Background: an optimization exercise with open tools, aiming at small area and a short achievable clock period. Do not read the settings as production practice.
Where RTL was checked, it was by simulation tests only, not by an equivalence proof against the original.
Some runs may be left out. An edit can pass the tests and still lose a function that they never use.
Function not checked in runs 2 and 3: the RTL went through the layout flow alone.
Treat power and IR drop as tool artefacts here; the default activity estimate runs too high for this design.

### design/flow/flow/run.sh
#!/bin/bash
# The standard layout, with the standard synthesis, but with timing repair
# aiming for 22 ns of setup slack instead of 0 (the clock period and the
# constraints are the design's own), then gates off the critical paths
# downsized again (power recovery). Each step's output goes to its own log.
set -euo pipefail
bash standard.sh synth > synth.log 2>&1
bash standard.sh SETUP_SLACK_MARGIN=22 RECOVER_POWER=100 finish > layout.log 2>&1
### design/flow/standard.sh
#!/bin/bash
# synth_recipe.tcl (not shown) runs the flow's synth.tcl, then flattens the netlist and writes it again
# the make line also repeats each setting of config.mk as NAME=value (left out here)
make -C /OpenROAD-flow-scripts/flow DESIGN_CONFIG=/design/flow/config.mk WORK_HOME=/design/flow/orfs CLKGATE_MAP_FILE= SYNTH_SCRIPT=/design/flow/synth_recipe.tcl "${@:-finish}"
### design/flow/config.mk
export PLATFORM = sky130hd
export DESIGN_NAME = bitcruncher_dp
export DESIGN_NICKNAME = bitcruncher_dp
export VERILOG_FILES = /design/flow/design.v
export SDC_FILE = /design/flow/constraint.sdc
export NUM_CORES = 4
export LEC_CHECK = 0
export CAP_MARGIN = 20
export CORE_MARGIN = 2
export CORE_UTILIZATION = 40
export SLEW_MARGIN = 20
### design/flow/constraint.sdc
create_clock -name core_clock -period 40.0 [get_ports {clk}]
set_input_delay 8.0000 -clock core_clock [delete_from_list [all_inputs] [get_ports {clk}]]
set_output_delay 8.0000 -clock core_clock [all_outputs]
set_load 0.01 [all_outputs]
### design/flow/design.v
`timescale 1ns / 1ps
module ALU_ACC(
    input         clk,
    input         rst_n,
    input         C8,     
    input         C9,     
    input         C13,    
    input         C15,    
    input         C16,    
    input         C17,    
    input         C18,    
    input         C19,    
    input         C20,    
    input         C21,    
    input  [15:0] BR_out,
    output [15:0] ALU_out,
    output reg [3:0] ALUflags  
    );
    reg [15:0] ACC;
    assign ALU_out = ACC;
    wire n8  = ~C8;
    wire s9  = n8 & C9;
    wire n9  = n8 & ~C9;
    wire s13 = n9 & C13;
    wire n13 = n9 & ~C13;
    wire s15 = n13 & C15;
    wire n15 = n13 & ~C15;
    wire s16 = n15 & C16;
    wire n16 = n15 & ~C16;
    wire s17 = n16 & C17;
    wire n17 = n16 & ~C17;
    wire s18 = n17 & C18;
    wire n18 = n17 & ~C18;
    wire s19 = n18 & C19;
    wire n19 = n18 & ~C19;
    wire s20 = n19 & C20;
    wire n20 = n19 & ~C20;
    wire s21 = n20 & C21;
    wire hold = n20 & ~C21;
    wire sas = s9 | s13;
    wire        sub = ~C9;
    wire [15:0] bx  = BR_out ^ {16{sub}};
    wire [16:0] as  = {1'b0, ACC} + {1'b0, bx} + {16'd0, sub};
    wire as_cf = as[16] ^ sub;                  
    wire as_of = (ACC[15] == bx[15]) && (as[15] != ACC[15]);
    wire [15:0] prod;
    wire        mul_of;
    mul16 u_mul(.a(ACC), .b(BR_out), .p(prod), .of(mul_of));
    wire [15:0] quot;
    div16 u_div(.a(ACC), .d(BR_out), .q(quot));
    wire quot_z = as_cf;
    wire [15:0] acc_nd =
          ({16{hold}} & ACC)
        | ({16{sas}}  & as[15:0])
        | ({16{s15}}  & prod)
        | ({16{s17}}  & {1'b0, ACC[15:1]})
        | ({16{s18}}  & {ACC[14:0], 1'b0})
        | ({16{s19}}  & (ACC & BR_out))
        | ({16{s20}}  & (ACC | BR_out))
        | ({16{s21}}  & ~ACC);
    wire [15:0] acc_n = acc_nd | ({16{s16}} & quot);
    wire zf_n = hold ? ALUflags[3] : (s16 ? quot_z : ~|acc_nd);
    wire cf_n = hold ? ALUflags[2] : (sas & as_cf);
    wire of_n = hold ? ALUflags[1] : ((sas & as_of) | (s15 & mul_of));
    wire sf_n = hold ? ALUflags[0] : acc_n[15];
    always @(posedge clk or negedge rst_n) begin
        if (!rst_n) begin
            ACC      <= 16'b0;
            ALUflags <= 4'b0;
        end
        else begin
            ACC      <= acc_n;
            ALUflags <= {zf_n, cf_n, of_n, sf_n};
        end
    end
endmodule
module mul16(input [15:0] a, input [15:0] b, output [15:0] p, output of);
  wire [17:0] ax = {a[15], a[15], a};       
  wire [16:0] bx = {b, 1'b0};               
  wire one0 = bx[1] ^ bx[0];
  wire two0 = (bx[2] & ~bx[1] & ~bx[0]) | (~bx[2] & bx[1] & bx[0]);
  wire neg0 = bx[2];
  wire [16:0] pp0;
  assign pp0[0] = (one0 & ax[0]) ^ neg0;
  assign pp0[1] = ((one0 & ax[1]) | (two0 & ax[0])) ^ neg0;
  assign pp0[2] = ((one0 & ax[2]) | (two0 & ax[1])) ^ neg0;
  assign pp0[3] = ((one0 & ax[3]) | (two0 & ax[2])) ^ neg0;
  assign pp0[4] = ((one0 & ax[4]) | (two0 & ax[3])) ^ neg0;
  assign pp0[5] = ((one0 & ax[5]) | (two0 & ax[4])) ^ neg0;
  assign pp0[6] = ((one0 & ax[6]) | (two0 & ax[5])) ^ neg0;
  assign pp0[7] = ((one0 & ax[7]) | (two0 & ax[6])) ^ neg0;
  assign pp0[8] = ((one0 & ax[8]) | (two0 & ax[7])) ^ neg0;
  assign pp0[9] = ((one0 & ax[9]) | (two0 & ax[8])) ^ neg0;
  assign pp0[10] = ((one0 & ax[10]) | (two0 & ax[9])) ^ neg0;
  assign pp0[11] = ((one0 & ax[11]) | (two0 & ax[10])) ^ neg0;
  assign pp0[12] = ((one0 & ax[12]) | (two0 & ax[11])) ^ neg0;
  assign pp0[13] = ((one0 & ax[13]) | (two0 & ax[12])) ^ neg0;
  assign pp0[14] = ((one0 & ax[14]) | (two0 & ax[13])) ^ neg0;
  assign pp0[15] = ((one0 & ax[15]) | (two0 & ax[14])) ^ neg0;
  assign pp0[16] = ((one0 & ax[16]) | (two0 & ax[15])) ^ neg0;
  wire one1 = bx[3] ^ bx[2];
  wire two1 = (bx[4] & ~bx[3] & ~bx[2]) | (~bx[4] & bx[3] & bx[2]);
  wire neg1 = bx[4];
  wire [14:0] pp1;
  assign pp1[0] = (one1 & ax[0]) ^ neg1;
  assign pp1[1] = ((one1 & ax[1]) | (two1 & ax[0])) ^ neg1;
  assign pp1[2] = ((one1 & ax[2]) | (two1 & ax[1])) ^ neg1;
  assign pp1[3] = ((one1 & ax[3]) | (two1 & ax[2])) ^ neg1;
  assign pp1[4] = ((one1 & ax[4]) | (two1 & ax[3])) ^ neg1;
  assign pp1[5] = ((one1 & ax[5]) | (two1 & ax[4])) ^ neg1;
  assign pp1[6] = ((one1 & ax[6]) | (two1 & ax[5])) ^ neg1;
  assign pp1[7] = ((one1 & ax[7]) | (two1 & ax[6])) ^ neg1;
  assign pp1[8] = ((one1 & ax[8]) | (two1 & ax[7])) ^ neg1;
  assign pp1[9] = ((one1 & ax[9]) | (two1 & ax[8])) ^ neg1;
  assign pp1[10] = ((one1 & ax[10]) | (two1 & ax[9])) ^ neg1;
  assign pp1[11] = ((one1 & ax[11]) | (two1 & ax[10])) ^ neg1;
  assign pp1[12] = ((one1 & ax[12]) | (two1 & ax[11])) ^ neg1;
  assign pp1[13] = ((one1 & ax[13]) | (two1 & ax[12])) ^ neg1;
  assign pp1[14] = ((one1 & ax[14]) | (two1 & ax[13])) ^ neg1;
  wire one2 = bx[5] ^ bx[4];
  wire two2 = (bx[6] & ~bx[5] & ~bx[4]) | (~bx[6] & bx[5] & bx[4]);
  wire neg2 = bx[6];
  wire [12:0] pp2;
  assign pp2[0] = (one2 & ax[0]) ^ neg2;
  assign pp2[1] = ((one2 & ax[1]) | (two2 & ax[0])) ^ neg2;
  assign pp2[2] = ((one2 & ax[2]) | (two2 & ax[1])) ^ neg2;
  assign pp2[3] = ((one2 & ax[3]) | (two2 & ax[2])) ^ neg2;
  assign pp2[4] = ((one2 & ax[4]) | (two2 & ax[3])) ^ neg2;
  assign pp2[5] = ((one2 & ax[5]) | (two2 & ax[4])) ^ neg2;
  assign pp2[6] = ((one2 & ax[6]) | (two2 & ax[5])) ^ neg2;
  assign pp2[7] = ((one2 & ax[7]) | (two2 & ax[6])) ^ neg2;
  assign pp2[8] = ((one2 & ax[8]) | (two2 & ax[7])) ^ neg2;
  assign pp2[9] = ((one2 & ax[9]) | (two2 & ax[8])) ^ neg2;
  assign pp2[10] = ((one2 & ax[10]) | (two2 & ax[9])) ^ neg2;
  assign pp2[11] = ((one2 & ax[11]) | (two2 & ax[10])) ^ neg2;
  assign pp2[12] = ((one2 & ax[12]) | (two2 & ax[11])) ^ neg2;
  wire one3 = bx[7] ^ bx[6];
  wire two3 = (bx[8] & ~bx[7] & ~bx[6]) | (~bx[8] & bx[7] & bx[6]);
  wire neg3 = bx[8];
  wire [10:0] pp3;
  assign pp3[0] = (one3 & ax[0]) ^ neg3;
  assign pp3[1] = ((one3 & ax[1]) | (two3 & ax[0])) ^ neg3;
  assign pp3[2] = ((one3 & ax[2]) | (two3 & ax[1])) ^ neg3;
  assign pp3[3] = ((one3 & ax[3]) | (two3 & ax[2])) ^ neg3;
  assign pp3[4] = ((one3 & ax[4]) | (two3 & ax[3])) ^ neg3;
  assign pp3[5] = ((one3 & ax[5]) | (two3 & ax[4])) ^ neg3;
  assign pp3[6] = ((one3 & ax[6]) | (two3 & ax[5])) ^ neg3;
  assign pp3[7] = ((one3 & ax[7]) | (two3 & ax[6])) ^ neg3;
  assign pp3[8] = ((one3 & ax[8]) | (two3 & ax[7])) ^ neg3;
  assign pp3[9] = ((one3 & ax[9]) | (two3 & ax[8])) ^ neg3;
  assign pp3[10] = ((one3 & ax[10]) | (two3 & ax[9])) ^ neg3;
  wire one4 = bx[9] ^ bx[8];
  wire two4 = (bx[10] & ~bx[9] & ~bx[8]) | (~bx[10] & bx[9] & bx[8]);
  wire neg4 = bx[10];
  wire [8:0] pp4;
  assign pp4[0] = (one4 & ax[0]) ^ neg4;
  assign pp4[1] = ((one4 & ax[1]) | (two4 & ax[0])) ^ neg4;
  assign pp4[2] = ((one4 & ax[2]) | (two4 & ax[1])) ^ neg4;
  assign pp4[3] = ((one4 & ax[3]) | (two4 & ax[2])) ^ neg4;
  assign pp4[4] = ((one4 & ax[4]) | (two4 & ax[3])) ^ neg4;
  assign pp4[5] = ((one4 & ax[5]) | (two4 & ax[4])) ^ neg4;
  assign pp4[6] = ((one4 & ax[6]) | (two4 & ax[5])) ^ neg4;
  assign pp4[7] = ((one4 & ax[7]) | (two4 & ax[6])) ^ neg4;
  assign pp4[8] = ((one4 & ax[8]) | (two4 & ax[7])) ^ neg4;
  wire one5 = bx[11] ^ bx[10];
  wire two5 = (bx[12] & ~bx[11] & ~bx[10]) | (~bx[12] & bx[11] & bx[10]);
  wire neg5 = bx[12];
  wire [6:0] pp5;
  assign pp5[0] = (one5 & ax[0]) ^ neg5;
  assign pp5[1] = ((one5 & ax[1]) | (two5 & ax[0])) ^ neg5;
  assign pp5[2] = ((one5 & ax[2]) | (two5 & ax[1])) ^ neg5;
  assign pp5[3] = ((one5 & ax[3]) | (two5 & ax[2])) ^ neg5;
  assign pp5[4] = ((one5 & ax[4]) | (two5 & ax[3])) ^ neg5;
  assign pp5[5] = ((one5 & ax[5]) | (two5 & ax[4])) ^ neg5;
  assign pp5[6] = ((one5 & ax[6]) | (two5 & ax[5])) ^ neg5;
  wire one6 = bx[13] ^ bx[12];
  wire two6 = (bx[14] & ~bx[13] & ~bx[12]) | (~bx[14] & bx[13] & bx[12]);
  wire neg6 = bx[14];
  wire [4:0] pp6;
  assign pp6[0] = (one6 & ax[0]) ^ neg6;
  assign pp6[1] = ((one6 & ax[1]) | (two6 & ax[0])) ^ neg6;
  assign pp6[2] = ((one6 & ax[2]) | (two6 & ax[1])) ^ neg6;
  assign pp6[3] = ((one6 & ax[3]) | (two6 & ax[2])) ^ neg6;
  assign pp6[4] = ((one6 & ax[4]) | (two6 & ax[3])) ^ neg6;
  wire one7 = bx[15] ^ bx[14];
  wire two7 = (bx[16] & ~bx[15] & ~bx[14]) | (~bx[16] & bx[15] & bx[14]);
  wire neg7 = bx[16];
  wire [2:0] pp7;
  assign pp7[0] = (one7 & ax[0]) ^ neg7;
  assign pp7[1] = ((one7 & ax[1]) | (two7 & ax[0])) ^ neg7;
  assign pp7[2] = ((one7 & ax[2]) | (two7 & ax[1])) ^ neg7;
  wire hs1 = pp0[10] ^ pp1[8];
  wire hc1 = pp0[10] & pp1[8];
  wire hs2 = pp0[11] ^ pp1[9];
  wire hc2 = pp0[11] & pp1[9];
  wire fs3 = pp0[12] ^ pp1[10] ^ pp2[8];
  wire fc3 = (pp0[12] & pp1[10]) | (pp0[12] & pp2[8]) | (pp1[10] & pp2[8]);
  wire hs4 = pp3[6] ^ pp4[4];
  wire hc4 = pp3[6] & pp4[4];
  wire fs5 = pp0[13] ^ pp1[11] ^ pp2[9];
  wire fc5 = (pp0[13] & pp1[11]) | (pp0[13] & pp2[9]) | (pp1[11] & pp2[9]);
  wire hs6 = pp3[7] ^ pp4[5];
  wire hc6 = pp3[7] & pp4[5];
  wire fs7 = pp0[14] ^ pp1[12] ^ pp2[10];
  wire fc7 = (pp0[14] & pp1[12]) | (pp0[14] & pp2[10]) | (pp1[12] & pp2[10]);
  wire fs8 = pp3[8] ^ pp4[6] ^ pp5[4];
  wire fc8 = (pp3[8] & pp4[6]) | (pp3[8] & pp5[4]) | (pp4[6] & pp5[4]);
  wire hs9 = pp6[2] ^ pp7[0];
  wire hc9 = pp6[2] & pp7[0];
  wire fs10 = pp0[15] ^ pp1[13] ^ pp2[11];
  wire fc10 = (pp0[15] & pp1[13]) | (pp0[15] & pp2[11]) | (pp1[13] & pp2[11]);
  wire fs11 = pp3[9] ^ pp4[7] ^ pp5[5];
  wire fc11 = (pp3[9] & pp4[7]) | (pp3[9] & pp5[5]) | (pp4[7] & pp5[5]);
  wire hs12 = pp6[3] ^ pp7[1];
  wire hc12 = pp6[3] & pp7[1];
  wire fs13 = pp0[16] ^ pp1[14] ^ pp2[12];
  wire fc13 = (pp0[16] & pp1[14]) | (pp0[16] & pp2[12]) | (pp1[14] & pp2[12]);
  wire fs14 = pp3[10] ^ pp4[8] ^ pp5[6];
  wire fc14 = (pp3[10] & pp4[8]) | (pp3[10] & pp5[6]) | (pp4[8] & pp5[6]);
  wire hs15 = pp6[4] ^ pp7[2];
  wire hc15 = pp6[4] & pp7[2];
  wire hs16 = pp0[6] ^ pp1[4];
  wire hc16 = pp0[6] & pp1[4];
  wire hs17 = pp0[7] ^ pp1[5];
  wire hc17 = pp0[7] & pp1[5];
  wire fs18 = pp0[8] ^ pp1[6] ^ pp2[4];
  wire fc18 = (pp0[8] & pp1[6]) | (pp0[8] & pp2[4]) | (pp1[6] & pp2[4]);
  wire hs19 = pp3[2] ^ pp4[0];
  wire hc19 = pp3[2] & pp4[0];
  wire fs20 = pp0[9] ^ pp1[7] ^ pp2[5];
  wire fc20 = (pp0[9] & pp1[7]) | (pp0[9] & pp2[5]) | (pp1[7] & pp2[5]);
  wire hs21 = pp3[3] ^ pp4[1];
  wire hc21 = pp3[3] & pp4[1];
  wire fs22 = pp2[6] ^ pp3[4] ^ pp4[2];
  wire fc22 = (pp2[6] & pp3[4]) | (pp2[6] & pp4[2]) | (pp3[4] & pp4[2]);
  wire fs23 = pp5[0] ^ neg5 ^ hs1;
  wire fc23 = (pp5[0] & neg5) | (pp5[0] & hs1) | (neg5 & hs1);
  wire fs24 = pp2[7] ^ pp3[5] ^ pp4[3];
  wire fc24 = (pp2[7] & pp3[5]) | (pp2[7] & pp4[3]) | (pp3[5] & pp4[3]);
  wire fs25 = pp5[1] ^ hc1 ^ hs2;
  wire fc25 = (pp5[1] & hc1) | (pp5[1] & hs2) | (hc1 & hs2);
  wire fs26 = pp5[2] ^ pp6[0] ^ neg6;
  wire fc26 = (pp5[2] & pp6[0]) | (pp5[2] & neg6) | (pp6[0] & neg6);
  wire fs27 = hc2 ^ fs3 ^ hs4;
  wire fc27 = (hc2 & fs3) | (hc2 & hs4) | (fs3 & hs4);
  wire fs28 = pp5[3] ^ pp6[1] ^ fc3;
  wire fc28 = (pp5[3] & pp6[1]) | (pp5[3] & fc3) | (pp6[1] & fc3);
  wire fs29 = hc4 ^ fs5 ^ hs6;
  wire fc29 = (hc4 & fs5) | (hc4 & hs6) | (fs5 & hs6);
  wire fs30 = neg7 ^ fc5 ^ hc6;
  wire fc30 = (neg7 & fc5) | (neg7 & hc6) | (fc5 & hc6);
  wire fs31 = fs7 ^ fs8 ^ hs9;
  wire fc31 = (fs7 & fs8) | (fs7 & hs9) | (fs8 & hs9);
  wire fs32 = fc7 ^ fc8 ^ hc9;
  wire fc32 = (fc7 & fc8) | (fc7 & hc9) | (fc8 & hc9);
  wire fs33 = fs10 ^ fs11 ^ hs12;
  wire fc33 = (fs10 & fs11) | (fs10 & hs12) | (fs11 & hs12);
  wire fs34 = fc10 ^ fc11 ^ hc12;
  wire fc34 = (fc10 & fc11) | (fc10 & hc12) | (fc11 & hc12);
  wire fs35 = fs13 ^ fs14 ^ hs15;
  wire fc35 = (fs13 & fs14) | (fs13 & hs15) | (fs14 & hs15);
  wire hs36 = pp0[4] ^ pp1[2];
  wire hc36 = pp0[4] & pp1[2];
  wire hs37 = pp0[5] ^ pp1[3];
  wire hc37 = pp0[5] & pp1[3];
  wire fs38 = pp2[2] ^ pp3[0] ^ neg3;
  wire fc38 = (pp2[2] & pp3[0]) | (pp2[2] & neg3) | (pp3[0] & neg3);
  wire fs39 = pp2[3] ^ pp3[1] ^ hc16;
  wire fc39 = (pp2[3] & pp3[1]) | (pp2[3] & hc16) | (pp3[1] & hc16);
  wire fs40 = neg4 ^ hc17 ^ fs18;
  wire fc40 = (neg4 & hc17) | (neg4 & fs18) | (hc17 & fs18);
  wire fs41 = fc18 ^ hc19 ^ fs20;
  wire fc41 = (fc18 & hc19) | (fc18 & fs20) | (hc19 & fs20);
  wire fs42 = fc20 ^ hc21 ^ fs22;
  wire fc42 = (fc20 & hc21) | (fc20 & fs22) | (hc21 & fs22);
  wire fs43 = fc22 ^ fc23 ^ fs24;
  wire fc43 = (fc22 & fc23) | (fc22 & fs24) | (fc23 & fs24);
  wire fs44 = fc24 ^ fc25 ^ fs26;
  wire fc44 = (fc24 & fc25) | (fc24 & fs26) | (fc25 & fs26);
  wire fs45 = fc26 ^ fc27 ^ fs28;
  wire fc45 = (fc26 & fc27) | (fc26 & fs28) | (fc27 & fs28);
  wire fs46 = fc28 ^ fc29 ^ fs30;
  wire fc46 = (fc28 & fc29) | (fc28 & fs30) | (fc29 & fs30);
  wire fs47 = fc30 ^ fc31 ^ fs32;
  wire fc47 = (fc30 & fc31) | (fc30 & fs32) | (fc31 & fs32);
  wire fs48 = fc32 ^ fc33 ^ fs34;
  wire fc48 = (fc32 & fc33) | (fc32 & fs34) | (fc33 & fs34);
  wire hs49 = pp0[2] ^ pp1[0];
  wire hc49 = pp0[2] & pp1[0];
  wire hs50 = pp0[3] ^ pp1[1];
  wire hc50 = pp0[3] & pp1[1];
  wire fs51 = pp2[0] ^ neg2 ^ hs36;
  wire fc51 = (pp2[0] & neg2) | (pp2[0] & hs36) | (neg2 & hs36);
  wire fs52 = pp2[1] ^ hc36 ^ hs37;
  wire fc52 = (pp2[1] & hc36) | (pp2[1] & hs37) | (hc36 & hs37);
  wire fs53 = hs16 ^ hc37 ^ fs38;
  wire fc53 = (hs16 & hc37) | (hs16 & fs38) | (hc37 & fs38);
  wire fs54 = hs17 ^ fc38 ^ fs39;
  wire fc54 = (hs17 & fc38) | (hs17 & fs39) | (fc38 & fs39);
  wire fs55 = hs19 ^ fc39 ^ fs40;
  wire fc55 = (hs19 & fc39) | (hs19 & fs40) | (fc39 & fs40);
  wire fs56 = hs21 ^ fc40 ^ fs41;
  wire fc56 = (hs21 & fc40) | (hs21 & fs41) | (fc40 & fs41);
  wire fs57 = fs23 ^ fc41 ^ fs42;
  wire fc57 = (fs23 & fc41) | (fs23 & fs42) | (fc41 & fs42);
  wire fs58 = fs25 ^ fc42 ^ fs43;
  wire fc58 = (fs25 & fc42) | (fs25 & fs43) | (fc42 & fs43);
  wire fs59 = fs27 ^ fc43 ^ fs44;
  wire fc59 = (fs27 & fc43) | (fs27 & fs44) | (fc43 & fs44);
  wire fs60 = fs29 ^ fc44 ^ fs45;
  wire fc60 = (fs29 & fc44) | (fs29 & fs45) | (fc44 & fs45);
  wire fs61 = fs31 ^ fc45 ^ fs46;
  wire fc61 = (fs31 & fc45) | (fs31 & fs46) | (fc45 & fs46);
  wire fs62 = fs33 ^ fc46 ^ fs47;
  wire fc62 = (fs33 & fc46) | (fs33 & fs47) | (fc46 & fs47);
  wire fs63 = fs35 ^ fc47 ^ fs48;
  wire fc63 = (fs35 & fc47) | (fs35 & fs48) | (fc47 & fs48);
  wire [16:0] l;
  wire hs64 = pp0[0] ^ neg0;
  wire hc64 = pp0[0] & neg0;
  assign l[0] = hs64;
  wire hs65 = pp0[1] ^ hc64;
  wire hc65 = pp0[1] & hc64;
  assign l[1] = hs65;
  wire fs66 = neg1 ^ hs49 ^ hc65;
  wire fc66 = (neg1 & hs49) | (neg1 & hc65) | (hs49 & hc65);
  assign l[2] = fs66;
  wire fs67 = hc49 ^ hs50 ^ fc66;
  wire fc67 = (hc49 & hs50) | (hc49 & fc66) | (hs50 & fc66);
  assign l[3] = fs67;
  wire fs68 = hc50 ^ fs51 ^ fc67;
  wire fc68 = (hc50 & fs51) | (hc50 & fc67) | (fs51 & fc67);
  assign l[4] = fs68;
  wire fs69 = fc51 ^ fs52 ^ fc68;
  wire fc69 = (fc51 & fs52) | (fc51 & fc68) | (fs52 & fc68);
  assign l[5] = fs69;
  wire fs70 = fc52 ^ fs53 ^ fc69;
  wire fc70 = (fc52 & fs53) | (fc52 & fc69) | (fs53 & fc69);
  assign l[6] = fs70;
  wire fs71 = fc53 ^ fs54 ^ fc70;
  wire fc71 = (fc53 & fs54) | (fc53 & fc70) | (fs54 & fc70);
  assign l[7] = fs71;
  wire fs72 = fc54 ^ fs55 ^ fc71;
  wire fc72 = (fc54 & fs55) | (fc54 & fc71) | (fs55 & fc71);
  assign l[8] = fs72;
  wire fs73 = fc55 ^ fs56 ^ fc72;
  wire fc73 = (fc55 & fs56) | (fc55 & fc72) | (fs56 & fc72);
  assign l[9] = fs73;
  wire fs74 = fc56 ^ fs57 ^ fc73;
  wire fc74 = (fc56 & fs57) | (fc56 & fc73) | (fs57 & fc73);
  assign l[10] = fs74;
  wire fs75 = fc57 ^ fs58 ^ fc74;
  wire fc75 = (fc57 & fs58) | (fc57 & fc74) | (fs58 & fc74);
  assign l[11] = fs75;
  wire fs76 = fc58 ^ fs59 ^ fc75;
  wire fc76 = (fc58 & fs59) | (fc58 & fc75) | (fs59 & fc75);
  assign l[12] = fs76;
  wire fs77 = fc59 ^ fs60 ^ fc76;
  wire fc77 = (fc59 & fs60) | (fc59 & fc76) | (fs60 & fc76);
  assign l[13] = fs77;
  wire fs78 = fc60 ^ fs61 ^ fc77;
  wire fc78 = (fc60 & fs61) | (fc60 & fc77) | (fs61 & fc77);
  assign l[14] = fs78;
  wire fs79 = fc61 ^ fs62 ^ fc78;
  wire fc79 = (fc61 & fs62) | (fc61 & fc78) | (fs62 & fc78);
  assign l[15] = fs79;
  wire fs80 = fc62 ^ fs63 ^ fc79;
  wire fc80 = (fc62 & fs63) | (fc62 & fc79) | (fs63 & fc79);
  assign l[16] = fs80;
  assign p = l[15:0];
  wire [15:1] ta, tb;
  genvar k;
  generate for (k = 1; k <= 15; k = k + 1) begin : th
    assign ta[k] = |(a[15:k-1] ^ {(17-k){a[15]}});
    assign tb[k] = |(b[15:k-1] ^ {(17-k){b[15]}});
  end endgenerate
  wire big = (ta[2]&tb[15]) | (ta[3]&tb[14]) | (ta[4]&tb[13]) | (ta[5]&tb[12]) | (ta[6]&tb[11]) |
             (ta[7]&tb[10]) | (ta[8]&tb[9]) | (ta[9]&tb[8]) | (ta[10]&tb[7]) | (ta[11]&tb[6]) |
             (ta[12]&tb[5]) | (ta[13]&tb[4]) | (ta[14]&tb[3]) | (ta[15]&tb[2]);
  assign of = big | (l[16] ^ l[15]);
endmodule
module div16(input [15:0] a, input [15:0] d, output [15:0] q);
  wire [19:0] m1 = {4'd0, d};
  wire [19:0] m2 = {m1[18:0], 1'b0};
  wire [19:0] m3 = m2 + m1;
  wire [19:0] nm1 = ~m1, nm2 = ~m2, nm3 = ~m3;
  wire [15:0] c0q;
  wire [1:0] c0c0 = a[15:14];
  wire [1:0] c0s0k1_g = c0c0 & nm1[1:0];
  wire [1:0] c0s0k1_t = c0c0 | nm1[1:0];
  wire c0s0k1_G0_1 = c0s0k1_g[1] | (c0s0k1_t[1] & c0s0k1_t[0]);
  wire c0s0k1_co = c0s0k1_G0_1;
  wire [1:0] c0s0k1_x = c0c0 ^ nm1[1:0];
  wire [1:0] c0s0k1_df = c0s0k1_x ^ {c0s0k1_t[0], 1'b1};
  wire c0ge0_1 = (~|m1[19:2]) & c0s0k1_co;
  wire [1:0] c0s0k2_g = c0c0 & nm2[1:0];
  wire [1:0] c0s0k2_t = c0c0 | nm2[1:0];
  wire c0s0k2_G0_1 = c0s0k2_g[1] | (c0s0k2_t[1] & c0s0k2_t[0]);
  wire c0s0k2_co = c0s0k2_G0_1;
  wire [1:0] c0s0k2_x = c0c0 ^ nm2[1:0];
  wire [1:0] c0s0k2_df = c0s0k2_x ^ {c0s0k2_t[0], 1'b1};
  wire c0ge0_2 = (~|m2[19:2]) & c0s0k2_co;
  wire [1:0] c0s0k3_g = c0c0 & nm3[1:0];
  wire [1:0] c0s0k3_t = c0c0 | nm3[1:0];
  wire c0s0k3_G0_1 = c0s0k3_g[1] | (c0s0k3_t[1] & c0s0k3_t[0]);
  wire c0s0k3_co = c0s0k3_G0_1;
  wire [1:0] c0s0k3_x = c0c0 ^ nm3[1:0];
  wire [1:0] c0s0k3_df = c0s0k3_x ^ {c0s0k3_t[0], 1'b1};
  wire c0ge0_3 = (d <= 16'd1) & c0s0k3_co;
  wire [1:0] c0r0 = ({2{~c0ge0_1}} & c0c0[1:0]) | ({2{(c0ge0_1 & ~c0ge0_2)}} & c0s0k1_df[1:0]) | ({2{(c0ge0_2 & ~c0ge0_3)}} & c0s0k2_df[1:0]) | ({2{c0ge0_3}} & c0s0k3_df[1:0]);
  assign c0q[14] = (c0ge0_1 & ~c0ge0_2) | c0ge0_3;
  assign c0q[15] = (c0ge0_2 & ~c0ge0_3) | c0ge0_3;
  wire [3:0] c0c1 = {c0r0, a[13:12]};
  wire [3:0] c0s1k1_g = c0c1 & nm1[3:0];
  wire [3:0] c0s1k1_t = c0c1 | nm1[3:0];
  wire c0s1k1_G0_1 = c0s1k1_g[1] | (c0s1k1_t[1] & c0s1k1_t[0]);
  wire c0s1k1_G0_3 = c0s1k1_g[3] | (c0s1k1_t[3] & c0s1k1_g[2]);
  wire c0s1k1_T0_3 = c0s1k1_t[3] & c0s1k1_t[2];
  wire c0s1k1_G1_2 = c0s1k1_g[2] | (c0s1k1_t[2] & c0s1k1_G0_1);
  wire c0s1k1_G1_3 = c0s1k1_G0_3 | (c0s1k1_T0_3 & c0s1k1_G0_1);
  wire c0s1k1_co = c0s1k1_G1_3;
  wire [3:0] c0s1k1_x = c0c1 ^ nm1[3:0];
  wire [3:0] c0s1k1_df = c0s1k1_x ^ {c0s1k1_G1_2, c0s1k1_G0_1, c0s1k1_t[0], 1'b1};
  wire c0ge1_1 = (~|m1[19:4]) & c0s1k1_co;
  wire [3:0] c0s1k2_g = c0c1 & nm2[3:0];
  wire [3:0] c0s1k2_t = c0c1 | nm2[3:0];
  wire c0s1k2_G0_1 = c0s1k2_g[1] | (c0s1k2_t[1] & c0s1k2_t[0]);
  wire c0s1k2_G0_3 = c0s1k2_g[3] | (c0s1k2_t[3] & c0s1k2_g[2]);
  wire c0s1k2_T0_3 = c0s1k2_t[3] & c0s1k2_t[2];
  wire c0s1k2_G1_2 = c0s1k2_g[2] | (c0s1k2_t[2] & c0s1k2_G0_1);
  wire c0s1k2_G1_3 = c0s1k2_G0_3 | (c0s1k2_T0_3 & c0s1k2_G0_1);
  wire c0s1k2_co = c0s1k2_G1_3;
  wire [3:0] c0s1k2_x = c0c1 ^ nm2[3:0];
  wire [3:0] c0s1k2_df = c0s1k2_x ^ {c0s1k2_G1_2, c0s1k2_G0_1, c0s1k2_t[0], 1'b1};
  wire c0ge1_2 = (~|m2[19:4]) & c0s1k2_co;
  wire [3:0] c0s1k3_g = c0c1 & nm3[3:0];
  wire [3:0] c0s1k3_t = c0c1 | nm3[3:0];
  wire c0s1k3_G0_1 = c0s1k3_g[1] | (c0s1k3_t[1] & c0s1k3_t[0]);
  wire c0s1k3_G0_3 = c0s1k3_g[3] | (c0s1k3_t[3] & c0s1k3_g[2]);
  wire c0s1k3_T0_3 = c0s1k3_t[3] & c0s1k3_t[2];
  wire c0s1k3_G1_2 = c0s1k3_g[2] | (c0s1k3_t[2] & c0s1k3_G0_1);
  wire c0s1k3_G1_3 = c0s1k3_G0_3 | (c0s1k3_T0_3 & c0s1k3_G0_1);
  wire c0s1k3_co = c0s1k3_G1_3;
  wire [3:0] c0s1k3_x = c0c1 ^ nm3[3:0];
  wire [3:0] c0s1k3_df = c0s1k3_x ^ {c0s1k3_G1_2, c0s1k3_G0_1, c0s1k3_t[0], 1'b1};
  wire c0ge1_3 = (d <= 16'd5) & c0s1k3_co;
  wire [3:0] c0r1 = ({4{~c0ge1_1}} & c0c1[3:0]) | ({4{(c0ge1_1 & ~c0ge1_2)}} & c0s1k1_df[3:0]) | ({4{(c0ge1_2 & ~c0ge1_3)}} & c0s1k2_df[3:0]) | ({4{c0ge1_3}} & c0s1k3_df[3:0]);
  assign c0q[12] = (c0ge1_1 & ~c0ge1_2) | c0ge1_3;
  assign c0q[13] = (c0ge1_2 & ~c0ge1_3) | c0ge1_3;
  wire [5:0] c0c2 = {c0r1, a[11:10]};
  wire [5:0] c0s2k1_g = c0c2 & nm1[5:0];
  wire [5:0] c0s2k1_t = c0c2 | nm1[5:0];
  wire c0s2k1_G0_1 = c0s2k1_g[1] | (c0s2k1_t[1] & c0s2k1_t[0]);
  wire c0s2k1_G0_3 = c0s2k1_g[3] | (c0s2k1_t[3] & c0s2k1_g[2]);
  wire c0s2k1_T0_3 = c0s2k1_t[3] & c0s2k1_t[2];
  wire c0s2k1_G0_5 = c0s2k1_g[5] | (c0s2k1_t[5] & c0s2k1_g[4]);
  wire c0s2k1_T0_5 = c0s2k1_t[5] & c0s2k1_t[4];
  wire c0s2k1_G1_2 = c0s2k1_g[2] | (c0s2k1_t[2] & c0s2k1_G0_1);
  wire c0s2k1_G1_3 = c0s2k1_G0_3 | (c0s2k1_T0_3 & c0s2k1_G0_1);
  wire c0s2k1_G2_4 = c0s2k1_g[4] | (c0s2k1_t[4] & c0s2k1_G1_3);
  wire c0s2k1_G2_5 = c0s2k1_G0_5 | (c0s2k1_T0_5 & c0s2k1_G1_3);
  wire c0s2k1_co = c0s2k1_G2_5;
  wire [5:0] c0s2k1_x = c0c2 ^ nm1[5:0];
  wire [5:0] c0s2k1_df = c0s2k1_x ^ {c0s2k1_G2_4, c0s2k1_G1_3, c0s2k1_G1_2, c0s2k1_G0_1, c0s2k1_t[0], 1'b1};
  wire c0ge2_1 = (~|m1[19:6]) & c0s2k1_co;
  wire [5:0] c0s2k2_g = c0c2 & nm2[5:0];
  wire [5:0] c0s2k2_t = c0c2 | nm2[5:0];
  wire c0s2k2_G0_1 = c0s2k2_g[1] | (c0s2k2_t[1] & c0s2k2_t[0]);
  wire c0s2k2_G0_3 = c0s2k2_g[3] | (c0s2k2_t[3] & c0s2k2_g[2]);
  wire c0s2k2_T0_3 = c0s2k2_t[3] & c0s2k2_t[2];
  wire c0s2k2_G0_5 = c0s2k2_g[5] | (c0s2k2_t[5] & c0s2k2_g[4]);
  wire c0s2k2_T0_5 = c0s2k2_t[5] & c0s2k2_t[4];
  wire c0s2k2_G1_2 = c0s2k2_g[2] | (c0s2k2_t[2] & c0s2k2_G0_1);
  wire c0s2k2_G1_3 = c0s2k2_G0_3 | (c0s2k2_T0_3 & c0s2k2_G0_1);
  wire c0s2k2_G2_4 = c0s2k2_g[4] | (c0s2k2_t[4] & c0s2k2_G1_3);
  wire c0s2k2_G2_5 = c0s2k2_G0_5 | (c0s2k2_T0_5 & c0s2k2_G1_3);
  wire c0s2k2_co = c0s2k2_G2_5;
  wire [5:0] c0s2k2_x = c0c2 ^ nm2[5:0];
  wire [5:0] c0s2k2_df = c0s2k2_x ^ {c0s2k2_G2_4, c0s2k2_G1_3, c0s2k2_G1_2, c0s2k2_G0_1, c0s2k2_t[0], 1'b1};
  wire c0ge2_2 = (~|m2[19:6]) & c0s2k2_co;
  wire [5:0] c0s2k3_g = c0c2 & nm3[5:0];
  wire [5:0] c0s2k3_t = c0c2 | nm3[5:0];
  wire c0s2k3_G0_1 = c0s2k3_g[1] | (c0s2k3_t[1] & c0s2k3_t[0]);
  wire c0s2k3_G0_3 = c0s2k3_g[3] | (c0s2k3_t[3] & c0s2k3_g[2]);
  wire c0s2k3_T0_3 = c0s2k3_t[3] & c0s2k3_t[2];
  wire c0s2k3_G0_5 = c0s2k3_g[5] | (c0s2k3_t[5] & c0s2k3_g[4]);
  wire c0s2k3_T0_5 = c0s2k3_t[5] & c0s2k3_t[4];
  wire c0s2k3_G1_2 = c0s2k3_g[2] | (c0s2k3_t[2] & c0s2k3_G0_1);
  wire c0s2k3_G1_3 = c0s2k3_G0_3 | (c0s2k3_T0_3 & c0s2k3_G0_1);
  wire c0s2k3_G2_4 = c0s2k3_g[4] | (c0s2k3_t[4] & c0s2k3_G1_3);
  wire c0s2k3_G2_5 = c0s2k3_G0_5 | (c0s2k3_T0_5 & c0s2k3_G1_3);
  wire c0s2k3_co = c0s2k3_G2_5;
  wire [5:0] c0s2k3_x = c0c2 ^ nm3[5:0];
  wire [5:0] c0s2k3_df = c0s2k3_x ^ {c0s2k3_G2_4, c0s2k3_G1_3, c0s2k3_G1_2, c0s2k3_G0_1, c0s2k3_t[0], 1'b1};
  wire c0ge2_3 = (d <= 16'd21) & c0s2k3_co;
  wire [5:0] c0r2 = ({6{~c0ge2_1}} & c0c2[5:0]) | ({6{(c0ge2_1 & ~c0ge2_2)}} & c0s2k1_df[5:0]) | ({6{(c0ge2_2 & ~c0ge2_3)}} & c0s2k2_df[5:0]) | ({6{c0ge2_3}} & c0s2k3_df[5:0]);
  assign c0q[10] = (c0ge2_1 & ~c0ge2_2) | c0ge2_3;
  assign c0q[11] = (c0ge2_2 & ~c0ge2_3) | c0ge2_3;
  wire [7:0] c0c3 = {c0r2, a[9:8]};
  wire [7:0] c0s3k1_g = c0c3 & nm1[7:0];
  wire [7:0] c0s3k1_t = c0c3 | nm1[7:0];
  wire c0s3k1_G0_1 = c0s3k1_g[1] | (c0s3k1_t[1] & c0s3k1_t[0]);
  wire c0s3k1_G0_3 = c0s3k1_g[3] | (c0s3k1_t[3] & c0s3k1_g[2]);
  wire c0s3k1_T0_3 = c0s3k1_t[3] & c0s3k1_t[2];
  wire c0s3k1_G0_5 = c0s3k1_g[5] | (c0s3k1_t[5] & c0s3k1_g[4]);
  wire c0s3k1_T0_5 = c0s3k1_t[5] & c0s3k1_t[4];
  wire c0s3k1_G0_7 = c0s3k1_g[7] | (c0s3k1_t[7] & c0s3k1_g[6]);
  wire c0s3k1_T0_7 = c0s3k1_t[7] & c0s3k1_t[6];
  wire c0s3k1_G1_2 = c0s3k1_g[2] | (c0s3k1_t[2] & c0s3k1_G0_1);
  wire c0s3k1_G1_3 = c0s3k1_G0_3 | (c0s3k1_T0_3 & c0s3k1_G0_1);
  wire c0s3k1_G1_6 = c0s3k1_g[6] | (c0s3k1_t[6] & c0s3k1_G0_5);
  wire c0s3k1_T1_6 = c0s3k1_t[6] & c0s3k1_T0_5;
  wire c0s3k1_G1_7 = c0s3k1_G0_7 | (c0s3k1_T0_7 & c0s3k1_G0_5);
  wire c0s3k1_T1_7 = c0s3k1_T0_7 & c0s3k1_T0_5;
  wire c0s3k1_G2_4 = c0s3k1_g[4] | (c0s3k1_t[4] & c0s3k1_G1_3);
  wire c0s3k1_G2_5 = c0s3k1_G0_5 | (c0s3k1_T0_5 & c0s3k1_G1_3);
  wire c0s3k1_G2_6 = c0s3k1_G1_6 | (c0s3k1_T1_6 & c0s3k1_G1_3);
  wire c0s3k1_G2_7 = c0s3k1_G1_7 | (c0s3k1_T1_7 & c0s3k1_G1_3);
  wire c0s3k1_co = c0s3k1_G2_7;
  wire [7:0] c0s3k1_x = c0c3 ^ nm1[7:0];
  wire [7:0] c0s3k1_df = c0s3k1_x ^ {c0s3k1_G2_6, c0s3k1_G2_5, c0s3k1_G2_4, c0s3k1_G1_3, c0s3k1_G1_2, c0s3k1_G0_1, c0s3k1_t[0], 1'b1};
  wire c0ge3_1 = (~|m1[19:8]) & c0s3k1_co;
  wire [7:0] c0s3k2_g = c0c3 & nm2[7:0];
  wire [7:0] c0s3k2_t = c0c3 | nm2[7:0];
  wire c0s3k2_G0_1 = c0s3k2_g[1] | (c0s3k2_t[1] & c0s3k2_t[0]);
  wire c0s3k2_G0_3 = c0s3k2_g[3] | (c0s3k2_t[3] & c0s3k2_g[2]);
  wire c0s3k2_T0_3 = c0s3k2_t[3] & c0s3k2_t[2];
  wire c0s3k2_G0_5 = c0s3k2_g[5] | (c0s3k2_t[5] & c0s3k2_g[4]);
  wire c0s3k2_T0_5 = c0s3k2_t[5] & c0s3k2_t[4];
  wire c0s3k2_G0_7 = c0s3k2_g[7] | (c0s3k2_t[7] & c0s3k2_g[6]);
  wire c0s3k2_T0_7 = c0s3k2_t[7] & c0s3k2_t[6];
  wire c0s3k2_G1_2 = c0s3k2_g[2] | (c0s3k2_t[2] & c0s3k2_G0_1);
  wire c0s3k2_G1_3 = c0s3k2_G0_3 | (c0s3k2_T0_3 & c0s3k2_G0_1);
  wire c0s3k2_G1_6 = c0s3k2_g[6] | (c0s3k2_t[6] & c0s3k2_G0_5);
  wire c0s3k2_T1_6 = c0s3k2_t[6] & c0s3k2_T0_5;
  wire c0s3k2_G1_7 = c0s3k2_G0_7 | (c0s3k2_T0_7 & c0s3k2_G0_5);
  wire c0s3k2_T1_7 = c0s3k2_T0_7 & c0s3k2_T0_5;
  wire c0s3k2_G2_4 = c0s3k2_g[4] | (c0s3k2_t[4] & c0s3k2_G1_3);
  wire c0s3k2_G2_5 = c0s3k2_G0_5 | (c0s3k2_T0_5 & c0s3k2_G1_3);
  wire c0s3k2_G2_6 = c0s3k2_G1_6 | (c0s3k2_T1_6 & c0s3k2_G1_3);
  wire c0s3k2_G2_7 = c0s3k2_G1_7 | (c0s3k2_T1_7 & c0s3k2_G1_3);
  wire c0s3k2_co = c0s3k2_G2_7;
  wire [7:0] c0s3k2_x = c0c3 ^ nm2[7:0];
  wire [7:0] c0s3k2_df = c0s3k2_x ^ {c0s3k2_G2_6, c0s3k2_G2_5, c0s3k2_G2_4, c0s3k2_G1_3, c0s3k2_G1_2, c0s3k2_G0_1, c0s3k2_t[0], 1'b1};
  wire c0ge3_2 = (~|m2[19:8]) & c0s3k2_co;
  wire [7:0] c0s3k3_g = c0c3 & nm3[7:0];
  wire [7:0] c0s3k3_t = c0c3 | nm3[7:0];
  wire c0s3k3_G0_1 = c0s3k3_g[1] | (c0s3k3_t[1] & c0s3k3_t[0]);
  wire c0s3k3_G0_3 = c0s3k3_g[3] | (c0s3k3_t[3] & c0s3k3_g[2]);
  wire c0s3k3_T0_3 = c0s3k3_t[3] & c0s3k3_t[2];
  wire c0s3k3_G0_5 = c0s3k3_g[5] | (c0s3k3_t[5] & c0s3k3_g[4]);
  wire c0s3k3_T0_5 = c0s3k3_t[5] & c0s3k3_t[4];
  wire c0s3k3_G0_7 = c0s3k3_g[7] | (c0s3k3_t[7] & c0s3k3_g[6]);
  wire c0s3k3_T0_7 = c0s3k3_t[7] & c0s3k3_t[6];
  wire c0s3k3_G1_2 = c0s3k3_g[2] | (c0s3k3_t[2] & c0s3k3_G0_1);
  wire c0s3k3_G1_3 = c0s3k3_G0_3 | (c0s3k3_T0_3 & c0s3k3_G0_1);
  wire c0s3k3_G1_6 = c0s3k3_g[6] | (c0s3k3_t[6] & c0s3k3_G0_5);
  wire c0s3k3_T1_6 = c0s3k3_t[6] & c0s3k3_T0_5;
  wire c0s3k3_G1_7 = c0s3k3_G0_7 | (c0s3k3_T0_7 & c0s3k3_G0_5);
  wire c0s3k3_T1_7 = c0s3k3_T0_7 & c0s3k3_T0_5;
  wire c0s3k3_G2_4 = c0s3k3_g[4] | (c0s3k3_t[4] & c0s3k3_G1_3);
  wire c0s3k3_G2_5 = c0s3k3_G0_5 | (c0s3k3_T0_5 & c0s3k3_G1_3);
  wire c0s3k3_G2_6 = c0s3k3_G1_6 | (c0s3k3_T1_6 & c0s3k3_G1_3);
  wire c0s3k3_G2_7 = c0s3k3_G1_7 | (c0s3k3_T1_7 & c0s3k3_G1_3);
  wire c0s3k3_co = c0s3k3_G2_7;
  wire [7:0] c0s3k3_x = c0c3 ^ nm3[7:0];
  wire [7:0] c0s3k3_df = c0s3k3_x ^ {c0s3k3_G2_6, c0s3k3_G2_5, c0s3k3_G2_4, c0s3k3_G1_3, c0s3k3_G1_2, c0s3k3_G0_1, c0s3k3_t[0], 1'b1};
  wire c0ge3_3 = (d <= 16'd85) & c0s3k3_co;
  wire [7:0] c0r3 = ({8{~c0ge3_1}} & c0c3[7:0]) | ({8{(c0ge3_1 & ~c0ge3_2)}} & c0s3k1_df[7:0]) | ({8{(c0ge3_2 & ~c0ge3_3)}} & c0s3k2_df[7:0]) | ({8{c0ge3_3}} & c0s3k3_df[7:0]);
  assign c0q[8] = (c0ge3_1 & ~c0ge3_2) | c0ge3_3;
  assign c0q[9] = (c0ge3_2 & ~c0ge3_3) | c0ge3_3;
  wire [9:0] c0c4 = {c0r3, a[7:6]};
  wire [9:0] c0s4k1_g = c0c4 & nm1[9:0];
  wire [9:0] c0s4k1_t = c0c4 | nm1[9:0];
  wire c0s4k1_G0_1 = c0s4k1_g[1] | (c0s4k1_t[1] & c0s4k1_t[0]);
  wire c0s4k1_G0_3 = c0s4k1_g[3] | (c0s4k1_t[3] & c0s4k1_g[2]);
  wire c0s4k1_T0_3 = c0s4k1_t[3] & c0s4k1_t[2];
  wire c0s4k1_G0_5 = c0s4k1_g[5] | (c0s4k1_t[5] & c0s4k1_g[4]);
  wire c0s4k1_T0_5 = c0s4k1_t[5] & c0s4k1_t[4];
  wire c0s4k1_G0_7 = c0s4k1_g[7] | (c0s4k1_t[7] & c0s4k1_g[6]);
  wire c0s4k1_T0_7 = c0s4k1_t[7] & c0s4k1_t[6];
  wire c0s4k1_G0_9 = c0s4k1_g[9] | (c0s4k1_t[9] & c0s4k1_g[8]);
  wire c0s4k1_T0_9 = c0s4k1_t[9] & c0s4k1_t[8];
  wire c0s4k1_G1_2 = c0s4k1_g[2] | (c0s4k1_t[2] & c0s4k1_G0_1);
  wire c0s4k1_G1_3 = c0s4k1_G0_3 | (c0s4k1_T0_3 & c0s4k1_G0_1);
  wire c0s4k1_G1_6 = c0s4k1_g[6] | (c0s4k1_t[6] & c0s4k1_G0_5);
  wire c0s4k1_T1_6 = c0s4k1_t[6] & c0s4k1_T0_5;
  wire c0s4k1_G1_7 = c0s4k1_G0_7 | (c0s4k1_T0_7 & c0s4k1_G0_5);
  wire c0s4k1_T1_7 = c0s4k1_T0_7 & c0s4k1_T0_5;
  wire c0s4k1_G2_4 = c0s4k1_g[4] | (c0s4k1_t[4] & c0s4k1_G1_3);
  wire c0s4k1_G2_5 = c0s4k1_G0_5 | (c0s4k1_T0_5 & c0s4k1_G1_3);
  wire c0s4k1_G2_6 = c0s4k1_G1_6 | (c0s4k1_T1_6 & c0s4k1_G1_3);
  wire c0s4k1_G2_7 = c0s4k1_G1_7 | (c0s4k1_T1_7 & c0s4k1_G1_3);
  wire c0s4k1_G3_8 = c0s4k1_g[8] | (c0s4k1_t[8] & c0s4k1_G2_7);
  wire c0s4k1_G3_9 = c0s4k1_G0_9 | (c0s4k1_T0_9 & c0s4k1_G2_7);
  wire c0s4k1_co = c0s4k1_G3_9;
  wire [9:0] c0s4k1_x = c0c4 ^ nm1[9:0];
  wire [9:0] c0s4k1_df = c0s4k1_x ^ {c0s4k1_G3_8, c0s4k1_G2_7, c0s4k1_G2_6, c0s4k1_G2_5, c0s4k1_G2_4, c0s4k1_G1_3, c0s4k1_G1_2, c0s4k1_G0_1, c0s4k1_t[0], 1'b1};
  wire c0ge4_1 = (~|m1[19:10]) & c0s4k1_co;
  wire [9:0] c0s4k2_g = c0c4 & nm2[9:0];
  wire [9:0] c0s4k2_t = c0c4 | nm2[9:0];
  wire c0s4k2_G0_1 = c0s4k2_g[1] | (c0s4k2_t[1] & c0s4k2_t[0]);
  wire c0s4k2_G0_3 = c0s4k2_g[3] | (c0s4k2_t[3] & c0s4k2_g[2]);
  wire c0s4k2_T0_3 = c0s4k2_t[3] & c0s4k2_t[2];
  wire c0s4k2_G0_5 = c0s4k2_g[5] | (c0s4k2_t[5] & c0s4k2_g[4]);
  wire c0s4k2_T0_5 = c0s4k2_t[5] & c0s4k2_t[4];
  wire c0s4k2_G0_7 = c0s4k2_g[7] | (c0s4k2_t[7] & c0s4k2_g[6]);
  wire c0s4k2_T0_7 = c0s4k2_t[7] & c0s4k2_t[6];
  wire c0s4k2_G0_9 = c0s4k2_g[9] | (c0s4k2_t[9] & c0s4k2_g[8]);
  wire c0s4k2_T0_9 = c0s4k2_t[9] & c0s4k2_t[8];
  wire c0s4k2_G1_2 = c0s4k2_g[2] | (c0s4k2_t[2] & c0s4k2_G0_1);
  wire c0s4k2_G1_3 = c0s4k2_G0_3 | (c0s4k2_T0_3 & c0s4k2_G0_1);
  wire c0s4k2_G1_6 = c0s4k2_g[6] | (c0s4k2_t[6] & c0s4k2_G0_5);
  wire c0s4k2_T1_6 = c0s4k2_t[6] & c0s4k2_T0_5;
  wire c0s4k2_G1_7 = c0s4k2_G0_7 | (c0s4k2_T0_7 & c0s4k2_G0_5);
  wire c0s4k2_T1_7 = c0s4k2_T0_7 & c0s4k2_T0_5;
  wire c0s4k2_G2_4 = c0s4k2_g[4] | (c0s4k2_t[4] & c0s4k2_G1_3);
  wire c0s4k2_G2_5 = c0s4k2_G0_5 | (c0s4k2_T0_5 & c0s4k2_G1_3);
  wire c0s4k2_G2_6 = c0s4k2_G1_6 | (c0s4k2_T1_6 & c0s4k2_G1_3);
  wire c0s4k2_G2_7 = c0s4k2_G1_7 | (c0s4k2_T1_7 & c0s4k2_G1_3);
  wire c0s4k2_G3_8 = c0s4k2_g[8] | (c0s4k2_t[8] & c0s4k2_G2_7);
  wire c0s4k2_G3_9 = c0s4k2_G0_9 | (c0s4k2_T0_9 & c0s4k2_G2_7);
  wire c0s4k2_co = c0s4k2_G3_9;
  wire [9:0] c0s4k2_x = c0c4 ^ nm2[9:0];
  wire [9:0] c0s4k2_df = c0s4k2_x ^ {c0s4k2_G3_8, c0s4k2_G2_7, c0s4k2_G2_6, c0s4k2_G2_5, c0s4k2_G2_4, c0s4k2_G1_3, c0s4k2_G1_2, c0s4k2_G0_1, c0s4k2_t[0], 1'b1};
  wire c0ge4_2 = (~|m2[19:10]) & c0s4k2_co;
  wire [9:0] c0s4k3_g = c0c4 & nm3[9:0];
  wire [9:0] c0s4k3_t = c0c4 | nm3[9:0];
  wire c0s4k3_G0_1 = c0s4k3_g[1] | (c0s4k3_t[1] & c0s4k3_t[0]);
  wire c0s4k3_G0_3 = c0s4k3_g[3] | (c0s4k3_t[3] & c0s4k3_g[2]);
  wire c0s4k3_T0_3 = c0s4k3_t[3] & c0s4k3_t[2];
  wire c0s4k3_G0_5 = c0s4k3_g[5] | (c0s4k3_t[5] & c0s4k3_g[4]);
  wire c0s4k3_T0_5 = c0s4k3_t[5] & c0s4k3_t[4];
  wire c0s4k3_G0_7 = c0s4k3_g[7] | (c0s4k3_t[7] & c0s4k3_g[6]);
  wire c0s4k3_T0_7 = c0s4k3_t[7] & c0s4k3_t[6];
  wire c0s4k3_G0_9 = c0s4k3_g[9] | (c0s4k3_t[9] & c0s4k3_g[8]);
  wire c0s4k3_T0_9 = c0s4k3_t[9] & c0s4k3_t[8];
  wire c0s4k3_G1_2 = c0s4k3_g[2] | (c0s4k3_t[2] & c0s4k3_G0_1);
  wire c0s4k3_G1_3 = c0s4k3_G0_3 | (c0s4k3_T0_3 & c0s4k3_G0_1);
  wire c0s4k3_G1_6 = c0s4k3_g[6] | (c0s4k3_t[6] & c0s4k3_G0_5);
  wire c0s4k3_T1_6 = c0s4k3_t[6] & c0s4k3_T0_5;
  wire c0s4k3_G1_7 = c0s4k3_G0_7 | (c0s4k3_T0_7 & c0s4k3_G0_5);
  wire c0s4k3_T1_7 = c0s4k3_T0_7 & c0s4k3_T0_5;
  wire c0s4k3_G2_4 = c0s4k3_g[4] | (c0s4k3_t[4] & c0s4k3_G1_3);
  wire c0s4k3_G2_5 = c0s4k3_G0_5 | (c0s4k3_T0_5 & c0s4k3_G1_3);
  wire c0s4k3_G2_6 = c0s4k3_G1_6 | (c0s4k3_T1_6 & c0s4k3_G1_3);
  wire c0s4k3_G2_7 = c0s4k3_G1_7 | (c0s4k3_T1_7 & c0s4k3_G1_3);
  wire c0s4k3_G3_8 = c0s4k3_g[8] | (c0s4k3_t[8] & c0s4k3_G2_7);
  wire c0s4k3_G3_9 = c0s4k3_G0_9 | (c0s4k3_T0_9 & c0s4k3_G2_7);
  wire c0s4k3_co = c0s4k3_G3_9;
  wire [9:0] c0s4k3_x = c0c4 ^ nm3[9:0];
  wire [9:0] c0s4k3_df = c0s4k3_x ^ {c0s4k3_G3_8, c0s4k3_G2_7, c0s4k3_G2_6, c0s4k3_G2_5, c0s4k3_G2_4, c0s4k3_G1_3, c0s4k3_G1_2, c0s4k3_G0_1, c0s4k3_t[0], 1'b1};
  wire c0ge4_3 = (d <= 16'd341) & c0s4k3_co;
  wire [9:0] c0r4 = ({10{~c0ge4_1}} & c0c4[9:0]) | ({10{(c0ge4_1 & ~c0ge4_2)}} & c0s4k1_df[9:0]) | ({10{(c0ge4_2 & ~c0ge4_3)}} & c0s4k2_df[9:0]) | ({10{c0ge4_3}} & c0s4k3_df[9:0]);
  assign c0q[6] = (c0ge4_1 & ~c0ge4_2) | c0ge4_3;
  assign c0q[7] = (c0ge4_2 & ~c0ge4_3) | c0ge4_3;
  wire [11:0] c0c5 = {c0r4, a[5:4]};
  wire [11:0] c0s5k1_g = c0c5 & nm1[11:0];
  wire [11:0] c0s5k1_t = c0c5 | nm1[11:0];
  wire c0s5k1_G0_1 = c0s5k1_g[1] | (c0s5k1_t[1] & c0s5k1_t[0]);
  wire c0s5k1_G0_3 = c0s5k1_g[3] | (c0s5k1_t[3] & c0s5k1_g[2]);
  wire c0s5k1_T0_3 = c0s5k1_t[3] & c0s5k1_t[2];
  wire c0s5k1_G0_5 = c0s5k1_g[5] | (c0s5k1_t[5] & c0s5k1_g[4]);
  wire c0s5k1_T0_5 = c0s5k1_t[5] & c0s5k1_t[4];
  wire c0s5k1_G0_7 = c0s5k1_g[7] | (c0s5k1_t[7] & c0s5k1_g[6]);
  wire c0s5k1_T0_7 = c0s5k1_t[7] & c0s5k1_t[6];
  wire c0s5k1_G0_9 = c0s5k1_g[9] | (c0s5k1_t[9] & c0s5k1_g[8]);
  wire c0s5k1_T0_9 = c0s5k1_t[9] & c0s5k1_t[8];
  wire c0s5k1_G0_11 = c0s5k1_g[11] | (c0s5k1_t[11] & c0s5k1_g[10]);
  wire c0s5k1_T0_11 = c0s5k1_t[11] & c0s5k1_t[10];
  wire c0s5k1_G1_2 = c0s5k1_g[2] | (c0s5k1_t[2] & c0s5k1_G0_1);
  wire c0s5k1_G1_3 = c0s5k1_G0_3 | (c0s5k1_T0_3 & c0s5k1_G0_1);
  wire c0s5k1_G1_6 = c0s5k1_g[6] | (c0s5k1_t[6] & c0s5k1_G0_5);
  wire c0s5k1_T1_6 = c0s5k1_t[6] & c0s5k1_T0_5;
  wire c0s5k1_G1_7 = c0s5k1_G0_7 | (c0s5k1_T0_7 & c0s5k1_G0_5);
  wire c0s5k1_T1_7 = c0s5k1_T0_7 & c0s5k1_T0_5;
  wire c0s5k1_G1_10 = c0s5k1_g[10] | (c0s5k1_t[10] & c0s5k1_G0_9);
  wire c0s5k1_T1_10 = c0s5k1_t[10] & c0s5k1_T0_9;
  wire c0s5k1_G1_11 = c0s5k1_G0_11 | (c0s5k1_T0_11 & c0s5k1_G0_9);
  wire c0s5k1_T1_11 = c0s5k1_T0_11 & c0s5k1_T0_9;
  wire c0s5k1_G2_4 = c0s5k1_g[4] | (c0s5k1_t[4] & c0s5k1_G1_3);
  wire c0s5k1_G2_5 = c0s5k1_G0_5 | (c0s5k1_T0_5 & c0s5k1_G1_3);
  wire c0s5k1_G2_6 = c0s5k1_G1_6 | (c0s5k1_T1_6 & c0s5k1_G1_3);
  wire c0s5k1_G2_7 = c0s5k1_G1_7 | (c0s5k1_T1_7 & c0s5k1_G1_3);
  wire c0s5k1_G3_8 = c0s5k1_g[8] | (c0s5k1_t[8] & c0s5k1_G2_7);
  wire c0s5k1_G3_9 = c0s5k1_G0_9 | (c0s5k1_T0_9 & c0s5k1_G2_7);
  wire c0s5k1_G3_10 = c0s5k1_G1_10 | (c0s5k1_T1_10 & c0s5k1_G2_7);
  wire c0s5k1_G3_11 = c0s5k1_G1_11 | (c0s5k1_T1_11 & c0s5k1_G2_7);
  wire c0s5k1_co = c0s5k1_G3_11;
  wire [11:0] c0s5k1_x = c0c5 ^ nm1[11:0];
  wire [11:0] c0s5k1_df = c0s5k1_x ^ {c0s5k1_G3_10, c0s5k1_G3_9, c0s5k1_G3_8, c0s5k1_G2_7, c0s5k1_G2_6, c0s5k1_G2_5, c0s5k1_G2_4, c0s5k1_G1_3, c0s5k1_G1_2, c0s5k1_G0_1, c0s5k1_t[0], 1'b1};
  wire c0ge5_1 = (~|m1[19:12]) & c0s5k1_co;
  wire [11:0] c0s5k2_g = c0c5 & nm2[11:0];
  wire [11:0] c0s5k2_t = c0c5 | nm2[11:0];
  wire c0s5k2_G0_1 = c0s5k2_g[1] | (c0s5k2_t[1] & c0s5k2_t[0]);
  wire c0s5k2_G0_3 = c0s5k2_g[3] | (c0s5k2_t[3] & c0s5k2_g[2]);
  wire c0s5k2_T0_3 = c0s5k2_t[3] & c0s5k2_t[2];
  wire c0s5k2_G0_5 = c0s5k2_g[5] | (c0s5k2_t[5] & c0s5k2_g[4]);
  wire c0s5k2_T0_5 = c0s5k2_t[5] & c0s5k2_t[4];
  wire c0s5k2_G0_7 = c0s5k2_g[7] | (c0s5k2_t[7] & c0s5k2_g[6]);
  wire c0s5k2_T0_7 = c0s5k2_t[7] & c0s5k2_t[6];
  wire c0s5k2_G0_9 = c0s5k2_g[9] | (c0s5k2_t[9] & c0s5k2_g[8]);
  wire c0s5k2_T0_9 = c0s5k2_t[9] & c0s5k2_t[8];
  wire c0s5k2_G0_11 = c0s5k2_g[11] | (c0s5k2_t[11] & c0s5k2_g[10]);
  wire c0s5k2_T0_11 = c0s5k2_t[11] & c0s5k2_t[10];
  wire c0s5k2_G1_2 = c0s5k2_g[2] | (c0s5k2_t[2] & c0s5k2_G0_1);
  wire c0s5k2_G1_3 = c0s5k2_G0_3 | (c0s5k2_T0_3 & c0s5k2_G0_1);
  wire c0s5k2_G1_6 = c0s5k2_g[6] | (c0s5k2_t[6] & c0s5k2_G0_5);
  wire c0s5k2_T1_6 = c0s5k2_t[6] & c0s5k2_T0_5;
  wire c0s5k2_G1_7 = c0s5k2_G0_7 | (c0s5k2_T0_7 & c0s5k2_G0_5);
  wire c0s5k2_T1_7 = c0s5k2_T0_7 & c0s5k2_T0_5;
  wire c0s5k2_G1_10 = c0s5k2_g[10] | (c0s5k2_t[10] & c0s5k2_G0_9);
  wire c0s5k2_T1_10 = c0s5k2_t[10] & c0s5k2_T0_9;
  wire c0s5k2_G1_11 = c0s5k2_G0_11 | (c0s5k2_T0_11 & c0s5k2_G0_9);
  wire c0s5k2_T1_11 = c0s5k2_T0_11 & c0s5k2_T0_9;
  wire c0s5k2_G2_4 = c0s5k2_g[4] | (c0s5k2_t[4] & c0s5k2_G1_3);
  wire c0s5k2_G2_5 = c0s5k2_G0_5 | (c0s5k2_T0_5 & c0s5k2_G1_3);
  wire c0s5k2_G2_6 = c0s5k2_G1_6 | (c0s5k2_T1_6 & c0s5k2_G1_3);
  wire c0s5k2_G2_7 = c0s5k2_G1_7 | (c0s5k2_T1_7 & c0s5k2_G1_3);
  wire c0s5k2_G3_8 = c0s5k2_g[8] | (c0s5k2_t[8] & c0s5k2_G2_7);
  wire c0s5k2_G3_9 = c0s5k2_G0_9 | (c0s5k2_T0_9 & c0s5k2_G2_7);
  wire c0s5k2_G3_10 = c0s5k2_G1_10 | (c0s5k2_T1_10 & c0s5k2_G2_7);
  wire c0s5k2_G3_11 = c0s5k2_G1_11 | (c0s5k2_T1_11 & c0s5k2_G2_7);
  wire c0s5k2_co = c0s5k2_G3_11;
  wire [11:0] c0s5k2_x = c0c5 ^ nm2[11:0];
  wire [11:0] c0s5k2_df = c0s5k2_x ^ {c0s5k2_G3_10, c0s5k2_G3_9, c0s5k2_G3_8, c0s5k2_G2_7, c0s5k2_G2_6, c0s5k2_G2_5, c0s5k2_G2_4, c0s5k2_G1_3, c0s5k2_G1_2, c0s5k2_G0_1, c0s5k2_t[0], 1'b1};
  wire c0ge5_2 = (~|m2[19:12]) & c0s5k2_co;
  wire [11:0] c0s5k3_g = c0c5 & nm3[11:0];
  wire [11:0] c0s5k3_t = c0c5 | nm3[11:0];
  wire c0s5k3_G0_1 = c0s5k3_g[1] | (c0s5k3_t[1] & c0s5k3_t[0]);
  wire c0s5k3_G0_3 = c0s5k3_g[3] | (c0s5k3_t[3] & c0s5k3_g[2]);
  wire c0s5k3_T0_3 = c0s5k3_t[3] & c0s5k3_t[2];
  wire c0s5k3_G0_5 = c0s5k3_g[5] | (c0s5k3_t[5] & c0s5k3_g[4]);
  wire c0s5k3_T0_5 = c0s5k3_t[5] & c0s5k3_t[4];
  wire c0s5k3_G0_7 = c0s5k3_g[7] | (c0s5k3_t[7] & c0s5k3_g[6]);
  wire c0s5k3_T0_7 = c0s5k3_t[7] & c0s5k3_t[6];
  wire c0s5k3_G0_9 = c0s5k3_g[9] | (c0s5k3_t[9] & c0s5k3_g[8]);
  wire c0s5k3_T0_9 = c0s5k3_t[9] & c0s5k3_t[8];
  wire c0s5k3_G0_11 = c0s5k3_g[11] | (c0s5k3_t[11] & c0s5k3_g[10]);
  wire c0s5k3_T0_11 = c0s5k3_t[11] & c0s5k3_t[10];
  wire c0s5k3_G1_2 = c0s5k3_g[2] | (c0s5k3_t[2] & c0s5k3_G0_1);
  wire c0s5k3_G1_3 = c0s5k3_G0_3 | (c0s5k3_T0_3 & c0s5k3_G0_1);
  wire c0s5k3_G1_6 = c0s5k3_g[6] | (c0s5k3_t[6] & c0s5k3_G0_5);
  wire c0s5k3_T1_6 = c0s5k3_t[6] & c0s5k3_T0_5;
  wire c0s5k3_G1_7 = c0s5k3_G0_7 | (c0s5k3_T0_7 & c0s5k3_G0_5);
  wire c0s5k3_T1_7 = c0s5k3_T0_7 & c0s5k3_T0_5;
  wire c0s5k3_G1_10 = c0s5k3_g[10] | (c0s5k3_t[10] & c0s5k3_G0_9);
  wire c0s5k3_T1_10 = c0s5k3_t[10] & c0s5k3_T0_9;
  wire c0s5k3_G1_11 = c0s5k3_G0_11 | (c0s5k3_T0_11 & c0s5k3_G0_9);
  wire c0s5k3_T1_11 = c0s5k3_T0_11 & c0s5k3_T0_9;
  wire c0s5k3_G2_4 = c0s5k3_g[4] | (c0s5k3_t[4] & c0s5k3_G1_3);
  wire c0s5k3_G2_5 = c0s5k3_G0_5 | (c0s5k3_T0_5 & c0s5k3_G1_3);
  wire c0s5k3_G2_6 = c0s5k3_G1_6 | (c0s5k3_T1_6 & c0s5k3_G1_3);
  wire c0s5k3_G2_7 = c0s5k3_G1_7 | (c0s5k3_T1_7 & c0s5k3_G1_3);
  wire c0s5k3_G3_8 = c0s5k3_g[8] | (c0s5k3_t[8] & c0s5k3_G2_7);
  wire c0s5k3_G3_9 = c0s5k3_G0_9 | (c0s5k3_T0_9 & c0s5k3_G2_7);
  wire c0s5k3_G3_10 = c0s5k3_G1_10 | (c0s5k3_T1_10 & c0s5k3_G2_7);
  wire c0s5k3_G3_11 = c0s5k3_G1_11 | (c0s5k3_T1_11 & c0s5k3_G2_7);
  wire c0s5k3_co = c0s5k3_G3_11;
  wire [11:0] c0s5k3_x = c0c5 ^ nm3[11:0];
  wire [11:0] c0s5k3_df = c0s5k3_x ^ {c0s5k3_G3_10, c0s5k3_G3_9, c0s5k3_G3_8, c0s5k3_G2_7, c0s5k3_G2_6, c0s5k3_G2_5, c0s5k3_G2_4, c0s5k3_G1_3, c0s5k3_G1_2, c0s5k3_G0_1, c0s5k3_t[0], 1'b1};
  wire c0ge5_3 = (d <= 16'd1365) & c0s5k3_co;
  wire [11:0] c0r5 = ({12{~c0ge5_1}} & c0c5[11:0]) | ({12{(c0ge5_1 & ~c0ge5_2)}} & c0s5k1_df[11:0]) | ({12{(c0ge5_2 & ~c0ge5_3)}} & c0s5k2_df[11:0]) | ({12{c0ge5_3}} & c0s5k3_df[11:0]);
  assign c0q[4] = (c0ge5_1 & ~c0ge5_2) | c0ge5_3;
  assign c0q[5] = (c0ge5_2 & ~c0ge5_3) | c0ge5_3;
  wire [13:0] c0c6 = {c0r5, a[3:2]};
  wire [13:0] c0s6k1_g = c0c6 & nm1[13:0];
  wire [13:0] c0s6k1_t = c0c6 | nm1[13:0];
  wire c0s6k1_G0_1 = c0s6k1_g[1] | (c0s6k1_t[1] & c0s6k1_t[0]);
  wire c0s6k1_G0_3 = c0s6k1_g[3] | (c0s6k1_t[3] & c0s6k1_g[2]);
  wire c0s6k1_T0_3 = c0s6k1_t[3] & c0s6k1_t[2];
  wire c0s6k1_G0_5 = c0s6k1_g[5] | (c0s6k1_t[5] & c0s6k1_g[4]);
  wire c0s6k1_T0_5 = c0s6k1_t[5] & c0s6k1_t[4];
  wire c0s6k1_G0_7 = c0s6k1_g[7] | (c0s6k1_t[7] & c0s6k1_g[6]);
  wire c0s6k1_T0_7 = c0s6k1_t[7] & c0s6k1_t[6];
  wire c0s6k1_G0_9 = c0s6k1_g[9] | (c0s6k1_t[9] & c0s6k1_g[8]);
  wire c0s6k1_T0_9 = c0s6k1_t[9] & c0s6k1_t[8];
  wire c0s6k1_G0_11 = c0s6k1_g[11] | (c0s6k1_t[11] & c0s6k1_g[10]);
  wire c0s6k1_T0_11 = c0s6k1_t[11] & c0s6k1_t[10];
  wire c0s6k1_G0_13 = c0s6k1_g[13] | (c0s6k1_t[13] & c0s6k1_g[12]);
  wire c0s6k1_T0_13 = c0s6k1_t[13] & c0s6k1_t[12];
  wire c0s6k1_G1_2 = c0s6k1_g[2] | (c0s6k1_t[2] & c0s6k1_G0_1);
  wire c0s6k1_G1_3 = c0s6k1_G0_3 | (c0s6k1_T0_3 & c0s6k1_G0_1);
  wire c0s6k1_G1_6 = c0s6k1_g[6] | (c0s6k1_t[6] & c0s6k1_G0_5);
  wire c0s6k1_T1_6 = c0s6k1_t[6] & c0s6k1_T0_5;
  wire c0s6k1_G1_7 = c0s6k1_G0_7 | (c0s6k1_T0_7 & c0s6k1_G0_5);
  wire c0s6k1_T1_7 = c0s6k1_T0_7 & c0s6k1_T0_5;
  wire c0s6k1_G1_10 = c0s6k1_g[10] | (c0s6k1_t[10] & c0s6k1_G0_9);
  wire c0s6k1_T1_10 = c0s6k1_t[10] & c0s6k1_T0_9;
  wire c0s6k1_G1_11 = c0s6k1_G0_11 | (c0s6k1_T0_11 & c0s6k1_G0_9);
  wire c0s6k1_T1_11 = c0s6k1_T0_11 & c0s6k1_T0_9;
  wire c0s6k1_G2_4 = c0s6k1_g[4] | (c0s6k1_t[4] & c0s6k1_G1_3);
  wire c0s6k1_G2_5 = c0s6k1_G0_5 | (c0s6k1_T0_5 & c0s6k1_G1_3);
  wire c0s6k1_G2_6 = c0s6k1_G1_6 | (c0s6k1_T1_6 & c0s6k1_G1_3);
  wire c0s6k1_G2_7 = c0s6k1_G1_7 | (c0s6k1_T1_7 & c0s6k1_G1_3);
  wire c0s6k1_G2_12 = c0s6k1_g[12] | (c0s6k1_t[12] & c0s6k1_G1_11);
  wire c0s6k1_T2_12 = c0s6k1_t[12] & c0s6k1_T1_11;
  wire c0s6k1_G2_13 = c0s6k1_G0_13 | (c0s6k1_T0_13 & c0s6k1_G1_11);
  wire c0s6k1_T2_13 = c0s6k1_T0_13 & c0s6k1_T1_11;
  wire c0s6k1_G3_8 = c0s6k1_g[8] | (c0s6k1_t[8] & c0s6k1_G2_7);
  wire c0s6k1_G3_9 = c0s6k1_G0_9 | (c0s6k1_T0_9 & c0s6k1_G2_7);
  wire c0s6k1_G3_10 = c0s6k1_G1_10 | (c0s6k1_T1_10 & c0s6k1_G2_7);
  wire c0s6k1_G3_11 = c0s6k1_G1_11 | (c0s6k1_T1_11 & c0s6k1_G2_7);
  wire c0s6k1_G3_12 = c0s6k1_G2_12 | (c0s6k1_T2_12 & c0s6k1_G2_7);
  wire c0s6k1_G3_13 = c0s6k1_G2_13 | (c0s6k1_T2_13 & c0s6k1_G2_7);
  wire c0s6k1_co = c0s6k1_G3_13;
  wire [13:0] c0s6k1_x = c0c6 ^ nm1[13:0];
  wire [13:0] c0s6k1_df = c0s6k1_x ^ {c0s6k1_G3_12, c0s6k1_G3_11, c0s6k1_G3_10, c0s6k1_G3_9, c0s6k1_G3_8, c0s6k1_G2_7, c0s6k1_G2_6, c0s6k1_G2_5, c0s6k1_G2_4, c0s6k1_G1_3, c0s6k1_G1_2, c0s6k1_G0_1, c0s6k1_t[0], 1'b1};
  wire c0ge6_1 = (~|m1[19:14]) & c0s6k1_co;
  wire [13:0] c0s6k2_g = c0c6 & nm2[13:0];
  wire [13:0] c0s6k2_t = c0c6 | nm2[13:0];
  wire c0s6k2_G0_1 = c0s6k2_g[1] | (c0s6k2_t[1] & c0s6k2_t[0]);
  wire c0s6k2_G0_3 = c0s6k2_g[3] | (c0s6k2_t[3] & c0s6k2_g[2]);
  wire c0s6k2_T0_3 = c0s6k2_t[3] & c0s6k2_t[2];
  wire c0s6k2_G0_5 = c0s6k2_g[5] | (c0s6k2_t[5] & c0s6k2_g[4]);
  wire c0s6k2_T0_5 = c0s6k2_t[5] & c0s6k2_t[4];
  wire c0s6k2_G0_7 = c0s6k2_g[7] | (c0s6k2_t[7] & c0s6k2_g[6]);
  wire c0s6k2_T0_7 = c0s6k2_t[7] & c0s6k2_t[6];
  wire c0s6k2_G0_9 = c0s6k2_g[9] | (c0s6k2_t[9] & c0s6k2_g[8]);
  wire c0s6k2_T0_9 = c0s6k2_t[9] & c0s6k2_t[8];
  wire c0s6k2_G0_11 = c0s6k2_g[11] | (c0s6k2_t[11] & c0s6k2_g[10]);
  wire c0s6k2_T0_11 = c0s6k2_t[11] & c0s6k2_t[10];
  wire c0s6k2_G0_13 = c0s6k2_g[13] | (c0s6k2_t[13] & c0s6k2_g[12]);
  wire c0s6k2_T0_13 = c0s6k2_t[13] & c0s6k2_t[12];
  wire c0s6k2_G1_2 = c0s6k2_g[2] | (c0s6k2_t[2] & c0s6k2_G0_1);
  wire c0s6k2_G1_3 = c0s6k2_G0_3 | (c0s6k2_T0_3 & c0s6k2_G0_1);
  wire c0s6k2_G1_6 = c0s6k2_g[6] | (c0s6k2_t[6] & c0s6k2_G0_5);
  wire c0s6k2_T1_6 = c0s6k2_t[6] & c0s6k2_T0_5;
  wire c0s6k2_G1_7 = c0s6k2_G0_7 | (c0s6k2_T0_7 & c0s6k2_G0_5);
  wire c0s6k2_T1_7 = c0s6k2_T0_7 & c0s6k2_T0_5;
  wire c0s6k2_G1_10 = c0s6k2_g[10] | (c0s6k2_t[10] & c0s6k2_G0_9);
  wire c0s6k2_T1_10 = c0s6k2_t[10] & c0s6k2_T0_9;
  wire c0s6k2_G1_11 = c0s6k2_G0_11 | (c0s6k2_T0_11 & c0s6k2_G0_9);
  wire c0s6k2_T1_11 = c0s6k2_T0_11 & c0s6k2_T0_9;
  wire c0s6k2_G2_4 = c0s6k2_g[4] | (c0s6k2_t[4] & c0s6k2_G1_3);
  wire c0s6k2_G2_5 = c0s6k2_G0_5 | (c0s6k2_T0_5 & c0s6k2_G1_3);
  wire c0s6k2_G2_6 = c0s6k2_G1_6 | (c0s6k2_T1_6 & c0s6k2_G1_3);
  wire c0s6k2_G2_7 = c0s6k2_G1_7 | (c0s6k2_T1_7 & c0s6k2_G1_3);
  wire c0s6k2_G2_12 = c0s6k2_g[12] | (c0s6k2_t[12] & c0s6k2_G1_11);
  wire c0s6k2_T2_12 = c0s6k2_t[12] & c0s6k2_T1_11;
  wire c0s6k2_G2_13 = c0s6k2_G0_13 | (c0s6k2_T0_13 & c0s6k2_G1_11);
  wire c0s6k2_T2_13 = c0s6k2_T0_13 & c0s6k2_T1_11;
  wire c0s6k2_G3_8 = c0s6k2_g[8] | (c0s6k2_t[8] & c0s6k2_G2_7);
  wire c0s6k2_G3_9 = c0s6k2_G0_9 | (c0s6k2_T0_9 & c0s6k2_G2_7);
  wire c0s6k2_G3_10 = c0s6k2_G1_10 | (c0s6k2_T1_10 & c0s6k2_G2_7);
  wire c0s6k2_G3_11 = c0s6k2_G1_11 | (c0s6k2_T1_11 & c0s6k2_G2_7);
  wire c0s6k2_G3_12 = c0s6k2_G2_12 | (c0s6k2_T2_12 & c0s6k2_G2_7);
  wire c0s6k2_G3_13 = c0s6k2_G2_13 | (c0s6k2_T2_13 & c0s6k2_G2_7);
  wire c0s6k2_co = c0s6k2_G3_13;
  wire [13:0] c0s6k2_x = c0c6 ^ nm2[13:0];
  wire [13:0] c0s6k2_df = c0s6k2_x ^ {c0s6k2_G3_12, c0s6k2_G3_11, c0s6k2_G3_10, c0s6k2_G3_9, c0s6k2_G3_8, c0s6k2_G2_7, c0s6k2_G2_6, c0s6k2_G2_5, c0s6k2_G2_4, c0s6k2_G1_3, c0s6k2_G1_2, c0s6k2_G0_1, c0s6k2_t[0], 1'b1};
  wire c0ge6_2 = (~|m2[19:14]) & c0s6k2_co;
  wire [13:0] c0s6k3_g = c0c6 & nm3[13:0];
  wire [13:0] c0s6k3_t = c0c6 | nm3[13:0];
  wire c0s6k3_G0_1 = c0s6k3_g[1] | (c0s6k3_t[1] & c0s6k3_t[0]);
  wire c0s6k3_G0_3 = c0s6k3_g[3] | (c0s6k3_t[3] & c0s6k3_g[2]);
  wire c0s6k3_T0_3 = c0s6k3_t[3] & c0s6k3_t[2];
  wire c0s6k3_G0_5 = c0s6k3_g[5] | (c0s6k3_t[5] & c0s6k3_g[4]);
  wire c0s6k3_T0_5 = c0s6k3_t[5] & c0s6k3_t[4];
  wire c0s6k3_G0_7 = c0s6k3_g[7] | (c0s6k3_t[7] & c0s6k3_g[6]);
  wire c0s6k3_T0_7 = c0s6k3_t[7] & c0s6k3_t[6];
  wire c0s6k3_G0_9 = c0s6k3_g[9] | (c0s6k3_t[9] & c0s6k3_g[8]);
  wire c0s6k3_T0_9 = c0s6k3_t[9] & c0s6k3_t[8];
  wire c0s6k3_G0_11 = c0s6k3_g[11] | (c0s6k3_t[11] & c0s6k3_g[10]);
  wire c0s6k3_T0_11 = c0s6k3_t[11] & c0s6k3_t[10];
  wire c0s6k3_G0_13 = c0s6k3_g[13] | (c0s6k3_t[13] & c0s6k3_g[12]);
  wire c0s6k3_T0_13 = c0s6k3_t[13] & c0s6k3_t[12];
  wire c0s6k3_G1_2 = c0s6k3_g[2] | (c0s6k3_t[2] & c0s6k3_G0_1);
  wire c0s6k3_G1_3 = c0s6k3_G0_3 | (c0s6k3_T0_3 & c0s6k3_G0_1);
  wire c0s6k3_G1_6 = c0s6k3_g[6] | (c0s6k3_t[6] & c0s6k3_G0_5);
  wire c0s6k3_T1_6 = c0s6k3_t[6] & c0s6k3_T0_5;
  wire c0s6k3_G1_7 = c0s6k3_G0_7 | (c0s6k3_T0_7 & c0s6k3_G0_5);
  wire c0s6k3_T1_7 = c0s6k3_T0_7 & c0s6k3_T0_5;
  wire c0s6k3_G1_10 = c0s6k3_g[10] | (c0s6k3_t[10] & c0s6k3_G0_9);
  wire c0s6k3_T1_10 = c0s6k3_t[10] & c0s6k3_T0_9;
  wire c0s6k3_G1_11 = c0s6k3_G0_11 | (c0s6k3_T0_11 & c0s6k3_G0_9);
  wire c0s6k3_T1_11 = c0s6k3_T0_11 & c0s6k3_T0_9;
  wire c0s6k3_G2_4 = c0s6k3_g[4] | (c0s6k3_t[4] & c0s6k3_G1_3);
  wire c0s6k3_G2_5 = c0s6k3_G0_5 | (c0s6k3_T0_5 & c0s6k3_G1_3);
  wire c0s6k3_G2_6 = c0s6k3_G1_6 | (c0s6k3_T1_6 & c0s6k3_G1_3);
  wire c0s6k3_G2_7 = c0s6k3_G1_7 | (c0s6k3_T1_7 & c0s6k3_G1_3);
  wire c0s6k3_G2_12 = c0s6k3_g[12] | (c0s6k3_t[12] & c0s6k3_G1_11);
  wire c0s6k3_T2_12 = c0s6k3_t[12] & c0s6k3_T1_11;
  wire c0s6k3_G2_13 = c0s6k3_G0_13 | (c0s6k3_T0_13 & c0s6k3_G1_11);
  wire c0s6k3_T2_13 = c0s6k3_T0_13 & c0s6k3_T1_11;
  wire c0s6k3_G3_8 = c0s6k3_g[8] | (c0s6k3_t[8] & c0s6k3_G2_7);
  wire c0s6k3_G3_9 = c0s6k3_G0_9 | (c0s6k3_T0_9 & c0s6k3_G2_7);
  wire c0s6k3_G3_10 = c0s6k3_G1_10 | (c0s6k3_T1_10 & c0s6k3_G2_7);
  wire c0s6k3_G3_11 = c0s6k3_G1_11 | (c0s6k3_T1_11 & c0s6k3_G2_7);
  wire c0s6k3_G3_12 = c0s6k3_G2_12 | (c0s6k3_T2_12 & c0s6k3_G2_7);
  wire c0s6k3_G3_13 = c0s6k3_G2_13 | (c0s6k3_T2_13 & c0s6k3_G2_7);
  wire c0s6k3_co = c0s6k3_G3_13;
  wire [13:0] c0s6k3_x = c0c6 ^ nm3[13:0];
  wire [13:0] c0s6k3_df = c0s6k3_x ^ {c0s6k3_G3_12, c0s6k3_G3_11, c0s6k3_G3_10, c0s6k3_G3_9, c0s6k3_G3_8, c0s6k3_G2_7, c0s6k3_G2_6, c0s6k3_G2_5, c0s6k3_G2_4, c0s6k3_G1_3, c0s6k3_G1_2, c0s6k3_G0_1, c0s6k3_t[0], 1'b1};
  wire c0ge6_3 = (d <= 16'd5461) & c0s6k3_co;
  wire [13:0] c0r6 = ({14{~c0ge6_1}} & c0c6[13:0]) | ({14{(c0ge6_1 & ~c0ge6_2)}} & c0s6k1_df[13:0]) | ({14{(c0ge6_2 & ~c0ge6_3)}} & c0s6k2_df[13:0]) | ({14{c0ge6_3}} & c0s6k3_df[13:0]);
  assign c0q[2] = (c0ge6_1 & ~c0ge6_2) | c0ge6_3;
  assign c0q[3] = (c0ge6_2 & ~c0ge6_3) | c0ge6_3;
  wire [15:0] c0c7 = {c0r6, a[1:0]};
  wire [15:0] c0s7k1_g = c0c7 & nm1[15:0];
  wire [15:0] c0s7k1_t = c0c7 | nm1[15:0];
  wire c0s7k1_G0_1 = c0s7k1_g[1] | (c0s7k1_t[1] & c0s7k1_t[0]);
  wire c0s7k1_G0_3 = c0s7k1_g[3] | (c0s7k1_t[3] & c0s7k1_g[2]);
  wire c0s7k1_T0_3 = c0s7k1_t[3] & c0s7k1_t[2];
  wire c0s7k1_G0_5 = c0s7k1_g[5] | (c0s7k1_t[5] & c0s7k1_g[4]);
  wire c0s7k1_T0_5 = c0s7k1_t[5] & c0s7k1_t[4];
  wire c0s7k1_G0_7 = c0s7k1_g[7] | (c0s7k1_t[7] & c0s7k1_g[6]);
  wire c0s7k1_T0_7 = c0s7k1_t[7] & c0s7k1_t[6];
  wire c0s7k1_G0_9 = c0s7k1_g[9] | (c0s7k1_t[9] & c0s7k1_g[8]);
  wire c0s7k1_T0_9 = c0s7k1_t[9] & c0s7k1_t[8];
  wire c0s7k1_G0_11 = c0s7k1_g[11] | (c0s7k1_t[11] & c0s7k1_g[10]);
  wire c0s7k1_T0_11 = c0s7k1_t[11] & c0s7k1_t[10];
  wire c0s7k1_G0_13 = c0s7k1_g[13] | (c0s7k1_t[13] & c0s7k1_g[12]);
  wire c0s7k1_T0_13 = c0s7k1_t[13] & c0s7k1_t[12];
  wire c0s7k1_G0_15 = c0s7k1_g[15] | (c0s7k1_t[15] & c0s7k1_g[14]);
  wire c0s7k1_T0_15 = c0s7k1_t[15] & c0s7k1_t[14];
  wire c0s7k1_G1_2 = c0s7k1_g[2] | (c0s7k1_t[2] & c0s7k1_G0_1);
  wire c0s7k1_G1_3 = c0s7k1_G0_3 | (c0s7k1_T0_3 & c0s7k1_G0_1);
  wire c0s7k1_G1_6 = c0s7k1_g[6] | (c0s7k1_t[6] & c0s7k1_G0_5);
  wire c0s7k1_T1_6 = c0s7k1_t[6] & c0s7k1_T0_5;
  wire c0s7k1_G1_7 = c0s7k1_G0_7 | (c0s7k1_T0_7 & c0s7k1_G0_5);
  wire c0s7k1_T1_7 = c0s7k1_T0_7 & c0s7k1_T0_5;
  wire c0s7k1_G1_10 = c0s7k1_g[10] | (c0s7k1_t[10] & c0s7k1_G0_9);
  wire c0s7k1_T1_10 = c0s7k1_t[10] & c0s7k1_T0_9;
  wire c0s7k1_G1_11 = c0s7k1_G0_11 | (c0s7k1_T0_11 & c0s7k1_G0_9);
  wire c0s7k1_T1_11 = c0s7k1_T0_11 & c0s7k1_T0_9;
  wire c0s7k1_G1_14 = c0s7k1_g[14] | (c0s7k1_t[14] & c0s7k1_G0_13);
  wire c0s7k1_T1_14 = c0s7k1_t[14] & c0s7k1_T0_13;
  wire c0s7k1_G1_15 = c0s7k1_G0_15 | (c0s7k1_T0_15 & c0s7k1_G0_13);
  wire c0s7k1_T1_15 = c0s7k1_T0_15 & c0s7k1_T0_13;
  wire c0s7k1_G2_4 = c0s7k1_g[4] | (c0s7k1_t[4] & c0s7k1_G1_3);
  wire c0s7k1_G2_5 = c0s7k1_G0_5 | (c0s7k1_T0_5 & c0s7k1_G1_3);
  wire c0s7k1_G2_6 = c0s7k1_G1_6 | (c0s7k1_T1_6 & c0s7k1_G1_3);
  wire c0s7k1_G2_7 = c0s7k1_G1_7 | (c0s7k1_T1_7 & c0s7k1_G1_3);
  wire c0s7k1_G2_12 = c0s7k1_g[12] | (c0s7k1_t[12] & c0s7k1_G1_11);
  wire c0s7k1_T2_12 = c0s7k1_t[12] & c0s7k1_T1_11;
  wire c0s7k1_G2_13 = c0s7k1_G0_13 | (c0s7k1_T0_13 & c0s7k1_G1_11);
  wire c0s7k1_T2_13 = c0s7k1_T0_13 & c0s7k1_T1_11;
  wire c0s7k1_G2_14 = c0s7k1_G1_14 | (c0s7k1_T1_14 & c0s7k1_G1_11);
  wire c0s7k1_T2_14 = c0s7k1_T1_14 & c0s7k1_T1_11;
  wire c0s7k1_G2_15 = c0s7k1_G1_15 | (c0s7k1_T1_15 & c0s7k1_G1_11);
  wire c0s7k1_T2_15 = c0s7k1_T1_15 & c0s7k1_T1_11;
  wire c0s7k1_G3_8 = c0s7k1_g[8] | (c0s7k1_t[8] & c0s7k1_G2_7);
  wire c0s7k1_G3_9 = c0s7k1_G0_9 | (c0s7k1_T0_9 & c0s7k1_G2_7);
  wire c0s7k1_G3_10 = c0s7k1_G1_10 | (c0s7k1_T1_10 & c0s7k1_G2_7);
  wire c0s7k1_G3_11 = c0s7k1_G1_11 | (c0s7k1_T1_11 & c0s7k1_G2_7);
  wire c0s7k1_G3_12 = c0s7k1_G2_12 | (c0s7k1_T2_12 & c0s7k1_G2_7);
  wire c0s7k1_G3_13 = c0s7k1_G2_13 | (c0s7k1_T2_13 & c0s7k1_G2_7);
  wire c0s7k1_G3_14 = c0s7k1_G2_14 | (c0s7k1_T2_14 & c0s7k1_G2_7);
  wire c0s7k1_G3_15 = c0s7k1_G2_15 | (c0s7k1_T2_15 & c0s7k1_G2_7);
  wire c0s7k1_co = c0s7k1_G3_15;
  wire c0ge7_1 = (~|m1[19:16]) & c0s7k1_co;
  wire [15:0] c0s7k2_g = c0c7 & nm2[15:0];
  wire [15:0] c0s7k2_t = c0c7 | nm2[15:0];
  wire c0s7k2_G0_1 = c0s7k2_g[1] | (c0s7k2_t[1] & c0s7k2_t[0]);
  wire c0s7k2_G0_3 = c0s7k2_g[3] | (c0s7k2_t[3] & c0s7k2_g[2]);
  wire c0s7k2_T0_3 = c0s7k2_t[3] & c0s7k2_t[2];
  wire c0s7k2_G0_5 = c0s7k2_g[5] | (c0s7k2_t[5] & c0s7k2_g[4]);
  wire c0s7k2_T0_5 = c0s7k2_t[5] & c0s7k2_t[4];
  wire c0s7k2_G0_7 = c0s7k2_g[7] | (c0s7k2_t[7] & c0s7k2_g[6]);
  wire c0s7k2_T0_7 = c0s7k2_t[7] & c0s7k2_t[6];
  wire c0s7k2_G0_9 = c0s7k2_g[9] | (c0s7k2_t[9] & c0s7k2_g[8]);
  wire c0s7k2_T0_9 = c0s7k2_t[9] & c0s7k2_t[8];
  wire c0s7k2_G0_11 = c0s7k2_g[11] | (c0s7k2_t[11] & c0s7k2_g[10]);
  wire c0s7k2_T0_11 = c0s7k2_t[11] & c0s7k2_t[10];
  wire c0s7k2_G0_13 = c0s7k2_g[13] | (c0s7k2_t[13] & c0s7k2_g[12]);
  wire c0s7k2_T0_13 = c0s7k2_t[13] & c0s7k2_t[12];
  wire c0s7k2_G0_15 = c0s7k2_g[15] | (c0s7k2_t[15] & c0s7k2_g[14]);
  wire c0s7k2_T0_15 = c0s7k2_t[15] & c0s7k2_t[14];
  wire c0s7k2_G1_2 = c0s7k2_g[2] | (c0s7k2_t[2] & c0s7k2_G0_1);
  wire c0s7k2_G1_3 = c0s7k2_G0_3 | (c0s7k2_T0_3 & c0s7k2_G0_1);
  wire c0s7k2_G1_6 = c0s7k2_g[6] | (c0s7k2_t[6] & c0s7k2_G0_5);
  wire c0s7k2_T1_6 = c0s7k2_t[6] & c0s7k2_T0_5;
  wire c0s7k2_G1_7 = c0s7k2_G0_7 | (c0s7k2_T0_7 & c0s7k2_G0_5);
  wire c0s7k2_T1_7 = c0s7k2_T0_7 & c0s7k2_T0_5;
  wire c0s7k2_G1_10 = c0s7k2_g[10] | (c0s7k2_t[10] & c0s7k2_G0_9);
  wire c0s7k2_T1_10 = c0s7k2_t[10] & c0s7k2_T0_9;
  wire c0s7k2_G1_11 = c0s7k2_G0_11 | (c0s7k2_T0_11 & c0s7k2_G0_9);
  wire c0s7k2_T1_11 = c0s7k2_T0_11 & c0s7k2_T0_9;
  wire c0s7k2_G1_14 = c0s7k2_g[14] | (c0s7k2_t[14] & c0s7k2_G0_13);
  wire c0s7k2_T1_14 = c0s7k2_t[14] & c0s7k2_T0_13;
  wire c0s7k2_G1_15 = c0s7k2_G0_15 | (c0s7k2_T0_15 & c0s7k2_G0_13);
  wire c0s7k2_T1_15 = c0s7k2_T0_15 & c0s7k2_T0_13;
  wire c0s7k2_G2_4 = c0s7k2_g[4] | (c0s7k2_t[4] & c0s7k2_G1_3);
  wire c0s7k2_G2_5 = c0s7k2_G0_5 | (c0s7k2_T0_5 & c0s7k2_G1_3);
  wire c0s7k2_G2_6 = c0s7k2_G1_6 | (c0s7k2_T1_6 & c0s7k2_G1_3);
  wire c0s7k2_G2_7 = c0s7k2_G1_7 | (c0s7k2_T1_7 & c0s7k2_G1_3);
  wire c0s7k2_G2_12 = c0s7k2_g[12] | (c0s7k2_t[12] & c0s7k2_G1_11);
  wire c0s7k2_T2_12 = c0s7k2_t[12] & c0s7k2_T1_11;
  wire c0s7k2_G2_13 = c0s7k2_G0_13 | (c0s7k2_T0_13 & c0s7k2_G1_11);
  wire c0s7k2_T2_13 = c0s7k2_T0_13 & c0s7k2_T1_11;
  wire c0s7k2_G2_14 = c0s7k2_G1_14 | (c0s7k2_T1_14 & c0s7k2_G1_11);
  wire c0s7k2_T2_14 = c0s7k2_T1_14 & c0s7k2_T1_11;
  wire c0s7k2_G2_15 = c0s7k2_G1_15 | (c0s7k2_T1_15 & c0s7k2_G1_11);
  wire c0s7k2_T2_15 = c0s7k2_T1_15 & c0s7k2_T1_11;
  wire c0s7k2_G3_8 = c0s7k2_g[8] | (c0s7k2_t[8] & c0s7k2_G2_7);
  wire c0s7k2_G3_9 = c0s7k2_G0_9 | (c0s7k2_T0_9 & c0s7k2_G2_7);
  wire c0s7k2_G3_10 = c0s7k2_G1_10 | (c0s7k2_T1_10 & c0s7k2_G2_7);
  wire c0s7k2_G3_11 = c0s7k2_G1_11 | (c0s7k2_T1_11 & c0s7k2_G2_7);
  wire c0s7k2_G3_12 = c0s7k2_G2_12 | (c0s7k2_T2_12 & c0s7k2_G2_7);
  wire c0s7k2_G3_13 = c0s7k2_G2_13 | (c0s7k2_T2_13 & c0s7k2_G2_7);
  wire c0s7k2_G3_14 = c0s7k2_G2_14 | (c0s7k2_T2_14 & c0s7k2_G2_7);
  wire c0s7k2_G3_15 = c0s7k2_G2_15 | (c0s7k2_T2_15 & c0s7k2_G2_7);
  wire c0s7k2_co = c0s7k2_G3_15;
  wire c0ge7_2 = (~|m2[19:16]) & c0s7k2_co;
  wire [15:0] c0s7k3_g = c0c7 & nm3[15:0];
  wire [15:0] c0s7k3_t = c0c7 | nm3[15:0];
  wire c0s7k3_G0_1 = c0s7k3_g[1] | (c0s7k3_t[1] & c0s7k3_t[0]);
  wire c0s7k3_G0_3 = c0s7k3_g[3] | (c0s7k3_t[3] & c0s7k3_g[2]);
  wire c0s7k3_T0_3 = c0s7k3_t[3] & c0s7k3_t[2];
  wire c0s7k3_G0_5 = c0s7k3_g[5] | (c0s7k3_t[5] & c0s7k3_g[4]);
  wire c0s7k3_T0_5 = c0s7k3_t[5] & c0s7k3_t[4];
  wire c0s7k3_G0_7 = c0s7k3_g[7] | (c0s7k3_t[7] & c0s7k3_g[6]);
  wire c0s7k3_T0_7 = c0s7k3_t[7] & c0s7k3_t[6];
  wire c0s7k3_G0_9 = c0s7k3_g[9] | (c0s7k3_t[9] & c0s7k3_g[8]);
  wire c0s7k3_T0_9 = c0s7k3_t[9] & c0s7k3_t[8];
  wire c0s7k3_G0_11 = c0s7k3_g[11] | (c0s7k3_t[11] & c0s7k3_g[10]);
  wire c0s7k3_T0_11 = c0s7k3_t[11] & c0s7k3_t[10];
  wire c0s7k3_G0_13 = c0s7k3_g[13] | (c0s7k3_t[13] & c0s7k3_g[12]);
  wire c0s7k3_T0_13 = c0s7k3_t[13] & c0s7k3_t[12];
  wire c0s7k3_G0_15 = c0s7k3_g[15] | (c0s7k3_t[15] & c0s7k3_g[14]);
  wire c0s7k3_T0_15 = c0s7k3_t[15] & c0s7k3_t[14];
  wire c0s7k3_G1_2 = c0s7k3_g[2] | (c0s7k3_t[2] & c0s7k3_G0_1);
  wire c0s7k3_G1_3 = c0s7k3_G0_3 | (c0s7k3_T0_3 & c0s7k3_G0_1);
  wire c0s7k3_G1_6 = c0s7k3_g[6] | (c0s7k3_t[6] & c0s7k3_G0_5);
  wire c0s7k3_T1_6 = c0s7k3_t[6] & c0s7k3_T0_5;
  wire c0s7k3_G1_7 = c0s7k3_G0_7 | (c0s7k3_T0_7 & c0s7k3_G0_5);
  wire c0s7k3_T1_7 = c0s7k3_T0_7 & c0s7k3_T0_5;
  wire c0s7k3_G1_10 = c0s7k3_g[10] | (c0s7k3_t[10] & c0s7k3_G0_9);
  wire c0s7k3_T1_10 = c0s7k3_t[10] & c0s7k3_T0_9;
  wire c0s7k3_G1_11 = c0s7k3_G0_11 | (c0s7k3_T0_11 & c0s7k3_G0_9);
  wire c0s7k3_T1_11 = c0s7k3_T0_11 & c0s7k3_T0_9;
  wire c0s7k3_G1_14 = c0s7k3_g[14] | (c0s7k3_t[14] & c0s7k3_G0_13);
  wire c0s7k3_T1_14 = c0s7k3_t[14] & c0s7k3_T0_13;
  wire c0s7k3_G1_15 = c0s7k3_G0_15 | (c0s7k3_T0_15 & c0s7k3_G0_13);
  wire c0s7k3_T1_15 = c0s7k3_T0_15 & c0s7k3_T0_13;
  wire c0s7k3_G2_4 = c0s7k3_g[4] | (c0s7k3_t[4] & c0s7k3_G1_3);
  wire c0s7k3_G2_5 = c0s7k3_G0_5 | (c0s7k3_T0_5 & c0s7k3_G1_3);
  wire c0s7k3_G2_6 = c0s7k3_G1_6 | (c0s7k3_T1_6 & c0s7k3_G1_3);
  wire c0s7k3_G2_7 = c0s7k3_G1_7 | (c0s7k3_T1_7 & c0s7k3_G1_3);
  wire c0s7k3_G2_12 = c0s7k3_g[12] | (c0s7k3_t[12] & c0s7k3_G1_11);
  wire c0s7k3_T2_12 = c0s7k3_t[12] & c0s7k3_T1_11;
  wire c0s7k3_G2_13 = c0s7k3_G0_13 | (c0s7k3_T0_13 & c0s7k3_G1_11);
  wire c0s7k3_T2_13 = c0s7k3_T0_13 & c0s7k3_T1_11;
  wire c0s7k3_G2_14 = c0s7k3_G1_14 | (c0s7k3_T1_14 & c0s7k3_G1_11);
  wire c0s7k3_T2_14 = c0s7k3_T1_14 & c0s7k3_T1_11;
  wire c0s7k3_G2_15 = c0s7k3_G1_15 | (c0s7k3_T1_15 & c0s7k3_G1_11);
  wire c0s7k3_T2_15 = c0s7k3_T1_15 & c0s7k3_T1_11;
  wire c0s7k3_G3_8 = c0s7k3_g[8] | (c0s7k3_t[8] & c0s7k3_G2_7);
  wire c0s7k3_G3_9 = c0s7k3_G0_9 | (c0s7k3_T0_9 & c0s7k3_G2_7);
  wire c0s7k3_G3_10 = c0s7k3_G1_10 | (c0s7k3_T1_10 & c0s7k3_G2_7);
  wire c0s7k3_G3_11 = c0s7k3_G1_11 | (c0s7k3_T1_11 & c0s7k3_G2_7);
  wire c0s7k3_G3_12 = c0s7k3_G2_12 | (c0s7k3_T2_12 & c0s7k3_G2_7);
  wire c0s7k3_G3_13 = c0s7k3_G2_13 | (c0s7k3_T2_13 & c0s7k3_G2_7);
  wire c0s7k3_G3_14 = c0s7k3_G2_14 | (c0s7k3_T2_14 & c0s7k3_G2_7);
  wire c0s7k3_G3_15 = c0s7k3_G2_15 | (c0s7k3_T2_15 & c0s7k3_G2_7);
  wire c0s7k3_co = c0s7k3_G3_15;
  wire c0ge7_3 = (d <= 16'd21845) & c0s7k3_co;
  assign c0q[0] = (c0ge7_1 & ~c0ge7_2) | c0ge7_3;
  assign c0q[1] = (c0ge7_2 & ~c0ge7_3) | c0ge7_3;
  assign q = c0q;
endmodule
`timescale 1ns / 1ps
    module BR(
    input clk,
    input rst_n,
    input C7,
    input [15:0] MBR_out,
    output [15:0] BR_out
    );
    reg [15:0] BRr;
    assign BR_out = BRr;
    always@(posedge clk or negedge rst_n) begin
        if(!rst_n) begin
            BRr <= 16'b0;
        end
        else begin
            if(C7) begin
                BRr <= MBR_out;  
            end
            else begin
                BRr <= BRr;
            end
        end
    end
endmodule
`timescale 1ns / 1ps
module IR(
    input clk,
    input rst_n,
    input C4,
    input [15:0] MBR_out,
    output [7:0] IR_out
    );
    reg [7:0] IRr;
    assign IR_out = IRr;
    always@(posedge clk or negedge rst_n) begin
        if(!rst_n) begin
            IRr <= 8'b0;
        end
        else begin
            if(C4) begin
                IRr <= MBR_out[15:8];
            end
            else begin
                IRr <= IRr;
            end
        end
    end
endmodule
`timescale 1ns / 1ps
module MAR(
    input clk,
    input rst_n,
    input C5,
    input C10,
    input [15:0] MBR_out,
    input [7:0] PC_out,
    output [7:0] MAR_out_memory
    );
    reg [7:0] MARr;
    assign MAR_out_memory = MARr;
    always@(posedge clk or negedge rst_n) begin
        if(!rst_n) begin
            MARr <= 8'b0;
        end
        else begin
            if(C5) begin
                MARr <= MBR_out[7:0];
            end
            else if(C10) begin
                MARr <= PC_out;
            end
            else begin
                MARr <= MARr;
            end
        end
    end
endmodule
`timescale 1ns / 1ps
module MBR(
    input clk,
    input rst_n,
    input C3,
    input C11,
    input C12,
    input [15:0] ALU_out,
    input [15:0] MBR_in_memory,
    output [15:0] MBR_out,
    output reg [15:0] MBR_out_memory
    );
    reg [15:0] MBRr;
    assign MBR_out = MBRr;
    always@(posedge clk or negedge rst_n) begin
        if(!rst_n) begin
            MBRr <= 16'b0;
        end
        else begin
            if(C3) begin
                MBRr <= MBR_in_memory;
            end
            else if(C12) begin
                MBRr <= ALU_out;
            end
            else begin
                MBRr <= MBRr;
            end
            if(C11) begin
                MBR_out_memory <= MBRr;
            end
        end
    end
endmodule
`timescale 1ns / 1ps
module PC(
    input clk,
    input rst_n,
    input C6,
    input C14,
    input [15:0] MBR_out,
    output [7:0] PC_out
    );
    reg [7:0] PCr;
    assign PC_out = PCr;
    always@(posedge clk or negedge rst_n) begin
        if(!rst_n) begin
            PCr <= 8'b0;
        end
        else begin
            if(C14) begin
                PCr <= MBR_out[15:8];  
            end
            else if(C6) begin
                PCr <= PCr + 1'b1;  
            end
            else begin
                PCr <= PCr;
            end
        end
    end
endmodule
`timescale 1ns / 1ps
module bitcruncher_dp(
    input         clk,
    input         rst_n,
    input  [21:0] ctrl,             
    input  [15:0] MBR_in_memory,
    output [7:0]  MAR_out_memory,
    output [15:0] MBR_out_memory,
    output [7:0]  IR_out,
    output [3:0]  ALUflags
    );
    wire [21:0] Control_Signals = ctrl;
    wire [15:0] MBR_out;
    wire [15:0] BR_out;
    wire [15:0] ALU_out;
    wire [7:0]  PC_out;
    MAR u_MAR(
    .clk     ( clk     ),
    .rst_n   ( rst_n   ),
    .C5      ( Control_Signals[5]  ),
    .C10     ( Control_Signals[10] ),
    .MBR_out ( MBR_out ),
    .PC_out  ( PC_out  ),
    .MAR_out_memory ( MAR_out_memory )
    );
    MBR u_MBR(
    .clk           ( clk           ),
    .rst_n         ( rst_n         ),
    .C3            ( Control_Signals[3]  ),
    .C11           ( Control_Signals[11] ),
    .C12           ( Control_Signals[12] ),
    .ALU_out       ( ALU_out       ),
    .MBR_in_memory ( MBR_in_memory ),
    .MBR_out       ( MBR_out       ),
    .MBR_out_memory ( MBR_out_memory )
    );
    ALU_ACC u_ALU_ACC(
    .clk     ( clk     ),
    .rst_n   ( rst_n   ),
    .C8      ( Control_Signals[8]  ),
    .C9      ( Control_Signals[9]  ),
    .C13     ( Control_Signals[13] ),
    .C15     ( Control_Signals[15] ),
    .C16     ( Control_Signals[16] ),
    .C17     ( Control_Signals[17] ),
    .C18     ( Control_Signals[18] ),
    .C19     ( Control_Signals[19] ),
    .C20     ( Control_Signals[20] ),
    .C21     ( Control_Signals[21] ),
    .BR_out  ( BR_out  ),
    .ALU_out ( ALU_out ),
    .ALUflags ( ALUflags )
    );
    PC u_PC(
    .clk     ( clk     ),
    .rst_n   ( rst_n   ),
    .C6      ( Control_Signals[6]  ),
    .C14     ( Control_Signals[14] ),
    .MBR_out ( MBR_out ),
    .PC_out  ( PC_out  )
    );
    IR u_IR(
    .clk     ( clk     ),
    .rst_n   ( rst_n   ),
    .C4      ( Control_Signals[4] ),
    .MBR_out ( MBR_out ),
    .IR_out  ( IR_out  )
    );
    BR u_BR(
    .clk     ( clk     ),
    .rst_n   ( rst_n   ),
    .C7      ( Control_Signals[7] ),
    .MBR_out ( MBR_out ),
    .BR_out  ( BR_out  )
    );
endmodule
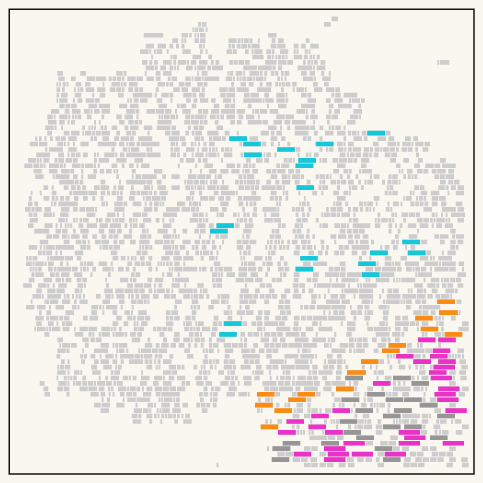
*Sequential cells coloured by instance or generate block, run 1*
Scale: 2 px per um. Other sequential cells in the stronger grey, the rest of the logic in the fainter grey.
scope	colour	sequential cells
u_ALU_ACC	cyan	20
u_BR	orange	16
u_MBR	magenta	32
not coloured	24
non-filler instance count after layout: 3286
final core utilization: 45.3%
area of the die: 53600 um2

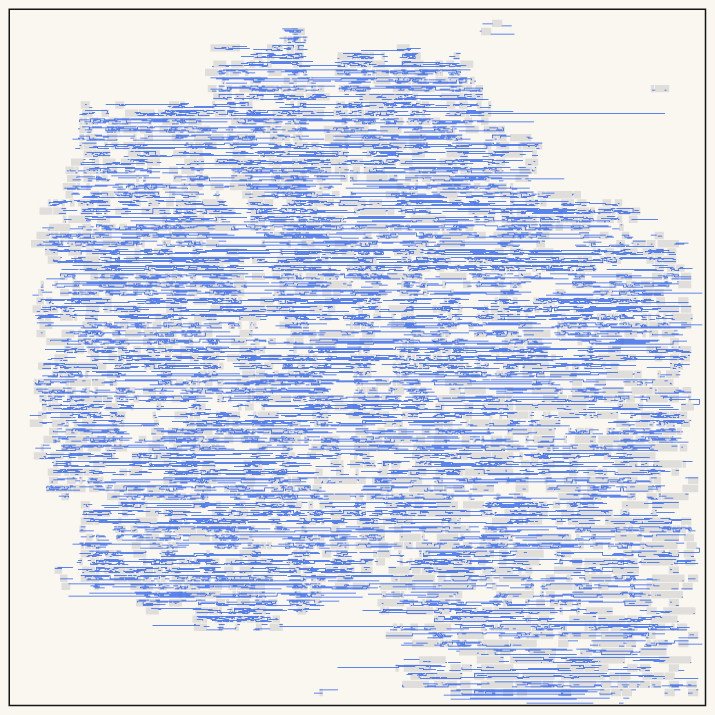
*Signal wires on met1, run 1*
Scale: 3 px per um. Cells faint in the background.
wire length on this layer	34.0 mm
main direction	horizontal

==> key figures, run 1 <==
Floorplan
  • Core Rows: 83
  • DIE HEIGHT: 232 um
  • Area of the placeable core: 51300 um2
  • Starting utilization of the core area: 40.4%
  • Die Wd: 232 um
  • Number of ports placed on the die boundary: 76

STA
  • Fraction of the cycle the final worst path needs: 47.8%
  • Fin. Hold Viols: 0
  • Final setup violation count: 0
  • Highest clock rate: 52.3 MHz
  • Time the final worst path needs with I/O delays and setup: 19.11 ns
  • Max-slew headroom at the worst pin: -124%
  • Worst-margin pin slew: 3.36 ns
  • Worst hold margin: 0.489 ns
  • Setup repair after global routing missed its margin: no
  • Largest clock skew in the final design: 0.0277 ns
  • Setup tns final: 0 ns
  • Number of pins with negative max-slew slack in the final report: 97

Cells and area
  • Leading cell types in the layout, fill and taps excluded: 309 x ha_1, 228 x inv_1, 191 x xnor2_1
  • Fin nets: 3033
  • Filler cell count: 5145
  • Synthesis-to-finish area growth: 12.3%
  • Fraction of layout instances using a drive strength above 1: 10.5%
  • Commonest non-fill, non-tap cell in the layout: ha_1

Synthesis
  • Prevailing post-synth register cell: dfrtp_1
  • Net count of the mapped netlist: 2967
  • Synthesized area per cell: 8.18 um2
  • Gate Count Post-Synth: 2532
  • Total of flip-flops plus latches after synthesis: 92
  • Number of enable flip-flop cells after synthesis: 16
  • Share of synthesized flip-flops with an asynchronous set or reset: 82.6%
  • Number of different library cells in the post-synthesis netlist: 120
  • Portion of the post-synthesis area used by sequential elements: 11.5%
  • Yosys warning count: 6
  • Post-synthesis instance area: 20700 um2

Worst setup path
  • Kind of critical path: register to register
  • Critical path data arrival time: 19.30 ns
  • R2R Setup Slk: 20.89 ns
  • Critical-path maximum fanout: 33
  • Delay contributed by the slowest stage of the critical path: 1.09 ns
  • Launching element type of the critical path: register
  • CP endpoint kind: register
  • Standard cell with the maximum stage delay on the critical path: clkbuf_1
  • Required @ worst endpoint: 40.19 ns
  • Dominant cell type by count on the critical path: nor2_1

Route
  • Initial DRC count: 2306
  • Routed Wire Length: 82100 um
  • Number of nets still failing antenna checks after routing: 0
  • Number of vias per cell after detailed routing: 6.35
  • Drt pass-1 iters: 8
  • Wire per inst: 25.0 um
  • DR vias: 20868
  • Number of remaining DRC errors: 0

Place
  • I/O Buffers: 72
  • Gpl congestion: 0.945
  • Cell total after placement: 3228
  • DPL Wire Length: 59500 um

CTS
  • Source-to-sink clock delay at the later pin of the worst-skew pair: 0.37 ns
  • Clk Tree Root Cell: clkbuf_16
  • Clk sink count: 92
  • CTS H-tree lvls: 3
  • CTS Buf Count: 9
  • Clock transition at path regs: 0.07 ns
  • CTS tree: done
  • Maximum root-to-sink buffer count: 2

GRT
  • Antenna violations before repair: 1
  • Wire length of the first global-routing pass: 124000 um
  • Overall fraction of global-route tracks in use: 29.9%
  • Global route total overflow: 0
  • Maximum number of pins on one net before global-route repair: 60
  • Number of global-route vias before repair: 20353

Job
  • Number of max-cap violations: 3

Outcome
  • Reasons for failing layout checks: capacitance limit, slew limit
  • Result of the run: finished with violations

Hold path
  • Hold/Removal Path Class: register to register
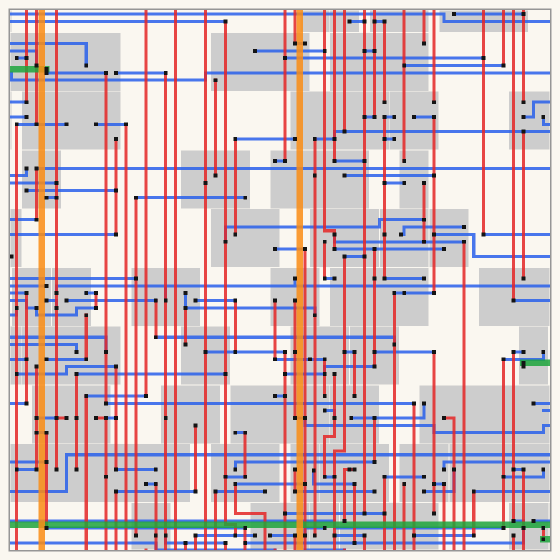
*A small window of the routed layout, run 1*
Region (45, 161) to (70, 186) um. Cells in grey, sequential cells in the stronger grey; small squares are vias.
layer	colour
M1	blue
M4	orange
M2	red
M3	green
sequential cells in the window	0
most frequent	ha_1 (9), xnor2_1 (5)
cells with their middle in the window	40

run 1: final timing paths:
path | cells after the start | start | to
max | 72 | u_BR.BRr[1] | u_ALU_ACC.ACC[1]
min | 2 | u_ALU_ACC.ALUflags[2] | u_ALU_ACC.ALUflags[2]
max reg2reg | 72 | u_BR.BRr[1] | u_ALU_ACC.ACC[1]
min reg2reg | 2 | u_ALU_ACC.ALUflags[2] | u_ALU_ACC.ALUflags[2]
max in group asynchronous | 2 | rst_n | u_BR.BRr[3]
min in group asynchronous | 1 | rst_n | u_ALU_ACC.ACC[4]
run 1: cells in the mapped netlist, drive strengths merged (16+ instances only):
master / instances / area [um2]
nor3: 50 / 255
mux2i: 33 / 334
and3: 21 / 131
nand4: 16 / 100
nand3: 47 / 235
nand2b: 20 / 125
o21ai: 131 / 663
o211ai: 18 / 140
a211oi: 25 / 213
dfrtp: 76 / 1900
nand2: 183 / 692
xor2: 57 / 499
o21bai: 40 / 300
a21o: 24 / 180
and2: 19 / 120
fa: 83 / 1660
nor2b: 18 / 113
mux2: 20 / 225
a2111oi: 17 / 189
a22oi: 85 / 657
nor4: 21 / 138
nor2: 144 / 553
edfxtp: 16 / 480
a31oi: 24 / 171
buf: 36 / 194
a221oi: 25 / 249
o31ai: 19 / 180
o221ai: 24 / 210
or3: 25 / 166
o22ai: 20 / 125
a21oi: 167 / 843
xnor2: 191 / 1670
ha: 312 / 3900
clkbuf: 79 / 297
inv: 243 / 912
run 1: cell families (layout without fill, tap and decap cells):
group	count (synthesis)	count (layout)	synth area share, %
compound gates	756	756	26.4
simple gates	619	620	14.8
xor+xnor	248	248	10.5
flops	92	92	11.5
other cells	0	3	0
buf+inv	360	430	6.81
mux	53	53	2.70
fa+ha+maj	404	404	27.3
run 1: routing by layer:
layer	vias to the layer above	share of wire, %	global-route usage, %
met3	236	8.5	4.18
met5	-	0	0
li1	9300	-	-
met4	0	4.5	13.3
met1	10274	41	39.4
met2	1058	46	48.6
run 1: what timing repair did:
item | CTS | global route
endpoints found under the setup margin | 4 | 3
endpoints found under the hold margin | 0 | 0
buffers inserted | 16 | 22
gates cloned | 0 | 1
hold buffers | 0 | 0
pin swaps | 5 | 10
gates resized for setup | 40 | 71
run 1: flip-flops by register name, summed over array words and instances (netlist names):
register and count:
u_IR.IRr 8, u_ALU_ACC.ALUflags 4, u_MAR.MARr 8, u_BR.BRr 16
u_ALU_ACC.ACC 16, u_PC.PCr 8, u_MBR.MBRr 16, u_MBR.MBR_out_memory 16
run 1: stage by stage:
stage	cell area (um2)	setup WS [ns]
detailed placement	22200	19.43
global placement	22200	19.59
finish	23300	20.89
global route	23300	20.25
CTS	22800	22.02
floorplan	20700	23.08
run 1: worst max-delay path, delay by kind of cell, from the launching register on:
family | cells | cell delay [ns]
adders and majority gates | 10 | 3.09
and+or+nand+nor | 24 | 5.57
muxes | 1 | 0.20
DFF | 1 | 0.33
AOI/OAI and AO/OA | 26 | 7.00
buffers and inverters | 11 | 2.73
run 1: final cells by class:
| type | instances | area, um2 | share of cell area [%] |
|---|---|---|---|
| multi-input combinational | 2081 | 17300 | 74.5 |
| sequential | 92 | 2380 | 10.3 |
| timing repair buffer | 169 | 1460 | 6.26 |
| inverter | 245 | 948 | 4.08 |
| tap | 680 | 851 | 3.66 |
| clock buffer | 10 | 229 | 0.984 |
| clock inverter | 6 | 47.5 | 0.204 |
| antenna | 3 | 7.51 | 0.0323 |
### Clock wires, drivers and flops, run 1

Scale: 1.5 px per um.
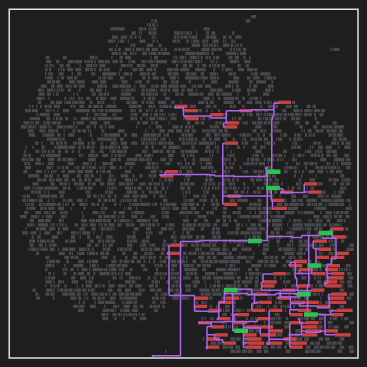

==> inputs of run 2 (changes only) <==
--- a/design/flow/design.v
+++ b/design/flow/design.v
@@ -43,23 +43,26 @@
     wire [16:0] as  = {1'b0, ACC} + {1'b0, bx} + {16'd0, sub};
     wire as_cf = as[16] ^ sub;                  
     wire as_of = (ACC[15] == bx[15]) && (as[15] != ACC[15]);
+    wire add_z = ((ACC ^ BR_out) == {ACC[14:0] | BR_out[14:0], 1'b0});
+    wire sub_z = (ACC == BR_out);
     wire [15:0] prod;
     wire        mul_of;
     mul16 u_mul(.a(ACC), .b(BR_out), .p(prod), .of(mul_of));
     wire [15:0] quot;
     div16 u_div(.a(ACC), .d(BR_out), .q(quot));
     wire quot_z = as_cf;
-    wire [15:0] acc_nd =
+    wire [15:0] acc_nl =
           ({16{hold}} & ACC)
-        | ({16{sas}}  & as[15:0])
         | ({16{s15}}  & prod)
         | ({16{s17}}  & {1'b0, ACC[15:1]})
         | ({16{s18}}  & {ACC[14:0], 1'b0})
         | ({16{s19}}  & (ACC & BR_out))
         | ({16{s20}}  & (ACC | BR_out))
         | ({16{s21}}  & ~ACC);
-    wire [15:0] acc_n = acc_nd | ({16{s16}} & quot);
-    wire zf_n = hold ? ALUflags[3] : (s16 ? quot_z : ~|acc_nd);
+    wire [15:0] acc_n = acc_nl | ({16{sas}} & as[15:0]) | ({16{s16}} & quot);
+    wire zf_n = hold ? ALUflags[3] :
+                s16  ? quot_z :
+                sas  ? (C9 ? add_z : sub_z) : ~|acc_nl;
     wire cf_n = hold ? ALUflags[2] : (sas & as_cf);
     wire of_n = hold ? ALUflags[1] : ((sas & as_of) | (s15 & mul_of));
     wire sf_n = hold ? ALUflags[0] : acc_n[15];
==> design/flow/flow/run.sh (replaced) <==
#!/bin/bash
# The standard layout, with the standard synthesis, but with timing repair
# aiming for 26 ns of setup slack instead of 0 (the clock period and the
# constraints are the design's own). Each step's output goes to its own log.
set -euo pipefail
bash standard.sh synth > synth.log 2>&1
bash standard.sh SETUP_SLACK_MARGIN=26 finish > layout.log 2>&1
--- a/design/flow/config.mk
+++ b/design/flow/config.mk
@@ -5,6 +5,7 @@
 export SDC_FILE = /design/flow/constraint.sdc
 export NUM_CORES = 4
 export LEC_CHECK = 0
+export ABC_AREA = 1
 export CAP_MARGIN = 20
 export CORE_MARGIN = 2
 export CORE_UTILIZATION = 40
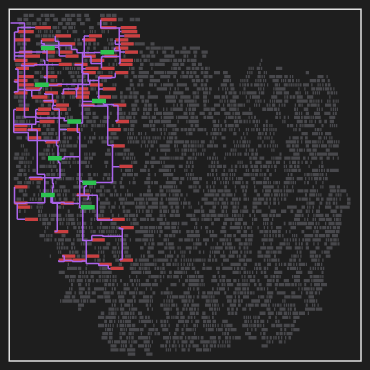
*Clock wires, drivers and flops, run 2*
Scale: 1.5 px per um.
[clock-net drivers] green | count: 9
[clock wires] purple | length: 1440 um
[flip-flops] red | count: 92
routed clock nets	10

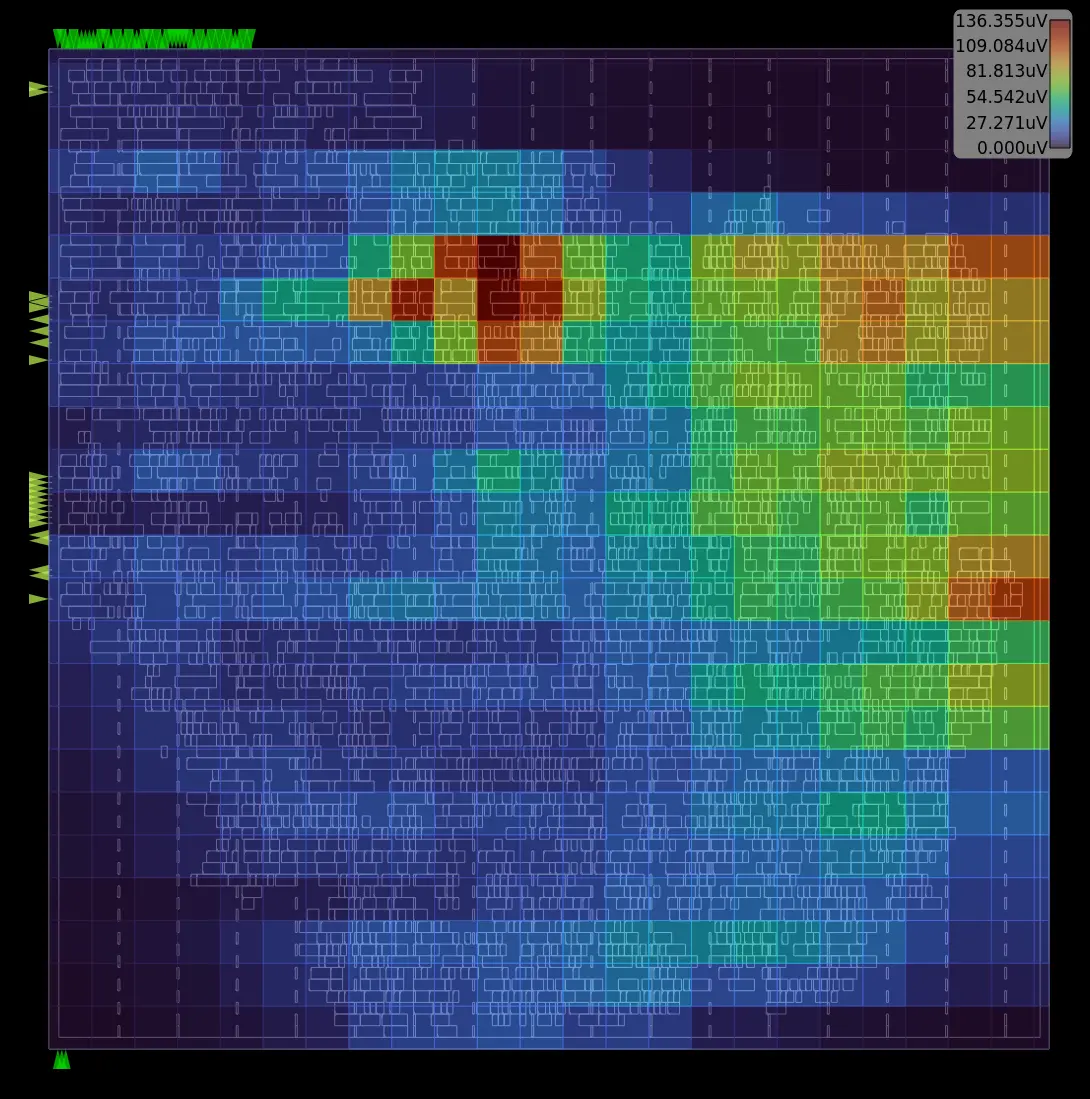
*IR drop map, run 2*

==> run 2 against run 1 <==
  * The run now finishes clean
  * Sequential share of layout area is 0.27 points lower
  * Critical path depth is 16 higher
  * Hold slack hardly changed
  * Non-clock buffer count is 20 higher
  * Clock skew is 0.013 ns lower
  * Clock-buffer cell count is 1 lower
  * Synthesized area is 1.6% higher
  * Die area is 1.6% higher
  * Final cell count is 14% higher
  * Sequential cell count stayed put
  * Register-to-register slack better by 6.0 ns
  * Critical endpoint unchanged
  * Largest cell class unchanged
==> key figures, run 2 <==
Worst setup path
  • CP endpoint kind: register (unchanged)
  • Required @ worst endpoint: 40.26 ns (was 40.19 ns)
  • Delay contributed by the slowest stage of the critical path: 0.40 ns (was 1.09 ns)
  • Critical-path maximum fanout: 36 (was 33)
  • Standard cell with the maximum stage delay on the critical path: nor2_1 (was clkbuf_1)
  • Critical path data arrival time: 13.37 ns (was 19.30 ns)
  • Dominant cell type by count on the critical path: nand2_1 (was nor2_1)
  • Launching element type of the critical path: register (unchanged)
  • Kind of critical path: register to register (unchanged)

STA
  • Highest clock rate: 76.3 MHz (was 52.3 MHz)
  • Setup tns final: 0 ns (unchanged)
  • Largest clock skew in the final design: 0.0145 ns (was 0.0277 ns)
  • Max-slew headroom at the worst pin: 22.4% (was -124%)
  • Setup repair after global routing missed its margin: yes (was no)
  • Number of pins with negative max-slew slack in the final report: 0 (was 97)
  • Worst hold margin: 0.489 ns (about the same)
  • Final setup violation count: 0 (unchanged)
  • Worst-margin pin slew: 1.16 ns (was 3.36 ns)
  • Time the final worst path needs with I/O delays and setup: 13.11 ns (was 19.11 ns)
  • Fin. Hold Viols: 0 (unchanged)
  • Fraction of the cycle the final worst path needs: 32.8% (was 47.8%)

Synthesis
  • Gate Count Post-Synth: 2934 (was 2532)
  • Yosys warning count: 6 (unchanged)
  • Prevailing post-synth register cell: dfrtp_1 (unchanged)
  • Post-synthesis instance area: 21100 um2 (was 20700 um2)
  • Net count of the mapped netlist: 3401 (was 2967)
  • Top-count cell post-synth: nand2_1 (was ha_1)
  • Top cells by count, synth: 557 x nand2_1, 435 x inv_1, 344 x ha_1, 202 x nor2_1, 164 x a21oi_1 (was 312 x ha_1, 234 x inv_1, 191 x xnor2_1, 181 x nand2_1, 165 x a21oi_1)
  • Most area-hungry cell type in the Yosys netlist: ha_1 (unchanged)
  • Portion of the post-synthesis area used by sequential elements: 11.3% (was 11.5%)
  • Synthesized area per cell: 7.18 um2 (was 8.18 um2)
  • Number of enable flip-flop cells after synthesis: 16 (unchanged)
  • Share of synthesized flip-flops with an asynchronous set or reset: 82.6% (unchanged)
  • Total of flip-flops plus latches after synthesis: 92 (unchanged)
  • Area share of the leading cell type in the synthesized netlist: 20.4% (was 18.8%)
  • Number of different library cells in the post-synthesis netlist: 67 (was 120)
  • Cells taking the most area after synthesis: ha_1 20%, nand2_1 9.9%, dfrtp_1 9.0%, fa_1 7.9%, inv_1 7.8% (was ha_1 19%, dfrtp_1 9.2%, xnor2_1 8.1%, fa_1 8.0%, inv_1 4.2%)

Place
  • I/O Buffers: 72 (unchanged)
  • DPL Wire Length: 59100 um (was 59500 um)
  • Gpl congestion: 0.949 (was 0.945)

GRT
  • Number of global-route vias before repair: 20667 (was 20353)
  • Maximum number of pins on one net before global-route repair: 50 (was 60)
  • Global route total overflow: 0 (unchanged)
  • Wire length of the first global-routing pass: 121000 um (was 124000 um)
  • Overall fraction of global-route tracks in use: 29.0% (was 29.9%)
  • Antenna violations before repair: 0 (was 1)

Floorplan
  • Die Wd: 233 um (was 232 um)
  • Area of the placeable core: 52300 um2 (was 51300 um2)
  • Starting utilization of the core area: 40.2% (was 40.4%)
  • Area of the die: 54500 um2 (was 53600 um2)
  • Core Rows: 84 (was 83)
  • DIE HEIGHT: 233 um (was 232 um)
  • Number of ports placed on the die boundary: 76 (unchanged)

Route
  • Number of nets still failing antenna checks after routing: 0 (unchanged)
  • Number of remaining DRC errors: 0 (unchanged)
  • Wire per inst: 21.1 um (was 25.0 um)
  • Initial DRC count: 1705 (was 2306)
  • Routed Wire Length: 79300 um (was 82100 um)
  • Drt pass-1 iters: 8 (unchanged)
  • DR vias: 21096 (was 20868)
  • Number of vias per cell after detailed routing: 5.62 (was 6.35)

CTS
  • Clock transition at path regs: 0.08 ns (was 0.07 ns)
  • CTS H-tree lvls: 3 (unchanged)
  • CTS Buf Count: 9 (unchanged)
  • Clk sink count: 92 (unchanged)
  • Clk Tree Root Cell: clkbuf_16 (unchanged)
  • Maximum root-to-sink buffer count: 2 (unchanged)
  • CTS tree: done (unchanged)
  • Source-to-sink clock delay at the later pin of the worst-skew pair: 0.36 ns (was 0.37 ns)
  • Number of buffers inserted by hold repair at cts: 0 (unchanged)

Cells and area
  • Fraction of layout instances using a drive strength above 1: 12.8% (was 10.5%)
  • Leading cell types in the layout, fill and taps excluded: 547 x nand2_1, 419 x inv_1, 340 x ha_1 (was 309 x ha_1, 228 x inv_1, 191 x xnor2_1)
  • Antenna diode count: 0 (was 3)
  • Final core utilization: 45.7% (was 45.3%)
  • Fin nets: 3526 (was 3033)
  • Synthesis-to-finish area growth: 13.5% (was 12.3%)
  • Commonest non-fill, non-tap cell in the layout: nand2_1 (was ha_1)

Job
  • Number of max-cap violations: 0 (was 3)

Hold path
  • Hold/Removal Path Class: register to register (unchanged)

Outcome
  • Result of the run: complete, no violations (was finished with violations)
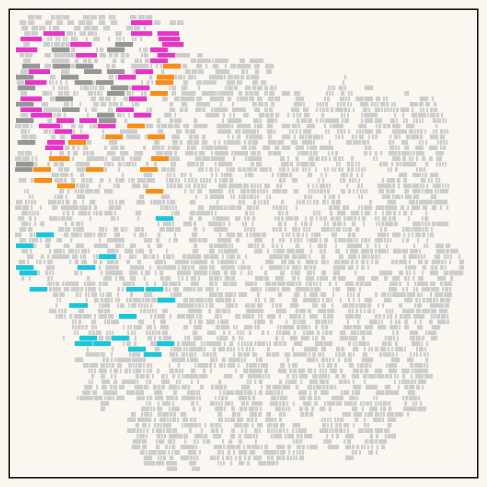
*Sequential cells coloured by instance or generate block, run 2*
Scale: 2 px per um. Other sequential cells in the stronger grey, the rest of the logic in the fainter grey.
scope	colour	sequential cells
u_ALU_ACC	cyan	20
u_BR	orange	16
u_MBR	magenta	32
not coloured	24

## run 2: cell count changes in the layout (fill, tap and decap cells not counted), sizes merged, moves of 55 or more
cell | before | now
nand3 | 47 | 149
xnor2 | 191 | 66
nor2 | 145 | 215
o22ai | 20 | 79
xor2 | 57 | 150
inv | 241 | 452
nand2 | 183 | 629
nand4 | 16 | 71
a22oi | 85 | 5
## run 2: what timing repair did
action                     in CTS  in global routing
setup buffers                  13                 62
pin swaps                       4                 18
setup endpoints to repair       4                  4
resized for setup              31                 95
## run 2: worst paths after layout
path | start | endpoint | slack, ns | cells past startpoint
worst max-delay path | u_BR.BRr[0] | u_ALU_ACC.ACC[1] | 26.89 | 88
worst min-delay path | u_ALU_ACC.ALUflags[3] | u_ALU_ACC.ALUflags[3] | 0.49 | 2
worst max register to register | u_BR.BRr[0] | u_ALU_ACC.ACC[1] | 26.89 | 88
worst min register to register | u_ALU_ACC.ALUflags[3] | u_ALU_ACC.ALUflags[3] | 0.49 | 2
max in group asynchronous | rst_n | u_BR.BRr[14] | 31.34 | 2
min in group asynchronous | rst_n | u_MAR.MARr[2] | 7.57 | 1
## run 2: worst max-delay path, delay by kind of cell, from the launching register on
kind / cells / cell delay, ns
DFF: 1 / 0.37
adders and majority gates: 9 / 2.25
AOI/OAI and AO/OA: 14 / 2.34
buffers and inverters: 22 / 2.69
xor gates and xnor gates: 1 / 0.17
and+or+nand+nor: 42 / 5.16
## run 2: per-stage QoR
stage	instance area [um2]	instances	worst slack [ns]
finish	23900	3752	26.89
global route	23900	3752	25.90
CTS	23000	3689	26.01
detailed placement	22500	3660	23.90
global placement	22500	3660	24.07
floorplan	21100	2934	27.01
## run 2: layout make-up
cell class / count / area, um2
Clock buffer: 9 / 225
Clock inverter: 7 / 80.1
Fill cell: 5305 / 28400
Inverter: 474 / 1840
Multi-Input combinational cell: 2293 / 16800
Sequential cell: 92 / 2390
Tap cell: 688 / 861
Timing Repair Buffer: 189 / 1710
## run 2: layer usage
metal  vias up  global-route usage (%)  wire [um]
met5         -                       0          0
met2       859                    46.9      35600
met1     10107                    38.1      33700
met3       220                    3.75       5790
li1       9910                       -          -
met4         0                    13.8       4230
## run 2: cell families after synthesis
| kind of cell | after synthesis | synth area share, % |
|---|---|---|
| adder cells (fa/ha/maj) | 427 | 28.3 |
| buffers and inverters | 549 | 10.5 |
| AND/OR/NAND/NOR | 1143 | 25.5 |
| flip-flops | 92 | 11.3 |
| multiplexers | 14 | 0.725 |
| XOR/XNOR | 216 | 8.98 |
| AO/OA/AOI/OAI | 493 | 14.6 |
### Routing congestion, run 2

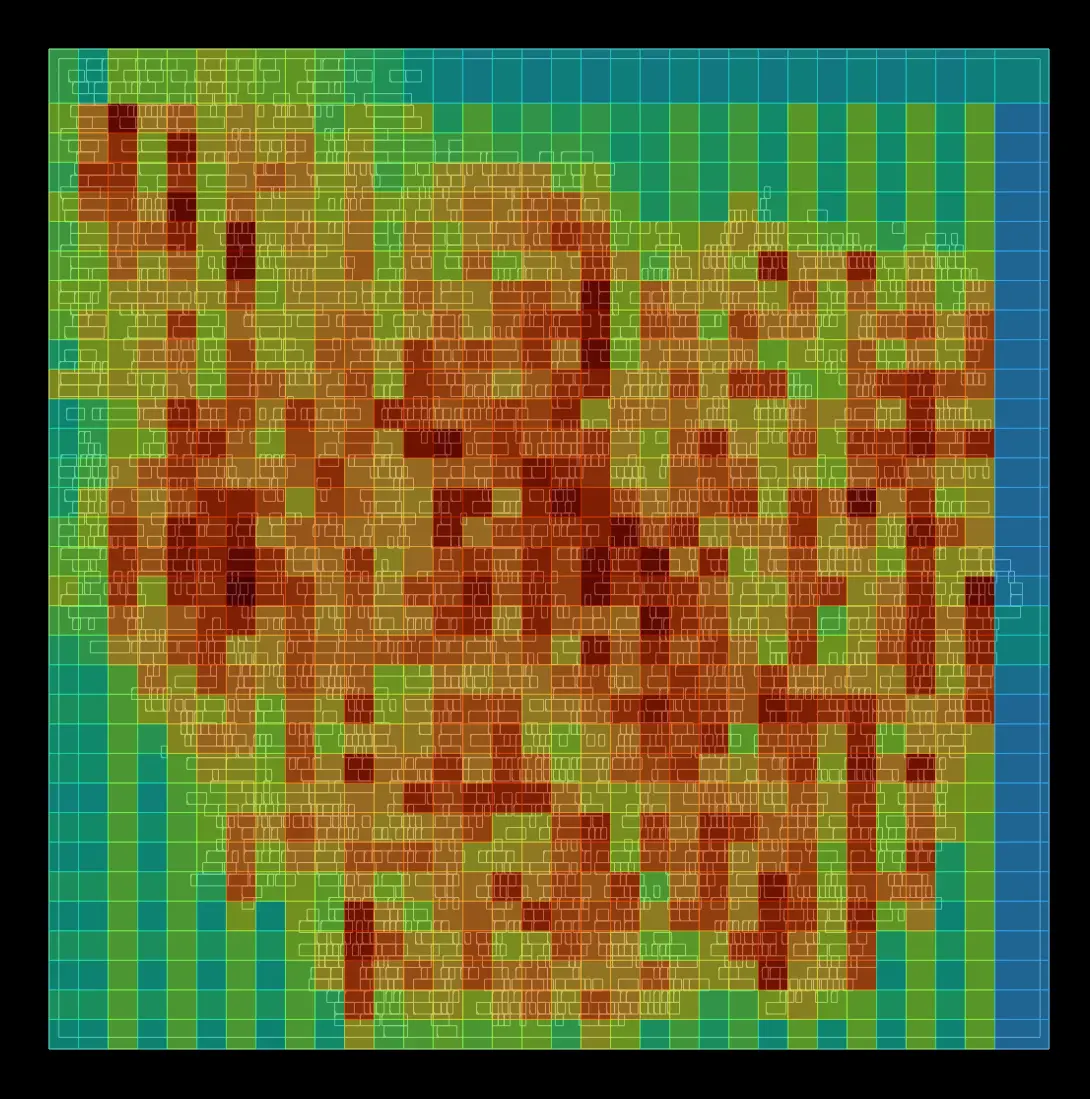

==> inputs of run 3 (changes only) <==
--- a/design/flow/design.v
+++ b/design/flow/design.v
@@ -37,34 +37,30 @@
     wire n20 = n19 & ~C20;
     wire s21 = n20 & C21;
     wire hold = n20 & ~C21;
-    wire sas = s9 | s13;
-    wire        sub = ~C9;
-    wire [15:0] bx  = BR_out ^ {16{sub}};
-    wire [16:0] as  = {1'b0, ACC} + {1'b0, bx} + {16'd0, sub};
-    wire as_cf = as[16] ^ sub;                  
-    wire as_of = (ACC[15] == bx[15]) && (as[15] != ACC[15]);
-    wire add_z = ((ACC ^ BR_out) == {ACC[14:0] | BR_out[14:0], 1'b0});
-    wire sub_z = (ACC == BR_out);
+    wire [16:0] sum  = {1'b0, ACC} + {1'b0, BR_out};
+    wire [16:0] diff = {1'b0, ACC} - {1'b0, BR_out};
+    wire add_of = (ACC[15] == BR_out[15]) && (sum[15] != ACC[15]);
+    wire sub_of = (ACC[15] != BR_out[15]) && (diff[15] != ACC[15]);
     wire [15:0] prod;
     wire        mul_of;
     mul16 u_mul(.a(ACC), .b(BR_out), .p(prod), .of(mul_of));
     wire [15:0] quot;
     div16 u_div(.a(ACC), .d(BR_out), .q(quot));
-    wire quot_z = as_cf;
-    wire [15:0] acc_nl =
+    wire quot_z = diff[16];
+    wire [15:0] acc_nd =
           ({16{hold}} & ACC)
+        | ({16{s9}}   & sum[15:0])
+        | ({16{s13}}  & diff[15:0])
         | ({16{s15}}  & prod)
         | ({16{s17}}  & {1'b0, ACC[15:1]})
         | ({16{s18}}  & {ACC[14:0], 1'b0})
         | ({16{s19}}  & (ACC & BR_out))
         | ({16{s20}}  & (ACC | BR_out))
         | ({16{s21}}  & ~ACC);
-    wire [15:0] acc_n = acc_nl | ({16{sas}} & as[15:0]) | ({16{s16}} & quot);
-    wire zf_n = hold ? ALUflags[3] :
-                s16  ? quot_z :
-                sas  ? (C9 ? add_z : sub_z) : ~|acc_nl;
-    wire cf_n = hold ? ALUflags[2] : (sas & as_cf);
-    wire of_n = hold ? ALUflags[1] : ((sas & as_of) | (s15 & mul_of));
+    wire [15:0] acc_n = acc_nd | ({16{s16}} & quot);
+    wire zf_n = hold ? ALUflags[3] : (s16 ? quot_z : ~|acc_nd);
+    wire cf_n = hold ? ALUflags[2] : ((s9 & sum[16]) | (s13 & diff[16]));
+    wire of_n = hold ? ALUflags[1] : ((s9 & add_of) | (s13 & sub_of) | (s15 & mul_of));
     wire sf_n = hold ? ALUflags[0] : acc_n[15];
     always @(posedge clk or negedge rst_n) begin
         if (!rst_n) begin
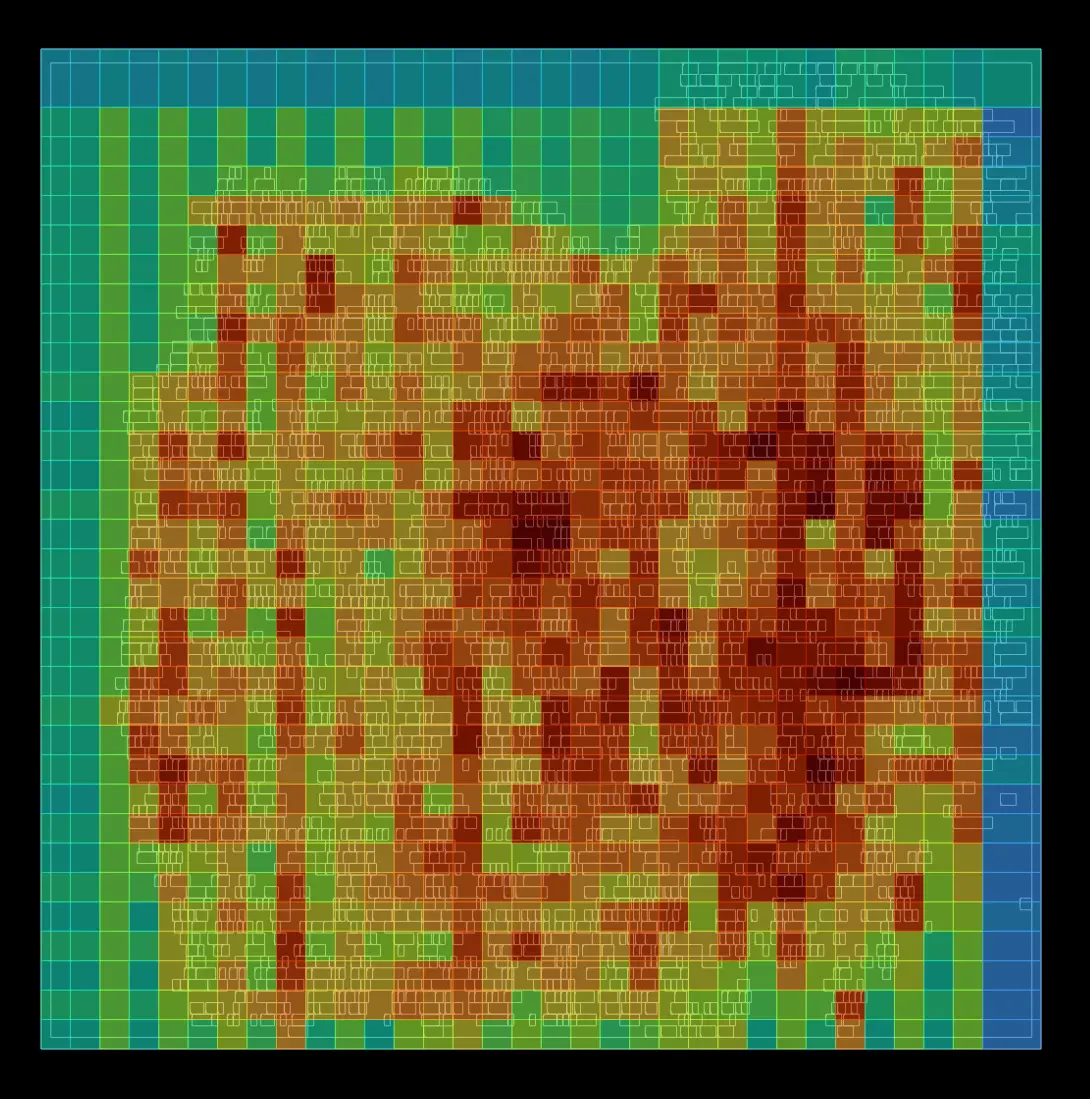
*Routing congestion, run 3*
most used routing layer: met2
overall fraction of global-route tracks in use: 28.8%

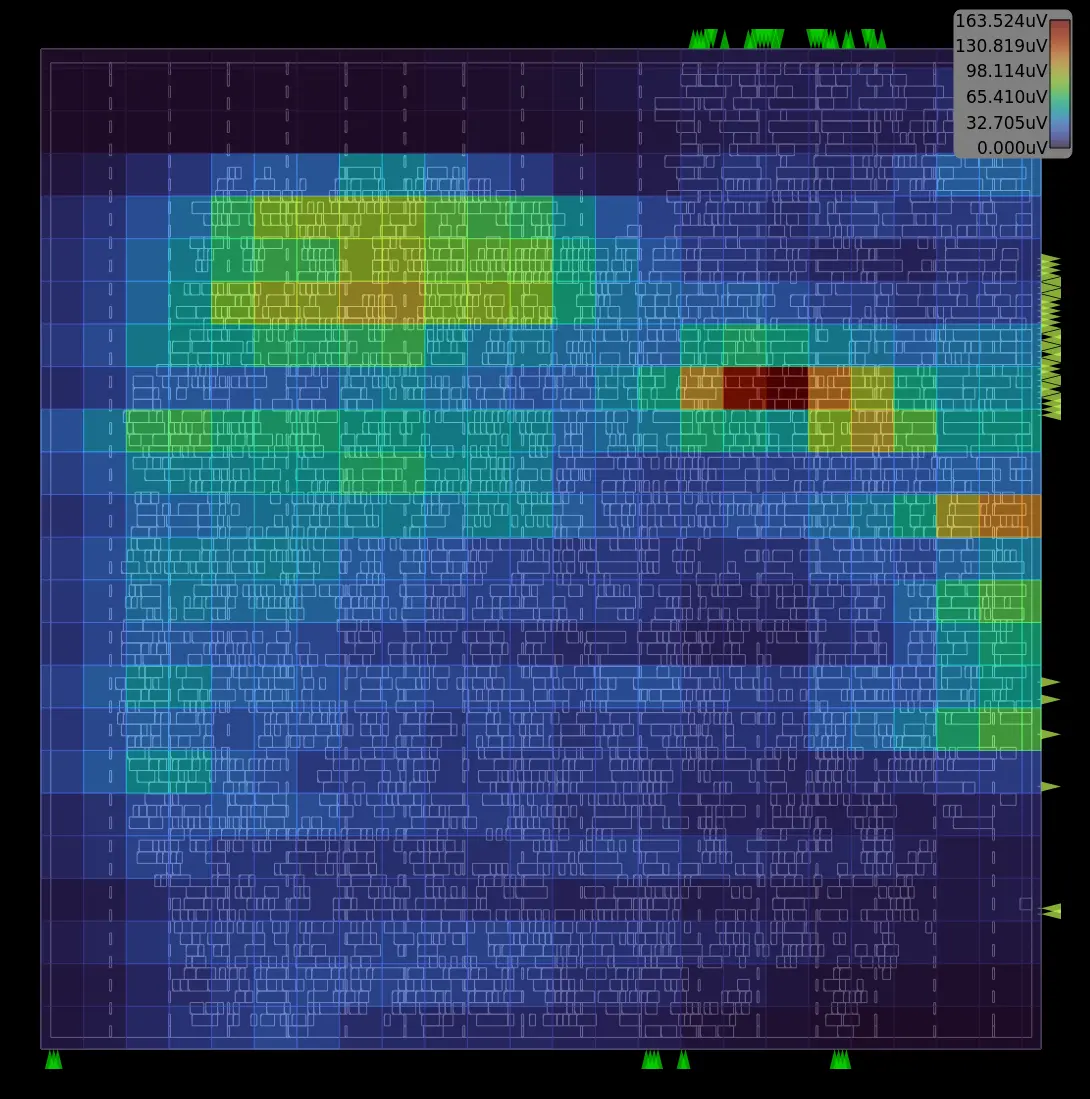
*IR drop map, run 3*

==> run 3 against run 2 <==
  * Still clean
  * Wire length is 1.4% higher
  * Sequential share of layout area is 0.056 points higher
  * Hold slack better by 0.0055 ns
  * Largest cell class unchanged
  * Final cell count is 0.45% higher
  * Global-route usage is 0.15 points lower
  * Sequential cell count stayed put
  * Synthesized area is 0.88% higher
  * Design area is 0.25% lower
  * Setup slack worse by 0.10 ns
  * Critical path depth is 1 lower
==> key figures, run 3 <==
Outcome
  • Result of the run: complete, no violations (unchanged)

STA
  • Worst-margin pin slew: 0.955 ns (was 1.16 ns)
  • Highest clock rate: 75.7 MHz (was 76.3 MHz)
  • Max-slew headroom at the worst pin: 36.3% (was 22.4%)
  • Fraction of the cycle the final worst path needs: 33.0% (was 32.8%)
  • Number of pins with negative max-slew slack in the final report: 0 (unchanged)
  • Final setup violation count: 0 (unchanged)
  • Setup repair after global routing missed its margin: no (was yes)
  • Worst hold margin: 0.495 ns (was 0.489 ns)
  • Fin. Hold Viols: 0 (unchanged)
  • Largest clock skew in the final design: 0.0178 ns (was 0.0145 ns)
  • Time the final worst path needs with I/O delays and setup: 13.22 ns (was 13.11 ns)
  • Setup tns final: 0 ns (unchanged)

Cells and area
  • Synthesis-to-finish area growth: 12.3% (was 13.5%)
  • Area occupied by registers: 2390 um2 (about the same)
  • Fin nets: 3542 (was 3526)
  • Filler cell count: 5383 (was 5305)
  • Antenna diode count: 0 (unchanged)
  • Commonest non-fill, non-tap cell in the layout: nand2_1 (unchanged)
  • Leading cell types in the layout, fill and taps excluded: 538 x nand2_1, 429 x inv_1, 340 x ha_1 (was 547 x nand2_1, 419 x inv_1, 340 x ha_1)
  • Fraction of layout instances using a drive strength above 1: 13.1% (was 12.8%)
  • Total area of multi-input combinational cells: 16800 um2 (about the same)

Synthesis
  • Yosys warning count: 6 (unchanged)
  • Most area-hungry cell type in the Yosys netlist: ha_1 (unchanged)
  • Net count of the mapped netlist: 3430 (was 3401)
  • Gate Count Post-Synth: 2964 (was 2934)
  • Total of flip-flops plus latches after synthesis: 92 (unchanged)
  • Post-synthesis instance area: 21200 um2 (was 21100 um2)
  • Area share of the leading cell type in the synthesized netlist: 20.1% (was 20.4%)
  • Share of synthesized flip-flops with an asynchronous set or reset: 82.6% (unchanged)
  • Portion of the post-synthesis area used by sequential elements: 11.2% (was 11.3%)
  • Top cells by count, synth: 541 x nand2_1, 444 x inv_1, 342 x ha_1, 202 x nor2_1, 182 x a21oi_1 (was 557 x nand2_1, 435 x inv_1, 344 x ha_1, 202 x nor2_1, 164 x a21oi_1)
  • Number of enable flip-flop cells after synthesis: 16 (unchanged)
  • Prevailing post-synth register cell: dfrtp_1 (unchanged)
  • Top-count cell post-synth: nand2_1 (unchanged)
  • Synthesized area per cell: 7.17 um2 (was 7.18 um2)
  • Cells taking the most area after synthesis: ha_1 20%, nand2_1 9.6%, dfrtp_1 9.0%, fa_1 7.9%, inv_1 7.8% (was ha_1 20%, nand2_1 9.9%, dfrtp_1 9.0%, fa_1 7.9%, inv_1 7.8%)
  • Number of different library cells in the post-synthesis netlist: 71 (was 67)

Place
  • DPL Wire Length: 60100 um (was 59100 um)
  • I/O Buffers: 72 (unchanged)
  • Gpl congestion: 1.00 (was 0.949)

Route
  • Number of nets still failing antenna checks after routing: 0 (unchanged)
  • Number of remaining DRC errors: 0 (unchanged)
  • Routed Wire Length: 80400 um (was 79300 um)
  • Drt pass-1 iters: 10 (was 8)
  • Number of vias per cell after detailed routing: 5.63 (was 5.62)
  • Wire per inst: 21.3 um (was 21.1 um)
  • DR vias: 21224 (was 21096)
  • Initial DRC count: 1938 (was 1705)

Worst setup path
  • CP endpoint kind: register (unchanged)
  • Critical path data arrival time: 13.53 ns (was 13.37 ns)
  • Cell count of the worst reg-to-reg path: 87 (was 88)
  • Launching element type of the critical path: register (unchanged)
  • Critical-path maximum fanout: 19 (was 36)
  • CP delay by family, top: simple AND/OR/NAND/NOR gates (unchanged)
  • Standard cell with the maximum stage delay on the critical path: nor3_2 (was nor2_1)
  • Buf+Inv Stages, Crit Path: 17 (was 22)
  • Delay contributed by the slowest stage of the critical path: 0.40 ns (about the same)
  • CP Depth: 87 (was 88)
  • Required @ worst endpoint: 40.32 ns (was 40.26 ns)
  • Dominant cell type by count on the critical path: nand2_1 (unchanged)
  • Kind of critical path: register to register (unchanged)

Floorplan
  • Die Wd: 234 um (was 233 um)
  • Starting utilization of the core area: 40.4% (was 40.2%)
  • Area of the placeable core: 52600 um2 (was 52300 um2)
  • Core Rows: 84 (unchanged)
  • Number of ports placed on the die boundary: 76 (unchanged)
  • DIE HEIGHT: 234 um (was 233 um)

CTS
  • Number of buffers inserted by hold repair at cts: 0 (unchanged)
  • Maximum root-to-sink buffer count: 2 (unchanged)
  • Clock transition at path regs: 0.08 ns (about the same)
  • CTS tree: done (unchanged)
  • Clk sink count: 92 (unchanged)
  • Source-to-sink clock delay at the later pin of the worst-skew pair: 0.38 ns (was 0.36 ns)
  • CTS H-tree lvls: 3 (unchanged)
  • CTS Buf Count: 9 (unchanged)
  • Clk Tree Root Cell: clkbuf_16 (unchanged)

GRT
  • Wire length of the first global-routing pass: 121000 um (about the same)
  • Global route total overflow: 0 (unchanged)
  • Antenna violations before repair: 0 (unchanged)
  • Maximum number of pins on one net before global-route repair: 58 (was 50)
  • Number of global-route vias before repair: 20377 (was 20667)

Hold path
  • Hold/Removal Path Class: register to register (unchanged)
  • Cell count of the worst hold path: 2 (unchanged)

Job
  • Number of max-cap violations: 0 (unchanged)
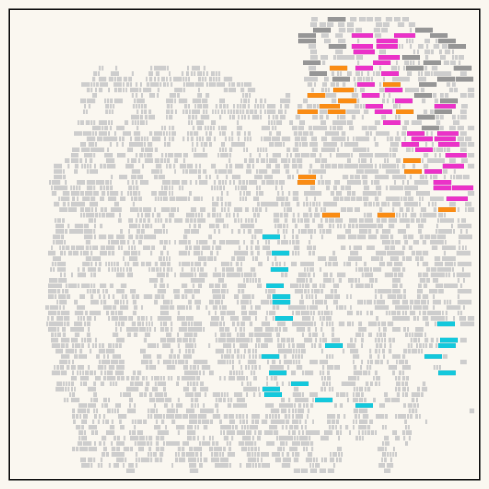
*Sequential cells coloured by instance or generate block, run 3*
Scale: 2 px per um. Other sequential cells in the stronger grey, the rest of the logic in the fainter grey.
scope	colour	sequential cells
u_ALU_ACC	cyan	20
u_MBR	magenta	32
u_BR	orange	16
not coloured	24
area of the die: 55000 um2
final core utilization: 45.4%

-- run 3: cell count changes after synthesis, moves of 9 or more --
cell / before / now
a21oi_1: 164 / 182
nand2_1: 557 / 541
nand2_2: 58 / 74
xnor2_1: 66 / 52
o21ai_0: 87 / 100
inv_1: 435 / 444
nor4_1: 13 / 4
-- run 3: repair_timing --
action,CTS,global route
setup endpoints to repair,4,4
resized for setup,31,63
pin swaps,4,9
buffers inserted,12,29
cloned,0,1
-- run 3: path summary, 6_finish.rpt --
check / start / to / slack (ns)
max in group asynchronous: rst_n / u_BR.BRr[15] / 31.29
worst min-delay path: u_ALU_ACC.ALUflags[0] / u_ALU_ACC.ALUflags[0] / 0.49
worst max register to register: u_BR.BRr[4] / u_ALU_ACC.ACC[0] / 26.78
min in group asynchronous: rst_n / u_ALU_ACC.ALUflags[0] / 7.52
worst min register to register: u_ALU_ACC.ALUflags[0] / u_ALU_ACC.ALUflags[0] / 0.49
worst max-delay path: u_BR.BRr[4] / u_ALU_ACC.ACC[0] / 26.78
-- run 3: area by class of cell --
cell class | count | share of cell area, %
timing repair buffer | 167 | 6.59
clock inverter | 6 | 0.304
sequential | 92 | 10.0
multi-input combinational | 2321 | 70.6
inverter | 485 | 7.85
clock buffer | 10 | 0.960
tap | 688 | 3.61
-- run 3: kinds of logic (layout without fill, tap and decap cells) --
family | count (synthesis) | count (layout) | synth area share [%]
flops | 92 | 92 | 11.2
xor+xnor | 195 | 195 | 8.04
fa+ha+maj | 426 | 426 | 28.1
buf+inv | 551 | 668 | 10.2
simple gates | 1164 | 1164 | 26.7
mux | 12 | 12 | 0.624
compound gates | 524 | 524 | 15.2
-- run 3: per-layer routing --
metal	routed length (um)	share of wire, %	GRT usage [%]	up-vias
met5	0	0	0	-
met4	3780	4.7	13.1	0
met3	5210	6.5	3.46	208
met2	36600	46	47.5	839
met1	34800	43	37.7	10210
li1	-	-	-	9967
-- run 3: worst register-to-register path, delay by kind of cell (launching register included) --
family,cells,cell delay [ns]
adder cells (fa/ha/maj),8,1.88
XOR/XNOR,1,0.14
AND/OR/NAND/NOR,53,6.55
flip-flops,1,0.37
AO/OA/AOI/OAI,8,1.54
buffers and inverters,17,2.67
-- run 3: stage by stage --
stage	std cells	utilization (%)	setup slack [ns]	cell area (um2)
after floorplan	2964	-	26.74	21200
after global placement	3711	43.5	24.28	22900
after detailed placement	3711	43.5	24.22	22900
after CTS	3739	44.5	26.09	23400
after global routing	3769	45.4	25.80	23800
final	3769	45.4	26.78	23800
### Clock wires, drivers and flops, run 3

Scale: 1.5 px per um.
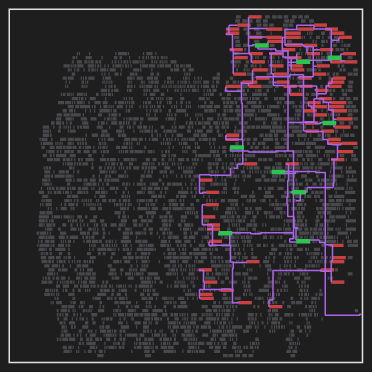

==> inputs of run 4 (changes only) <==
--- a/design/flow/design.v
+++ b/design/flow/design.v
@@ -37,20 +37,21 @@
     wire n20 = n19 & ~C20;
     wire s21 = n20 & C21;
     wire hold = n20 & ~C21;
-    wire [16:0] sum  = {1'b0, ACC} + {1'b0, BR_out};
-    wire [16:0] diff = {1'b0, ACC} - {1'b0, BR_out};
-    wire add_of = (ACC[15] == BR_out[15]) && (sum[15] != ACC[15]);
-    wire sub_of = (ACC[15] != BR_out[15]) && (diff[15] != ACC[15]);
+    wire sas = s9 | s13;
+    wire        sub = ~C9;
+    wire [15:0] bx  = BR_out ^ {16{sub}};
+    wire [16:0] as  = {1'b0, ACC} + {1'b0, bx} + {16'd0, sub};
+    wire as_cf = as[16] ^ sub;                  
+    wire as_of = (ACC[15] == bx[15]) && (as[15] != ACC[15]);
     wire [15:0] prod;
     wire        mul_of;
     mul16 u_mul(.a(ACC), .b(BR_out), .p(prod), .of(mul_of));
     wire [15:0] quot;
     div16 u_div(.a(ACC), .d(BR_out), .q(quot));
-    wire quot_z = diff[16];
+    wire quot_z = as_cf;
     wire [15:0] acc_nd =
           ({16{hold}} & ACC)
-        | ({16{s9}}   & sum[15:0])
-        | ({16{s13}}  & diff[15:0])
+        | ({16{sas}}  & as[15:0])
         | ({16{s15}}  & prod)
         | ({16{s17}}  & {1'b0, ACC[15:1]})
         | ({16{s18}}  & {ACC[14:0], 1'b0})
@@ -59,8 +60,8 @@
         | ({16{s21}}  & ~ACC);
     wire [15:0] acc_n = acc_nd | ({16{s16}} & quot);
     wire zf_n = hold ? ALUflags[3] : (s16 ? quot_z : ~|acc_nd);
-    wire cf_n = hold ? ALUflags[2] : ((s9 & sum[16]) | (s13 & diff[16]));
-    wire of_n = hold ? ALUflags[1] : ((s9 & add_of) | (s13 & sub_of) | (s15 & mul_of));
+    wire cf_n = hold ? ALUflags[2] : (sas & as_cf);
+    wire of_n = hold ? ALUflags[1] : ((sas & as_of) | (s15 & mul_of));
     wire sf_n = hold ? ALUflags[0] : acc_n[15];
     always @(posedge clk or negedge rst_n) begin
         if (!rst_n) begin
==> design/flow/flow/run.sh (replaced) <==
#!/bin/bash
# The standard layout with two changes in how it is made (the clock period and
# the constraints are the design's own):
#  - synthesis is the standard one, except that ABC maps for area with
#    "map -a" (a copy of ORFS's scripts folder with only abc_area.script
#    changed; registers are mapped before ABC, so they are the standard ones);
#  - timing repair aims for 26 ns of setup slack instead of 0.
# Each step's output goes to its own log.
set -euo pipefail
cp -r "$FLOW_HOME/scripts" ./scripts_abc
printf 'strash\ndch\nmap -a\ntopo\nstime -c\nbuffer -c\nupsize -c\ndnsize -c\n' > ./scripts_abc/abc_area.script
bash standard.sh SCRIPTS_DIR="$PWD/scripts_abc" synth > synth.log 2>&1
bash standard.sh SETUP_SLACK_MARGIN=26 finish > layout.log 2>&1
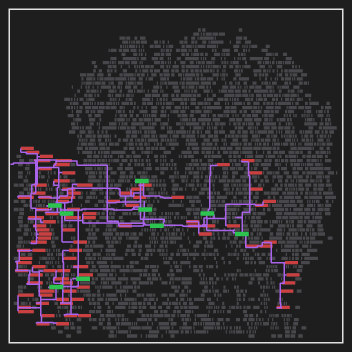
*Clock wires, drivers and flops, run 4*
Scale: 1.5 px per um.
[flip-flops] red | count: 92
[clock-net drivers] green | count: 9
[clock wires] purple | length: 1520 um
routed clock nets	10
source-to-sink clock delay at the later pin of the worst-skew pair: 0.37 ns
largest clock skew in the final design: 0.00687 ns

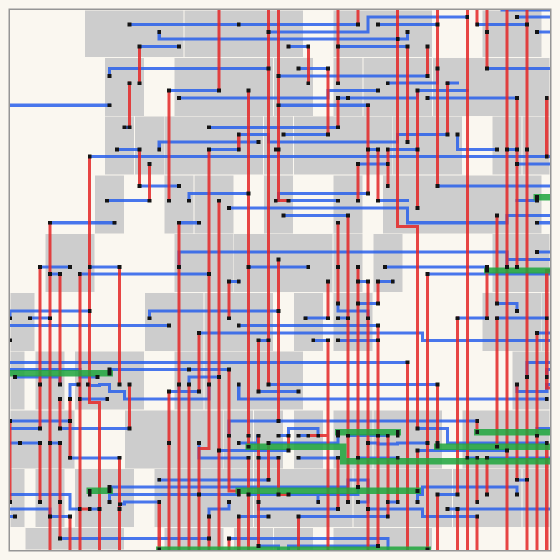
*A small window of the routed layout, run 4*
Region (43, 154) to (68, 179) um. Cells in grey, sequential cells in the stronger grey; small squares are vias.
layer	colour
M1	blue
M3	green
M2	red
sequential cells in the window	0
most frequent	ha_1 (10), nor2_1 (8), inv_1 (8)
cells with their middle in the window	56

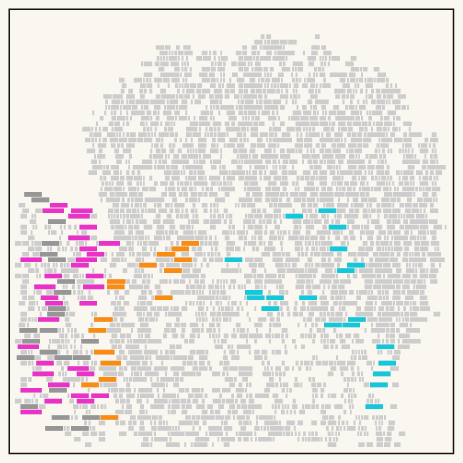
*Sequential cells coloured by instance or generate block, run 4*
Scale: 2 px per um. Other sequential cells in the stronger grey, the rest of the logic in the fainter grey.
scope	colour	sequential cells
u_BR	orange	16
u_MBR	magenta	32
u_ALU_ACC	cyan	20
non-filler instance count after layout: 3391
final core utilization: 52.0%
area of the die: 49000 um2

==> run 4 against run 3 <==
  * Sequential share of layout area is 0.15 points lower
  * Critical path depth is 2 higher
  * Clock skew shrank 0.011 ns
  * Register-to-register slack lost 0.58 ns
  * Via count shrank 7.3%
  * Still clean on timing, DRC and antenna
  * Setup slack lost 0.58 ns
  * First-iteration DRC count down 4.5%
  * Hold slack better by 0.0011 ns
  * Global-route usage shrank 0.10 points
==> key figures, run 4 <==
Place
  • Gpl congestion: 0.920 (was 1.00)
  • I/O Buffers: 72 (unchanged)
  • DPL Wire Length: 51000 um (was 60100 um)

STA
  • Highest clock rate: 72.5 MHz (was 75.7 MHz)
  • Fraction of the cycle the final worst path needs: 34.5% (was 33.0%)
  • Number of pins with negative max-slew slack in the final report: 0 (unchanged)
  • Setup tns final: 0 ns (unchanged)
  • Fin. Hold Viols: 0 (unchanged)
  • Worst-margin pin slew: 1.09 ns (was 0.955 ns)
  • Time the final worst path needs with I/O delays and setup: 13.79 ns (was 13.22 ns)

Synthesis
  • Prevailing post-synth register cell: dfrtp_1 (unchanged)
  • Cells taking the most area after synthesis: ha_1 21%, dfrtp_1 10%, fa_1 8.8%, inv_1 6.8%, xor2_1 6.1% (was ha_1 20%, nand2_1 9.6%, dfrtp_1 9.0%, fa_1 7.9%, inv_1 7.8%)
  • Top-count cell post-synth: inv_1 (was nand2_1)
  • Synthesized area per cell: 7.50 um2 (was 7.17 um2)
  • Yosys warning count: 6 (unchanged)
  • Total of flip-flops plus latches after synthesis: 92 (unchanged)
  • Top cells by count, synth: 341 x inv_1, 312 x ha_1, 283 x nor2_1, 261 x nand2_1, 179 x a21oi_1 (was 541 x nand2_1, 444 x inv_1, 342 x ha_1, 202 x nor2_1, 182 x a21oi_1)
  • Post-synthesis compound-gate area fraction: 21.0% (was 15.2%)
  • Share of synthesized flip-flops with an asynchronous set or reset: 82.6% (unchanged)
  • Number of different library cells in the post-synthesis netlist: 74 (was 71)
  • Number of enable flip-flop cells after synthesis: 16 (unchanged)
  • Synth Area in XOR/XNOR: 10.3% (was 8.04%)
  • Portion of the post-synthesis area used by sequential elements: 12.6% (was 11.2%)
  • Gate Count Post-Synth: 2520 (was 2964)
  • Adder and majority cell fraction of the synthesized area: 29.5% (was 28.1%)
  • Post-synthesis instance area: 18900 um2 (was 21200 um2)
  • Main combinational cell family by area after synthesis: adder cells (unchanged)
  • Multiplexer share of the synthesized area: 0.106% (was 0.624%)
  • Net count of the mapped netlist: 2955 (was 3430)

Route
  • Number of vias per cell after detailed routing: 5.80 (was 5.63)
  • Initial DRC count: 1850 (was 1938)
  • Wire per inst: 22.0 um (was 21.3 um)
  • Number of remaining DRC errors: 0 (unchanged)
  • Drt pass-1 iters: 6 (was 10)
  • DR vias: 19682 (was 21224)
  • Routed Wire Length: 74600 um (was 80400 um)

Worst setup path
  • Required @ worst endpoint: 40.23 ns (was 40.32 ns)
  • Dominant cell type by count on the critical path: nor2_4 (was nand2_1)
  • Delay contributed by the slowest stage of the critical path: 0.44 ns (was 0.40 ns)
  • R2R Setup Slk: 26.21 ns (was 26.78 ns)
  • Kind of critical path: register to register (unchanged)
  • Standard cell with the maximum stage delay on the critical path: dfrtp_2 (was nor3_2)
  • Launching element type of the critical path: register (unchanged)
  • CP endpoint kind: register (unchanged)
  • Critical path data arrival time: 14.03 ns (was 13.53 ns)

Job
  • Number of max-cap violations: 0 (unchanged)

Floorplan
  • DIE HEIGHT: 221 um (was 234 um)
  • Starting utilization of the core area: 40.6% (was 40.4%)
  • Core Rows: 79 (was 84)
  • Area of the placeable core: 46600 um2 (was 52600 um2)
  • Number of ports placed on the die boundary: 76 (unchanged)

CTS
  • Clk Tree Root Cell: clkbuf_16 (unchanged)
  • Maximum root-to-sink buffer count: 2 (unchanged)
  • Clk sink count: 92 (unchanged)
  • CTS tree: done (unchanged)
  • Number of buffers inserted by hold repair at cts: 0 (unchanged)
  • CTS H-tree lvls: 3 (unchanged)
  • CTS Buf Count: 9 (unchanged)

GRT
  • Overall fraction of global-route tracks in use: 28.7% (was 28.8%)
  • Wire length of the first global-routing pass: 110000 um (was 121000 um)
  • Global route total overflow: 0 (unchanged)
  • Antenna violations before repair: 0 (unchanged)
  • Maximum number of pins on one net before global-route repair: 44 (was 58)
  • Number of global-route vias before repair: 18969 (was 20377)

Cells and area
  • Fin nets: 3214 (was 3542)
  • Synthesis-to-finish area growth: 28.0% (was 12.3%)
  • Fraction of layout instances using a drive strength above 1: 23.9% (was 13.1%)
  • Commonest non-fill, non-tap cell in the layout: inv_1 (was nand2_1)
  • Antenna diode count: 0 (unchanged)
  • Leading cell types in the layout, fill and taps excluded: 303 x inv_1, 275 x ha_1, 246 x nand2_1 (was 538 x nand2_1, 429 x inv_1, 340 x ha_1)

Outcome
  • Result of the run: complete, no violations (unchanged)

Hold path
  • Hold/Removal Path Class: register to register (unchanged)
==> run 4: changes by cell type after synthesis, moves of 30 or more <==
cell	delta
inv_1	-103
nand3_1	-86
ha_1	-30
nor2_1	+81
nand2_2	-69
xnor2_1	+40
nand2_1	-280
o21ai_0	+42
nand4_1	-48
a22oi_1	+34
==> run 4: repair_timing <==
action | CTS | global route
pin swaps | 65 | 140
gates resized for setup | 168 | 286
setup endpoints to repair | 6 | 3
setup buffers | 78 | 123
hold endpoints to repair | 0 | 0
gates cloned | 1 | 3
==> run 4: cell type report <==
cell class	instances	area, um2
clock buffer	9	225
clock inverter	7	81.3
fill	4234	22400
inverter	391	1580
multi-input combinational	1962	16300
sequential	92	2390
tap	607	759
timing repair buffer	322	2890
timing repair inverter	1	5.00
==> run 4: critical path, delay by kind of cell (launching register included) <==
family,cells,cell delay [ns]
AO/OA/AOI/OAI,26,5.05
AND/OR/NAND/NOR,30,3.28
flip-flops,1,0.44
buffers and inverters,25,3.09
adder cells (fa/ha/maj),8,1.81
==> run 4: path summary, 6_finish.rpt <==
path / from / to / cells past startpoint
setup / recovery: u_BR.BRr[0] / u_ALU_ACC.ACC[0] / 89
hold / removal: u_MAR.MARr[0] / u_MAR.MARr[0] / 2
setup reg to reg: u_BR.BRr[0] / u_ALU_ACC.ACC[0] / 89
hold reg to reg: u_MAR.MARr[0] / u_MAR.MARr[0] / 2
max in group asynchronous: rst_n / u_BR.BRr[0] / 2
min in group asynchronous: rst_n / u_PC.PCr[0] / 1
==> run 4: per-stage QoR <==
step	hold WS, ns	util (%)	worst slack (ns)	cell area, um2
2_1_floorplan	0.446	-	26.02	18900
3_3_place_gp	0.465	43.9	21.55	20400
3_5_place_dp	0.464	43.9	21.27	20400
4_1_cts	0.496	47.3	26.01	22000
5_1_grt	0.512	52.0	25.69	24200
6_report	0.496	52.0	26.21	24200
==> run 4: cells by family after synthesis <==
| logic type | count (synthesis) |
|---|---|
| multiplexers | 2 |
| XOR/XNOR | 223 |
| AND/OR/NAND/NOR | 730 |
| AO/OA/AOI/OAI | 610 |
| flip-flops | 92 |
| adder cells (fa/ha/maj) | 396 |
| buffers and inverters | 467 |
==> run 4: routing by layer <==
layer	routed length (um)	global-route usage [%]	vias up
met5	0	0	-
met4	3610	10.6	0
met3	6580	5.11	256
met2	33600	46.8	981
met1	30800	37.9	9454
li1	-	-	8991
### Signal wires on met1, run 4

Scale: 3 px per um. Cells faint in the background.
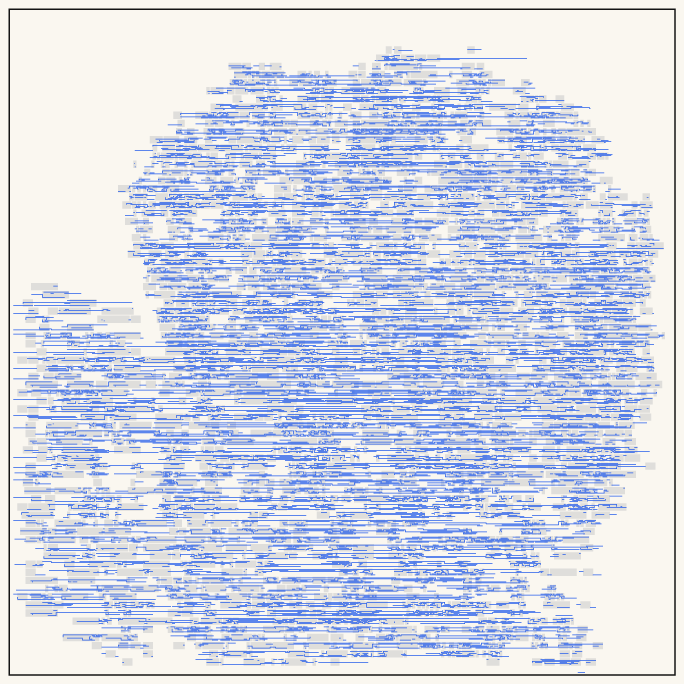

==> inputs of run 5 (changes only) <==
--- a/design/flow/flow/run.sh
+++ b/design/flow/flow/run.sh
@@ -8,6 +8,6 @@
 # Each step's output goes to its own log.
 set -euo pipefail
 cp -r "$FLOW_HOME/scripts" ./scripts_abc
-printf 'strash\ndch\nmap -a\ntopo\nstime -c\nbuffer -c\nupsize -c\ndnsize -c\n' > ./scripts_abc/abc_area.script
+printf 'strash\ndch -f\nmap -a\ntopo\nstime -c\nbuffer -c\nupsize -c\ndnsize -c\n' > ./scripts_abc/abc_area.script
 bash standard.sh SCRIPTS_DIR="$PWD/scripts_abc" synth > synth.log 2>&1
 bash standard.sh SETUP_SLACK_MARGIN=26 finish > layout.log 2>&1
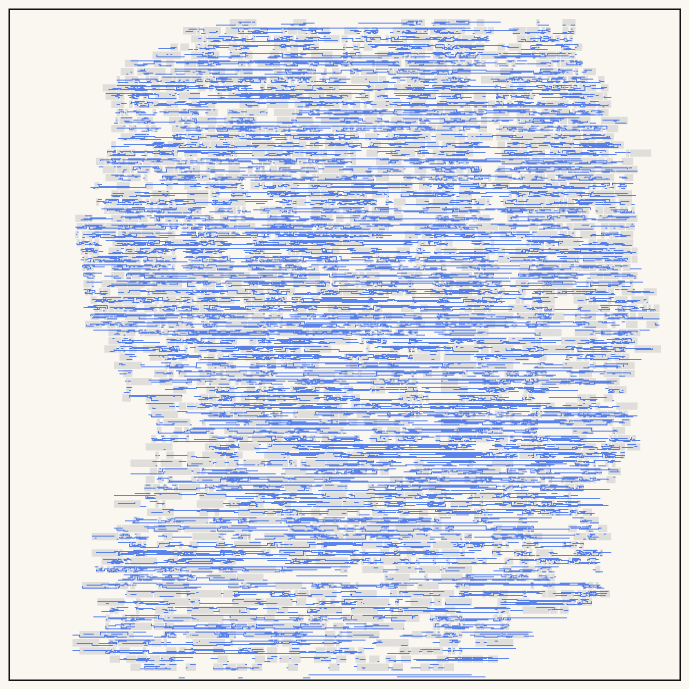
*Signal wires on met1, run 5*
Scale: 3 px per um. Cells faint in the background.
nets with wire on the layer	2977
wire length on this layer	31.2 mm
longest straight run	79.6 um
main direction	horizontal
share of all routed wire	41%
met1 track demand over resource: 38.9%
Routed Wire Length: 76300 um
DR vias: 19736

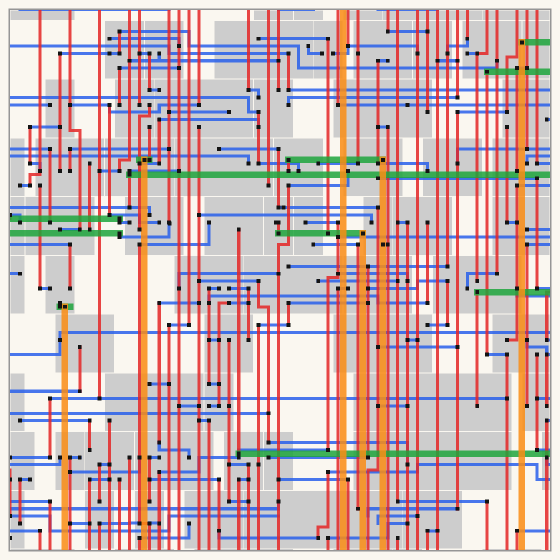
*A small window of the routed layout, run 5*
Region (43, 155) to (68, 180) um. Cells in grey, sequential cells in the stronger grey; small squares are vias.
layer	colour
M4	orange
M1	blue
M3	green
M2	red
sequential cells in the window	0
most frequent	buf_4 (9), ha_1 (7), nand2_1 (5)
cells with their middle in the window	52

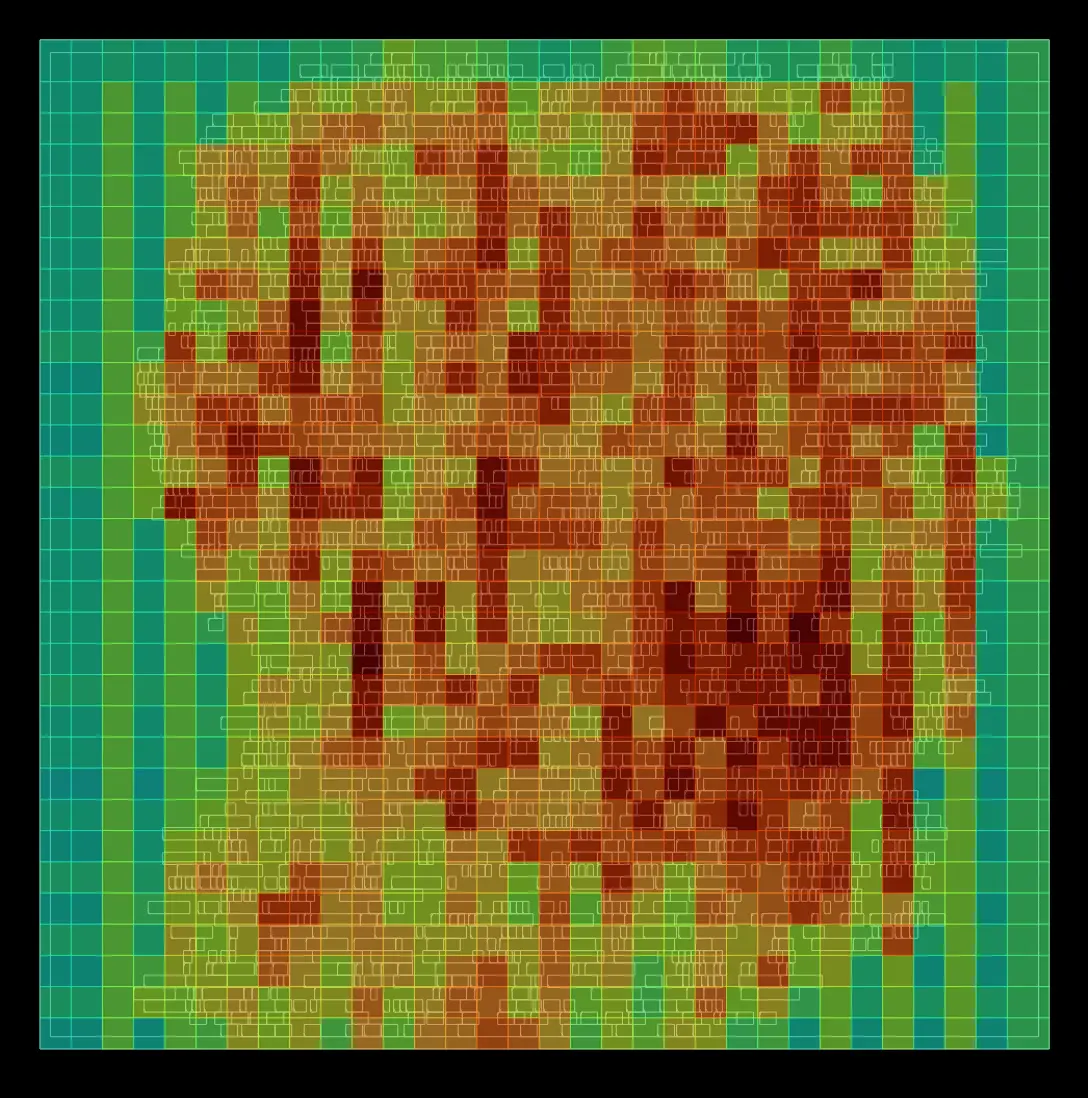
*Routing congestion, run 5*
met3 Resource Use GR: 4.44%
overall fraction of global-route tracks in use: 29.2%
final core utilization: 50.7%

==> run 5 against run 4 <==
  * Sequential cell count unchanged
  * Global-route usage is 0.53 points higher
  * Core utilization down 1.2 points
  * Final cell count grew 0.56%
  * Sequential share of layout area barely moved
==> key figures, run 5 <==
Synthesis
  • Share of synthesized flip-flops with an asynchronous set or reset: 82.6% (unchanged)
  • Portion of the post-synthesis area used by sequential elements: 12.4% (was 12.6%)
  • Post-synthesis instance area: 19200 um2 (was 18900 um2)
  • Gate Count Post-Synth: 2546 (was 2520)
  • Prevailing post-synth register cell: dfrtp_1 (unchanged)
  • Total of flip-flops plus latches after synthesis: 92 (unchanged)
  • Yosys warning count: 6 (unchanged)
  • Number of enable flip-flop cells after synthesis: 16 (unchanged)
  • Cells taking the most area after synthesis: ha_1 20%, dfrtp_1 9.9%, fa_1 8.6%, inv_1 6.9%, xor2_1 6.1% (was ha_1 21%, dfrtp_1 10%, fa_1 8.8%, inv_1 6.8%, xor2_1 6.1%)
  • Most area-hungry cell type in the Yosys netlist: ha_1 (unchanged)
  • Net count of the mapped netlist: 2981 (was 2955)
  • Top-count cell post-synth: inv_1 (unchanged)
  • Synthesized area per cell: 7.55 um2 (was 7.50 um2)
  • Area share of the leading cell type in the synthesized netlist: 20.3% (was 20.6%)

STA
  • Highest clock rate: 72.4 MHz (was 72.5 MHz)
  • Number of pins with negative max-slew slack in the final report: 0 (unchanged)
  • Max-slew headroom at the worst pin: 21.9% (was 26.6%)
  • Time the final worst path needs with I/O delays and setup: 13.81 ns (was 13.79 ns)
  • Setup repair after global routing missed its margin: yes (unchanged)
  • Largest clock skew in the final design: 0.0148 ns (was 0.00687 ns)
  • Fin. Hold Viols: 0 (unchanged)
  • Fraction of the cycle the final worst path needs: 34.5% (about the same)
  • Worst hold margin: 0.472 ns (was 0.496 ns)
  • Final critical-path setup slack: 26.19 ns (was 26.21 ns)
  • Setup tns final: 0 ns (unchanged)

Worst setup path
  • Critical path data arrival time: 14.06 ns (was 14.03 ns)
  • Critical-path maximum fanout: 7 (was 19)
  • Start point of the critical path: u_BR.BRr[14] (was u_BR.BRr[0])
  • Kind of critical path: register to register (unchanged)
  • R2R Path Start: u_BR.BRr[14] (was u_BR.BRr[0])
  • Cell count of the worst reg-to-reg path: 101 (was 89)
  • CP endpoint kind: register (unchanged)
  • Dominant cell type by count on the critical path: nor2_2 (was nor2_4)
  • Required @ worst endpoint: 40.26 ns (was 40.23 ns)
  • Delay contributed by the slowest stage of the critical path: 0.39 ns (was 0.44 ns)
  • Standard cell with the maximum stage delay on the critical path: dfrtp_1 (was dfrtp_2)

Hold path
  • Critical hold path startpoint: u_MBR.MBRr[5] (was u_MAR.MARr[0])
  • Cell count of the worst hold path: 0 (was 2)
  • Hold/Removal Path Class: register to register (unchanged)

Route
  • Number of nets still failing antenna checks after routing: 0 (unchanged)
  • Number of vias per cell after detailed routing: 5.79 (was 5.80)
  • Initial DRC count: 1889 (was 1850)
  • Drt pass-1 iters: 6 (unchanged)
  • Number of remaining DRC errors: 0 (unchanged)
  • Wire per inst: 22.4 um (was 22.0 um)

CTS
  • CTS H-tree lvls: 3 (unchanged)
  • Clk Tree Root Cell: clkbuf_16 (unchanged)
  • Maximum root-to-sink buffer count: 2 (unchanged)
  • Clk sink count: 92 (unchanged)
  • Number of buffers inserted by hold repair at cts: 0 (unchanged)
  • Clock transition at path regs: 0.08 ns (about the same)
  • CTS Buf Count: 9 (unchanged)
  • CTS tree: done (unchanged)

Cells and area
  • Leading cell types in the layout, fill and taps excluded: 318 x inv_1, 284 x ha_1, 264 x nand2_1 (was 303 x inv_1, 275 x ha_1, 246 x nand2_1)
  • Total area of multi-input combinational cells: 16200 um2 (was 16300 um2)
  • Synthesis-to-finish area growth: 25.6% (was 28.0%)
  • Fin nets: 3225 (was 3214)
  • Non-filler instance count after layout: 3410 (was 3391)
  • Area occupied by registers: 2390 um2 (about the same)
  • Filler cell count: 4425 (was 4234)
  • Commonest non-fill, non-tap cell in the layout: inv_1 (unchanged)

Floorplan
  • Die Wd: 223 um (was 221 um)
  • DIE HEIGHT: 223 um (was 221 um)
  • Area of the placeable core: 47500 um2 (was 46600 um2)
  • Number of ports placed on the die boundary: 76 (unchanged)
  • Starting utilization of the core area: 40.4% (was 40.6%)
  • Area of the die: 49800 um2 (was 49000 um2)

Place
  • Gpl congestion: 0.976 (was 0.920)
  • DPL Wire Length: 53600 um (was 51000 um)
  • Post-place setup slack: 22.17 ns (was 21.27 ns)
  • I/O Buffers: 72 (unchanged)
  • Placed standard-cell area: 20700 um2 (was 20400 um2)
  • Cell total after placement: 3202 (was 3170)

Job
  • Number of max-cap violations: 0 (unchanged)

GRT
  • Number of global-route vias before repair: 18682 (was 18969)
  • Maximum number of pins on one net before global-route repair: 64 (was 44)
  • Antenna violations before repair: 2 (was 0)
  • Global route total overflow: 0 (unchanged)

Outcome
  • Result of the run: complete, no violations (unchanged)
==> run 5: cell types whose count changed in the layout (fill, tap and decap cells not counted), sizes merged, moves of 5 or more <==
cell,delta
nand4,+9
nor2,-33
o211ai,+5
o21ai,+14
nand2,+28
o22ai,-7
buf,-17
nor3,-5
inv,+21
==> run 5: logic make-up (layout without fill, tap and decap cells) <==
group	count (synthesis)	in the layout	share of synthesized area [%]
flops	92	92	12.4
fa+ha+maj	396	396	29.0
simple gates	730	731	17.6
xor+xnor	227	227	10.3
buf+inv	487	735	9.93
compound gates	614	614	20.7
==> run 5: layout make-up <==
class	count	area share [%]
flip-flops and latches	92	9.90
repair buffers	304	11.4
multi-input cells	1968	67.3
clock inverters	7	0.327
well taps	615	3.19
clock buffers	9	0.934
inverters	415	6.95
==> run 5: what timing repair did <==
item	CTS	global route
setup endpoints to repair	5	5
cloned	1	1
pin swaps	33	158
resized for setup	93	284
buffers inserted	54	136
==> run 5: worst max-delay path: cells and delay by family (launching register included) <==
family / cells / cell delay, ns
AO/OA/AOI/OAI: 20 / 3.74
AND/OR/NAND/NOR: 53 / 6.08
adder cells (fa/ha/maj): 7 / 1.37
buffers and inverters: 21 / 2.03
flip-flops: 1 / 0.39
==> run 5: metal layers <==
metal,GRT usage (%),wire length (um)
met1,38.9,31200
met2,47.4,34600
met3,4.44,6670
met4,12.0,3870
met5,0,27
==> run 5: worst paths after layout <==
check                                               end  slack (ns)
worst max-delay path                   u_ALU_ACC.ACC[1]       26.19
worst min-delay path            u_MBR.MBR_out_memory[5]        0.47
worst max register to register         u_ALU_ACC.ACC[1]       26.19
worst min register to register  u_MBR.MBR_out_memory[5]        0.47
max in group asynchronous                  u_BR.BRr[13]       31.27
min in group asynchronous                   u_IR.IRr[3]        7.49
### Sequential cells coloured by instance or generate block, run 5

Scale: 2 px per um. Other sequential cells in the stronger grey, the rest of the logic in the fainter grey.
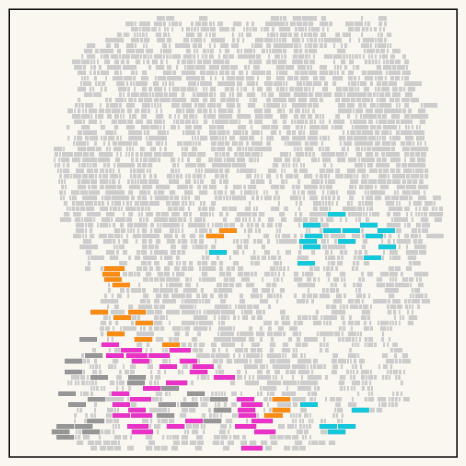

==> inputs of run 6 (changes only) <==
==> design/flow/flow/run.sh (replaced) <==
#!/bin/bash
# The standard layout, with the standard synthesis, changed in two ways (the
# clock period and the constraints are the design's own):
#  - timing repair aims for 26 ns of setup slack instead of 0;
#  - after synthesis the delay cells (clkdlybuf4s*, dlygate*, dlymetal*) are
#    added to the platform's don't-use list, so the port buffers that
#    placement inserts are plain buffers instead of delay buffers.
# Each step's output goes to its own log.
set -euo pipefail
bash standard.sh synth > synth.log 2>&1
DONT_USE="sky130_fd_sc_hd__lpflow_bleeder_1 sky130_fd_sc_hd__lpflow_clkbufkapwr_1 sky130_fd_sc_hd__lpflow_clkbufkapwr_16 sky130_fd_sc_hd__lpflow_clkbufkapwr_2 sky130_fd_sc_hd__lpflow_clkbufkapwr_4 sky130_fd_sc_hd__lpflow_clkbufkapwr_8 sky130_fd_sc_hd__lpflow_clkinvkapwr_1 sky130_fd_sc_hd__lpflow_clkinvkapwr_16 sky130_fd_sc_hd__lpflow_clkinvkapwr_2 sky130_fd_sc_hd__lpflow_clkinvkapwr_4 sky130_fd_sc_hd__lpflow_clkinvkapwr_8 sky130_fd_sc_hd__lpflow_decapkapwr_12 sky130_fd_sc_hd__lpflow_decapkapwr_3 sky130_fd_sc_hd__lpflow_decapkapwr_4 sky130_fd_sc_hd__lpflow_decapkapwr_6 sky130_fd_sc_hd__lpflow_decapkapwr_8 sky130_fd_sc_hd__lpflow_inputiso0n_1 sky130_fd_sc_hd__lpflow_inputiso0p_1 sky130_fd_sc_hd__lpflow_inputiso1n_1 sky130_fd_sc_hd__lpflow_inputiso1p_1 sky130_fd_sc_hd__lpflow_inputisolatch_1 sky130_fd_sc_hd__lpflow_isobufsrc_1 sky130_fd_sc_hd__lpflow_isobufsrc_16 sky130_fd_sc_hd__lpflow_isobufsrc_2 sky130_fd_sc_hd__lpflow_isobufsrc_4 sky130_fd_sc_hd__lpflow_isobufsrc_8 sky130_fd_sc_hd__lpflow_isobufsrckapwr_16 sky130_fd_sc_hd__lpflow_lsbuf_lh_hl_isowell_tap_1 sky130_fd_sc_hd__lpflow_lsbuf_lh_hl_isowell_tap_2 sky130_fd_sc_hd__lpflow_lsbuf_lh_hl_isowell_tap_4 sky130_fd_sc_hd__lpflow_lsbuf_lh_isowell_4 sky130_fd_sc_hd__lpflow_lsbuf_lh_isowell_tap_1 sky130_fd_sc_hd__lpflow_lsbuf_lh_isowell_tap_2 sky130_fd_sc_hd__lpflow_lsbuf_lh_isowell_tap_4 sky130_fd_sc_hd__probe_p_8 sky130_fd_sc_hd__probec_p_8 sky130_fd_sc_hd__clkdlybuf4s15_1 sky130_fd_sc_hd__clkdlybuf4s15_2 sky130_fd_sc_hd__clkdlybuf4s18_1 sky130_fd_sc_hd__clkdlybuf4s18_2 sky130_fd_sc_hd__clkdlybuf4s25_1 sky130_fd_sc_hd__clkdlybuf4s25_2 sky130_fd_sc_hd__clkdlybuf4s50_1 sky130_fd_sc_hd__clkdlybuf4s50_2 sky130_fd_sc_hd__dlygate4sd1_1 sky130_fd_sc_hd__dlygate4sd2_1 sky130_fd_sc_hd__dlygate4sd3_1 sky130_fd_sc_hd__dlymetal6s2s_1 sky130_fd_sc_hd__dlymetal6s4s_1 sky130_fd_sc_hd__dlymetal6s6s_1 "
bash standard.sh SETUP_SLACK_MARGIN=26 "DONT_USE_CELLS=$DONT_USE" finish > layout.log 2>&1
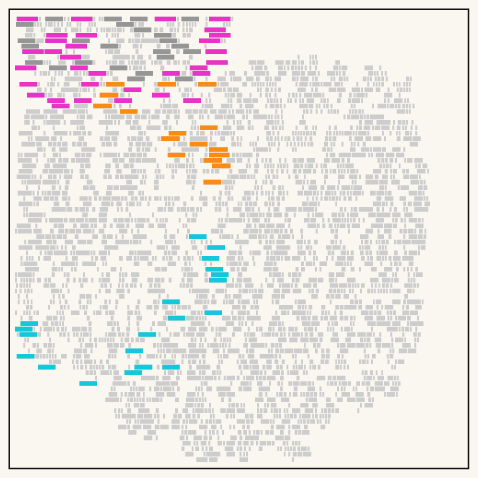
*Sequential cells coloured by instance or generate block, run 6*
Scale: 2 px per um. Other sequential cells in the stronger grey, the rest of the logic in the fainter grey.
scope	colour	sequential cells
u_MBR	magenta	32
u_BR	orange	16
u_ALU_ACC	cyan	20
not coloured	24
non-filler instance count after layout: 3656
final core utilization: 44.3%

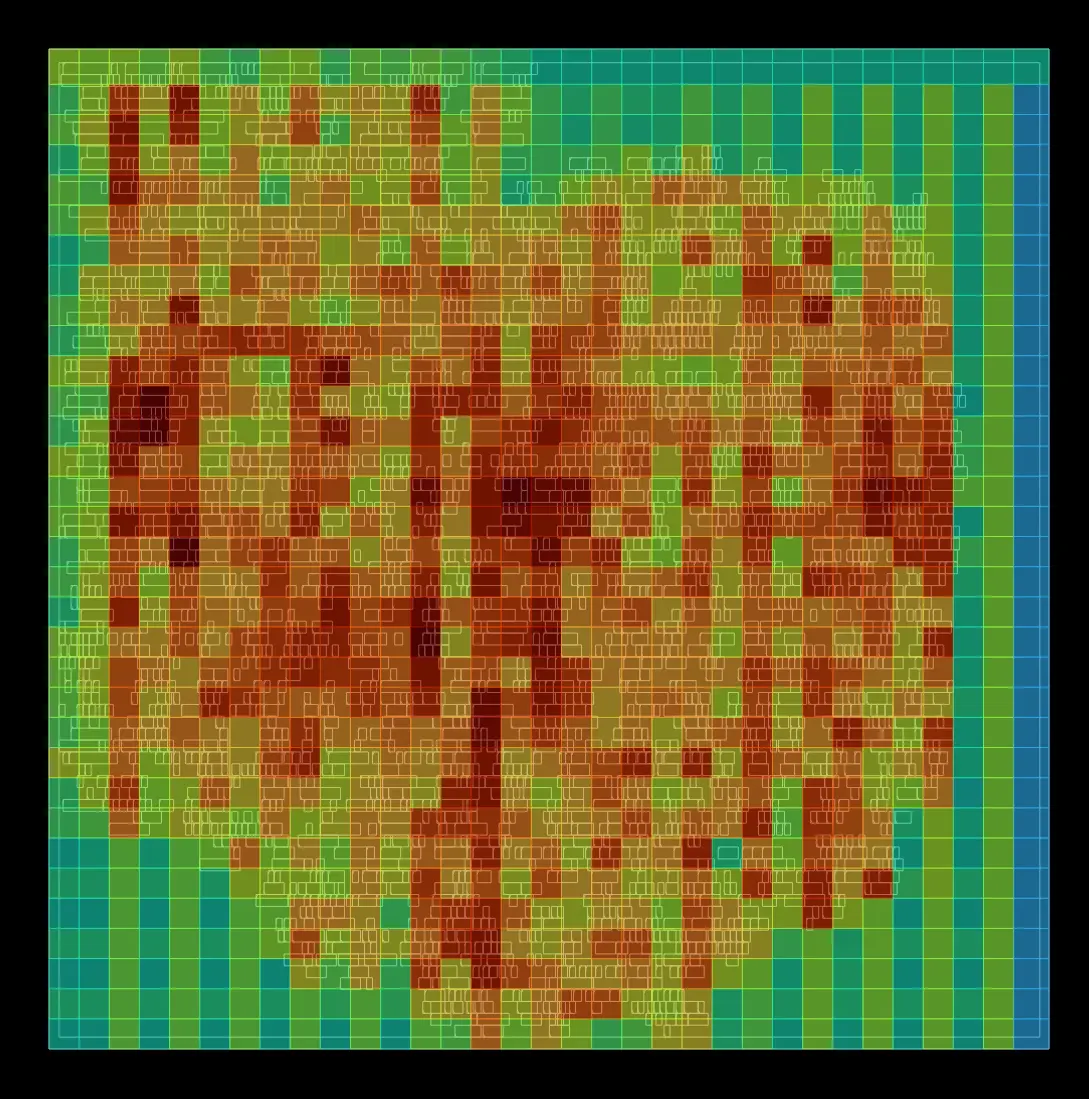
*Routing congestion, run 6*
met1 track demand over resource: 38.1%
met3 Resource Use GR: 2.63%
wire per inst: 20.8 um
met2 routing resource usage after global routing: 46.5%

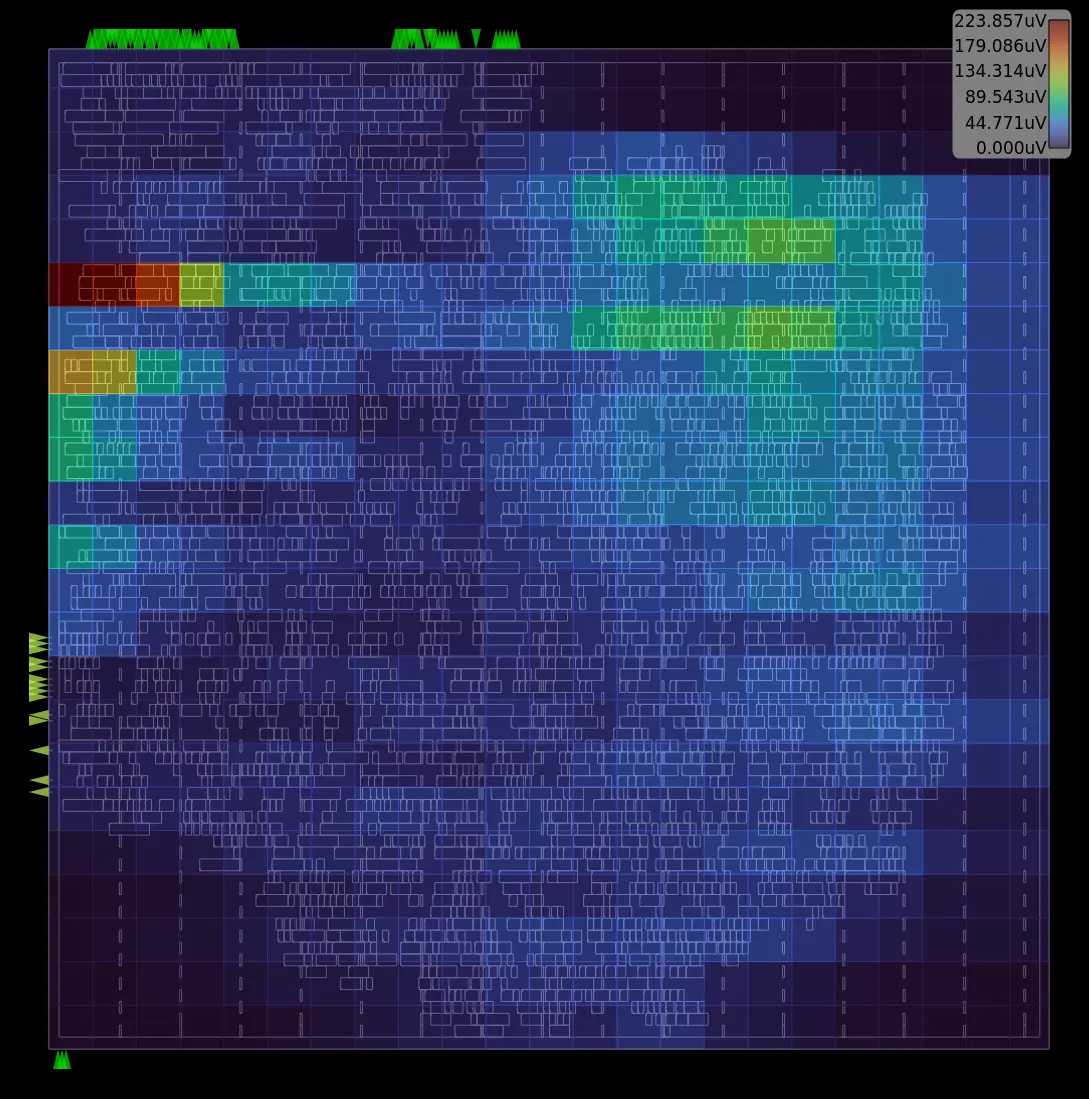
*IR drop map, run 6*

==> run 6 against run 5 <==
  * Fmax rose by 6.0%
  * Non-clock buffer count decreased by 134
  * Register-to-register slack gained 0.79 ns
  * Global-route usage decreased by 0.88 points
  * Largest cell class unchanged
  * Highest routed layer unchanged
==> key figures, run 6 <==
GRT
  • Wire length of the first global-routing pass: 115000 um (was 112000 um)
  • Overall fraction of global-route tracks in use: 28.4% (was 29.2%)
  • Maximum number of pins on one net before global-route repair: 52 (was 64)
  • Antenna violations before repair: 1 (was 2)
  • Number of global-route vias before repair: 19294 (was 18682)

CTS
  • CTS Buf Count: 9 (unchanged)
  • Clk Tree Root Cell: clkbuf_16 (unchanged)
  • CTS H-tree lvls: 3 (unchanged)
  • CTS tree: done (unchanged)
  • Clk sink count: 92 (unchanged)
  • Source-to-sink clock delay at the later pin of the worst-skew pair: 0.37 ns (was 0.38 ns)
  • Clock transition at path regs: 0.08 ns (about the same)
  • Number of buffers inserted by hold repair at cts: 0 (unchanged)
  • Maximum root-to-sink buffer count: 2 (unchanged)

Cells and area
  • Leading cell types in the layout, fill and taps excluded: 529 x nand2_1, 397 x inv_1, 310 x ha_1 (was 318 x inv_1, 284 x ha_1, 264 x nand2_1)
  • Commonest non-fill, non-tap cell in the layout: nand2_1 (was inv_1)
  • Filler cell count: 5250 (was 4425)
  • Area occupied by registers: 2400 um2 (was 2390 um2)
  • Fin nets: 3414 (was 3225)
  • Synthesis-to-finish area growth: 9.65% (was 25.6%)
  • Fraction of layout instances using a drive strength above 1: 10.6% (was 23.1%)
  • Total area of multi-input combinational cells: 16100 um2 (was 16200 um2)
  • Antenna diode count: 0 (unchanged)

Synthesis
  • Most area-hungry cell type in the Yosys netlist: ha_1 (unchanged)
  • Top-count cell post-synth: nand2_1 (was inv_1)
  • Number of different library cells in the post-synthesis netlist: 64 (was 79)
  • Number of enable flip-flop cells after synthesis: 16 (unchanged)
  • Gate Count Post-Synth: 2873 (was 2546)
  • Yosys warning count: 6 (unchanged)
  • Portion of the post-synthesis area used by sequential elements: 11.8% (was 12.4%)
  • Post-synthesis instance area: 20200 um2 (was 19200 um2)
  • Cells taking the most area after synthesis: ha_1 19%, nand2_1 9.9%, dfrtp_1 9.4%, fa_1 8.2%, inv_1 7.7% (was ha_1 20%, dfrtp_1 9.9%, fa_1 8.6%, inv_1 6.9%, xor2_1 6.1%)
  • Net count of the mapped netlist: 3308 (was 2981)
  • Share of synthesized flip-flops with an asynchronous set or reset: 82.6% (unchanged)
  • Top cells by count, synth: 535 x nand2_1, 415 x inv_1, 312 x ha_1, 204 x nor2_1, 174 x a21oi_1 (was 351 x inv_1, 312 x ha_1, 282 x nand2_1, 235 x nor2_1, 177 x a21oi_1)
  • Prevailing post-synth register cell: dfrtp_1 (unchanged)
  • Synthesized area per cell: 7.04 um2 (was 7.55 um2)
  • Area share of the leading cell type in the synthesized netlist: 19.3% (was 20.3%)
  • Total of flip-flops plus latches after synthesis: 92 (unchanged)

STA
  • Final setup violation count: 0 (unchanged)
  • Max-slew headroom at the worst pin: 28.4% (was 21.9%)
  • Worst-margin pin slew: 1.07 ns (was 1.16 ns)
  • Number of pins with negative max-slew slack in the final report: 0 (unchanged)
  • Largest clock skew in the final design: 0.0150 ns (was 0.0148 ns)
  • Time the final worst path needs with I/O delays and setup: 13.02 ns (was 13.81 ns)
  • Setup tns final: 0 ns (unchanged)
  • Worst hold margin: 0.488 ns (was 0.472 ns)
  • Setup repair after global routing missed its margin: no (was yes)
  • Fin. Hold Viols: 0 (unchanged)
  • Highest clock rate: 76.8 MHz (was 72.4 MHz)
  • Fraction of the cycle the final worst path needs: 32.6% (was 34.5%)

Worst setup path
  • Dominant cell type by count on the critical path: nand2_1 (was nor2_2)
  • CP endpoint kind: register (unchanged)
  • Standard cell with the maximum stage delay on the critical path: dfrtp_2 (was dfrtp_1)
  • Required @ worst endpoint: 40.22 ns (was 40.26 ns)
  • Delay contributed by the slowest stage of the critical path: 0.50 ns (was 0.39 ns)
  • Critical path data arrival time: 13.24 ns (was 14.06 ns)
  • Critical-path maximum fanout: 18 (was 7)
  • Buf+Inv Stages, Crit Path: 18 (was 21)
  • CP delay by family, top: simple AND/OR/NAND/NOR gates (unchanged)
  • Kind of critical path: register to register (unchanged)
  • Launching element type of the critical path: register (unchanged)

Route
  • Routed Wire Length: 76100 um (was 76300 um)
  • Initial DRC count: 1940 (was 1889)
  • DR vias: 20510 (was 19736)
  • Number of remaining DRC errors: 0 (unchanged)
  • Number of nets still failing antenna checks after routing: 0 (unchanged)
  • Number of vias per cell after detailed routing: 5.61 (was 5.79)
  • Drt pass-1 iters: 6 (unchanged)

Job
  • Number of max-cap violations: 0 (unchanged)

Outcome
  • Result of the run: complete, no violations (unchanged)

Floorplan
  • Core Rows: 82 (was 80)
  • Die Wd: 229 um (was 223 um)
  • Area of the die: 52400 um2 (was 49800 um2)
  • Area of the placeable core: 50100 um2 (was 47500 um2)
  • Starting utilization of the core area: 40.4% (about the same)
  • Number of ports placed on the die boundary: 76 (unchanged)
  • DIE HEIGHT: 229 um (was 223 um)

Hold path
  • Hold/Removal Path Class: register to register (unchanged)

Place
  • I/O Buffers: 72 (unchanged)
  • DPL Wire Length: 58900 um (was 53600 um)
run 6: routing by layer:
layer / wire length, um / track usage (%)
met1: 32200 / 38.1
met2: 34400 / 46.5
met3: 5850 / 2.63
met4: 3570 / 12.1
met5: 12 / 0
run 6: timing repair:
action,in CTS,in global routing
endpoints found under the setup margin,4,4
pin swaps,4,13
resized for setup,44,62
buffers inserted,17,34
run 6: through the flow:
step / std cells / setup WS, ns / instance area, um2
3_3_place_gp: 3589 / 23.72 / 21200
5_1_grt: 3656 / 25.93 / 22200
3_5_place_dp: 3589 / 23.65 / 21200
6_report: 3656 / 26.98 / 22200
4_1_cts: 3622 / 26.02 / 21800
2_1_floorplan: 2873 / 26.78 / 20200
run 6: cell families after synthesis:
kind of cell / share of synthesized area, %
and+or+nand+nor: 26.1
buffers and inverters: 10.1
AOI/OAI and AO/OA: 14.7
adders and majority gates: 27.5
xor gates and xnor gates: 9.05
DFF: 11.8
muxes: 0.755
run 6: area by class of cell:
cell class,count,share of cell area (%)
clock buffer,9,1.02
clock inverter,7,0.305
inverter,460,8.03
multi-input combinational,2246,72.4
sequential,92,10.8
tap,672,3.79
timing repair buffer,170,3.62
run 6: worst register-to-register path: cells and delay by family, from the launching register on:
family,cells,cell delay [ns]
simple gates,50,6.15
fa+ha+maj,8,1.83
buf+inv,18,2.26
flops,1,0.50
compound gates,13,2.14
run 6: worst paths after layout:
path	start	to	slack [ns]	cells past startpoint
max in group asynchronous	rst_n	u_BR.BRr[3]	31.00	2
max	u_BR.BRr[11]	u_ALU_ACC.ACC[1]	26.98	89
min in group asynchronous	rst_n	u_IR.IRr[1]	7.69	1
max reg2reg	u_BR.BRr[11]	u_ALU_ACC.ACC[1]	26.98	89
min reg2reg	u_ALU_ACC.ALUflags[0]	u_ALU_ACC.ALUflags[0]	0.49	2
min	u_ALU_ACC.ALUflags[0]	u_ALU_ACC.ALUflags[0]	0.49	2
### Signal wires on met1, run 6

Scale: 3 px per um. Cells faint in the background.
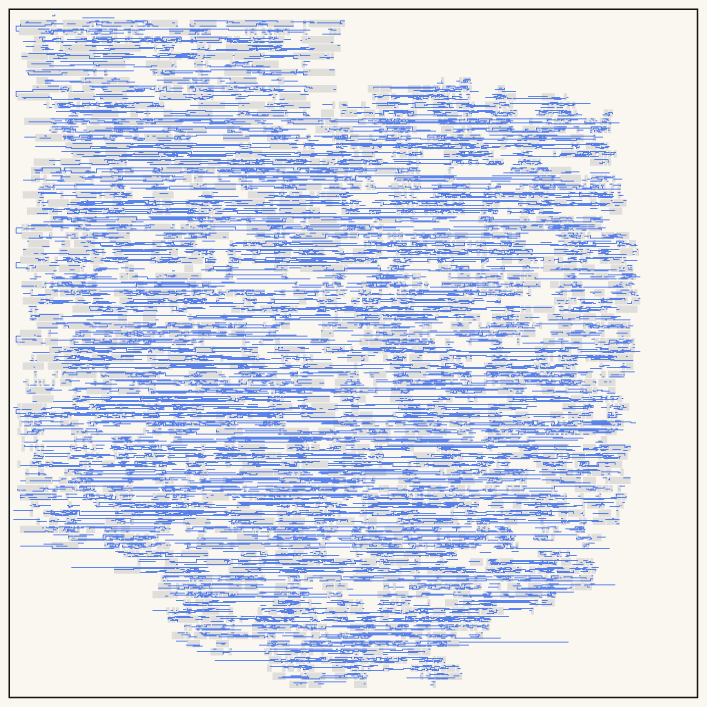

==> inputs of run 7 (changes only) <==
==> design/flow/flow/run.sh (replaced) <==
#!/bin/bash
# The standard layout, with the standard synthesis, changed in two ways (the
# clock period and the constraints are the design's own):
#  - timing repair aims for 28 ns of setup slack instead of 0;
#  - after synthesis the delay cells (clkdlybuf4s*, dlygate*, dlymetal*) are
#    added to the platform's don't-use list, so the port buffers that
#    placement inserts are plain buffers instead of delay buffers.
# Each step's output goes to its own log.
set -euo pipefail
bash standard.sh synth > synth.log 2>&1
DONT_USE="sky130_fd_sc_hd__lpflow_bleeder_1 sky130_fd_sc_hd__lpflow_clkbufkapwr_1 sky130_fd_sc_hd__lpflow_clkbufkapwr_16 sky130_fd_sc_hd__lpflow_clkbufkapwr_2 sky130_fd_sc_hd__lpflow_clkbufkapwr_4 sky130_fd_sc_hd__lpflow_clkbufkapwr_8 sky130_fd_sc_hd__lpflow_clkinvkapwr_1 sky130_fd_sc_hd__lpflow_clkinvkapwr_16 sky130_fd_sc_hd__lpflow_clkinvkapwr_2 sky130_fd_sc_hd__lpflow_clkinvkapwr_4 sky130_fd_sc_hd__lpflow_clkinvkapwr_8 sky130_fd_sc_hd__lpflow_decapkapwr_12 sky130_fd_sc_hd__lpflow_decapkapwr_3 sky130_fd_sc_hd__lpflow_decapkapwr_4 sky130_fd_sc_hd__lpflow_decapkapwr_6 sky130_fd_sc_hd__lpflow_decapkapwr_8 sky130_fd_sc_hd__lpflow_inputiso0n_1 sky130_fd_sc_hd__lpflow_inputiso0p_1 sky130_fd_sc_hd__lpflow_inputiso1n_1 sky130_fd_sc_hd__lpflow_inputiso1p_1 sky130_fd_sc_hd__lpflow_inputisolatch_1 sky130_fd_sc_hd__lpflow_isobufsrc_1 sky130_fd_sc_hd__lpflow_isobufsrc_16 sky130_fd_sc_hd__lpflow_isobufsrc_2 sky130_fd_sc_hd__lpflow_isobufsrc_4 sky130_fd_sc_hd__lpflow_isobufsrc_8 sky130_fd_sc_hd__lpflow_isobufsrckapwr_16 sky130_fd_sc_hd__lpflow_lsbuf_lh_hl_isowell_tap_1 sky130_fd_sc_hd__lpflow_lsbuf_lh_hl_isowell_tap_2 sky130_fd_sc_hd__lpflow_lsbuf_lh_hl_isowell_tap_4 sky130_fd_sc_hd__lpflow_lsbuf_lh_isowell_4 sky130_fd_sc_hd__lpflow_lsbuf_lh_isowell_tap_1 sky130_fd_sc_hd__lpflow_lsbuf_lh_isowell_tap_2 sky130_fd_sc_hd__lpflow_lsbuf_lh_isowell_tap_4 sky130_fd_sc_hd__probe_p_8 sky130_fd_sc_hd__probec_p_8 sky130_fd_sc_hd__clkdlybuf4s15_1 sky130_fd_sc_hd__clkdlybuf4s15_2 sky130_fd_sc_hd__clkdlybuf4s18_1 sky130_fd_sc_hd__clkdlybuf4s18_2 sky130_fd_sc_hd__clkdlybuf4s25_1 sky130_fd_sc_hd__clkdlybuf4s25_2 sky130_fd_sc_hd__clkdlybuf4s50_1 sky130_fd_sc_hd__clkdlybuf4s50_2 sky130_fd_sc_hd__dlygate4sd1_1 sky130_fd_sc_hd__dlygate4sd2_1 sky130_fd_sc_hd__dlygate4sd3_1 sky130_fd_sc_hd__dlymetal6s2s_1 sky130_fd_sc_hd__dlymetal6s4s_1 sky130_fd_sc_hd__dlymetal6s6s_1 "
bash standard.sh SETUP_SLACK_MARGIN=28 "DONT_USE_CELLS=$DONT_USE" finish > layout.log 2>&1
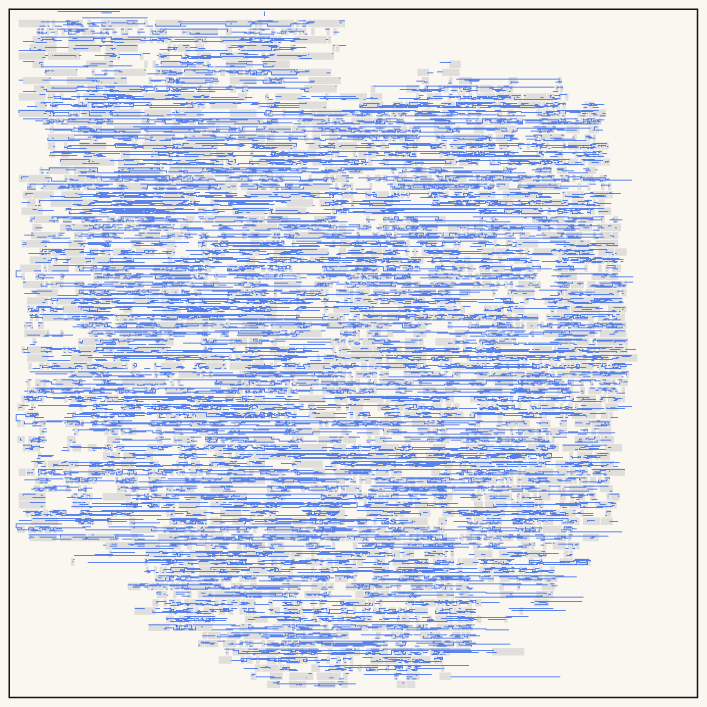
*Signal wires on met1, run 7*
Scale: 3 px per um. Cells faint in the background.
share of all routed wire	41%
wire length on this layer	32.5 mm
DR vias: 21764
met1 track demand over resource: 37.4%
Routed Wire Length: 80100 um

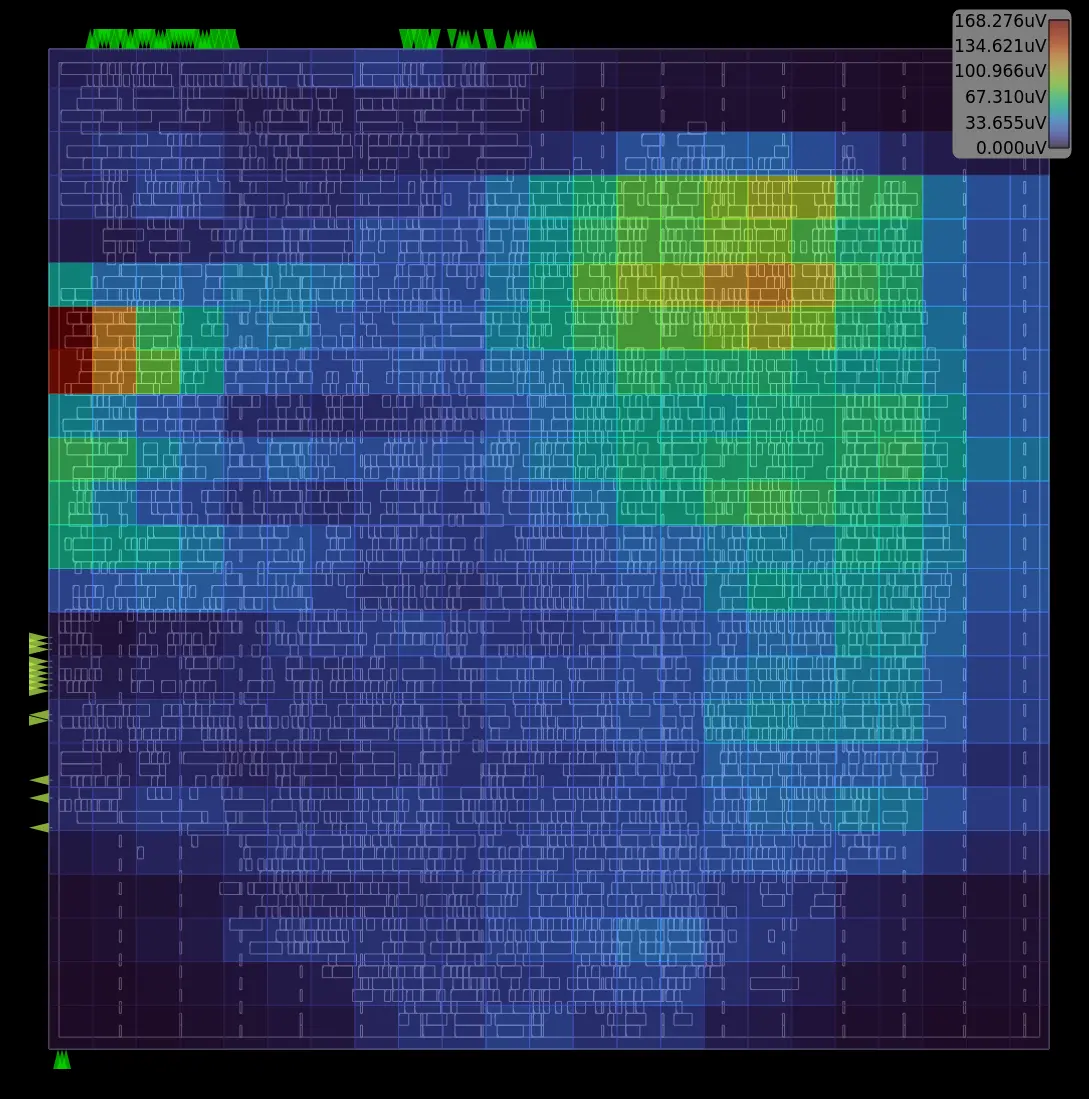
*IR drop map, run 7*

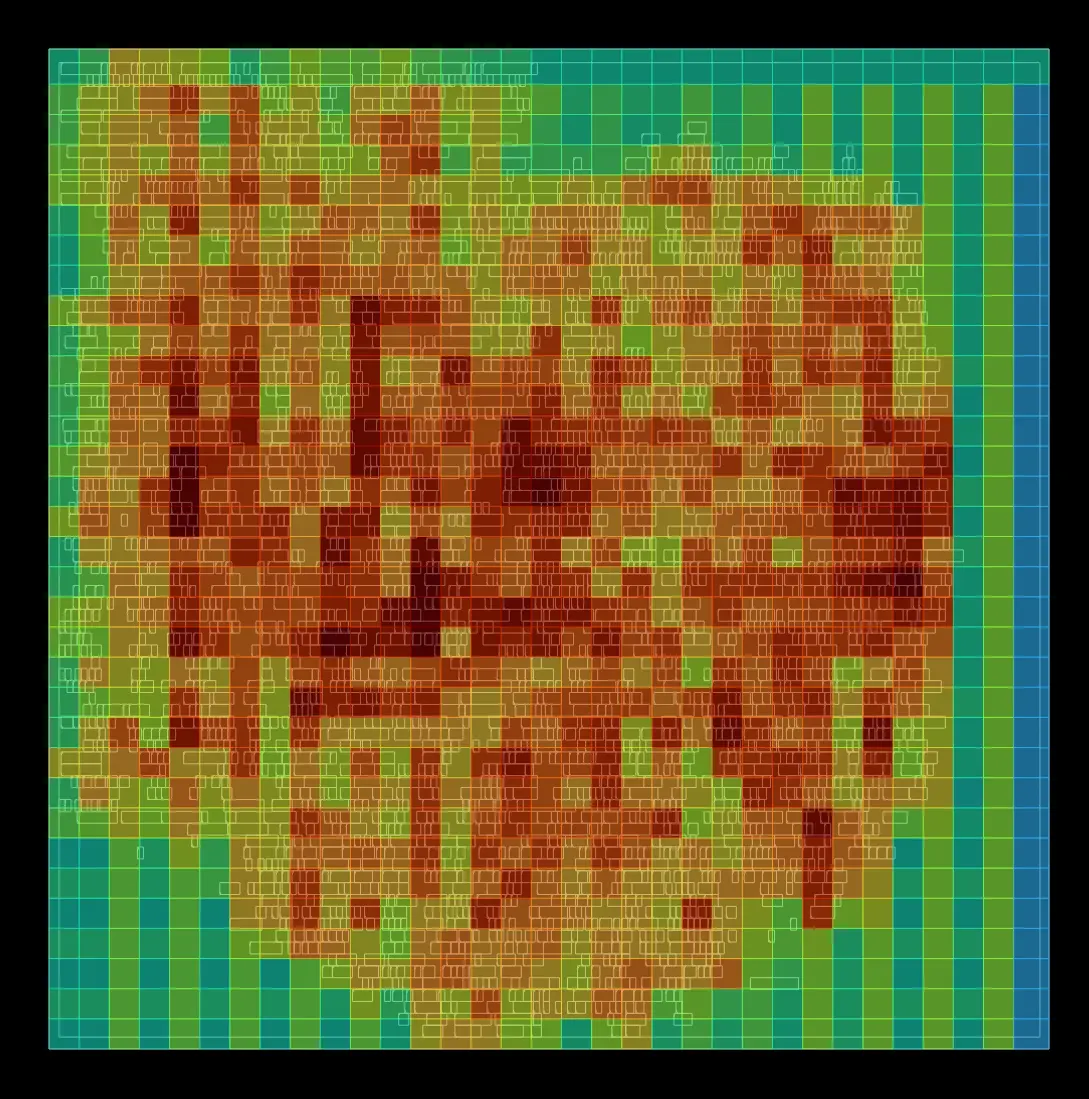
*Routing congestion, run 7*
met2 routing resource usage after global routing: 48.1%
met3 Resource Use GR: 4.17%
wire per inst: 20.6 um
final core utilization: 48.9%
overall fraction of global-route tracks in use: 29.1%

==> run 7 against run 6 <==
  * Still clean on timing, DRC and antenna
  * First-iteration DRC count fell by 7.2%
  * Final cell count up 6.2%
  * Setup slack gained 0.78 ns
  * Non-clock buffer count is 227 higher
  * Clock skew shrank 0.0080 ns
  * Sequential cell count unchanged
  * Critical endpoint is now u_ALU_ACC.ACC[0]
==> key figures, run 7 <==
Cells and area
  • Fin nets: 3642 (was 3414)
  • Fraction of layout instances using a drive strength above 1: 19.4% (was 10.6%)
  • Synthesis-to-finish area growth: 20.9% (was 9.65%)
  • Filler cell count: 5091 (was 5250)
  • Commonest non-fill, non-tap cell in the layout: nand2_1 (unchanged)
  • Leading cell types in the layout, fill and taps excluded: 497 x nand2_1, 374 x inv_1, 290 x ha_1 (was 529 x nand2_1, 397 x inv_1, 310 x ha_1)
  • Total area of multi-input combinational cells: 17100 um2 (was 16100 um2)
  • Antenna diode count: 0 (unchanged)
  • Area occupied by registers: 2410 um2 (was 2400 um2)

Synthesis
  • Prevailing post-synth register cell: dfrtp_1 (unchanged)
  • Total of flip-flops plus latches after synthesis: 92 (unchanged)
  • Most area-hungry cell type in the Yosys netlist: ha_1 (unchanged)
  • Yosys warning count: 6 (unchanged)
  • Top-count cell post-synth: nand2_1 (unchanged)
  • Synthesized area per cell: 7.04 um2 (unchanged)
  • Number of enable flip-flop cells after synthesis: 16 (unchanged)
  • Top cells by count, synth: 535 x nand2_1, 415 x inv_1, 312 x ha_1, 204 x nor2_1, 174 x a21oi_1 (unchanged)
  • Number of different library cells in the post-synthesis netlist: 64 (unchanged)
  • Post-synthesis instance area: 20200 um2 (unchanged)
  • Area share of the leading cell type in the synthesized netlist: 19.3% (unchanged)
  • Gate Count Post-Synth: 2873 (unchanged)
  • Portion of the post-synthesis area used by sequential elements: 11.8% (unchanged)
  • Cells taking the most area after synthesis: ha_1 19%, nand2_1 9.9%, dfrtp_1 9.4%, fa_1 8.2%, inv_1 7.7% (unchanged)
  • Net count of the mapped netlist: 3308 (unchanged)
  • Share of synthesized flip-flops with an asynchronous set or reset: 82.6% (unchanged)

Route
  • Initial DRC count: 1800 (was 1940)
  • Drt pass-1 iters: 8 (was 6)
  • Number of vias per cell after detailed routing: 5.60 (was 5.61)
  • Number of nets still failing antenna checks after routing: 0 (unchanged)
  • Number of remaining DRC errors: 0 (unchanged)

Worst setup path
  • Launching element type of the critical path: register (unchanged)
  • CP endpoint kind: register (unchanged)
  • Required @ worst endpoint: 40.22 ns (about the same)
  • Delay contributed by the slowest stage of the critical path: 0.41 ns (was 0.50 ns)
  • Standard cell with the maximum stage delay on the critical path: dfrtp_1 (was dfrtp_2)
  • Critical path data arrival time: 12.46 ns (was 13.24 ns)
  • Critical-path maximum fanout: 7 (was 18)
  • Kind of critical path: register to register (unchanged)
  • Dominant cell type by count on the critical path: nand2_1 (unchanged)

CTS
  • Maximum root-to-sink buffer count: 2 (unchanged)
  • CTS H-tree lvls: 3 (unchanged)
  • Clock transition at path regs: 0.07 ns (was 0.08 ns)
  • Number of buffers inserted by hold repair at cts: 0 (unchanged)
  • Clk sink count: 92 (unchanged)
  • Clk Tree Root Cell: clkbuf_16 (unchanged)
  • CTS tree: done (unchanged)
  • CTS Buf Count: 9 (unchanged)
  • Source-to-sink clock delay at the later pin of the worst-skew pair: 0.37 ns (about the same)

STA
  • Fin. Hold Viols: 0 (unchanged)
  • Highest clock rate: 81.7 MHz (was 76.8 MHz)
  • Final setup violation count: 0 (unchanged)
  • Setup tns final: 0 ns (unchanged)
  • Max-slew headroom at the worst pin: 28.5% (was 28.4%)
  • Setup repair after global routing missed its margin: yes (was no)
  • Largest clock skew in the final design: 0.00703 ns (was 0.0150 ns)
  • Worst-margin pin slew: 1.05 ns (was 1.07 ns)
  • Number of pins with negative max-slew slack in the final report: 0 (unchanged)
  • Worst hold margin: 0.488 ns (about the same)
  • Time the final worst path needs with I/O delays and setup: 12.24 ns (was 13.02 ns)
  • Fraction of the cycle the final worst path needs: 30.6% (was 32.6%)

GRT
  • Global route total overflow: 0 (unchanged)
  • Wire length of the first global-routing pass: 120000 um (was 115000 um)
  • Number of global-route vias before repair: 20949 (was 19294)
  • Antenna violations before repair: 0 (was 1)
  • Maximum number of pins on one net before global-route repair: 48 (was 52)

Floorplan
  • Number of ports placed on the die boundary: 76 (unchanged)
  • Area of the die: 52400 um2 (unchanged)
  • DIE HEIGHT: 229 um (unchanged)
  • Area of the placeable core: 50100 um2 (unchanged)
  • Die Wd: 229 um (unchanged)
  • Core Rows: 82 (unchanged)
  • Starting utilization of the core area: 40.4% (unchanged)

Job
  • Number of max-cap violations: 0 (unchanged)

Hold path
  • Hold/Removal Path Class: register to register (unchanged)

Place
  • DPL Wire Length: 57500 um (was 58900 um)
  • I/O Buffers: 72 (unchanged)
  • Gpl congestion: 0.946 (was 0.961)

Outcome
  • Result of the run: complete, no violations (unchanged)
-- run 7: cell counts after synthesis --
No cell type changed its count.
-- run 7: kinds of logic after synthesis --
| family | after synthesis | share of synthesized area [%] |
|---|---|---|
| xor gates and xnor gates | 209 | 9.05 |
| muxes | 14 | 0.755 |
| buffers and inverters | 535 | 10.1 |
| and+or+nand+nor | 1134 | 26.1 |
| AOI/OAI and AO/OA | 494 | 14.7 |
| DFF | 92 | 11.8 |
| adders and majority gates | 395 | 27.5 |
-- run 7: final cells by class --
class	count	area share (%)
well taps	672	3.44
repair buffers	397	8.23
inverters	460	7.47
clock buffers	9	0.921
flip-flops and latches	92	9.84
multi-input cells	2247	69.9
clock inverters	7	0.256
-- run 7: routing by layer --
metal | vias up | GRT usage (%) | routed length (um)
li1 | 10131 | - | -
met3 | 260 | 4.17 | 6250
met2 | 998 | 48.1 | 37000
met5 | - | 0 | 0
met1 | 10375 | 37.4 | 32500
met4 | 0 | 14.1 | 4370
-- run 7: critical path, delay by kind of cell (launching register included) --
family	cells	cell delay [ns]
AND/OR/NAND/NOR	49	5.88
buffers and inverters	25	2.89
adder cells (fa/ha/maj)	8	1.75
AO/OA/AOI/OAI	9	1.10
flip-flops	1	0.41
-- run 7: what timing repair did --
action | in CTS | in global routing
gates resized for setup | 158 | 289
hold endpoints to repair | 0 | 0
setup buffers | 136 | 146
setup endpoints to repair | 7 | 5
pin swaps | 50 | 113
cloned | 0 | 2
-- run 7: worst paths after layout --
path                                        from               endpoint  slack, ns  cells after the start
max                                  u_BR.BRr[9]       u_ALU_ACC.ACC[0]      27.76                     91
min                        u_ALU_ACC.ALUflags[0]  u_ALU_ACC.ALUflags[0]       0.49                      2
max reg2reg                          u_BR.BRr[9]       u_ALU_ACC.ACC[0]      27.76                     91
min reg2reg                u_ALU_ACC.ALUflags[0]  u_ALU_ACC.ALUflags[0]       0.49                      2
max in group asynchronous                  rst_n            u_BR.BRr[2]      30.96                      2
min in group asynchronous                  rst_n            u_IR.IRr[0]       7.68                      1
-- run 7: metrics by stage --
step	std cells	area [um2]	worst slack (ns)
3_3_place_gp	3584	21200	23.52
6_report	3884	24500	27.76
2_1_floorplan	2873	20300	28.02
3_5_place_dp	3584	21200	23.45
5_1_grt	3884	24500	27.24
4_1_cts	3736	22800	27.86
### A small window of the routed layout, run 7

Region (45, 159) to (70, 184) um. Cells in grey, sequential cells in the stronger grey; small squares are vias.
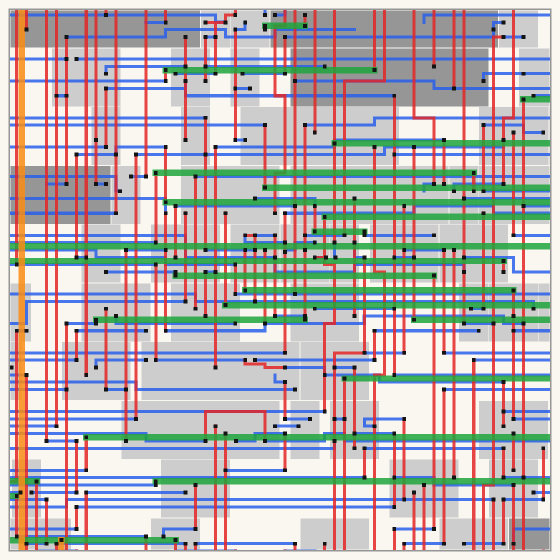

==> inputs of run 8 (changes only) <==
==> design/flow/flow/run.sh (replaced) <==
#!/bin/bash
# The standard layout, with the standard synthesis, changed in two ways (the
# clock period and the constraints are the design's own):
#  - timing repair aims for 27 ns of setup slack instead of 0;
#  - after synthesis the delay cells (clkdlybuf4s*, dlygate*, dlymetal*) are
#    added to the platform's don't-use list, so the port buffers that
#    placement inserts are plain buffers instead of delay buffers.
# Each step's output goes to its own log.
set -euo pipefail
bash standard.sh synth > synth.log 2>&1
DONT_USE="sky130_fd_sc_hd__lpflow_bleeder_1 sky130_fd_sc_hd__lpflow_clkbufkapwr_1 sky130_fd_sc_hd__lpflow_clkbufkapwr_16 sky130_fd_sc_hd__lpflow_clkbufkapwr_2 sky130_fd_sc_hd__lpflow_clkbufkapwr_4 sky130_fd_sc_hd__lpflow_clkbufkapwr_8 sky130_fd_sc_hd__lpflow_clkinvkapwr_1 sky130_fd_sc_hd__lpflow_clkinvkapwr_16 sky130_fd_sc_hd__lpflow_clkinvkapwr_2 sky130_fd_sc_hd__lpflow_clkinvkapwr_4 sky130_fd_sc_hd__lpflow_clkinvkapwr_8 sky130_fd_sc_hd__lpflow_decapkapwr_12 sky130_fd_sc_hd__lpflow_decapkapwr_3 sky130_fd_sc_hd__lpflow_decapkapwr_4 sky130_fd_sc_hd__lpflow_decapkapwr_6 sky130_fd_sc_hd__lpflow_decapkapwr_8 sky130_fd_sc_hd__lpflow_inputiso0n_1 sky130_fd_sc_hd__lpflow_inputiso0p_1 sky130_fd_sc_hd__lpflow_inputiso1n_1 sky130_fd_sc_hd__lpflow_inputiso1p_1 sky130_fd_sc_hd__lpflow_inputisolatch_1 sky130_fd_sc_hd__lpflow_isobufsrc_1 sky130_fd_sc_hd__lpflow_isobufsrc_16 sky130_fd_sc_hd__lpflow_isobufsrc_2 sky130_fd_sc_hd__lpflow_isobufsrc_4 sky130_fd_sc_hd__lpflow_isobufsrc_8 sky130_fd_sc_hd__lpflow_isobufsrckapwr_16 sky130_fd_sc_hd__lpflow_lsbuf_lh_hl_isowell_tap_1 sky130_fd_sc_hd__lpflow_lsbuf_lh_hl_isowell_tap_2 sky130_fd_sc_hd__lpflow_lsbuf_lh_hl_isowell_tap_4 sky130_fd_sc_hd__lpflow_lsbuf_lh_isowell_4 sky130_fd_sc_hd__lpflow_lsbuf_lh_isowell_tap_1 sky130_fd_sc_hd__lpflow_lsbuf_lh_isowell_tap_2 sky130_fd_sc_hd__lpflow_lsbuf_lh_isowell_tap_4 sky130_fd_sc_hd__probe_p_8 sky130_fd_sc_hd__probec_p_8 sky130_fd_sc_hd__clkdlybuf4s15_1 sky130_fd_sc_hd__clkdlybuf4s15_2 sky130_fd_sc_hd__clkdlybuf4s18_1 sky130_fd_sc_hd__clkdlybuf4s18_2 sky130_fd_sc_hd__clkdlybuf4s25_1 sky130_fd_sc_hd__clkdlybuf4s25_2 sky130_fd_sc_hd__clkdlybuf4s50_1 sky130_fd_sc_hd__clkdlybuf4s50_2 sky130_fd_sc_hd__dlygate4sd1_1 sky130_fd_sc_hd__dlygate4sd2_1 sky130_fd_sc_hd__dlygate4sd3_1 sky130_fd_sc_hd__dlymetal6s2s_1 sky130_fd_sc_hd__dlymetal6s4s_1 sky130_fd_sc_hd__dlymetal6s6s_1 "
bash standard.sh SETUP_SLACK_MARGIN=27 "DONT_USE_CELLS=$DONT_USE" finish > layout.log 2>&1
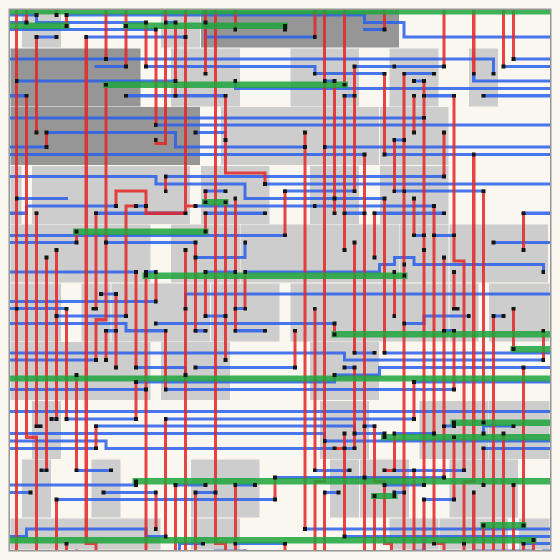
*A small window of the routed layout, run 8*
Region (45, 159) to (70, 184) um. Cells in grey, sequential cells in the stronger grey; small squares are vias.
layer	colour
M1	blue
M3	green
M2	red
sequential cells in the window	3
cells with their middle in the window	45
netlist names of flops here include	u_BR.BRr (2), u_MBR.MBRr (1)
most frequent	xor2_1 (11), o22ai_1 (8)

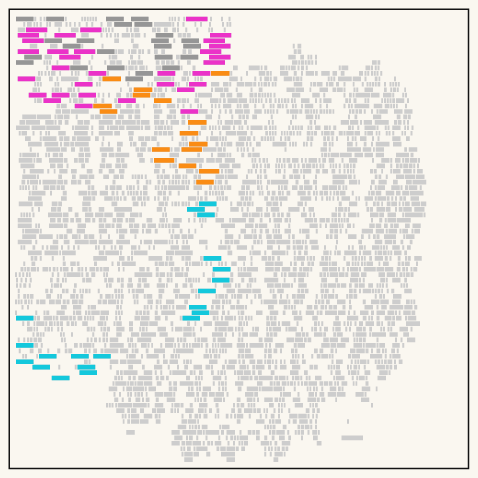
*Sequential cells coloured by instance or generate block, run 8*
Scale: 2 px per um. Other sequential cells in the stronger grey, the rest of the logic in the fainter grey.
scope	colour	sequential cells
u_ALU_ACC	cyan	20
u_BR	orange	16
u_MBR	magenta	32

==> run 8 against run 7 <==
  * Core utilization is 2.9 points lower
  * Clock skew is 0.0061 ns higher
  * Final cell count down 3.8%
  * Sequential share of layout area rose by 0.61 points
  * Clock-buffer cell count unchanged
  * Largest cell class unchanged
  * Highest routed layer unchanged
==> key figures, run 8 <==
Route
  • Drt pass-1 iters: 6 (was 8)
  • Number of vias per cell after detailed routing: 5.64 (was 5.60)
  • DR vias: 21075 (was 21764)
  • Number of remaining DRC errors: 0 (unchanged)
  • Initial DRC count: 1775 (was 1800)
  • Number of nets still failing antenna checks after routing: 0 (unchanged)
  • Routed Wire Length: 77300 um (was 80100 um)

STA
  • Setup tns final: 0 ns (unchanged)
  • Time the final worst path needs with I/O delays and setup: 12.34 ns (was 12.24 ns)
  • Final setup violation count: 0 (unchanged)
  • Max-slew headroom at the worst pin: 19.3% (was 28.5%)
  • Worst-margin pin slew: 1.20 ns (was 1.05 ns)
  • Number of pins with negative max-slew slack in the final report: 0 (unchanged)
  • Highest clock rate: 81.1 MHz (was 81.7 MHz)
  • Final critical-path setup slack: 27.66 ns (was 27.76 ns)
  • Setup repair after global routing missed its margin: no (was yes)
  • Largest clock skew in the final design: 0.0131 ns (was 0.00703 ns)
  • Fraction of the cycle the final worst path needs: 30.8% (was 30.6%)

Worst setup path
  • Kind of critical path: register to register (unchanged)
  • Standard cell with the maximum stage delay on the critical path: dfrtp_1 (unchanged)
  • R2R Setup Slk: 27.66 ns (was 27.76 ns)
  • Critical path data arrival time: 12.54 ns (was 12.46 ns)
  • Critical-path maximum fanout: 20 (was 7)
  • Required @ worst endpoint: 40.20 ns (was 40.22 ns)
  • Launching element type of the critical path: register (unchanged)
  • R2R Path Start: u_BR.BRr[9] (unchanged)
  • Cell count of the worst reg-to-reg path: 92 (was 91)
  • Delay contributed by the slowest stage of the critical path: 0.40 ns (was 0.41 ns)

Place
  • Gpl congestion: 0.977 (was 0.946)
  • DPL Wire Length: 57600 um (was 57500 um)
  • Placed standard-cell area: 21200 um2 (about the same)
  • I/O Buffers: 72 (unchanged)

Floorplan
  • Area of the die: 52400 um2 (unchanged)
  • Starting utilization of the core area: 40.4% (unchanged)
  • Core Rows: 82 (unchanged)

CTS
  • Clk Tree Root Cell: clkbuf_16 (unchanged)
  • Number of buffers inserted by hold repair at cts: 0 (unchanged)
  • CTS H-tree lvls: 3 (unchanged)
  • CTS Buf Count: 9 (unchanged)
  • Maximum root-to-sink buffer count: 2 (unchanged)
  • Clk sink count: 92 (unchanged)
  • Clock transition at path regs: 0.08 ns (was 0.07 ns)

Synthesis
  • Top-count cell post-synth: nand2_1 (unchanged)
  • Gate Count Post-Synth: 2873 (unchanged)
  • Yosys warning count: 6 (unchanged)
  • Total of flip-flops plus latches after synthesis: 92 (unchanged)
  • Area share of the leading cell type in the synthesized netlist: 19.3% (unchanged)
  • Share of synthesized flip-flops with an asynchronous set or reset: 82.6% (unchanged)
  • Number of different library cells in the post-synthesis netlist: 64 (unchanged)
  • Synthesized area per cell: 7.04 um2 (unchanged)
  • Most area-hungry cell type in the Yosys netlist: ha_1 (unchanged)
  • Post-synthesis instance area: 20200 um2 (unchanged)
  • Net count of the mapped netlist: 3308 (unchanged)
  • Portion of the post-synthesis area used by sequential elements: 11.8% (unchanged)
  • Top cells by count, synth: 535 x nand2_1, 415 x inv_1, 312 x ha_1, 204 x nor2_1, 174 x a21oi_1 (unchanged)
  • Number of enable flip-flop cells after synthesis: 16 (unchanged)
  • Prevailing post-synth register cell: dfrtp_1 (unchanged)
  • Cells taking the most area after synthesis: ha_1 19%, nand2_1 9.9%, dfrtp_1 9.4%, fa_1 8.2%, inv_1 7.7% (unchanged)

GRT
  • Wire length of the first global-routing pass: 117000 um (was 120000 um)
  • Met2 routing resource usage after global routing: 47.5% (was 48.1%)
  • Number of global-route vias before repair: 20153 (was 20949)
  • Met1 track demand over resource: 37.2% (was 37.4%)
  • Overall fraction of global-route tracks in use: 28.5% (was 29.1%)
  • Met3 Resource Use GR: 3.48% (was 4.17%)
  • Most used routing layer: met2 (unchanged)
  • Antenna violations before repair: 1 (was 0)

Outcome
  • Result of the run: complete, no violations (unchanged)

Cells and area
  • Fin nets: 3493 (was 3642)
  • Commonest non-fill, non-tap cell in the layout: nand2_1 (unchanged)
  • Leading cell types in the layout, fill and taps excluded: 522 x nand2_1, 390 x inv_1, 303 x ha_1 (was 497 x nand2_1, 374 x inv_1, 290 x ha_1)
  • Fraction of layout instances using a drive strength above 1: 13.7% (was 19.4%)
  • Antenna diode count: 0 (unchanged)
  • Synthesis-to-finish area growth: 13.7% (was 20.9%)

Job
  • Number of max-cap violations: 0 (unchanged)

Hold path
  • Critical hold path startpoint: u_ALU_ACC.ALUflags[0] (unchanged)
  • Hold/Removal Path Class: register to register (unchanged)
  • Endpoint of the worst hold path: u_ALU_ACC.ALUflags[0] (unchanged)
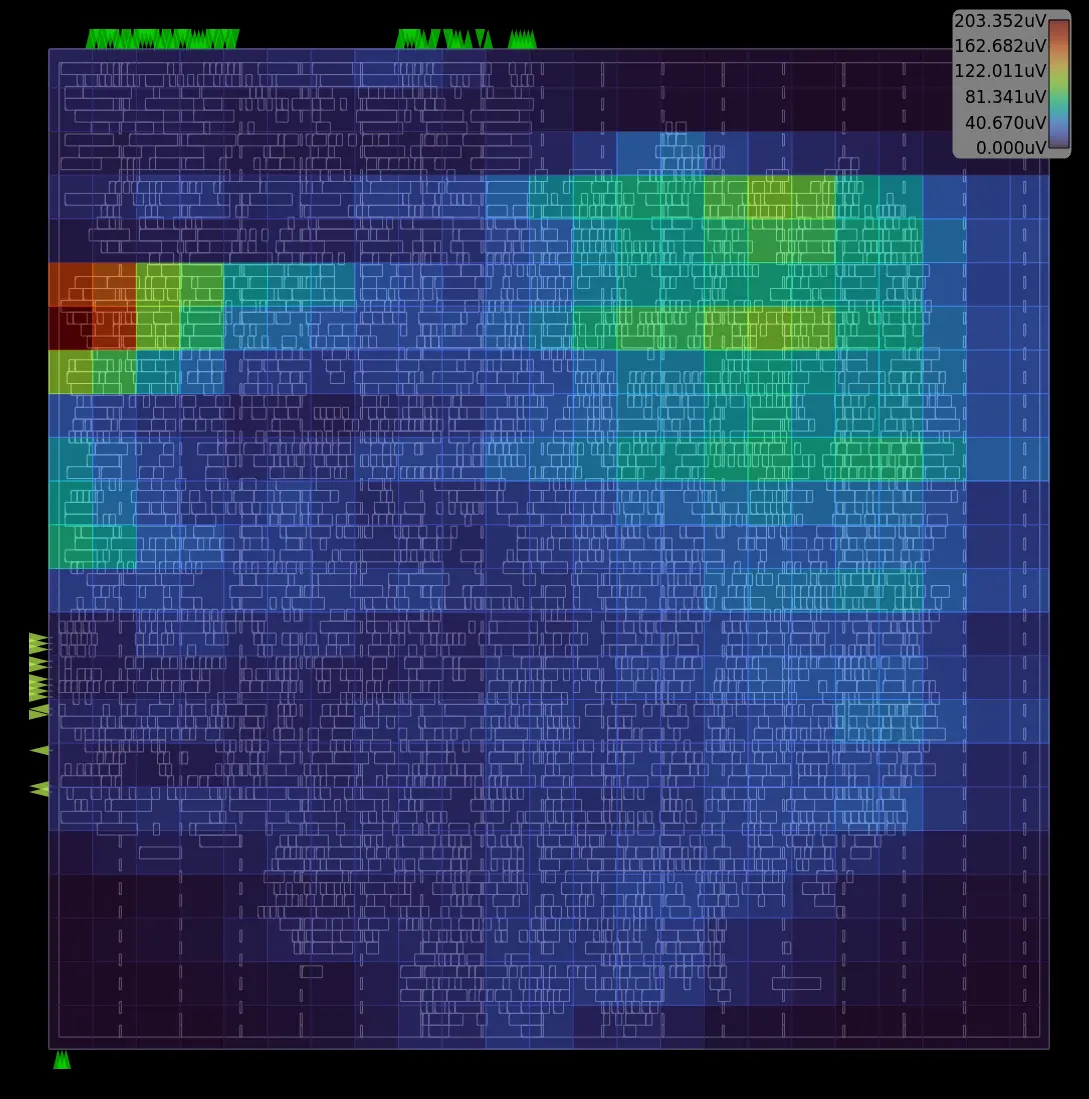
*IR drop map, run 8*

run 8: cell counts after synthesis:
No cell type changed its count.
run 8: critical path, delay by kind of cell (launching register included):
kind	cells	cell delay, ns
compound gates	13	1.98
buf+inv	17	1.85
flops	1	0.40
fa+ha+maj	8	1.69
simple gates	53	6.10
xor+xnor	1	0.14
run 8: worst max-delay path by stage:
stage                 from               end  slack, ns
3_5_place_dp   u_BR.BRr[7]  u_ALU_ACC.ACC[0]      23.36
4_1_cts        u_BR.BRr[7]  u_ALU_ACC.ACC[0]      27.01
2_1_floorplan  u_BR.BRr[1]  u_ALU_ACC.ACC[0]      27.18
3_3_place_gp   u_BR.BRr[7]  u_ALU_ACC.ACC[0]      23.15
5_1_grt        u_BR.BRr[7]  u_ALU_ACC.ACC[0]      26.77
6_report       u_BR.BRr[9]  u_ALU_ACC.ACC[0]      27.66
run 8: area by class of cell:
cell class,count,area [um2]
multi-input cells,2246,16400
repair buffers,249,1250
flip-flops and latches,92,2400
clock inverters,7,67.6
fillers,5237,27100
well taps,672,841
clock buffers,9,225
inverters,460,1820
run 8: routing by layer:
metal,vias to the layer above,routed length [um]
met5,-,0
li1,9809,-
met4,0,3750
met3,224,5950
met2,942,35500
met1,10100,32100
run 8: repair_timing:
action,4_1_cts,5_1_grt
gates cloned,0,1
pin swaps,11,43
gates resized for setup,81,141
endpoints found under the setup margin,6,5
setup buffers,39,94
run 8: cells by family after synthesis:
group / synth area share, %
mux: 0.755
compound gates: 14.7
flops: 11.8
buf+inv: 10.1
simple gates: 26.1
fa+ha+maj: 27.5
xor+xnor: 9.05
run 8: through the flow:
| step | instances | util, % | hold WS (ns) |
|---|---|---|---|
| 6_report | 3735 | 45.9 | 0.487 |
| 5_1_grt | 3735 | 45.9 | 0.527 |
| 4_1_cts | 3640 | 44.0 | 0.494 |
| 3_5_place_dp | 3585 | 42.4 | 0.468 |
| 3_3_place_gp | 3584 | 42.4 | 0.465 |
| 2_1_floorplan | 2873 | - | 0.469 |
### Signal wires on met1, run 8

Scale: 3 px per um. Cells faint in the background.
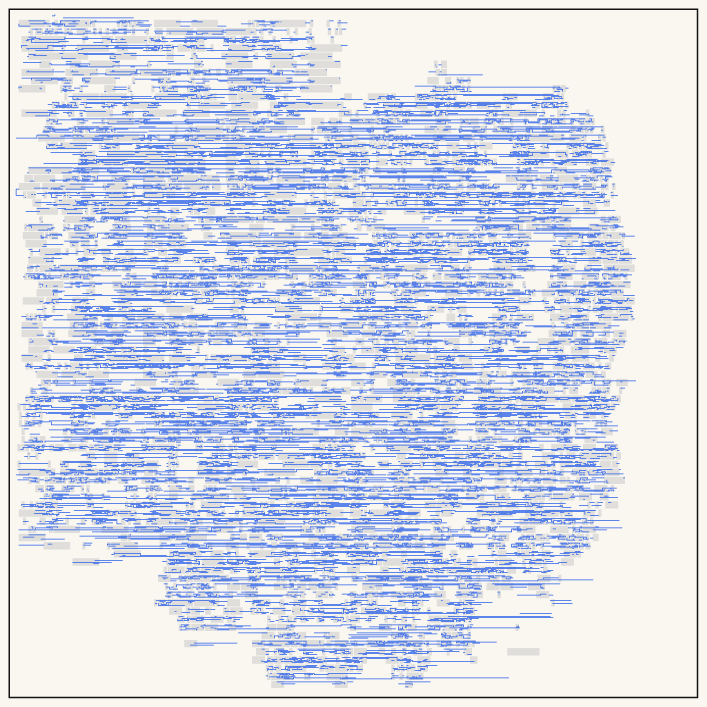

==> inputs of run 9 (changes only) <==
--- a/design/flow/config.mk
+++ b/design/flow/config.mk
@@ -9,4 +9,5 @@
 export CAP_MARGIN = 20
 export CORE_MARGIN = 2
 export CORE_UTILIZATION = 40
+export PLACE_DENSITY = 0.5
 export SLEW_MARGIN = 20
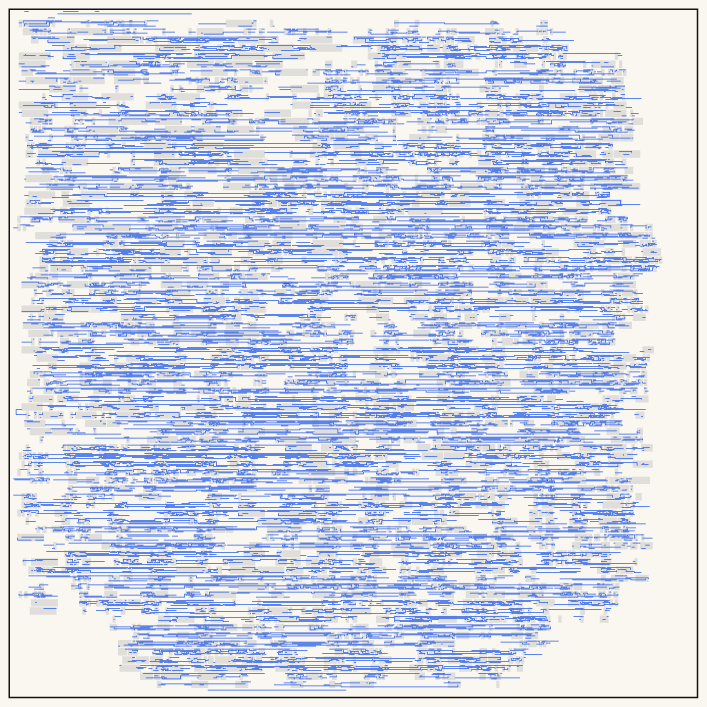
*Signal wires on met1, run 9*
Scale: 3 px per um. Cells faint in the background.
main direction	horizontal
nets with wire on the layer	3255
longest straight run	74.5 um

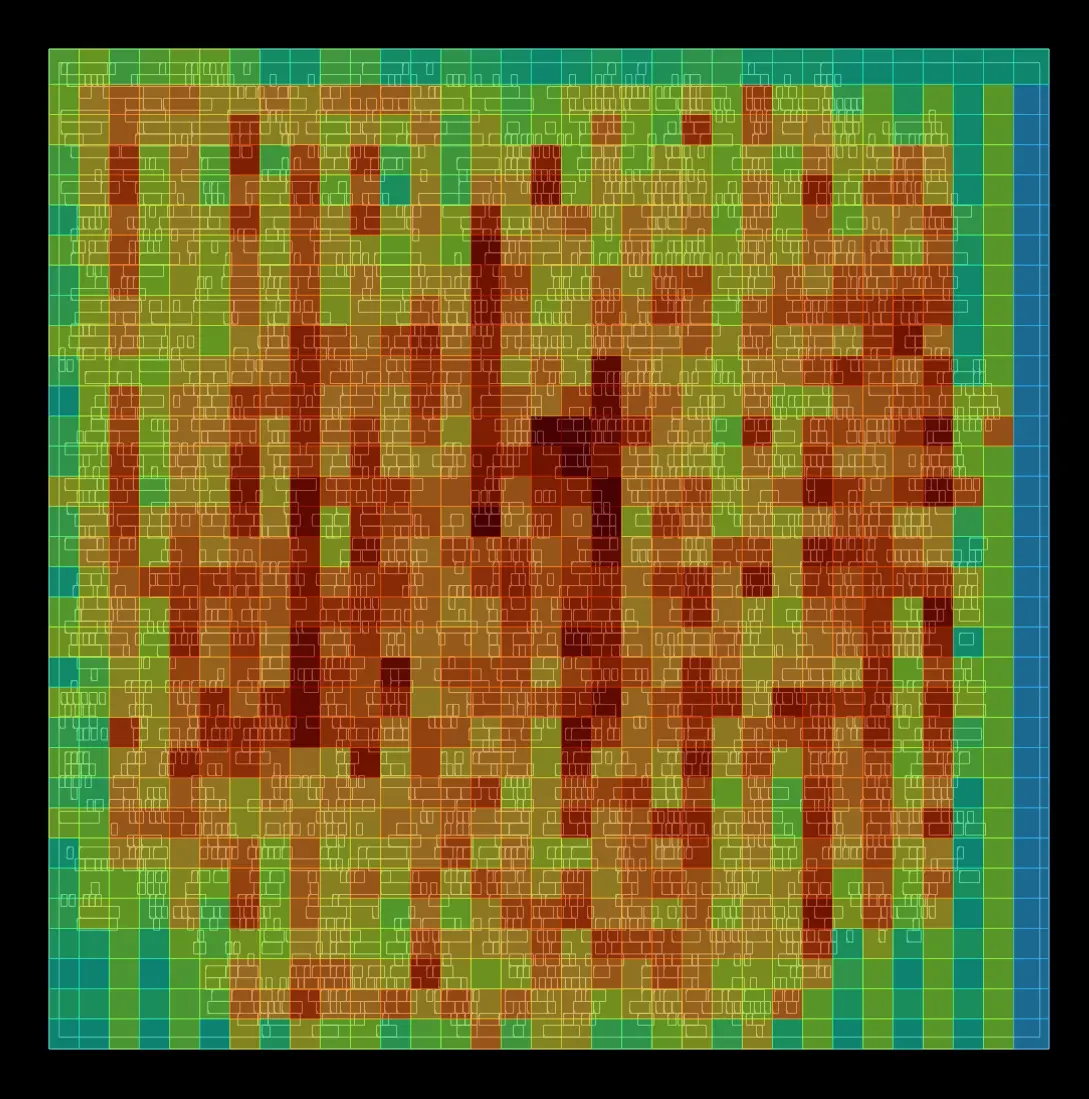
*Routing congestion, run 9*
met1 track demand over resource: 42.9%
overall fraction of global-route tracks in use: 31.5%
met3 Resource Use GR: 3.11%

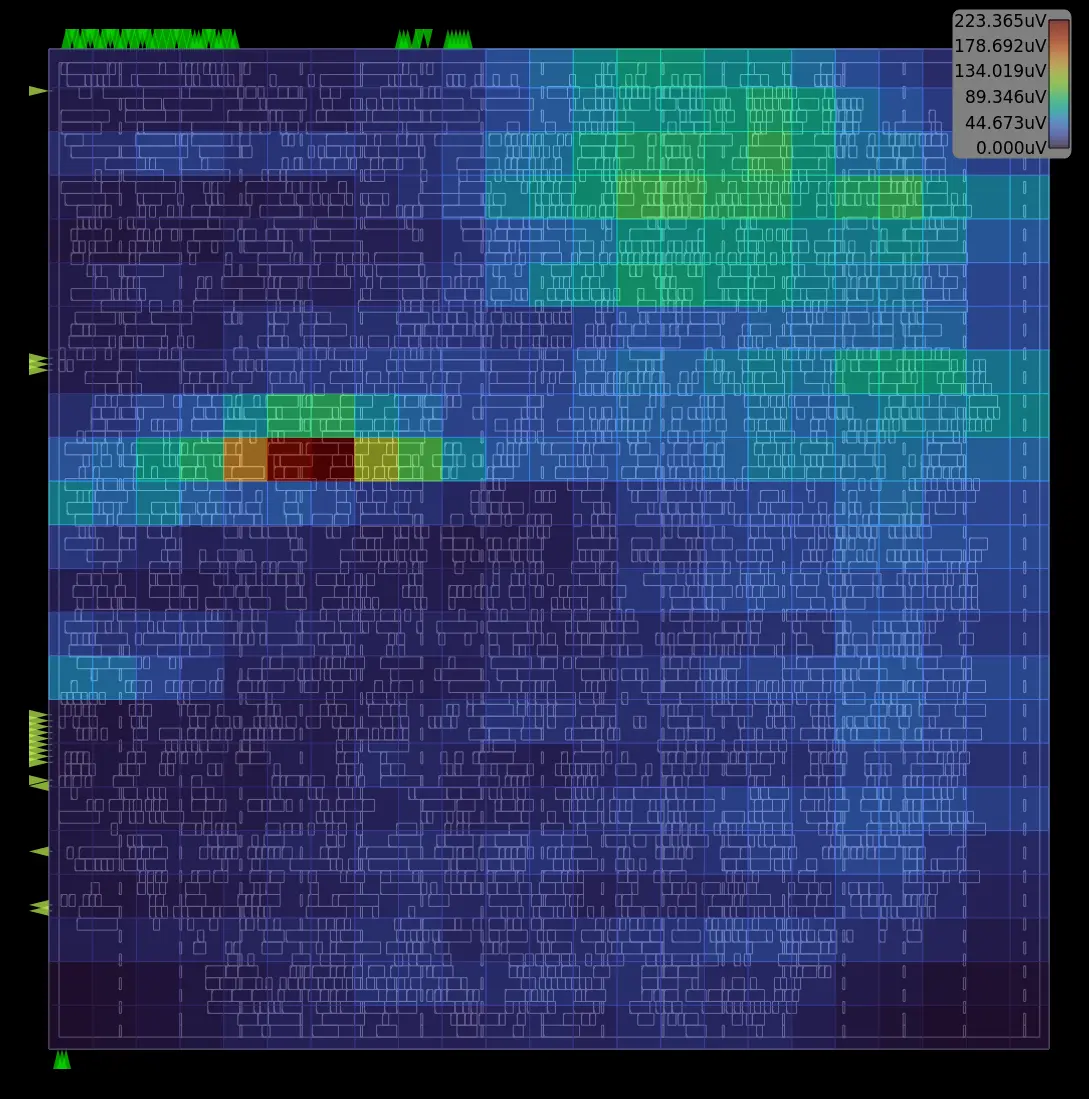
*IR drop map, run 9*

==> run 9 against run 8 <==
  * First-iteration DRC count up 8.1%
  * Via count about the same
==> key figures, run 9 <==
STA
  • Setup repair after global routing missed its margin: yes (was no)
  • Fin. Hold Viols: 0 (unchanged)
  • Final setup violation count: 0 (unchanged)
  • Time the final worst path needs with I/O delays and setup: 12.54 ns (was 12.34 ns)
  • Setup tns final: 0 ns (unchanged)
  • Highest clock rate: 79.7 MHz (was 81.1 MHz)
  • Worst hold margin: 0.495 ns (was 0.487 ns)
  • Number of pins with negative max-slew slack in the final report: 0 (unchanged)
  • Fraction of the cycle the final worst path needs: 31.4% (was 30.8%)
  • Max-slew headroom at the worst pin: 5.55% (was 19.3%)
  • Worst-margin pin slew: 1.40 ns (was 1.20 ns)
  • Largest clock skew in the final design: 0.0167 ns (was 0.0131 ns)

Outcome
  • Result of the run: complete, no violations (unchanged)

Synthesis
  • Portion of the post-synthesis area used by sequential elements: 11.8% (unchanged)
  • Area share of the leading cell type in the synthesized netlist: 19.3% (unchanged)
  • Most area-hungry cell type in the Yosys netlist: ha_1 (unchanged)
  • Top cells by count, synth: 535 x nand2_1, 415 x inv_1, 312 x ha_1, 204 x nor2_1, 174 x a21oi_1 (unchanged)
  • Post-synthesis instance area: 20200 um2 (unchanged)
  • Gate Count Post-Synth: 2873 (unchanged)
  • Prevailing post-synth register cell: dfrtp_1 (unchanged)
  • Yosys warning count: 6 (unchanged)
  • Cells taking the most area after synthesis: ha_1 19%, nand2_1 9.9%, dfrtp_1 9.4%, fa_1 8.2%, inv_1 7.7% (unchanged)
  • Top-count cell post-synth: nand2_1 (unchanged)
  • Number of enable flip-flop cells after synthesis: 16 (unchanged)
  • Share of synthesized flip-flops with an asynchronous set or reset: 82.6% (unchanged)
  • Number of different library cells in the post-synthesis netlist: 64 (unchanged)
  • Net count of the mapped netlist: 3308 (unchanged)
  • Total of flip-flops plus latches after synthesis: 92 (unchanged)
  • Synthesized area per cell: 7.04 um2 (unchanged)

GRT
  • Antenna violations before repair: 0 (was 1)
  • Maximum number of pins on one net before global-route repair: 45 (was 47)
  • Number of global-route vias before repair: 19681 (was 20153)
  • Global route total overflow: 0 (unchanged)
  • Wire length of the first global-routing pass: 125000 um (was 117000 um)

CTS
  • Clock transition at path regs: 0.08 ns (about the same)
  • CTS H-tree lvls: 3 (unchanged)
  • CTS Buf Count: 9 (unchanged)
  • Clk sink count: 92 (unchanged)
  • CTS tree: done (unchanged)
  • Clk Tree Root Cell: clkbuf_16 (unchanged)
  • Source-to-sink clock delay at the later pin of the worst-skew pair: 0.38 ns (was 0.36 ns)
  • Maximum root-to-sink buffer count: 2 (unchanged)
  • Number of buffers inserted by hold repair at cts: 0 (unchanged)

Floorplan
  • Area of the die: 52400 um2 (unchanged)
  • Core Rows: 82 (unchanged)
  • Area of the placeable core: 50100 um2 (unchanged)
  • Number of ports placed on the die boundary: 76 (unchanged)
  • Starting utilization of the core area: 40.4% (unchanged)
  • DIE HEIGHT: 229 um (unchanged)
  • Die Wd: 229 um (unchanged)

Route
  • Number of nets still failing antenna checks after routing: 0 (unchanged)
  • Drt pass-1 iters: 6 (unchanged)
  • Initial DRC count: 1918 (was 1775)
  • Routed Wire Length: 84900 um (was 77300 um)
  • Number of vias per cell after detailed routing: 5.56 (was 5.64)
  • Number of remaining DRC errors: 0 (unchanged)
  • Wire per inst: 22.4 um (was 20.7 um)
  • DR vias: 21054 (was 21075)

Worst setup path
  • Delay contributed by the slowest stage of the critical path: 0.44 ns (was 0.40 ns)
  • Launching element type of the critical path: register (unchanged)
  • CP endpoint kind: register (unchanged)
  • Critical-path maximum fanout: 10 (was 20)
  • R2R Setup Slk: 27.46 ns (was 27.66 ns)
  • CP delay by family, top: simple AND/OR/NAND/NOR gates (unchanged)
  • Standard cell with the maximum stage delay on the critical path: fa_1 (was dfrtp_1)
  • Start point of the critical path: u_BR.BRr[0] (was u_BR.BRr[9])
  • R2R Path Start: u_BR.BRr[0] (was u_BR.BRr[9])
  • Critical path data arrival time: 12.78 ns (was 12.54 ns)
  • Required @ worst endpoint: 40.24 ns (was 40.20 ns)
  • Cell count of the worst reg-to-reg path: 89 (was 92)
  • Buf+Inv Stages, Crit Path: 23 (was 17)
  • Kind of critical path: register to register (unchanged)
  • Dominant cell type by count on the critical path: nand2_1 (unchanged)
  • FF-to-FF End: u_ALU_ACC.ACC[1] (was u_ALU_ACC.ACC[0])

Hold path
  • Endpoint of the worst hold path: u_ALU_ACC.ALUflags[0] (unchanged)
  • Critical hold path startpoint: u_ALU_ACC.ALUflags[0] (unchanged)
  • Hold/Removal Path Class: register to register (unchanged)
  • Cell count of the worst hold path: 2 (unchanged)

Cells and area
  • Leading cell types in the layout, fill and taps excluded: 512 x nand2_1, 385 x inv_1, 302 x ha_1 (was 522 x nand2_1, 390 x inv_1, 303 x ha_1)
  • Synthesis-to-finish area growth: 16.5% (was 13.7%)
  • Fin nets: 3543 (was 3493)
  • Antenna diode count: 0 (unchanged)
  • Fraction of layout instances using a drive strength above 1: 15.5% (was 13.7%)
  • Commonest non-fill, non-tap cell in the layout: nand2_1 (unchanged)

Place
  • DPL Wire Length: 62700 um (was 57600 um)
  • Gpl congestion: 0.973 (was 0.977)
  • I/O Buffers: 72 (unchanged)

Job
  • Number of max-cap violations: 0 (unchanged)
run 9: cell counts after synthesis:
No cell type changed its count.
run 9: how the worst max path moves through the flow:
stage                       end  slack, ns  cells after the start
3_3_place_gp   u_ALU_ACC.ACC[0]      22.92                     79
3_5_place_dp   u_ALU_ACC.ACC[0]      22.93                     79
5_1_grt        u_ALU_ACC.ACC[0]      26.84                     86
2_1_floorplan  u_ALU_ACC.ACC[0]      27.18                     85
4_1_cts        u_ALU_ACC.ACC[0]      26.59                     89
6_report       u_ALU_ACC.ACC[1]      27.46                     89
run 9: layer usage:
metal  GRT usage [%]  share of wire, %
met1            42.9                43
met2            51.0                45
met3            3.11               6.5
met4            12.9               5.0
met5               0                 0
run 9: worst register-to-register path, delay by kind of cell, from the launching register on:
kind / cells / cell delay (ns)
adders and majority gates: 9 / 2.28
and+or+nand+nor: 48 / 5.99
DFF: 1 / 0.41
AOI/OAI and AO/OA: 9 / 1.18
buffers and inverters: 23 / 2.52
run 9: cells by family after synthesis:
family	synth area share, %
AND/OR/NAND/NOR	26.1
buffers and inverters	10.1
AO/OA/AOI/OAI	14.7
adder cells (fa/ha/maj)	27.5
XOR/XNOR	9.05
flip-flops	11.8
multiplexers	0.755
run 9: timing repair:
action,4_1_cts,5_1_grt
cloned,2,0
setup buffers,41,135
setup endpoints to repair,6,5
pin swaps,11,69
gates resized for setup,91,195
run 9: stage by stage:
stage	worst slack, ns	util (%)	std cells	cell area [um2]
floorplan	27.18	-	2873	20200
global placement	22.92	42.4	3591	21200
detailed placement	22.93	42.4	3591	21200
CTS	26.59	44.2	3650	22100
global route	26.84	47.1	3785	23600
finish	27.46	47.1	3785	23600
run 9: cell type report:
cell class	instances	area, um2
Timing Repair Buffer	299	1510
Inverter	460	1840
Multi-Input combinational cell	2246	16700
Clock inverter	7	77.6
Fill cell	5276	26500
Sequential cell	92	2410
Tap cell	672	841
Clock buffer	9	225

==> notes/layouts.md <==
Pictures saved along the way, in no particular order.

IR drop map.
shot_01.png
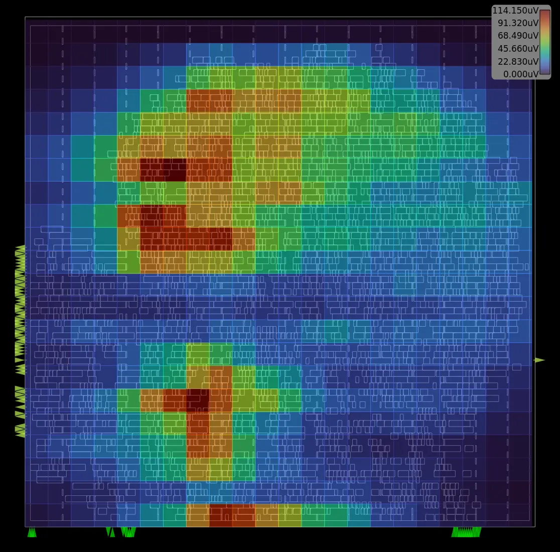
shot_02.png
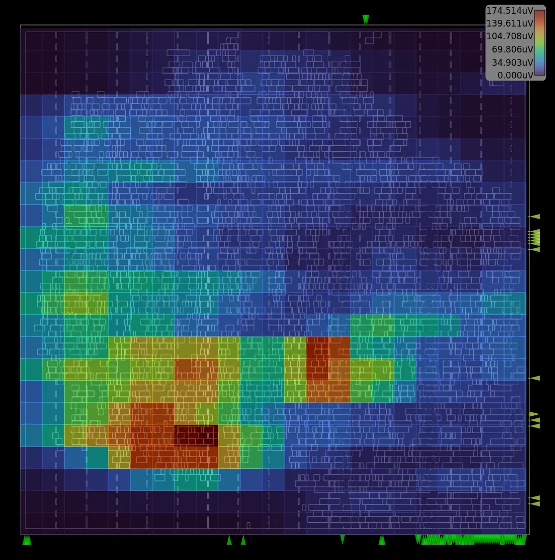
shot_03.png
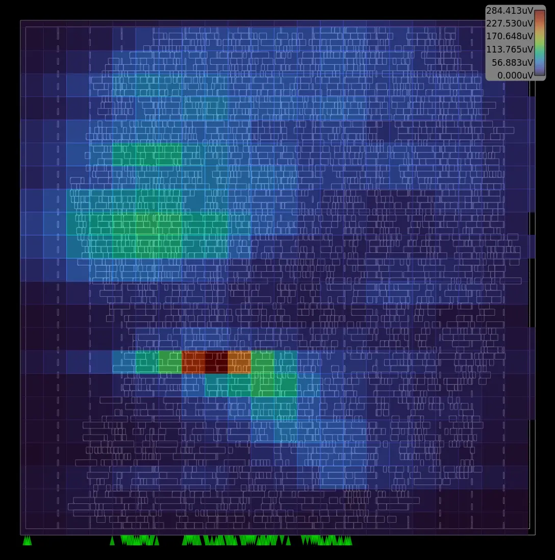
run 1 -> shot_02.png
run 5 -> shot_03.png
run 4 -> shot_01.png


==> layout pictures side by side <==
A small window of the routed layout.
panel A
Region (46, 163) to (71, 188) um. Cells in grey, sequential cells in the stronger grey; small squares are vias.
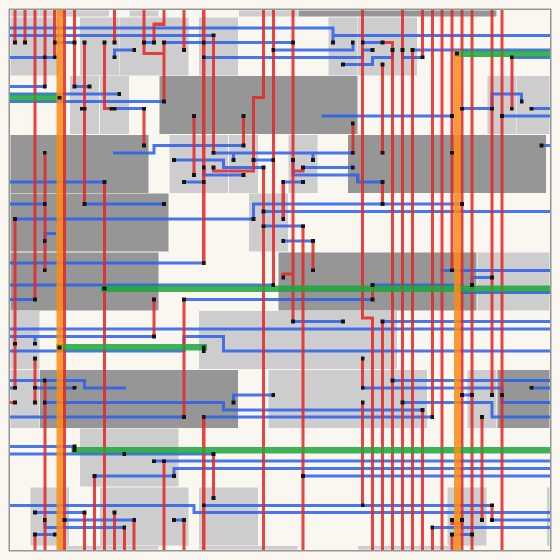
panel B
Region (46, 163) to (71, 188) um. Cells in grey, sequential cells in the stronger grey; small squares are vias.
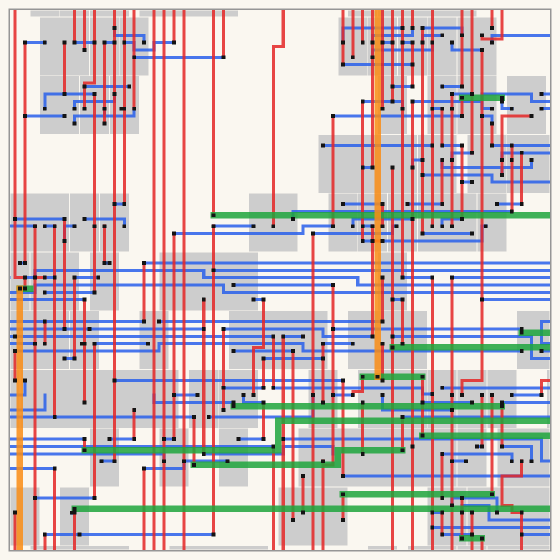
panel C
Region (45, 159) to (70, 184) um. Cells in grey, sequential cells in the stronger grey; small squares are vias.
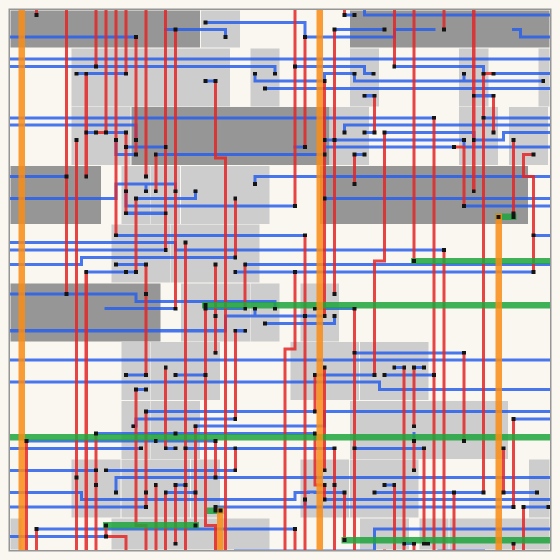
panel D
Region (45, 159) to (70, 184) um. Cells in grey, sequential cells in the stronger grey; small squares are vias.
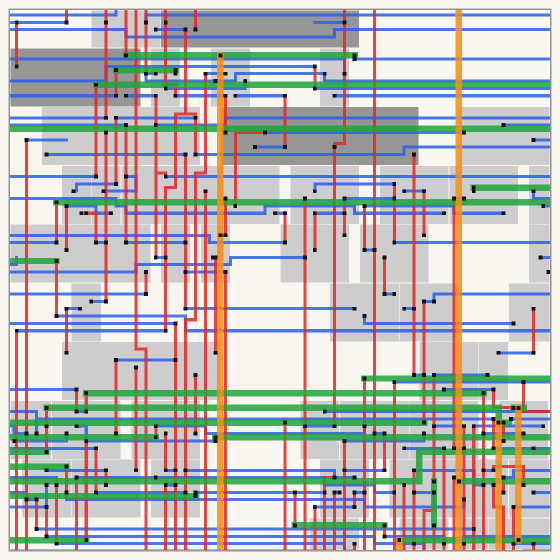
For run 6, see panel D.
For run 9, see panel C.
For run 2, see panel A.
For run 3, see panel B.

Key to panel B:
layer	colour
M1	blue
M3	green
M4	orange
M2	red
sequential cells in the window	0
most frequent	nand2_1 (15), inv_1 (12), nand3_1 (6)
cells with their middle in the window	57

-- port drivers added, routing unchanged --
Ports are ideal in the flow. The routed layouts listed here were re-timed in OpenROAD.
Step 1 assumes that a clkbuf_16 drives the clock port and a buf_2 every other input.
Step 2 times the ports against the registers' clock, not the clock port: input delays grow and output delays shrink by t, the midpoint of the rising clock arrivals with the driver on.
a / b / c = ideal / step 1 / step 2; a / b = the first two.
| run | t, ns | setup slack, ns | worst setup path at the end | worst register clock-pin slew, ns |
|---|---|---|---|---|
| run 1 | 0.405 | 20.895 / 20.895 / 20.895 | register to register | 0.09 / 0.09 |
| run 2 | 0.398 | 26.886 / 26.886 / 26.886 | register to register | 0.08 / 0.08 |
| run 3 | 0.425 | 26.784 / 26.784 / 26.784 | register to register | 0.08 / 0.08 |
| run 4 | 0.414 | 26.206 / 26.206 / 26.206 | register to register | 0.08 / 0.08 |
| run 5 | 0.410 | 26.191 / 26.191 / 26.191 | register to register | 0.08 / 0.08 |
| run 6 | 0.406 | 26.977 / 26.977 / 26.977 | register to register | 0.08 / 0.08 |
| run 7 | 0.411 | 27.760 / 27.760 / 27.760 | register to register | 0.08 / 0.08 |
| run 8 | 0.408 | 27.664 / 27.664 / 27.385 | input to register | 0.08 / 0.08 |
| run 9 | 0.424 | 27.459 / 27.459 / 27.314 | input to register | 0.08 / 0.08 |
The setup slack of run 8, which loses most, moves by 0.000 ns with the drivers and by -0.279 ns with both steps.
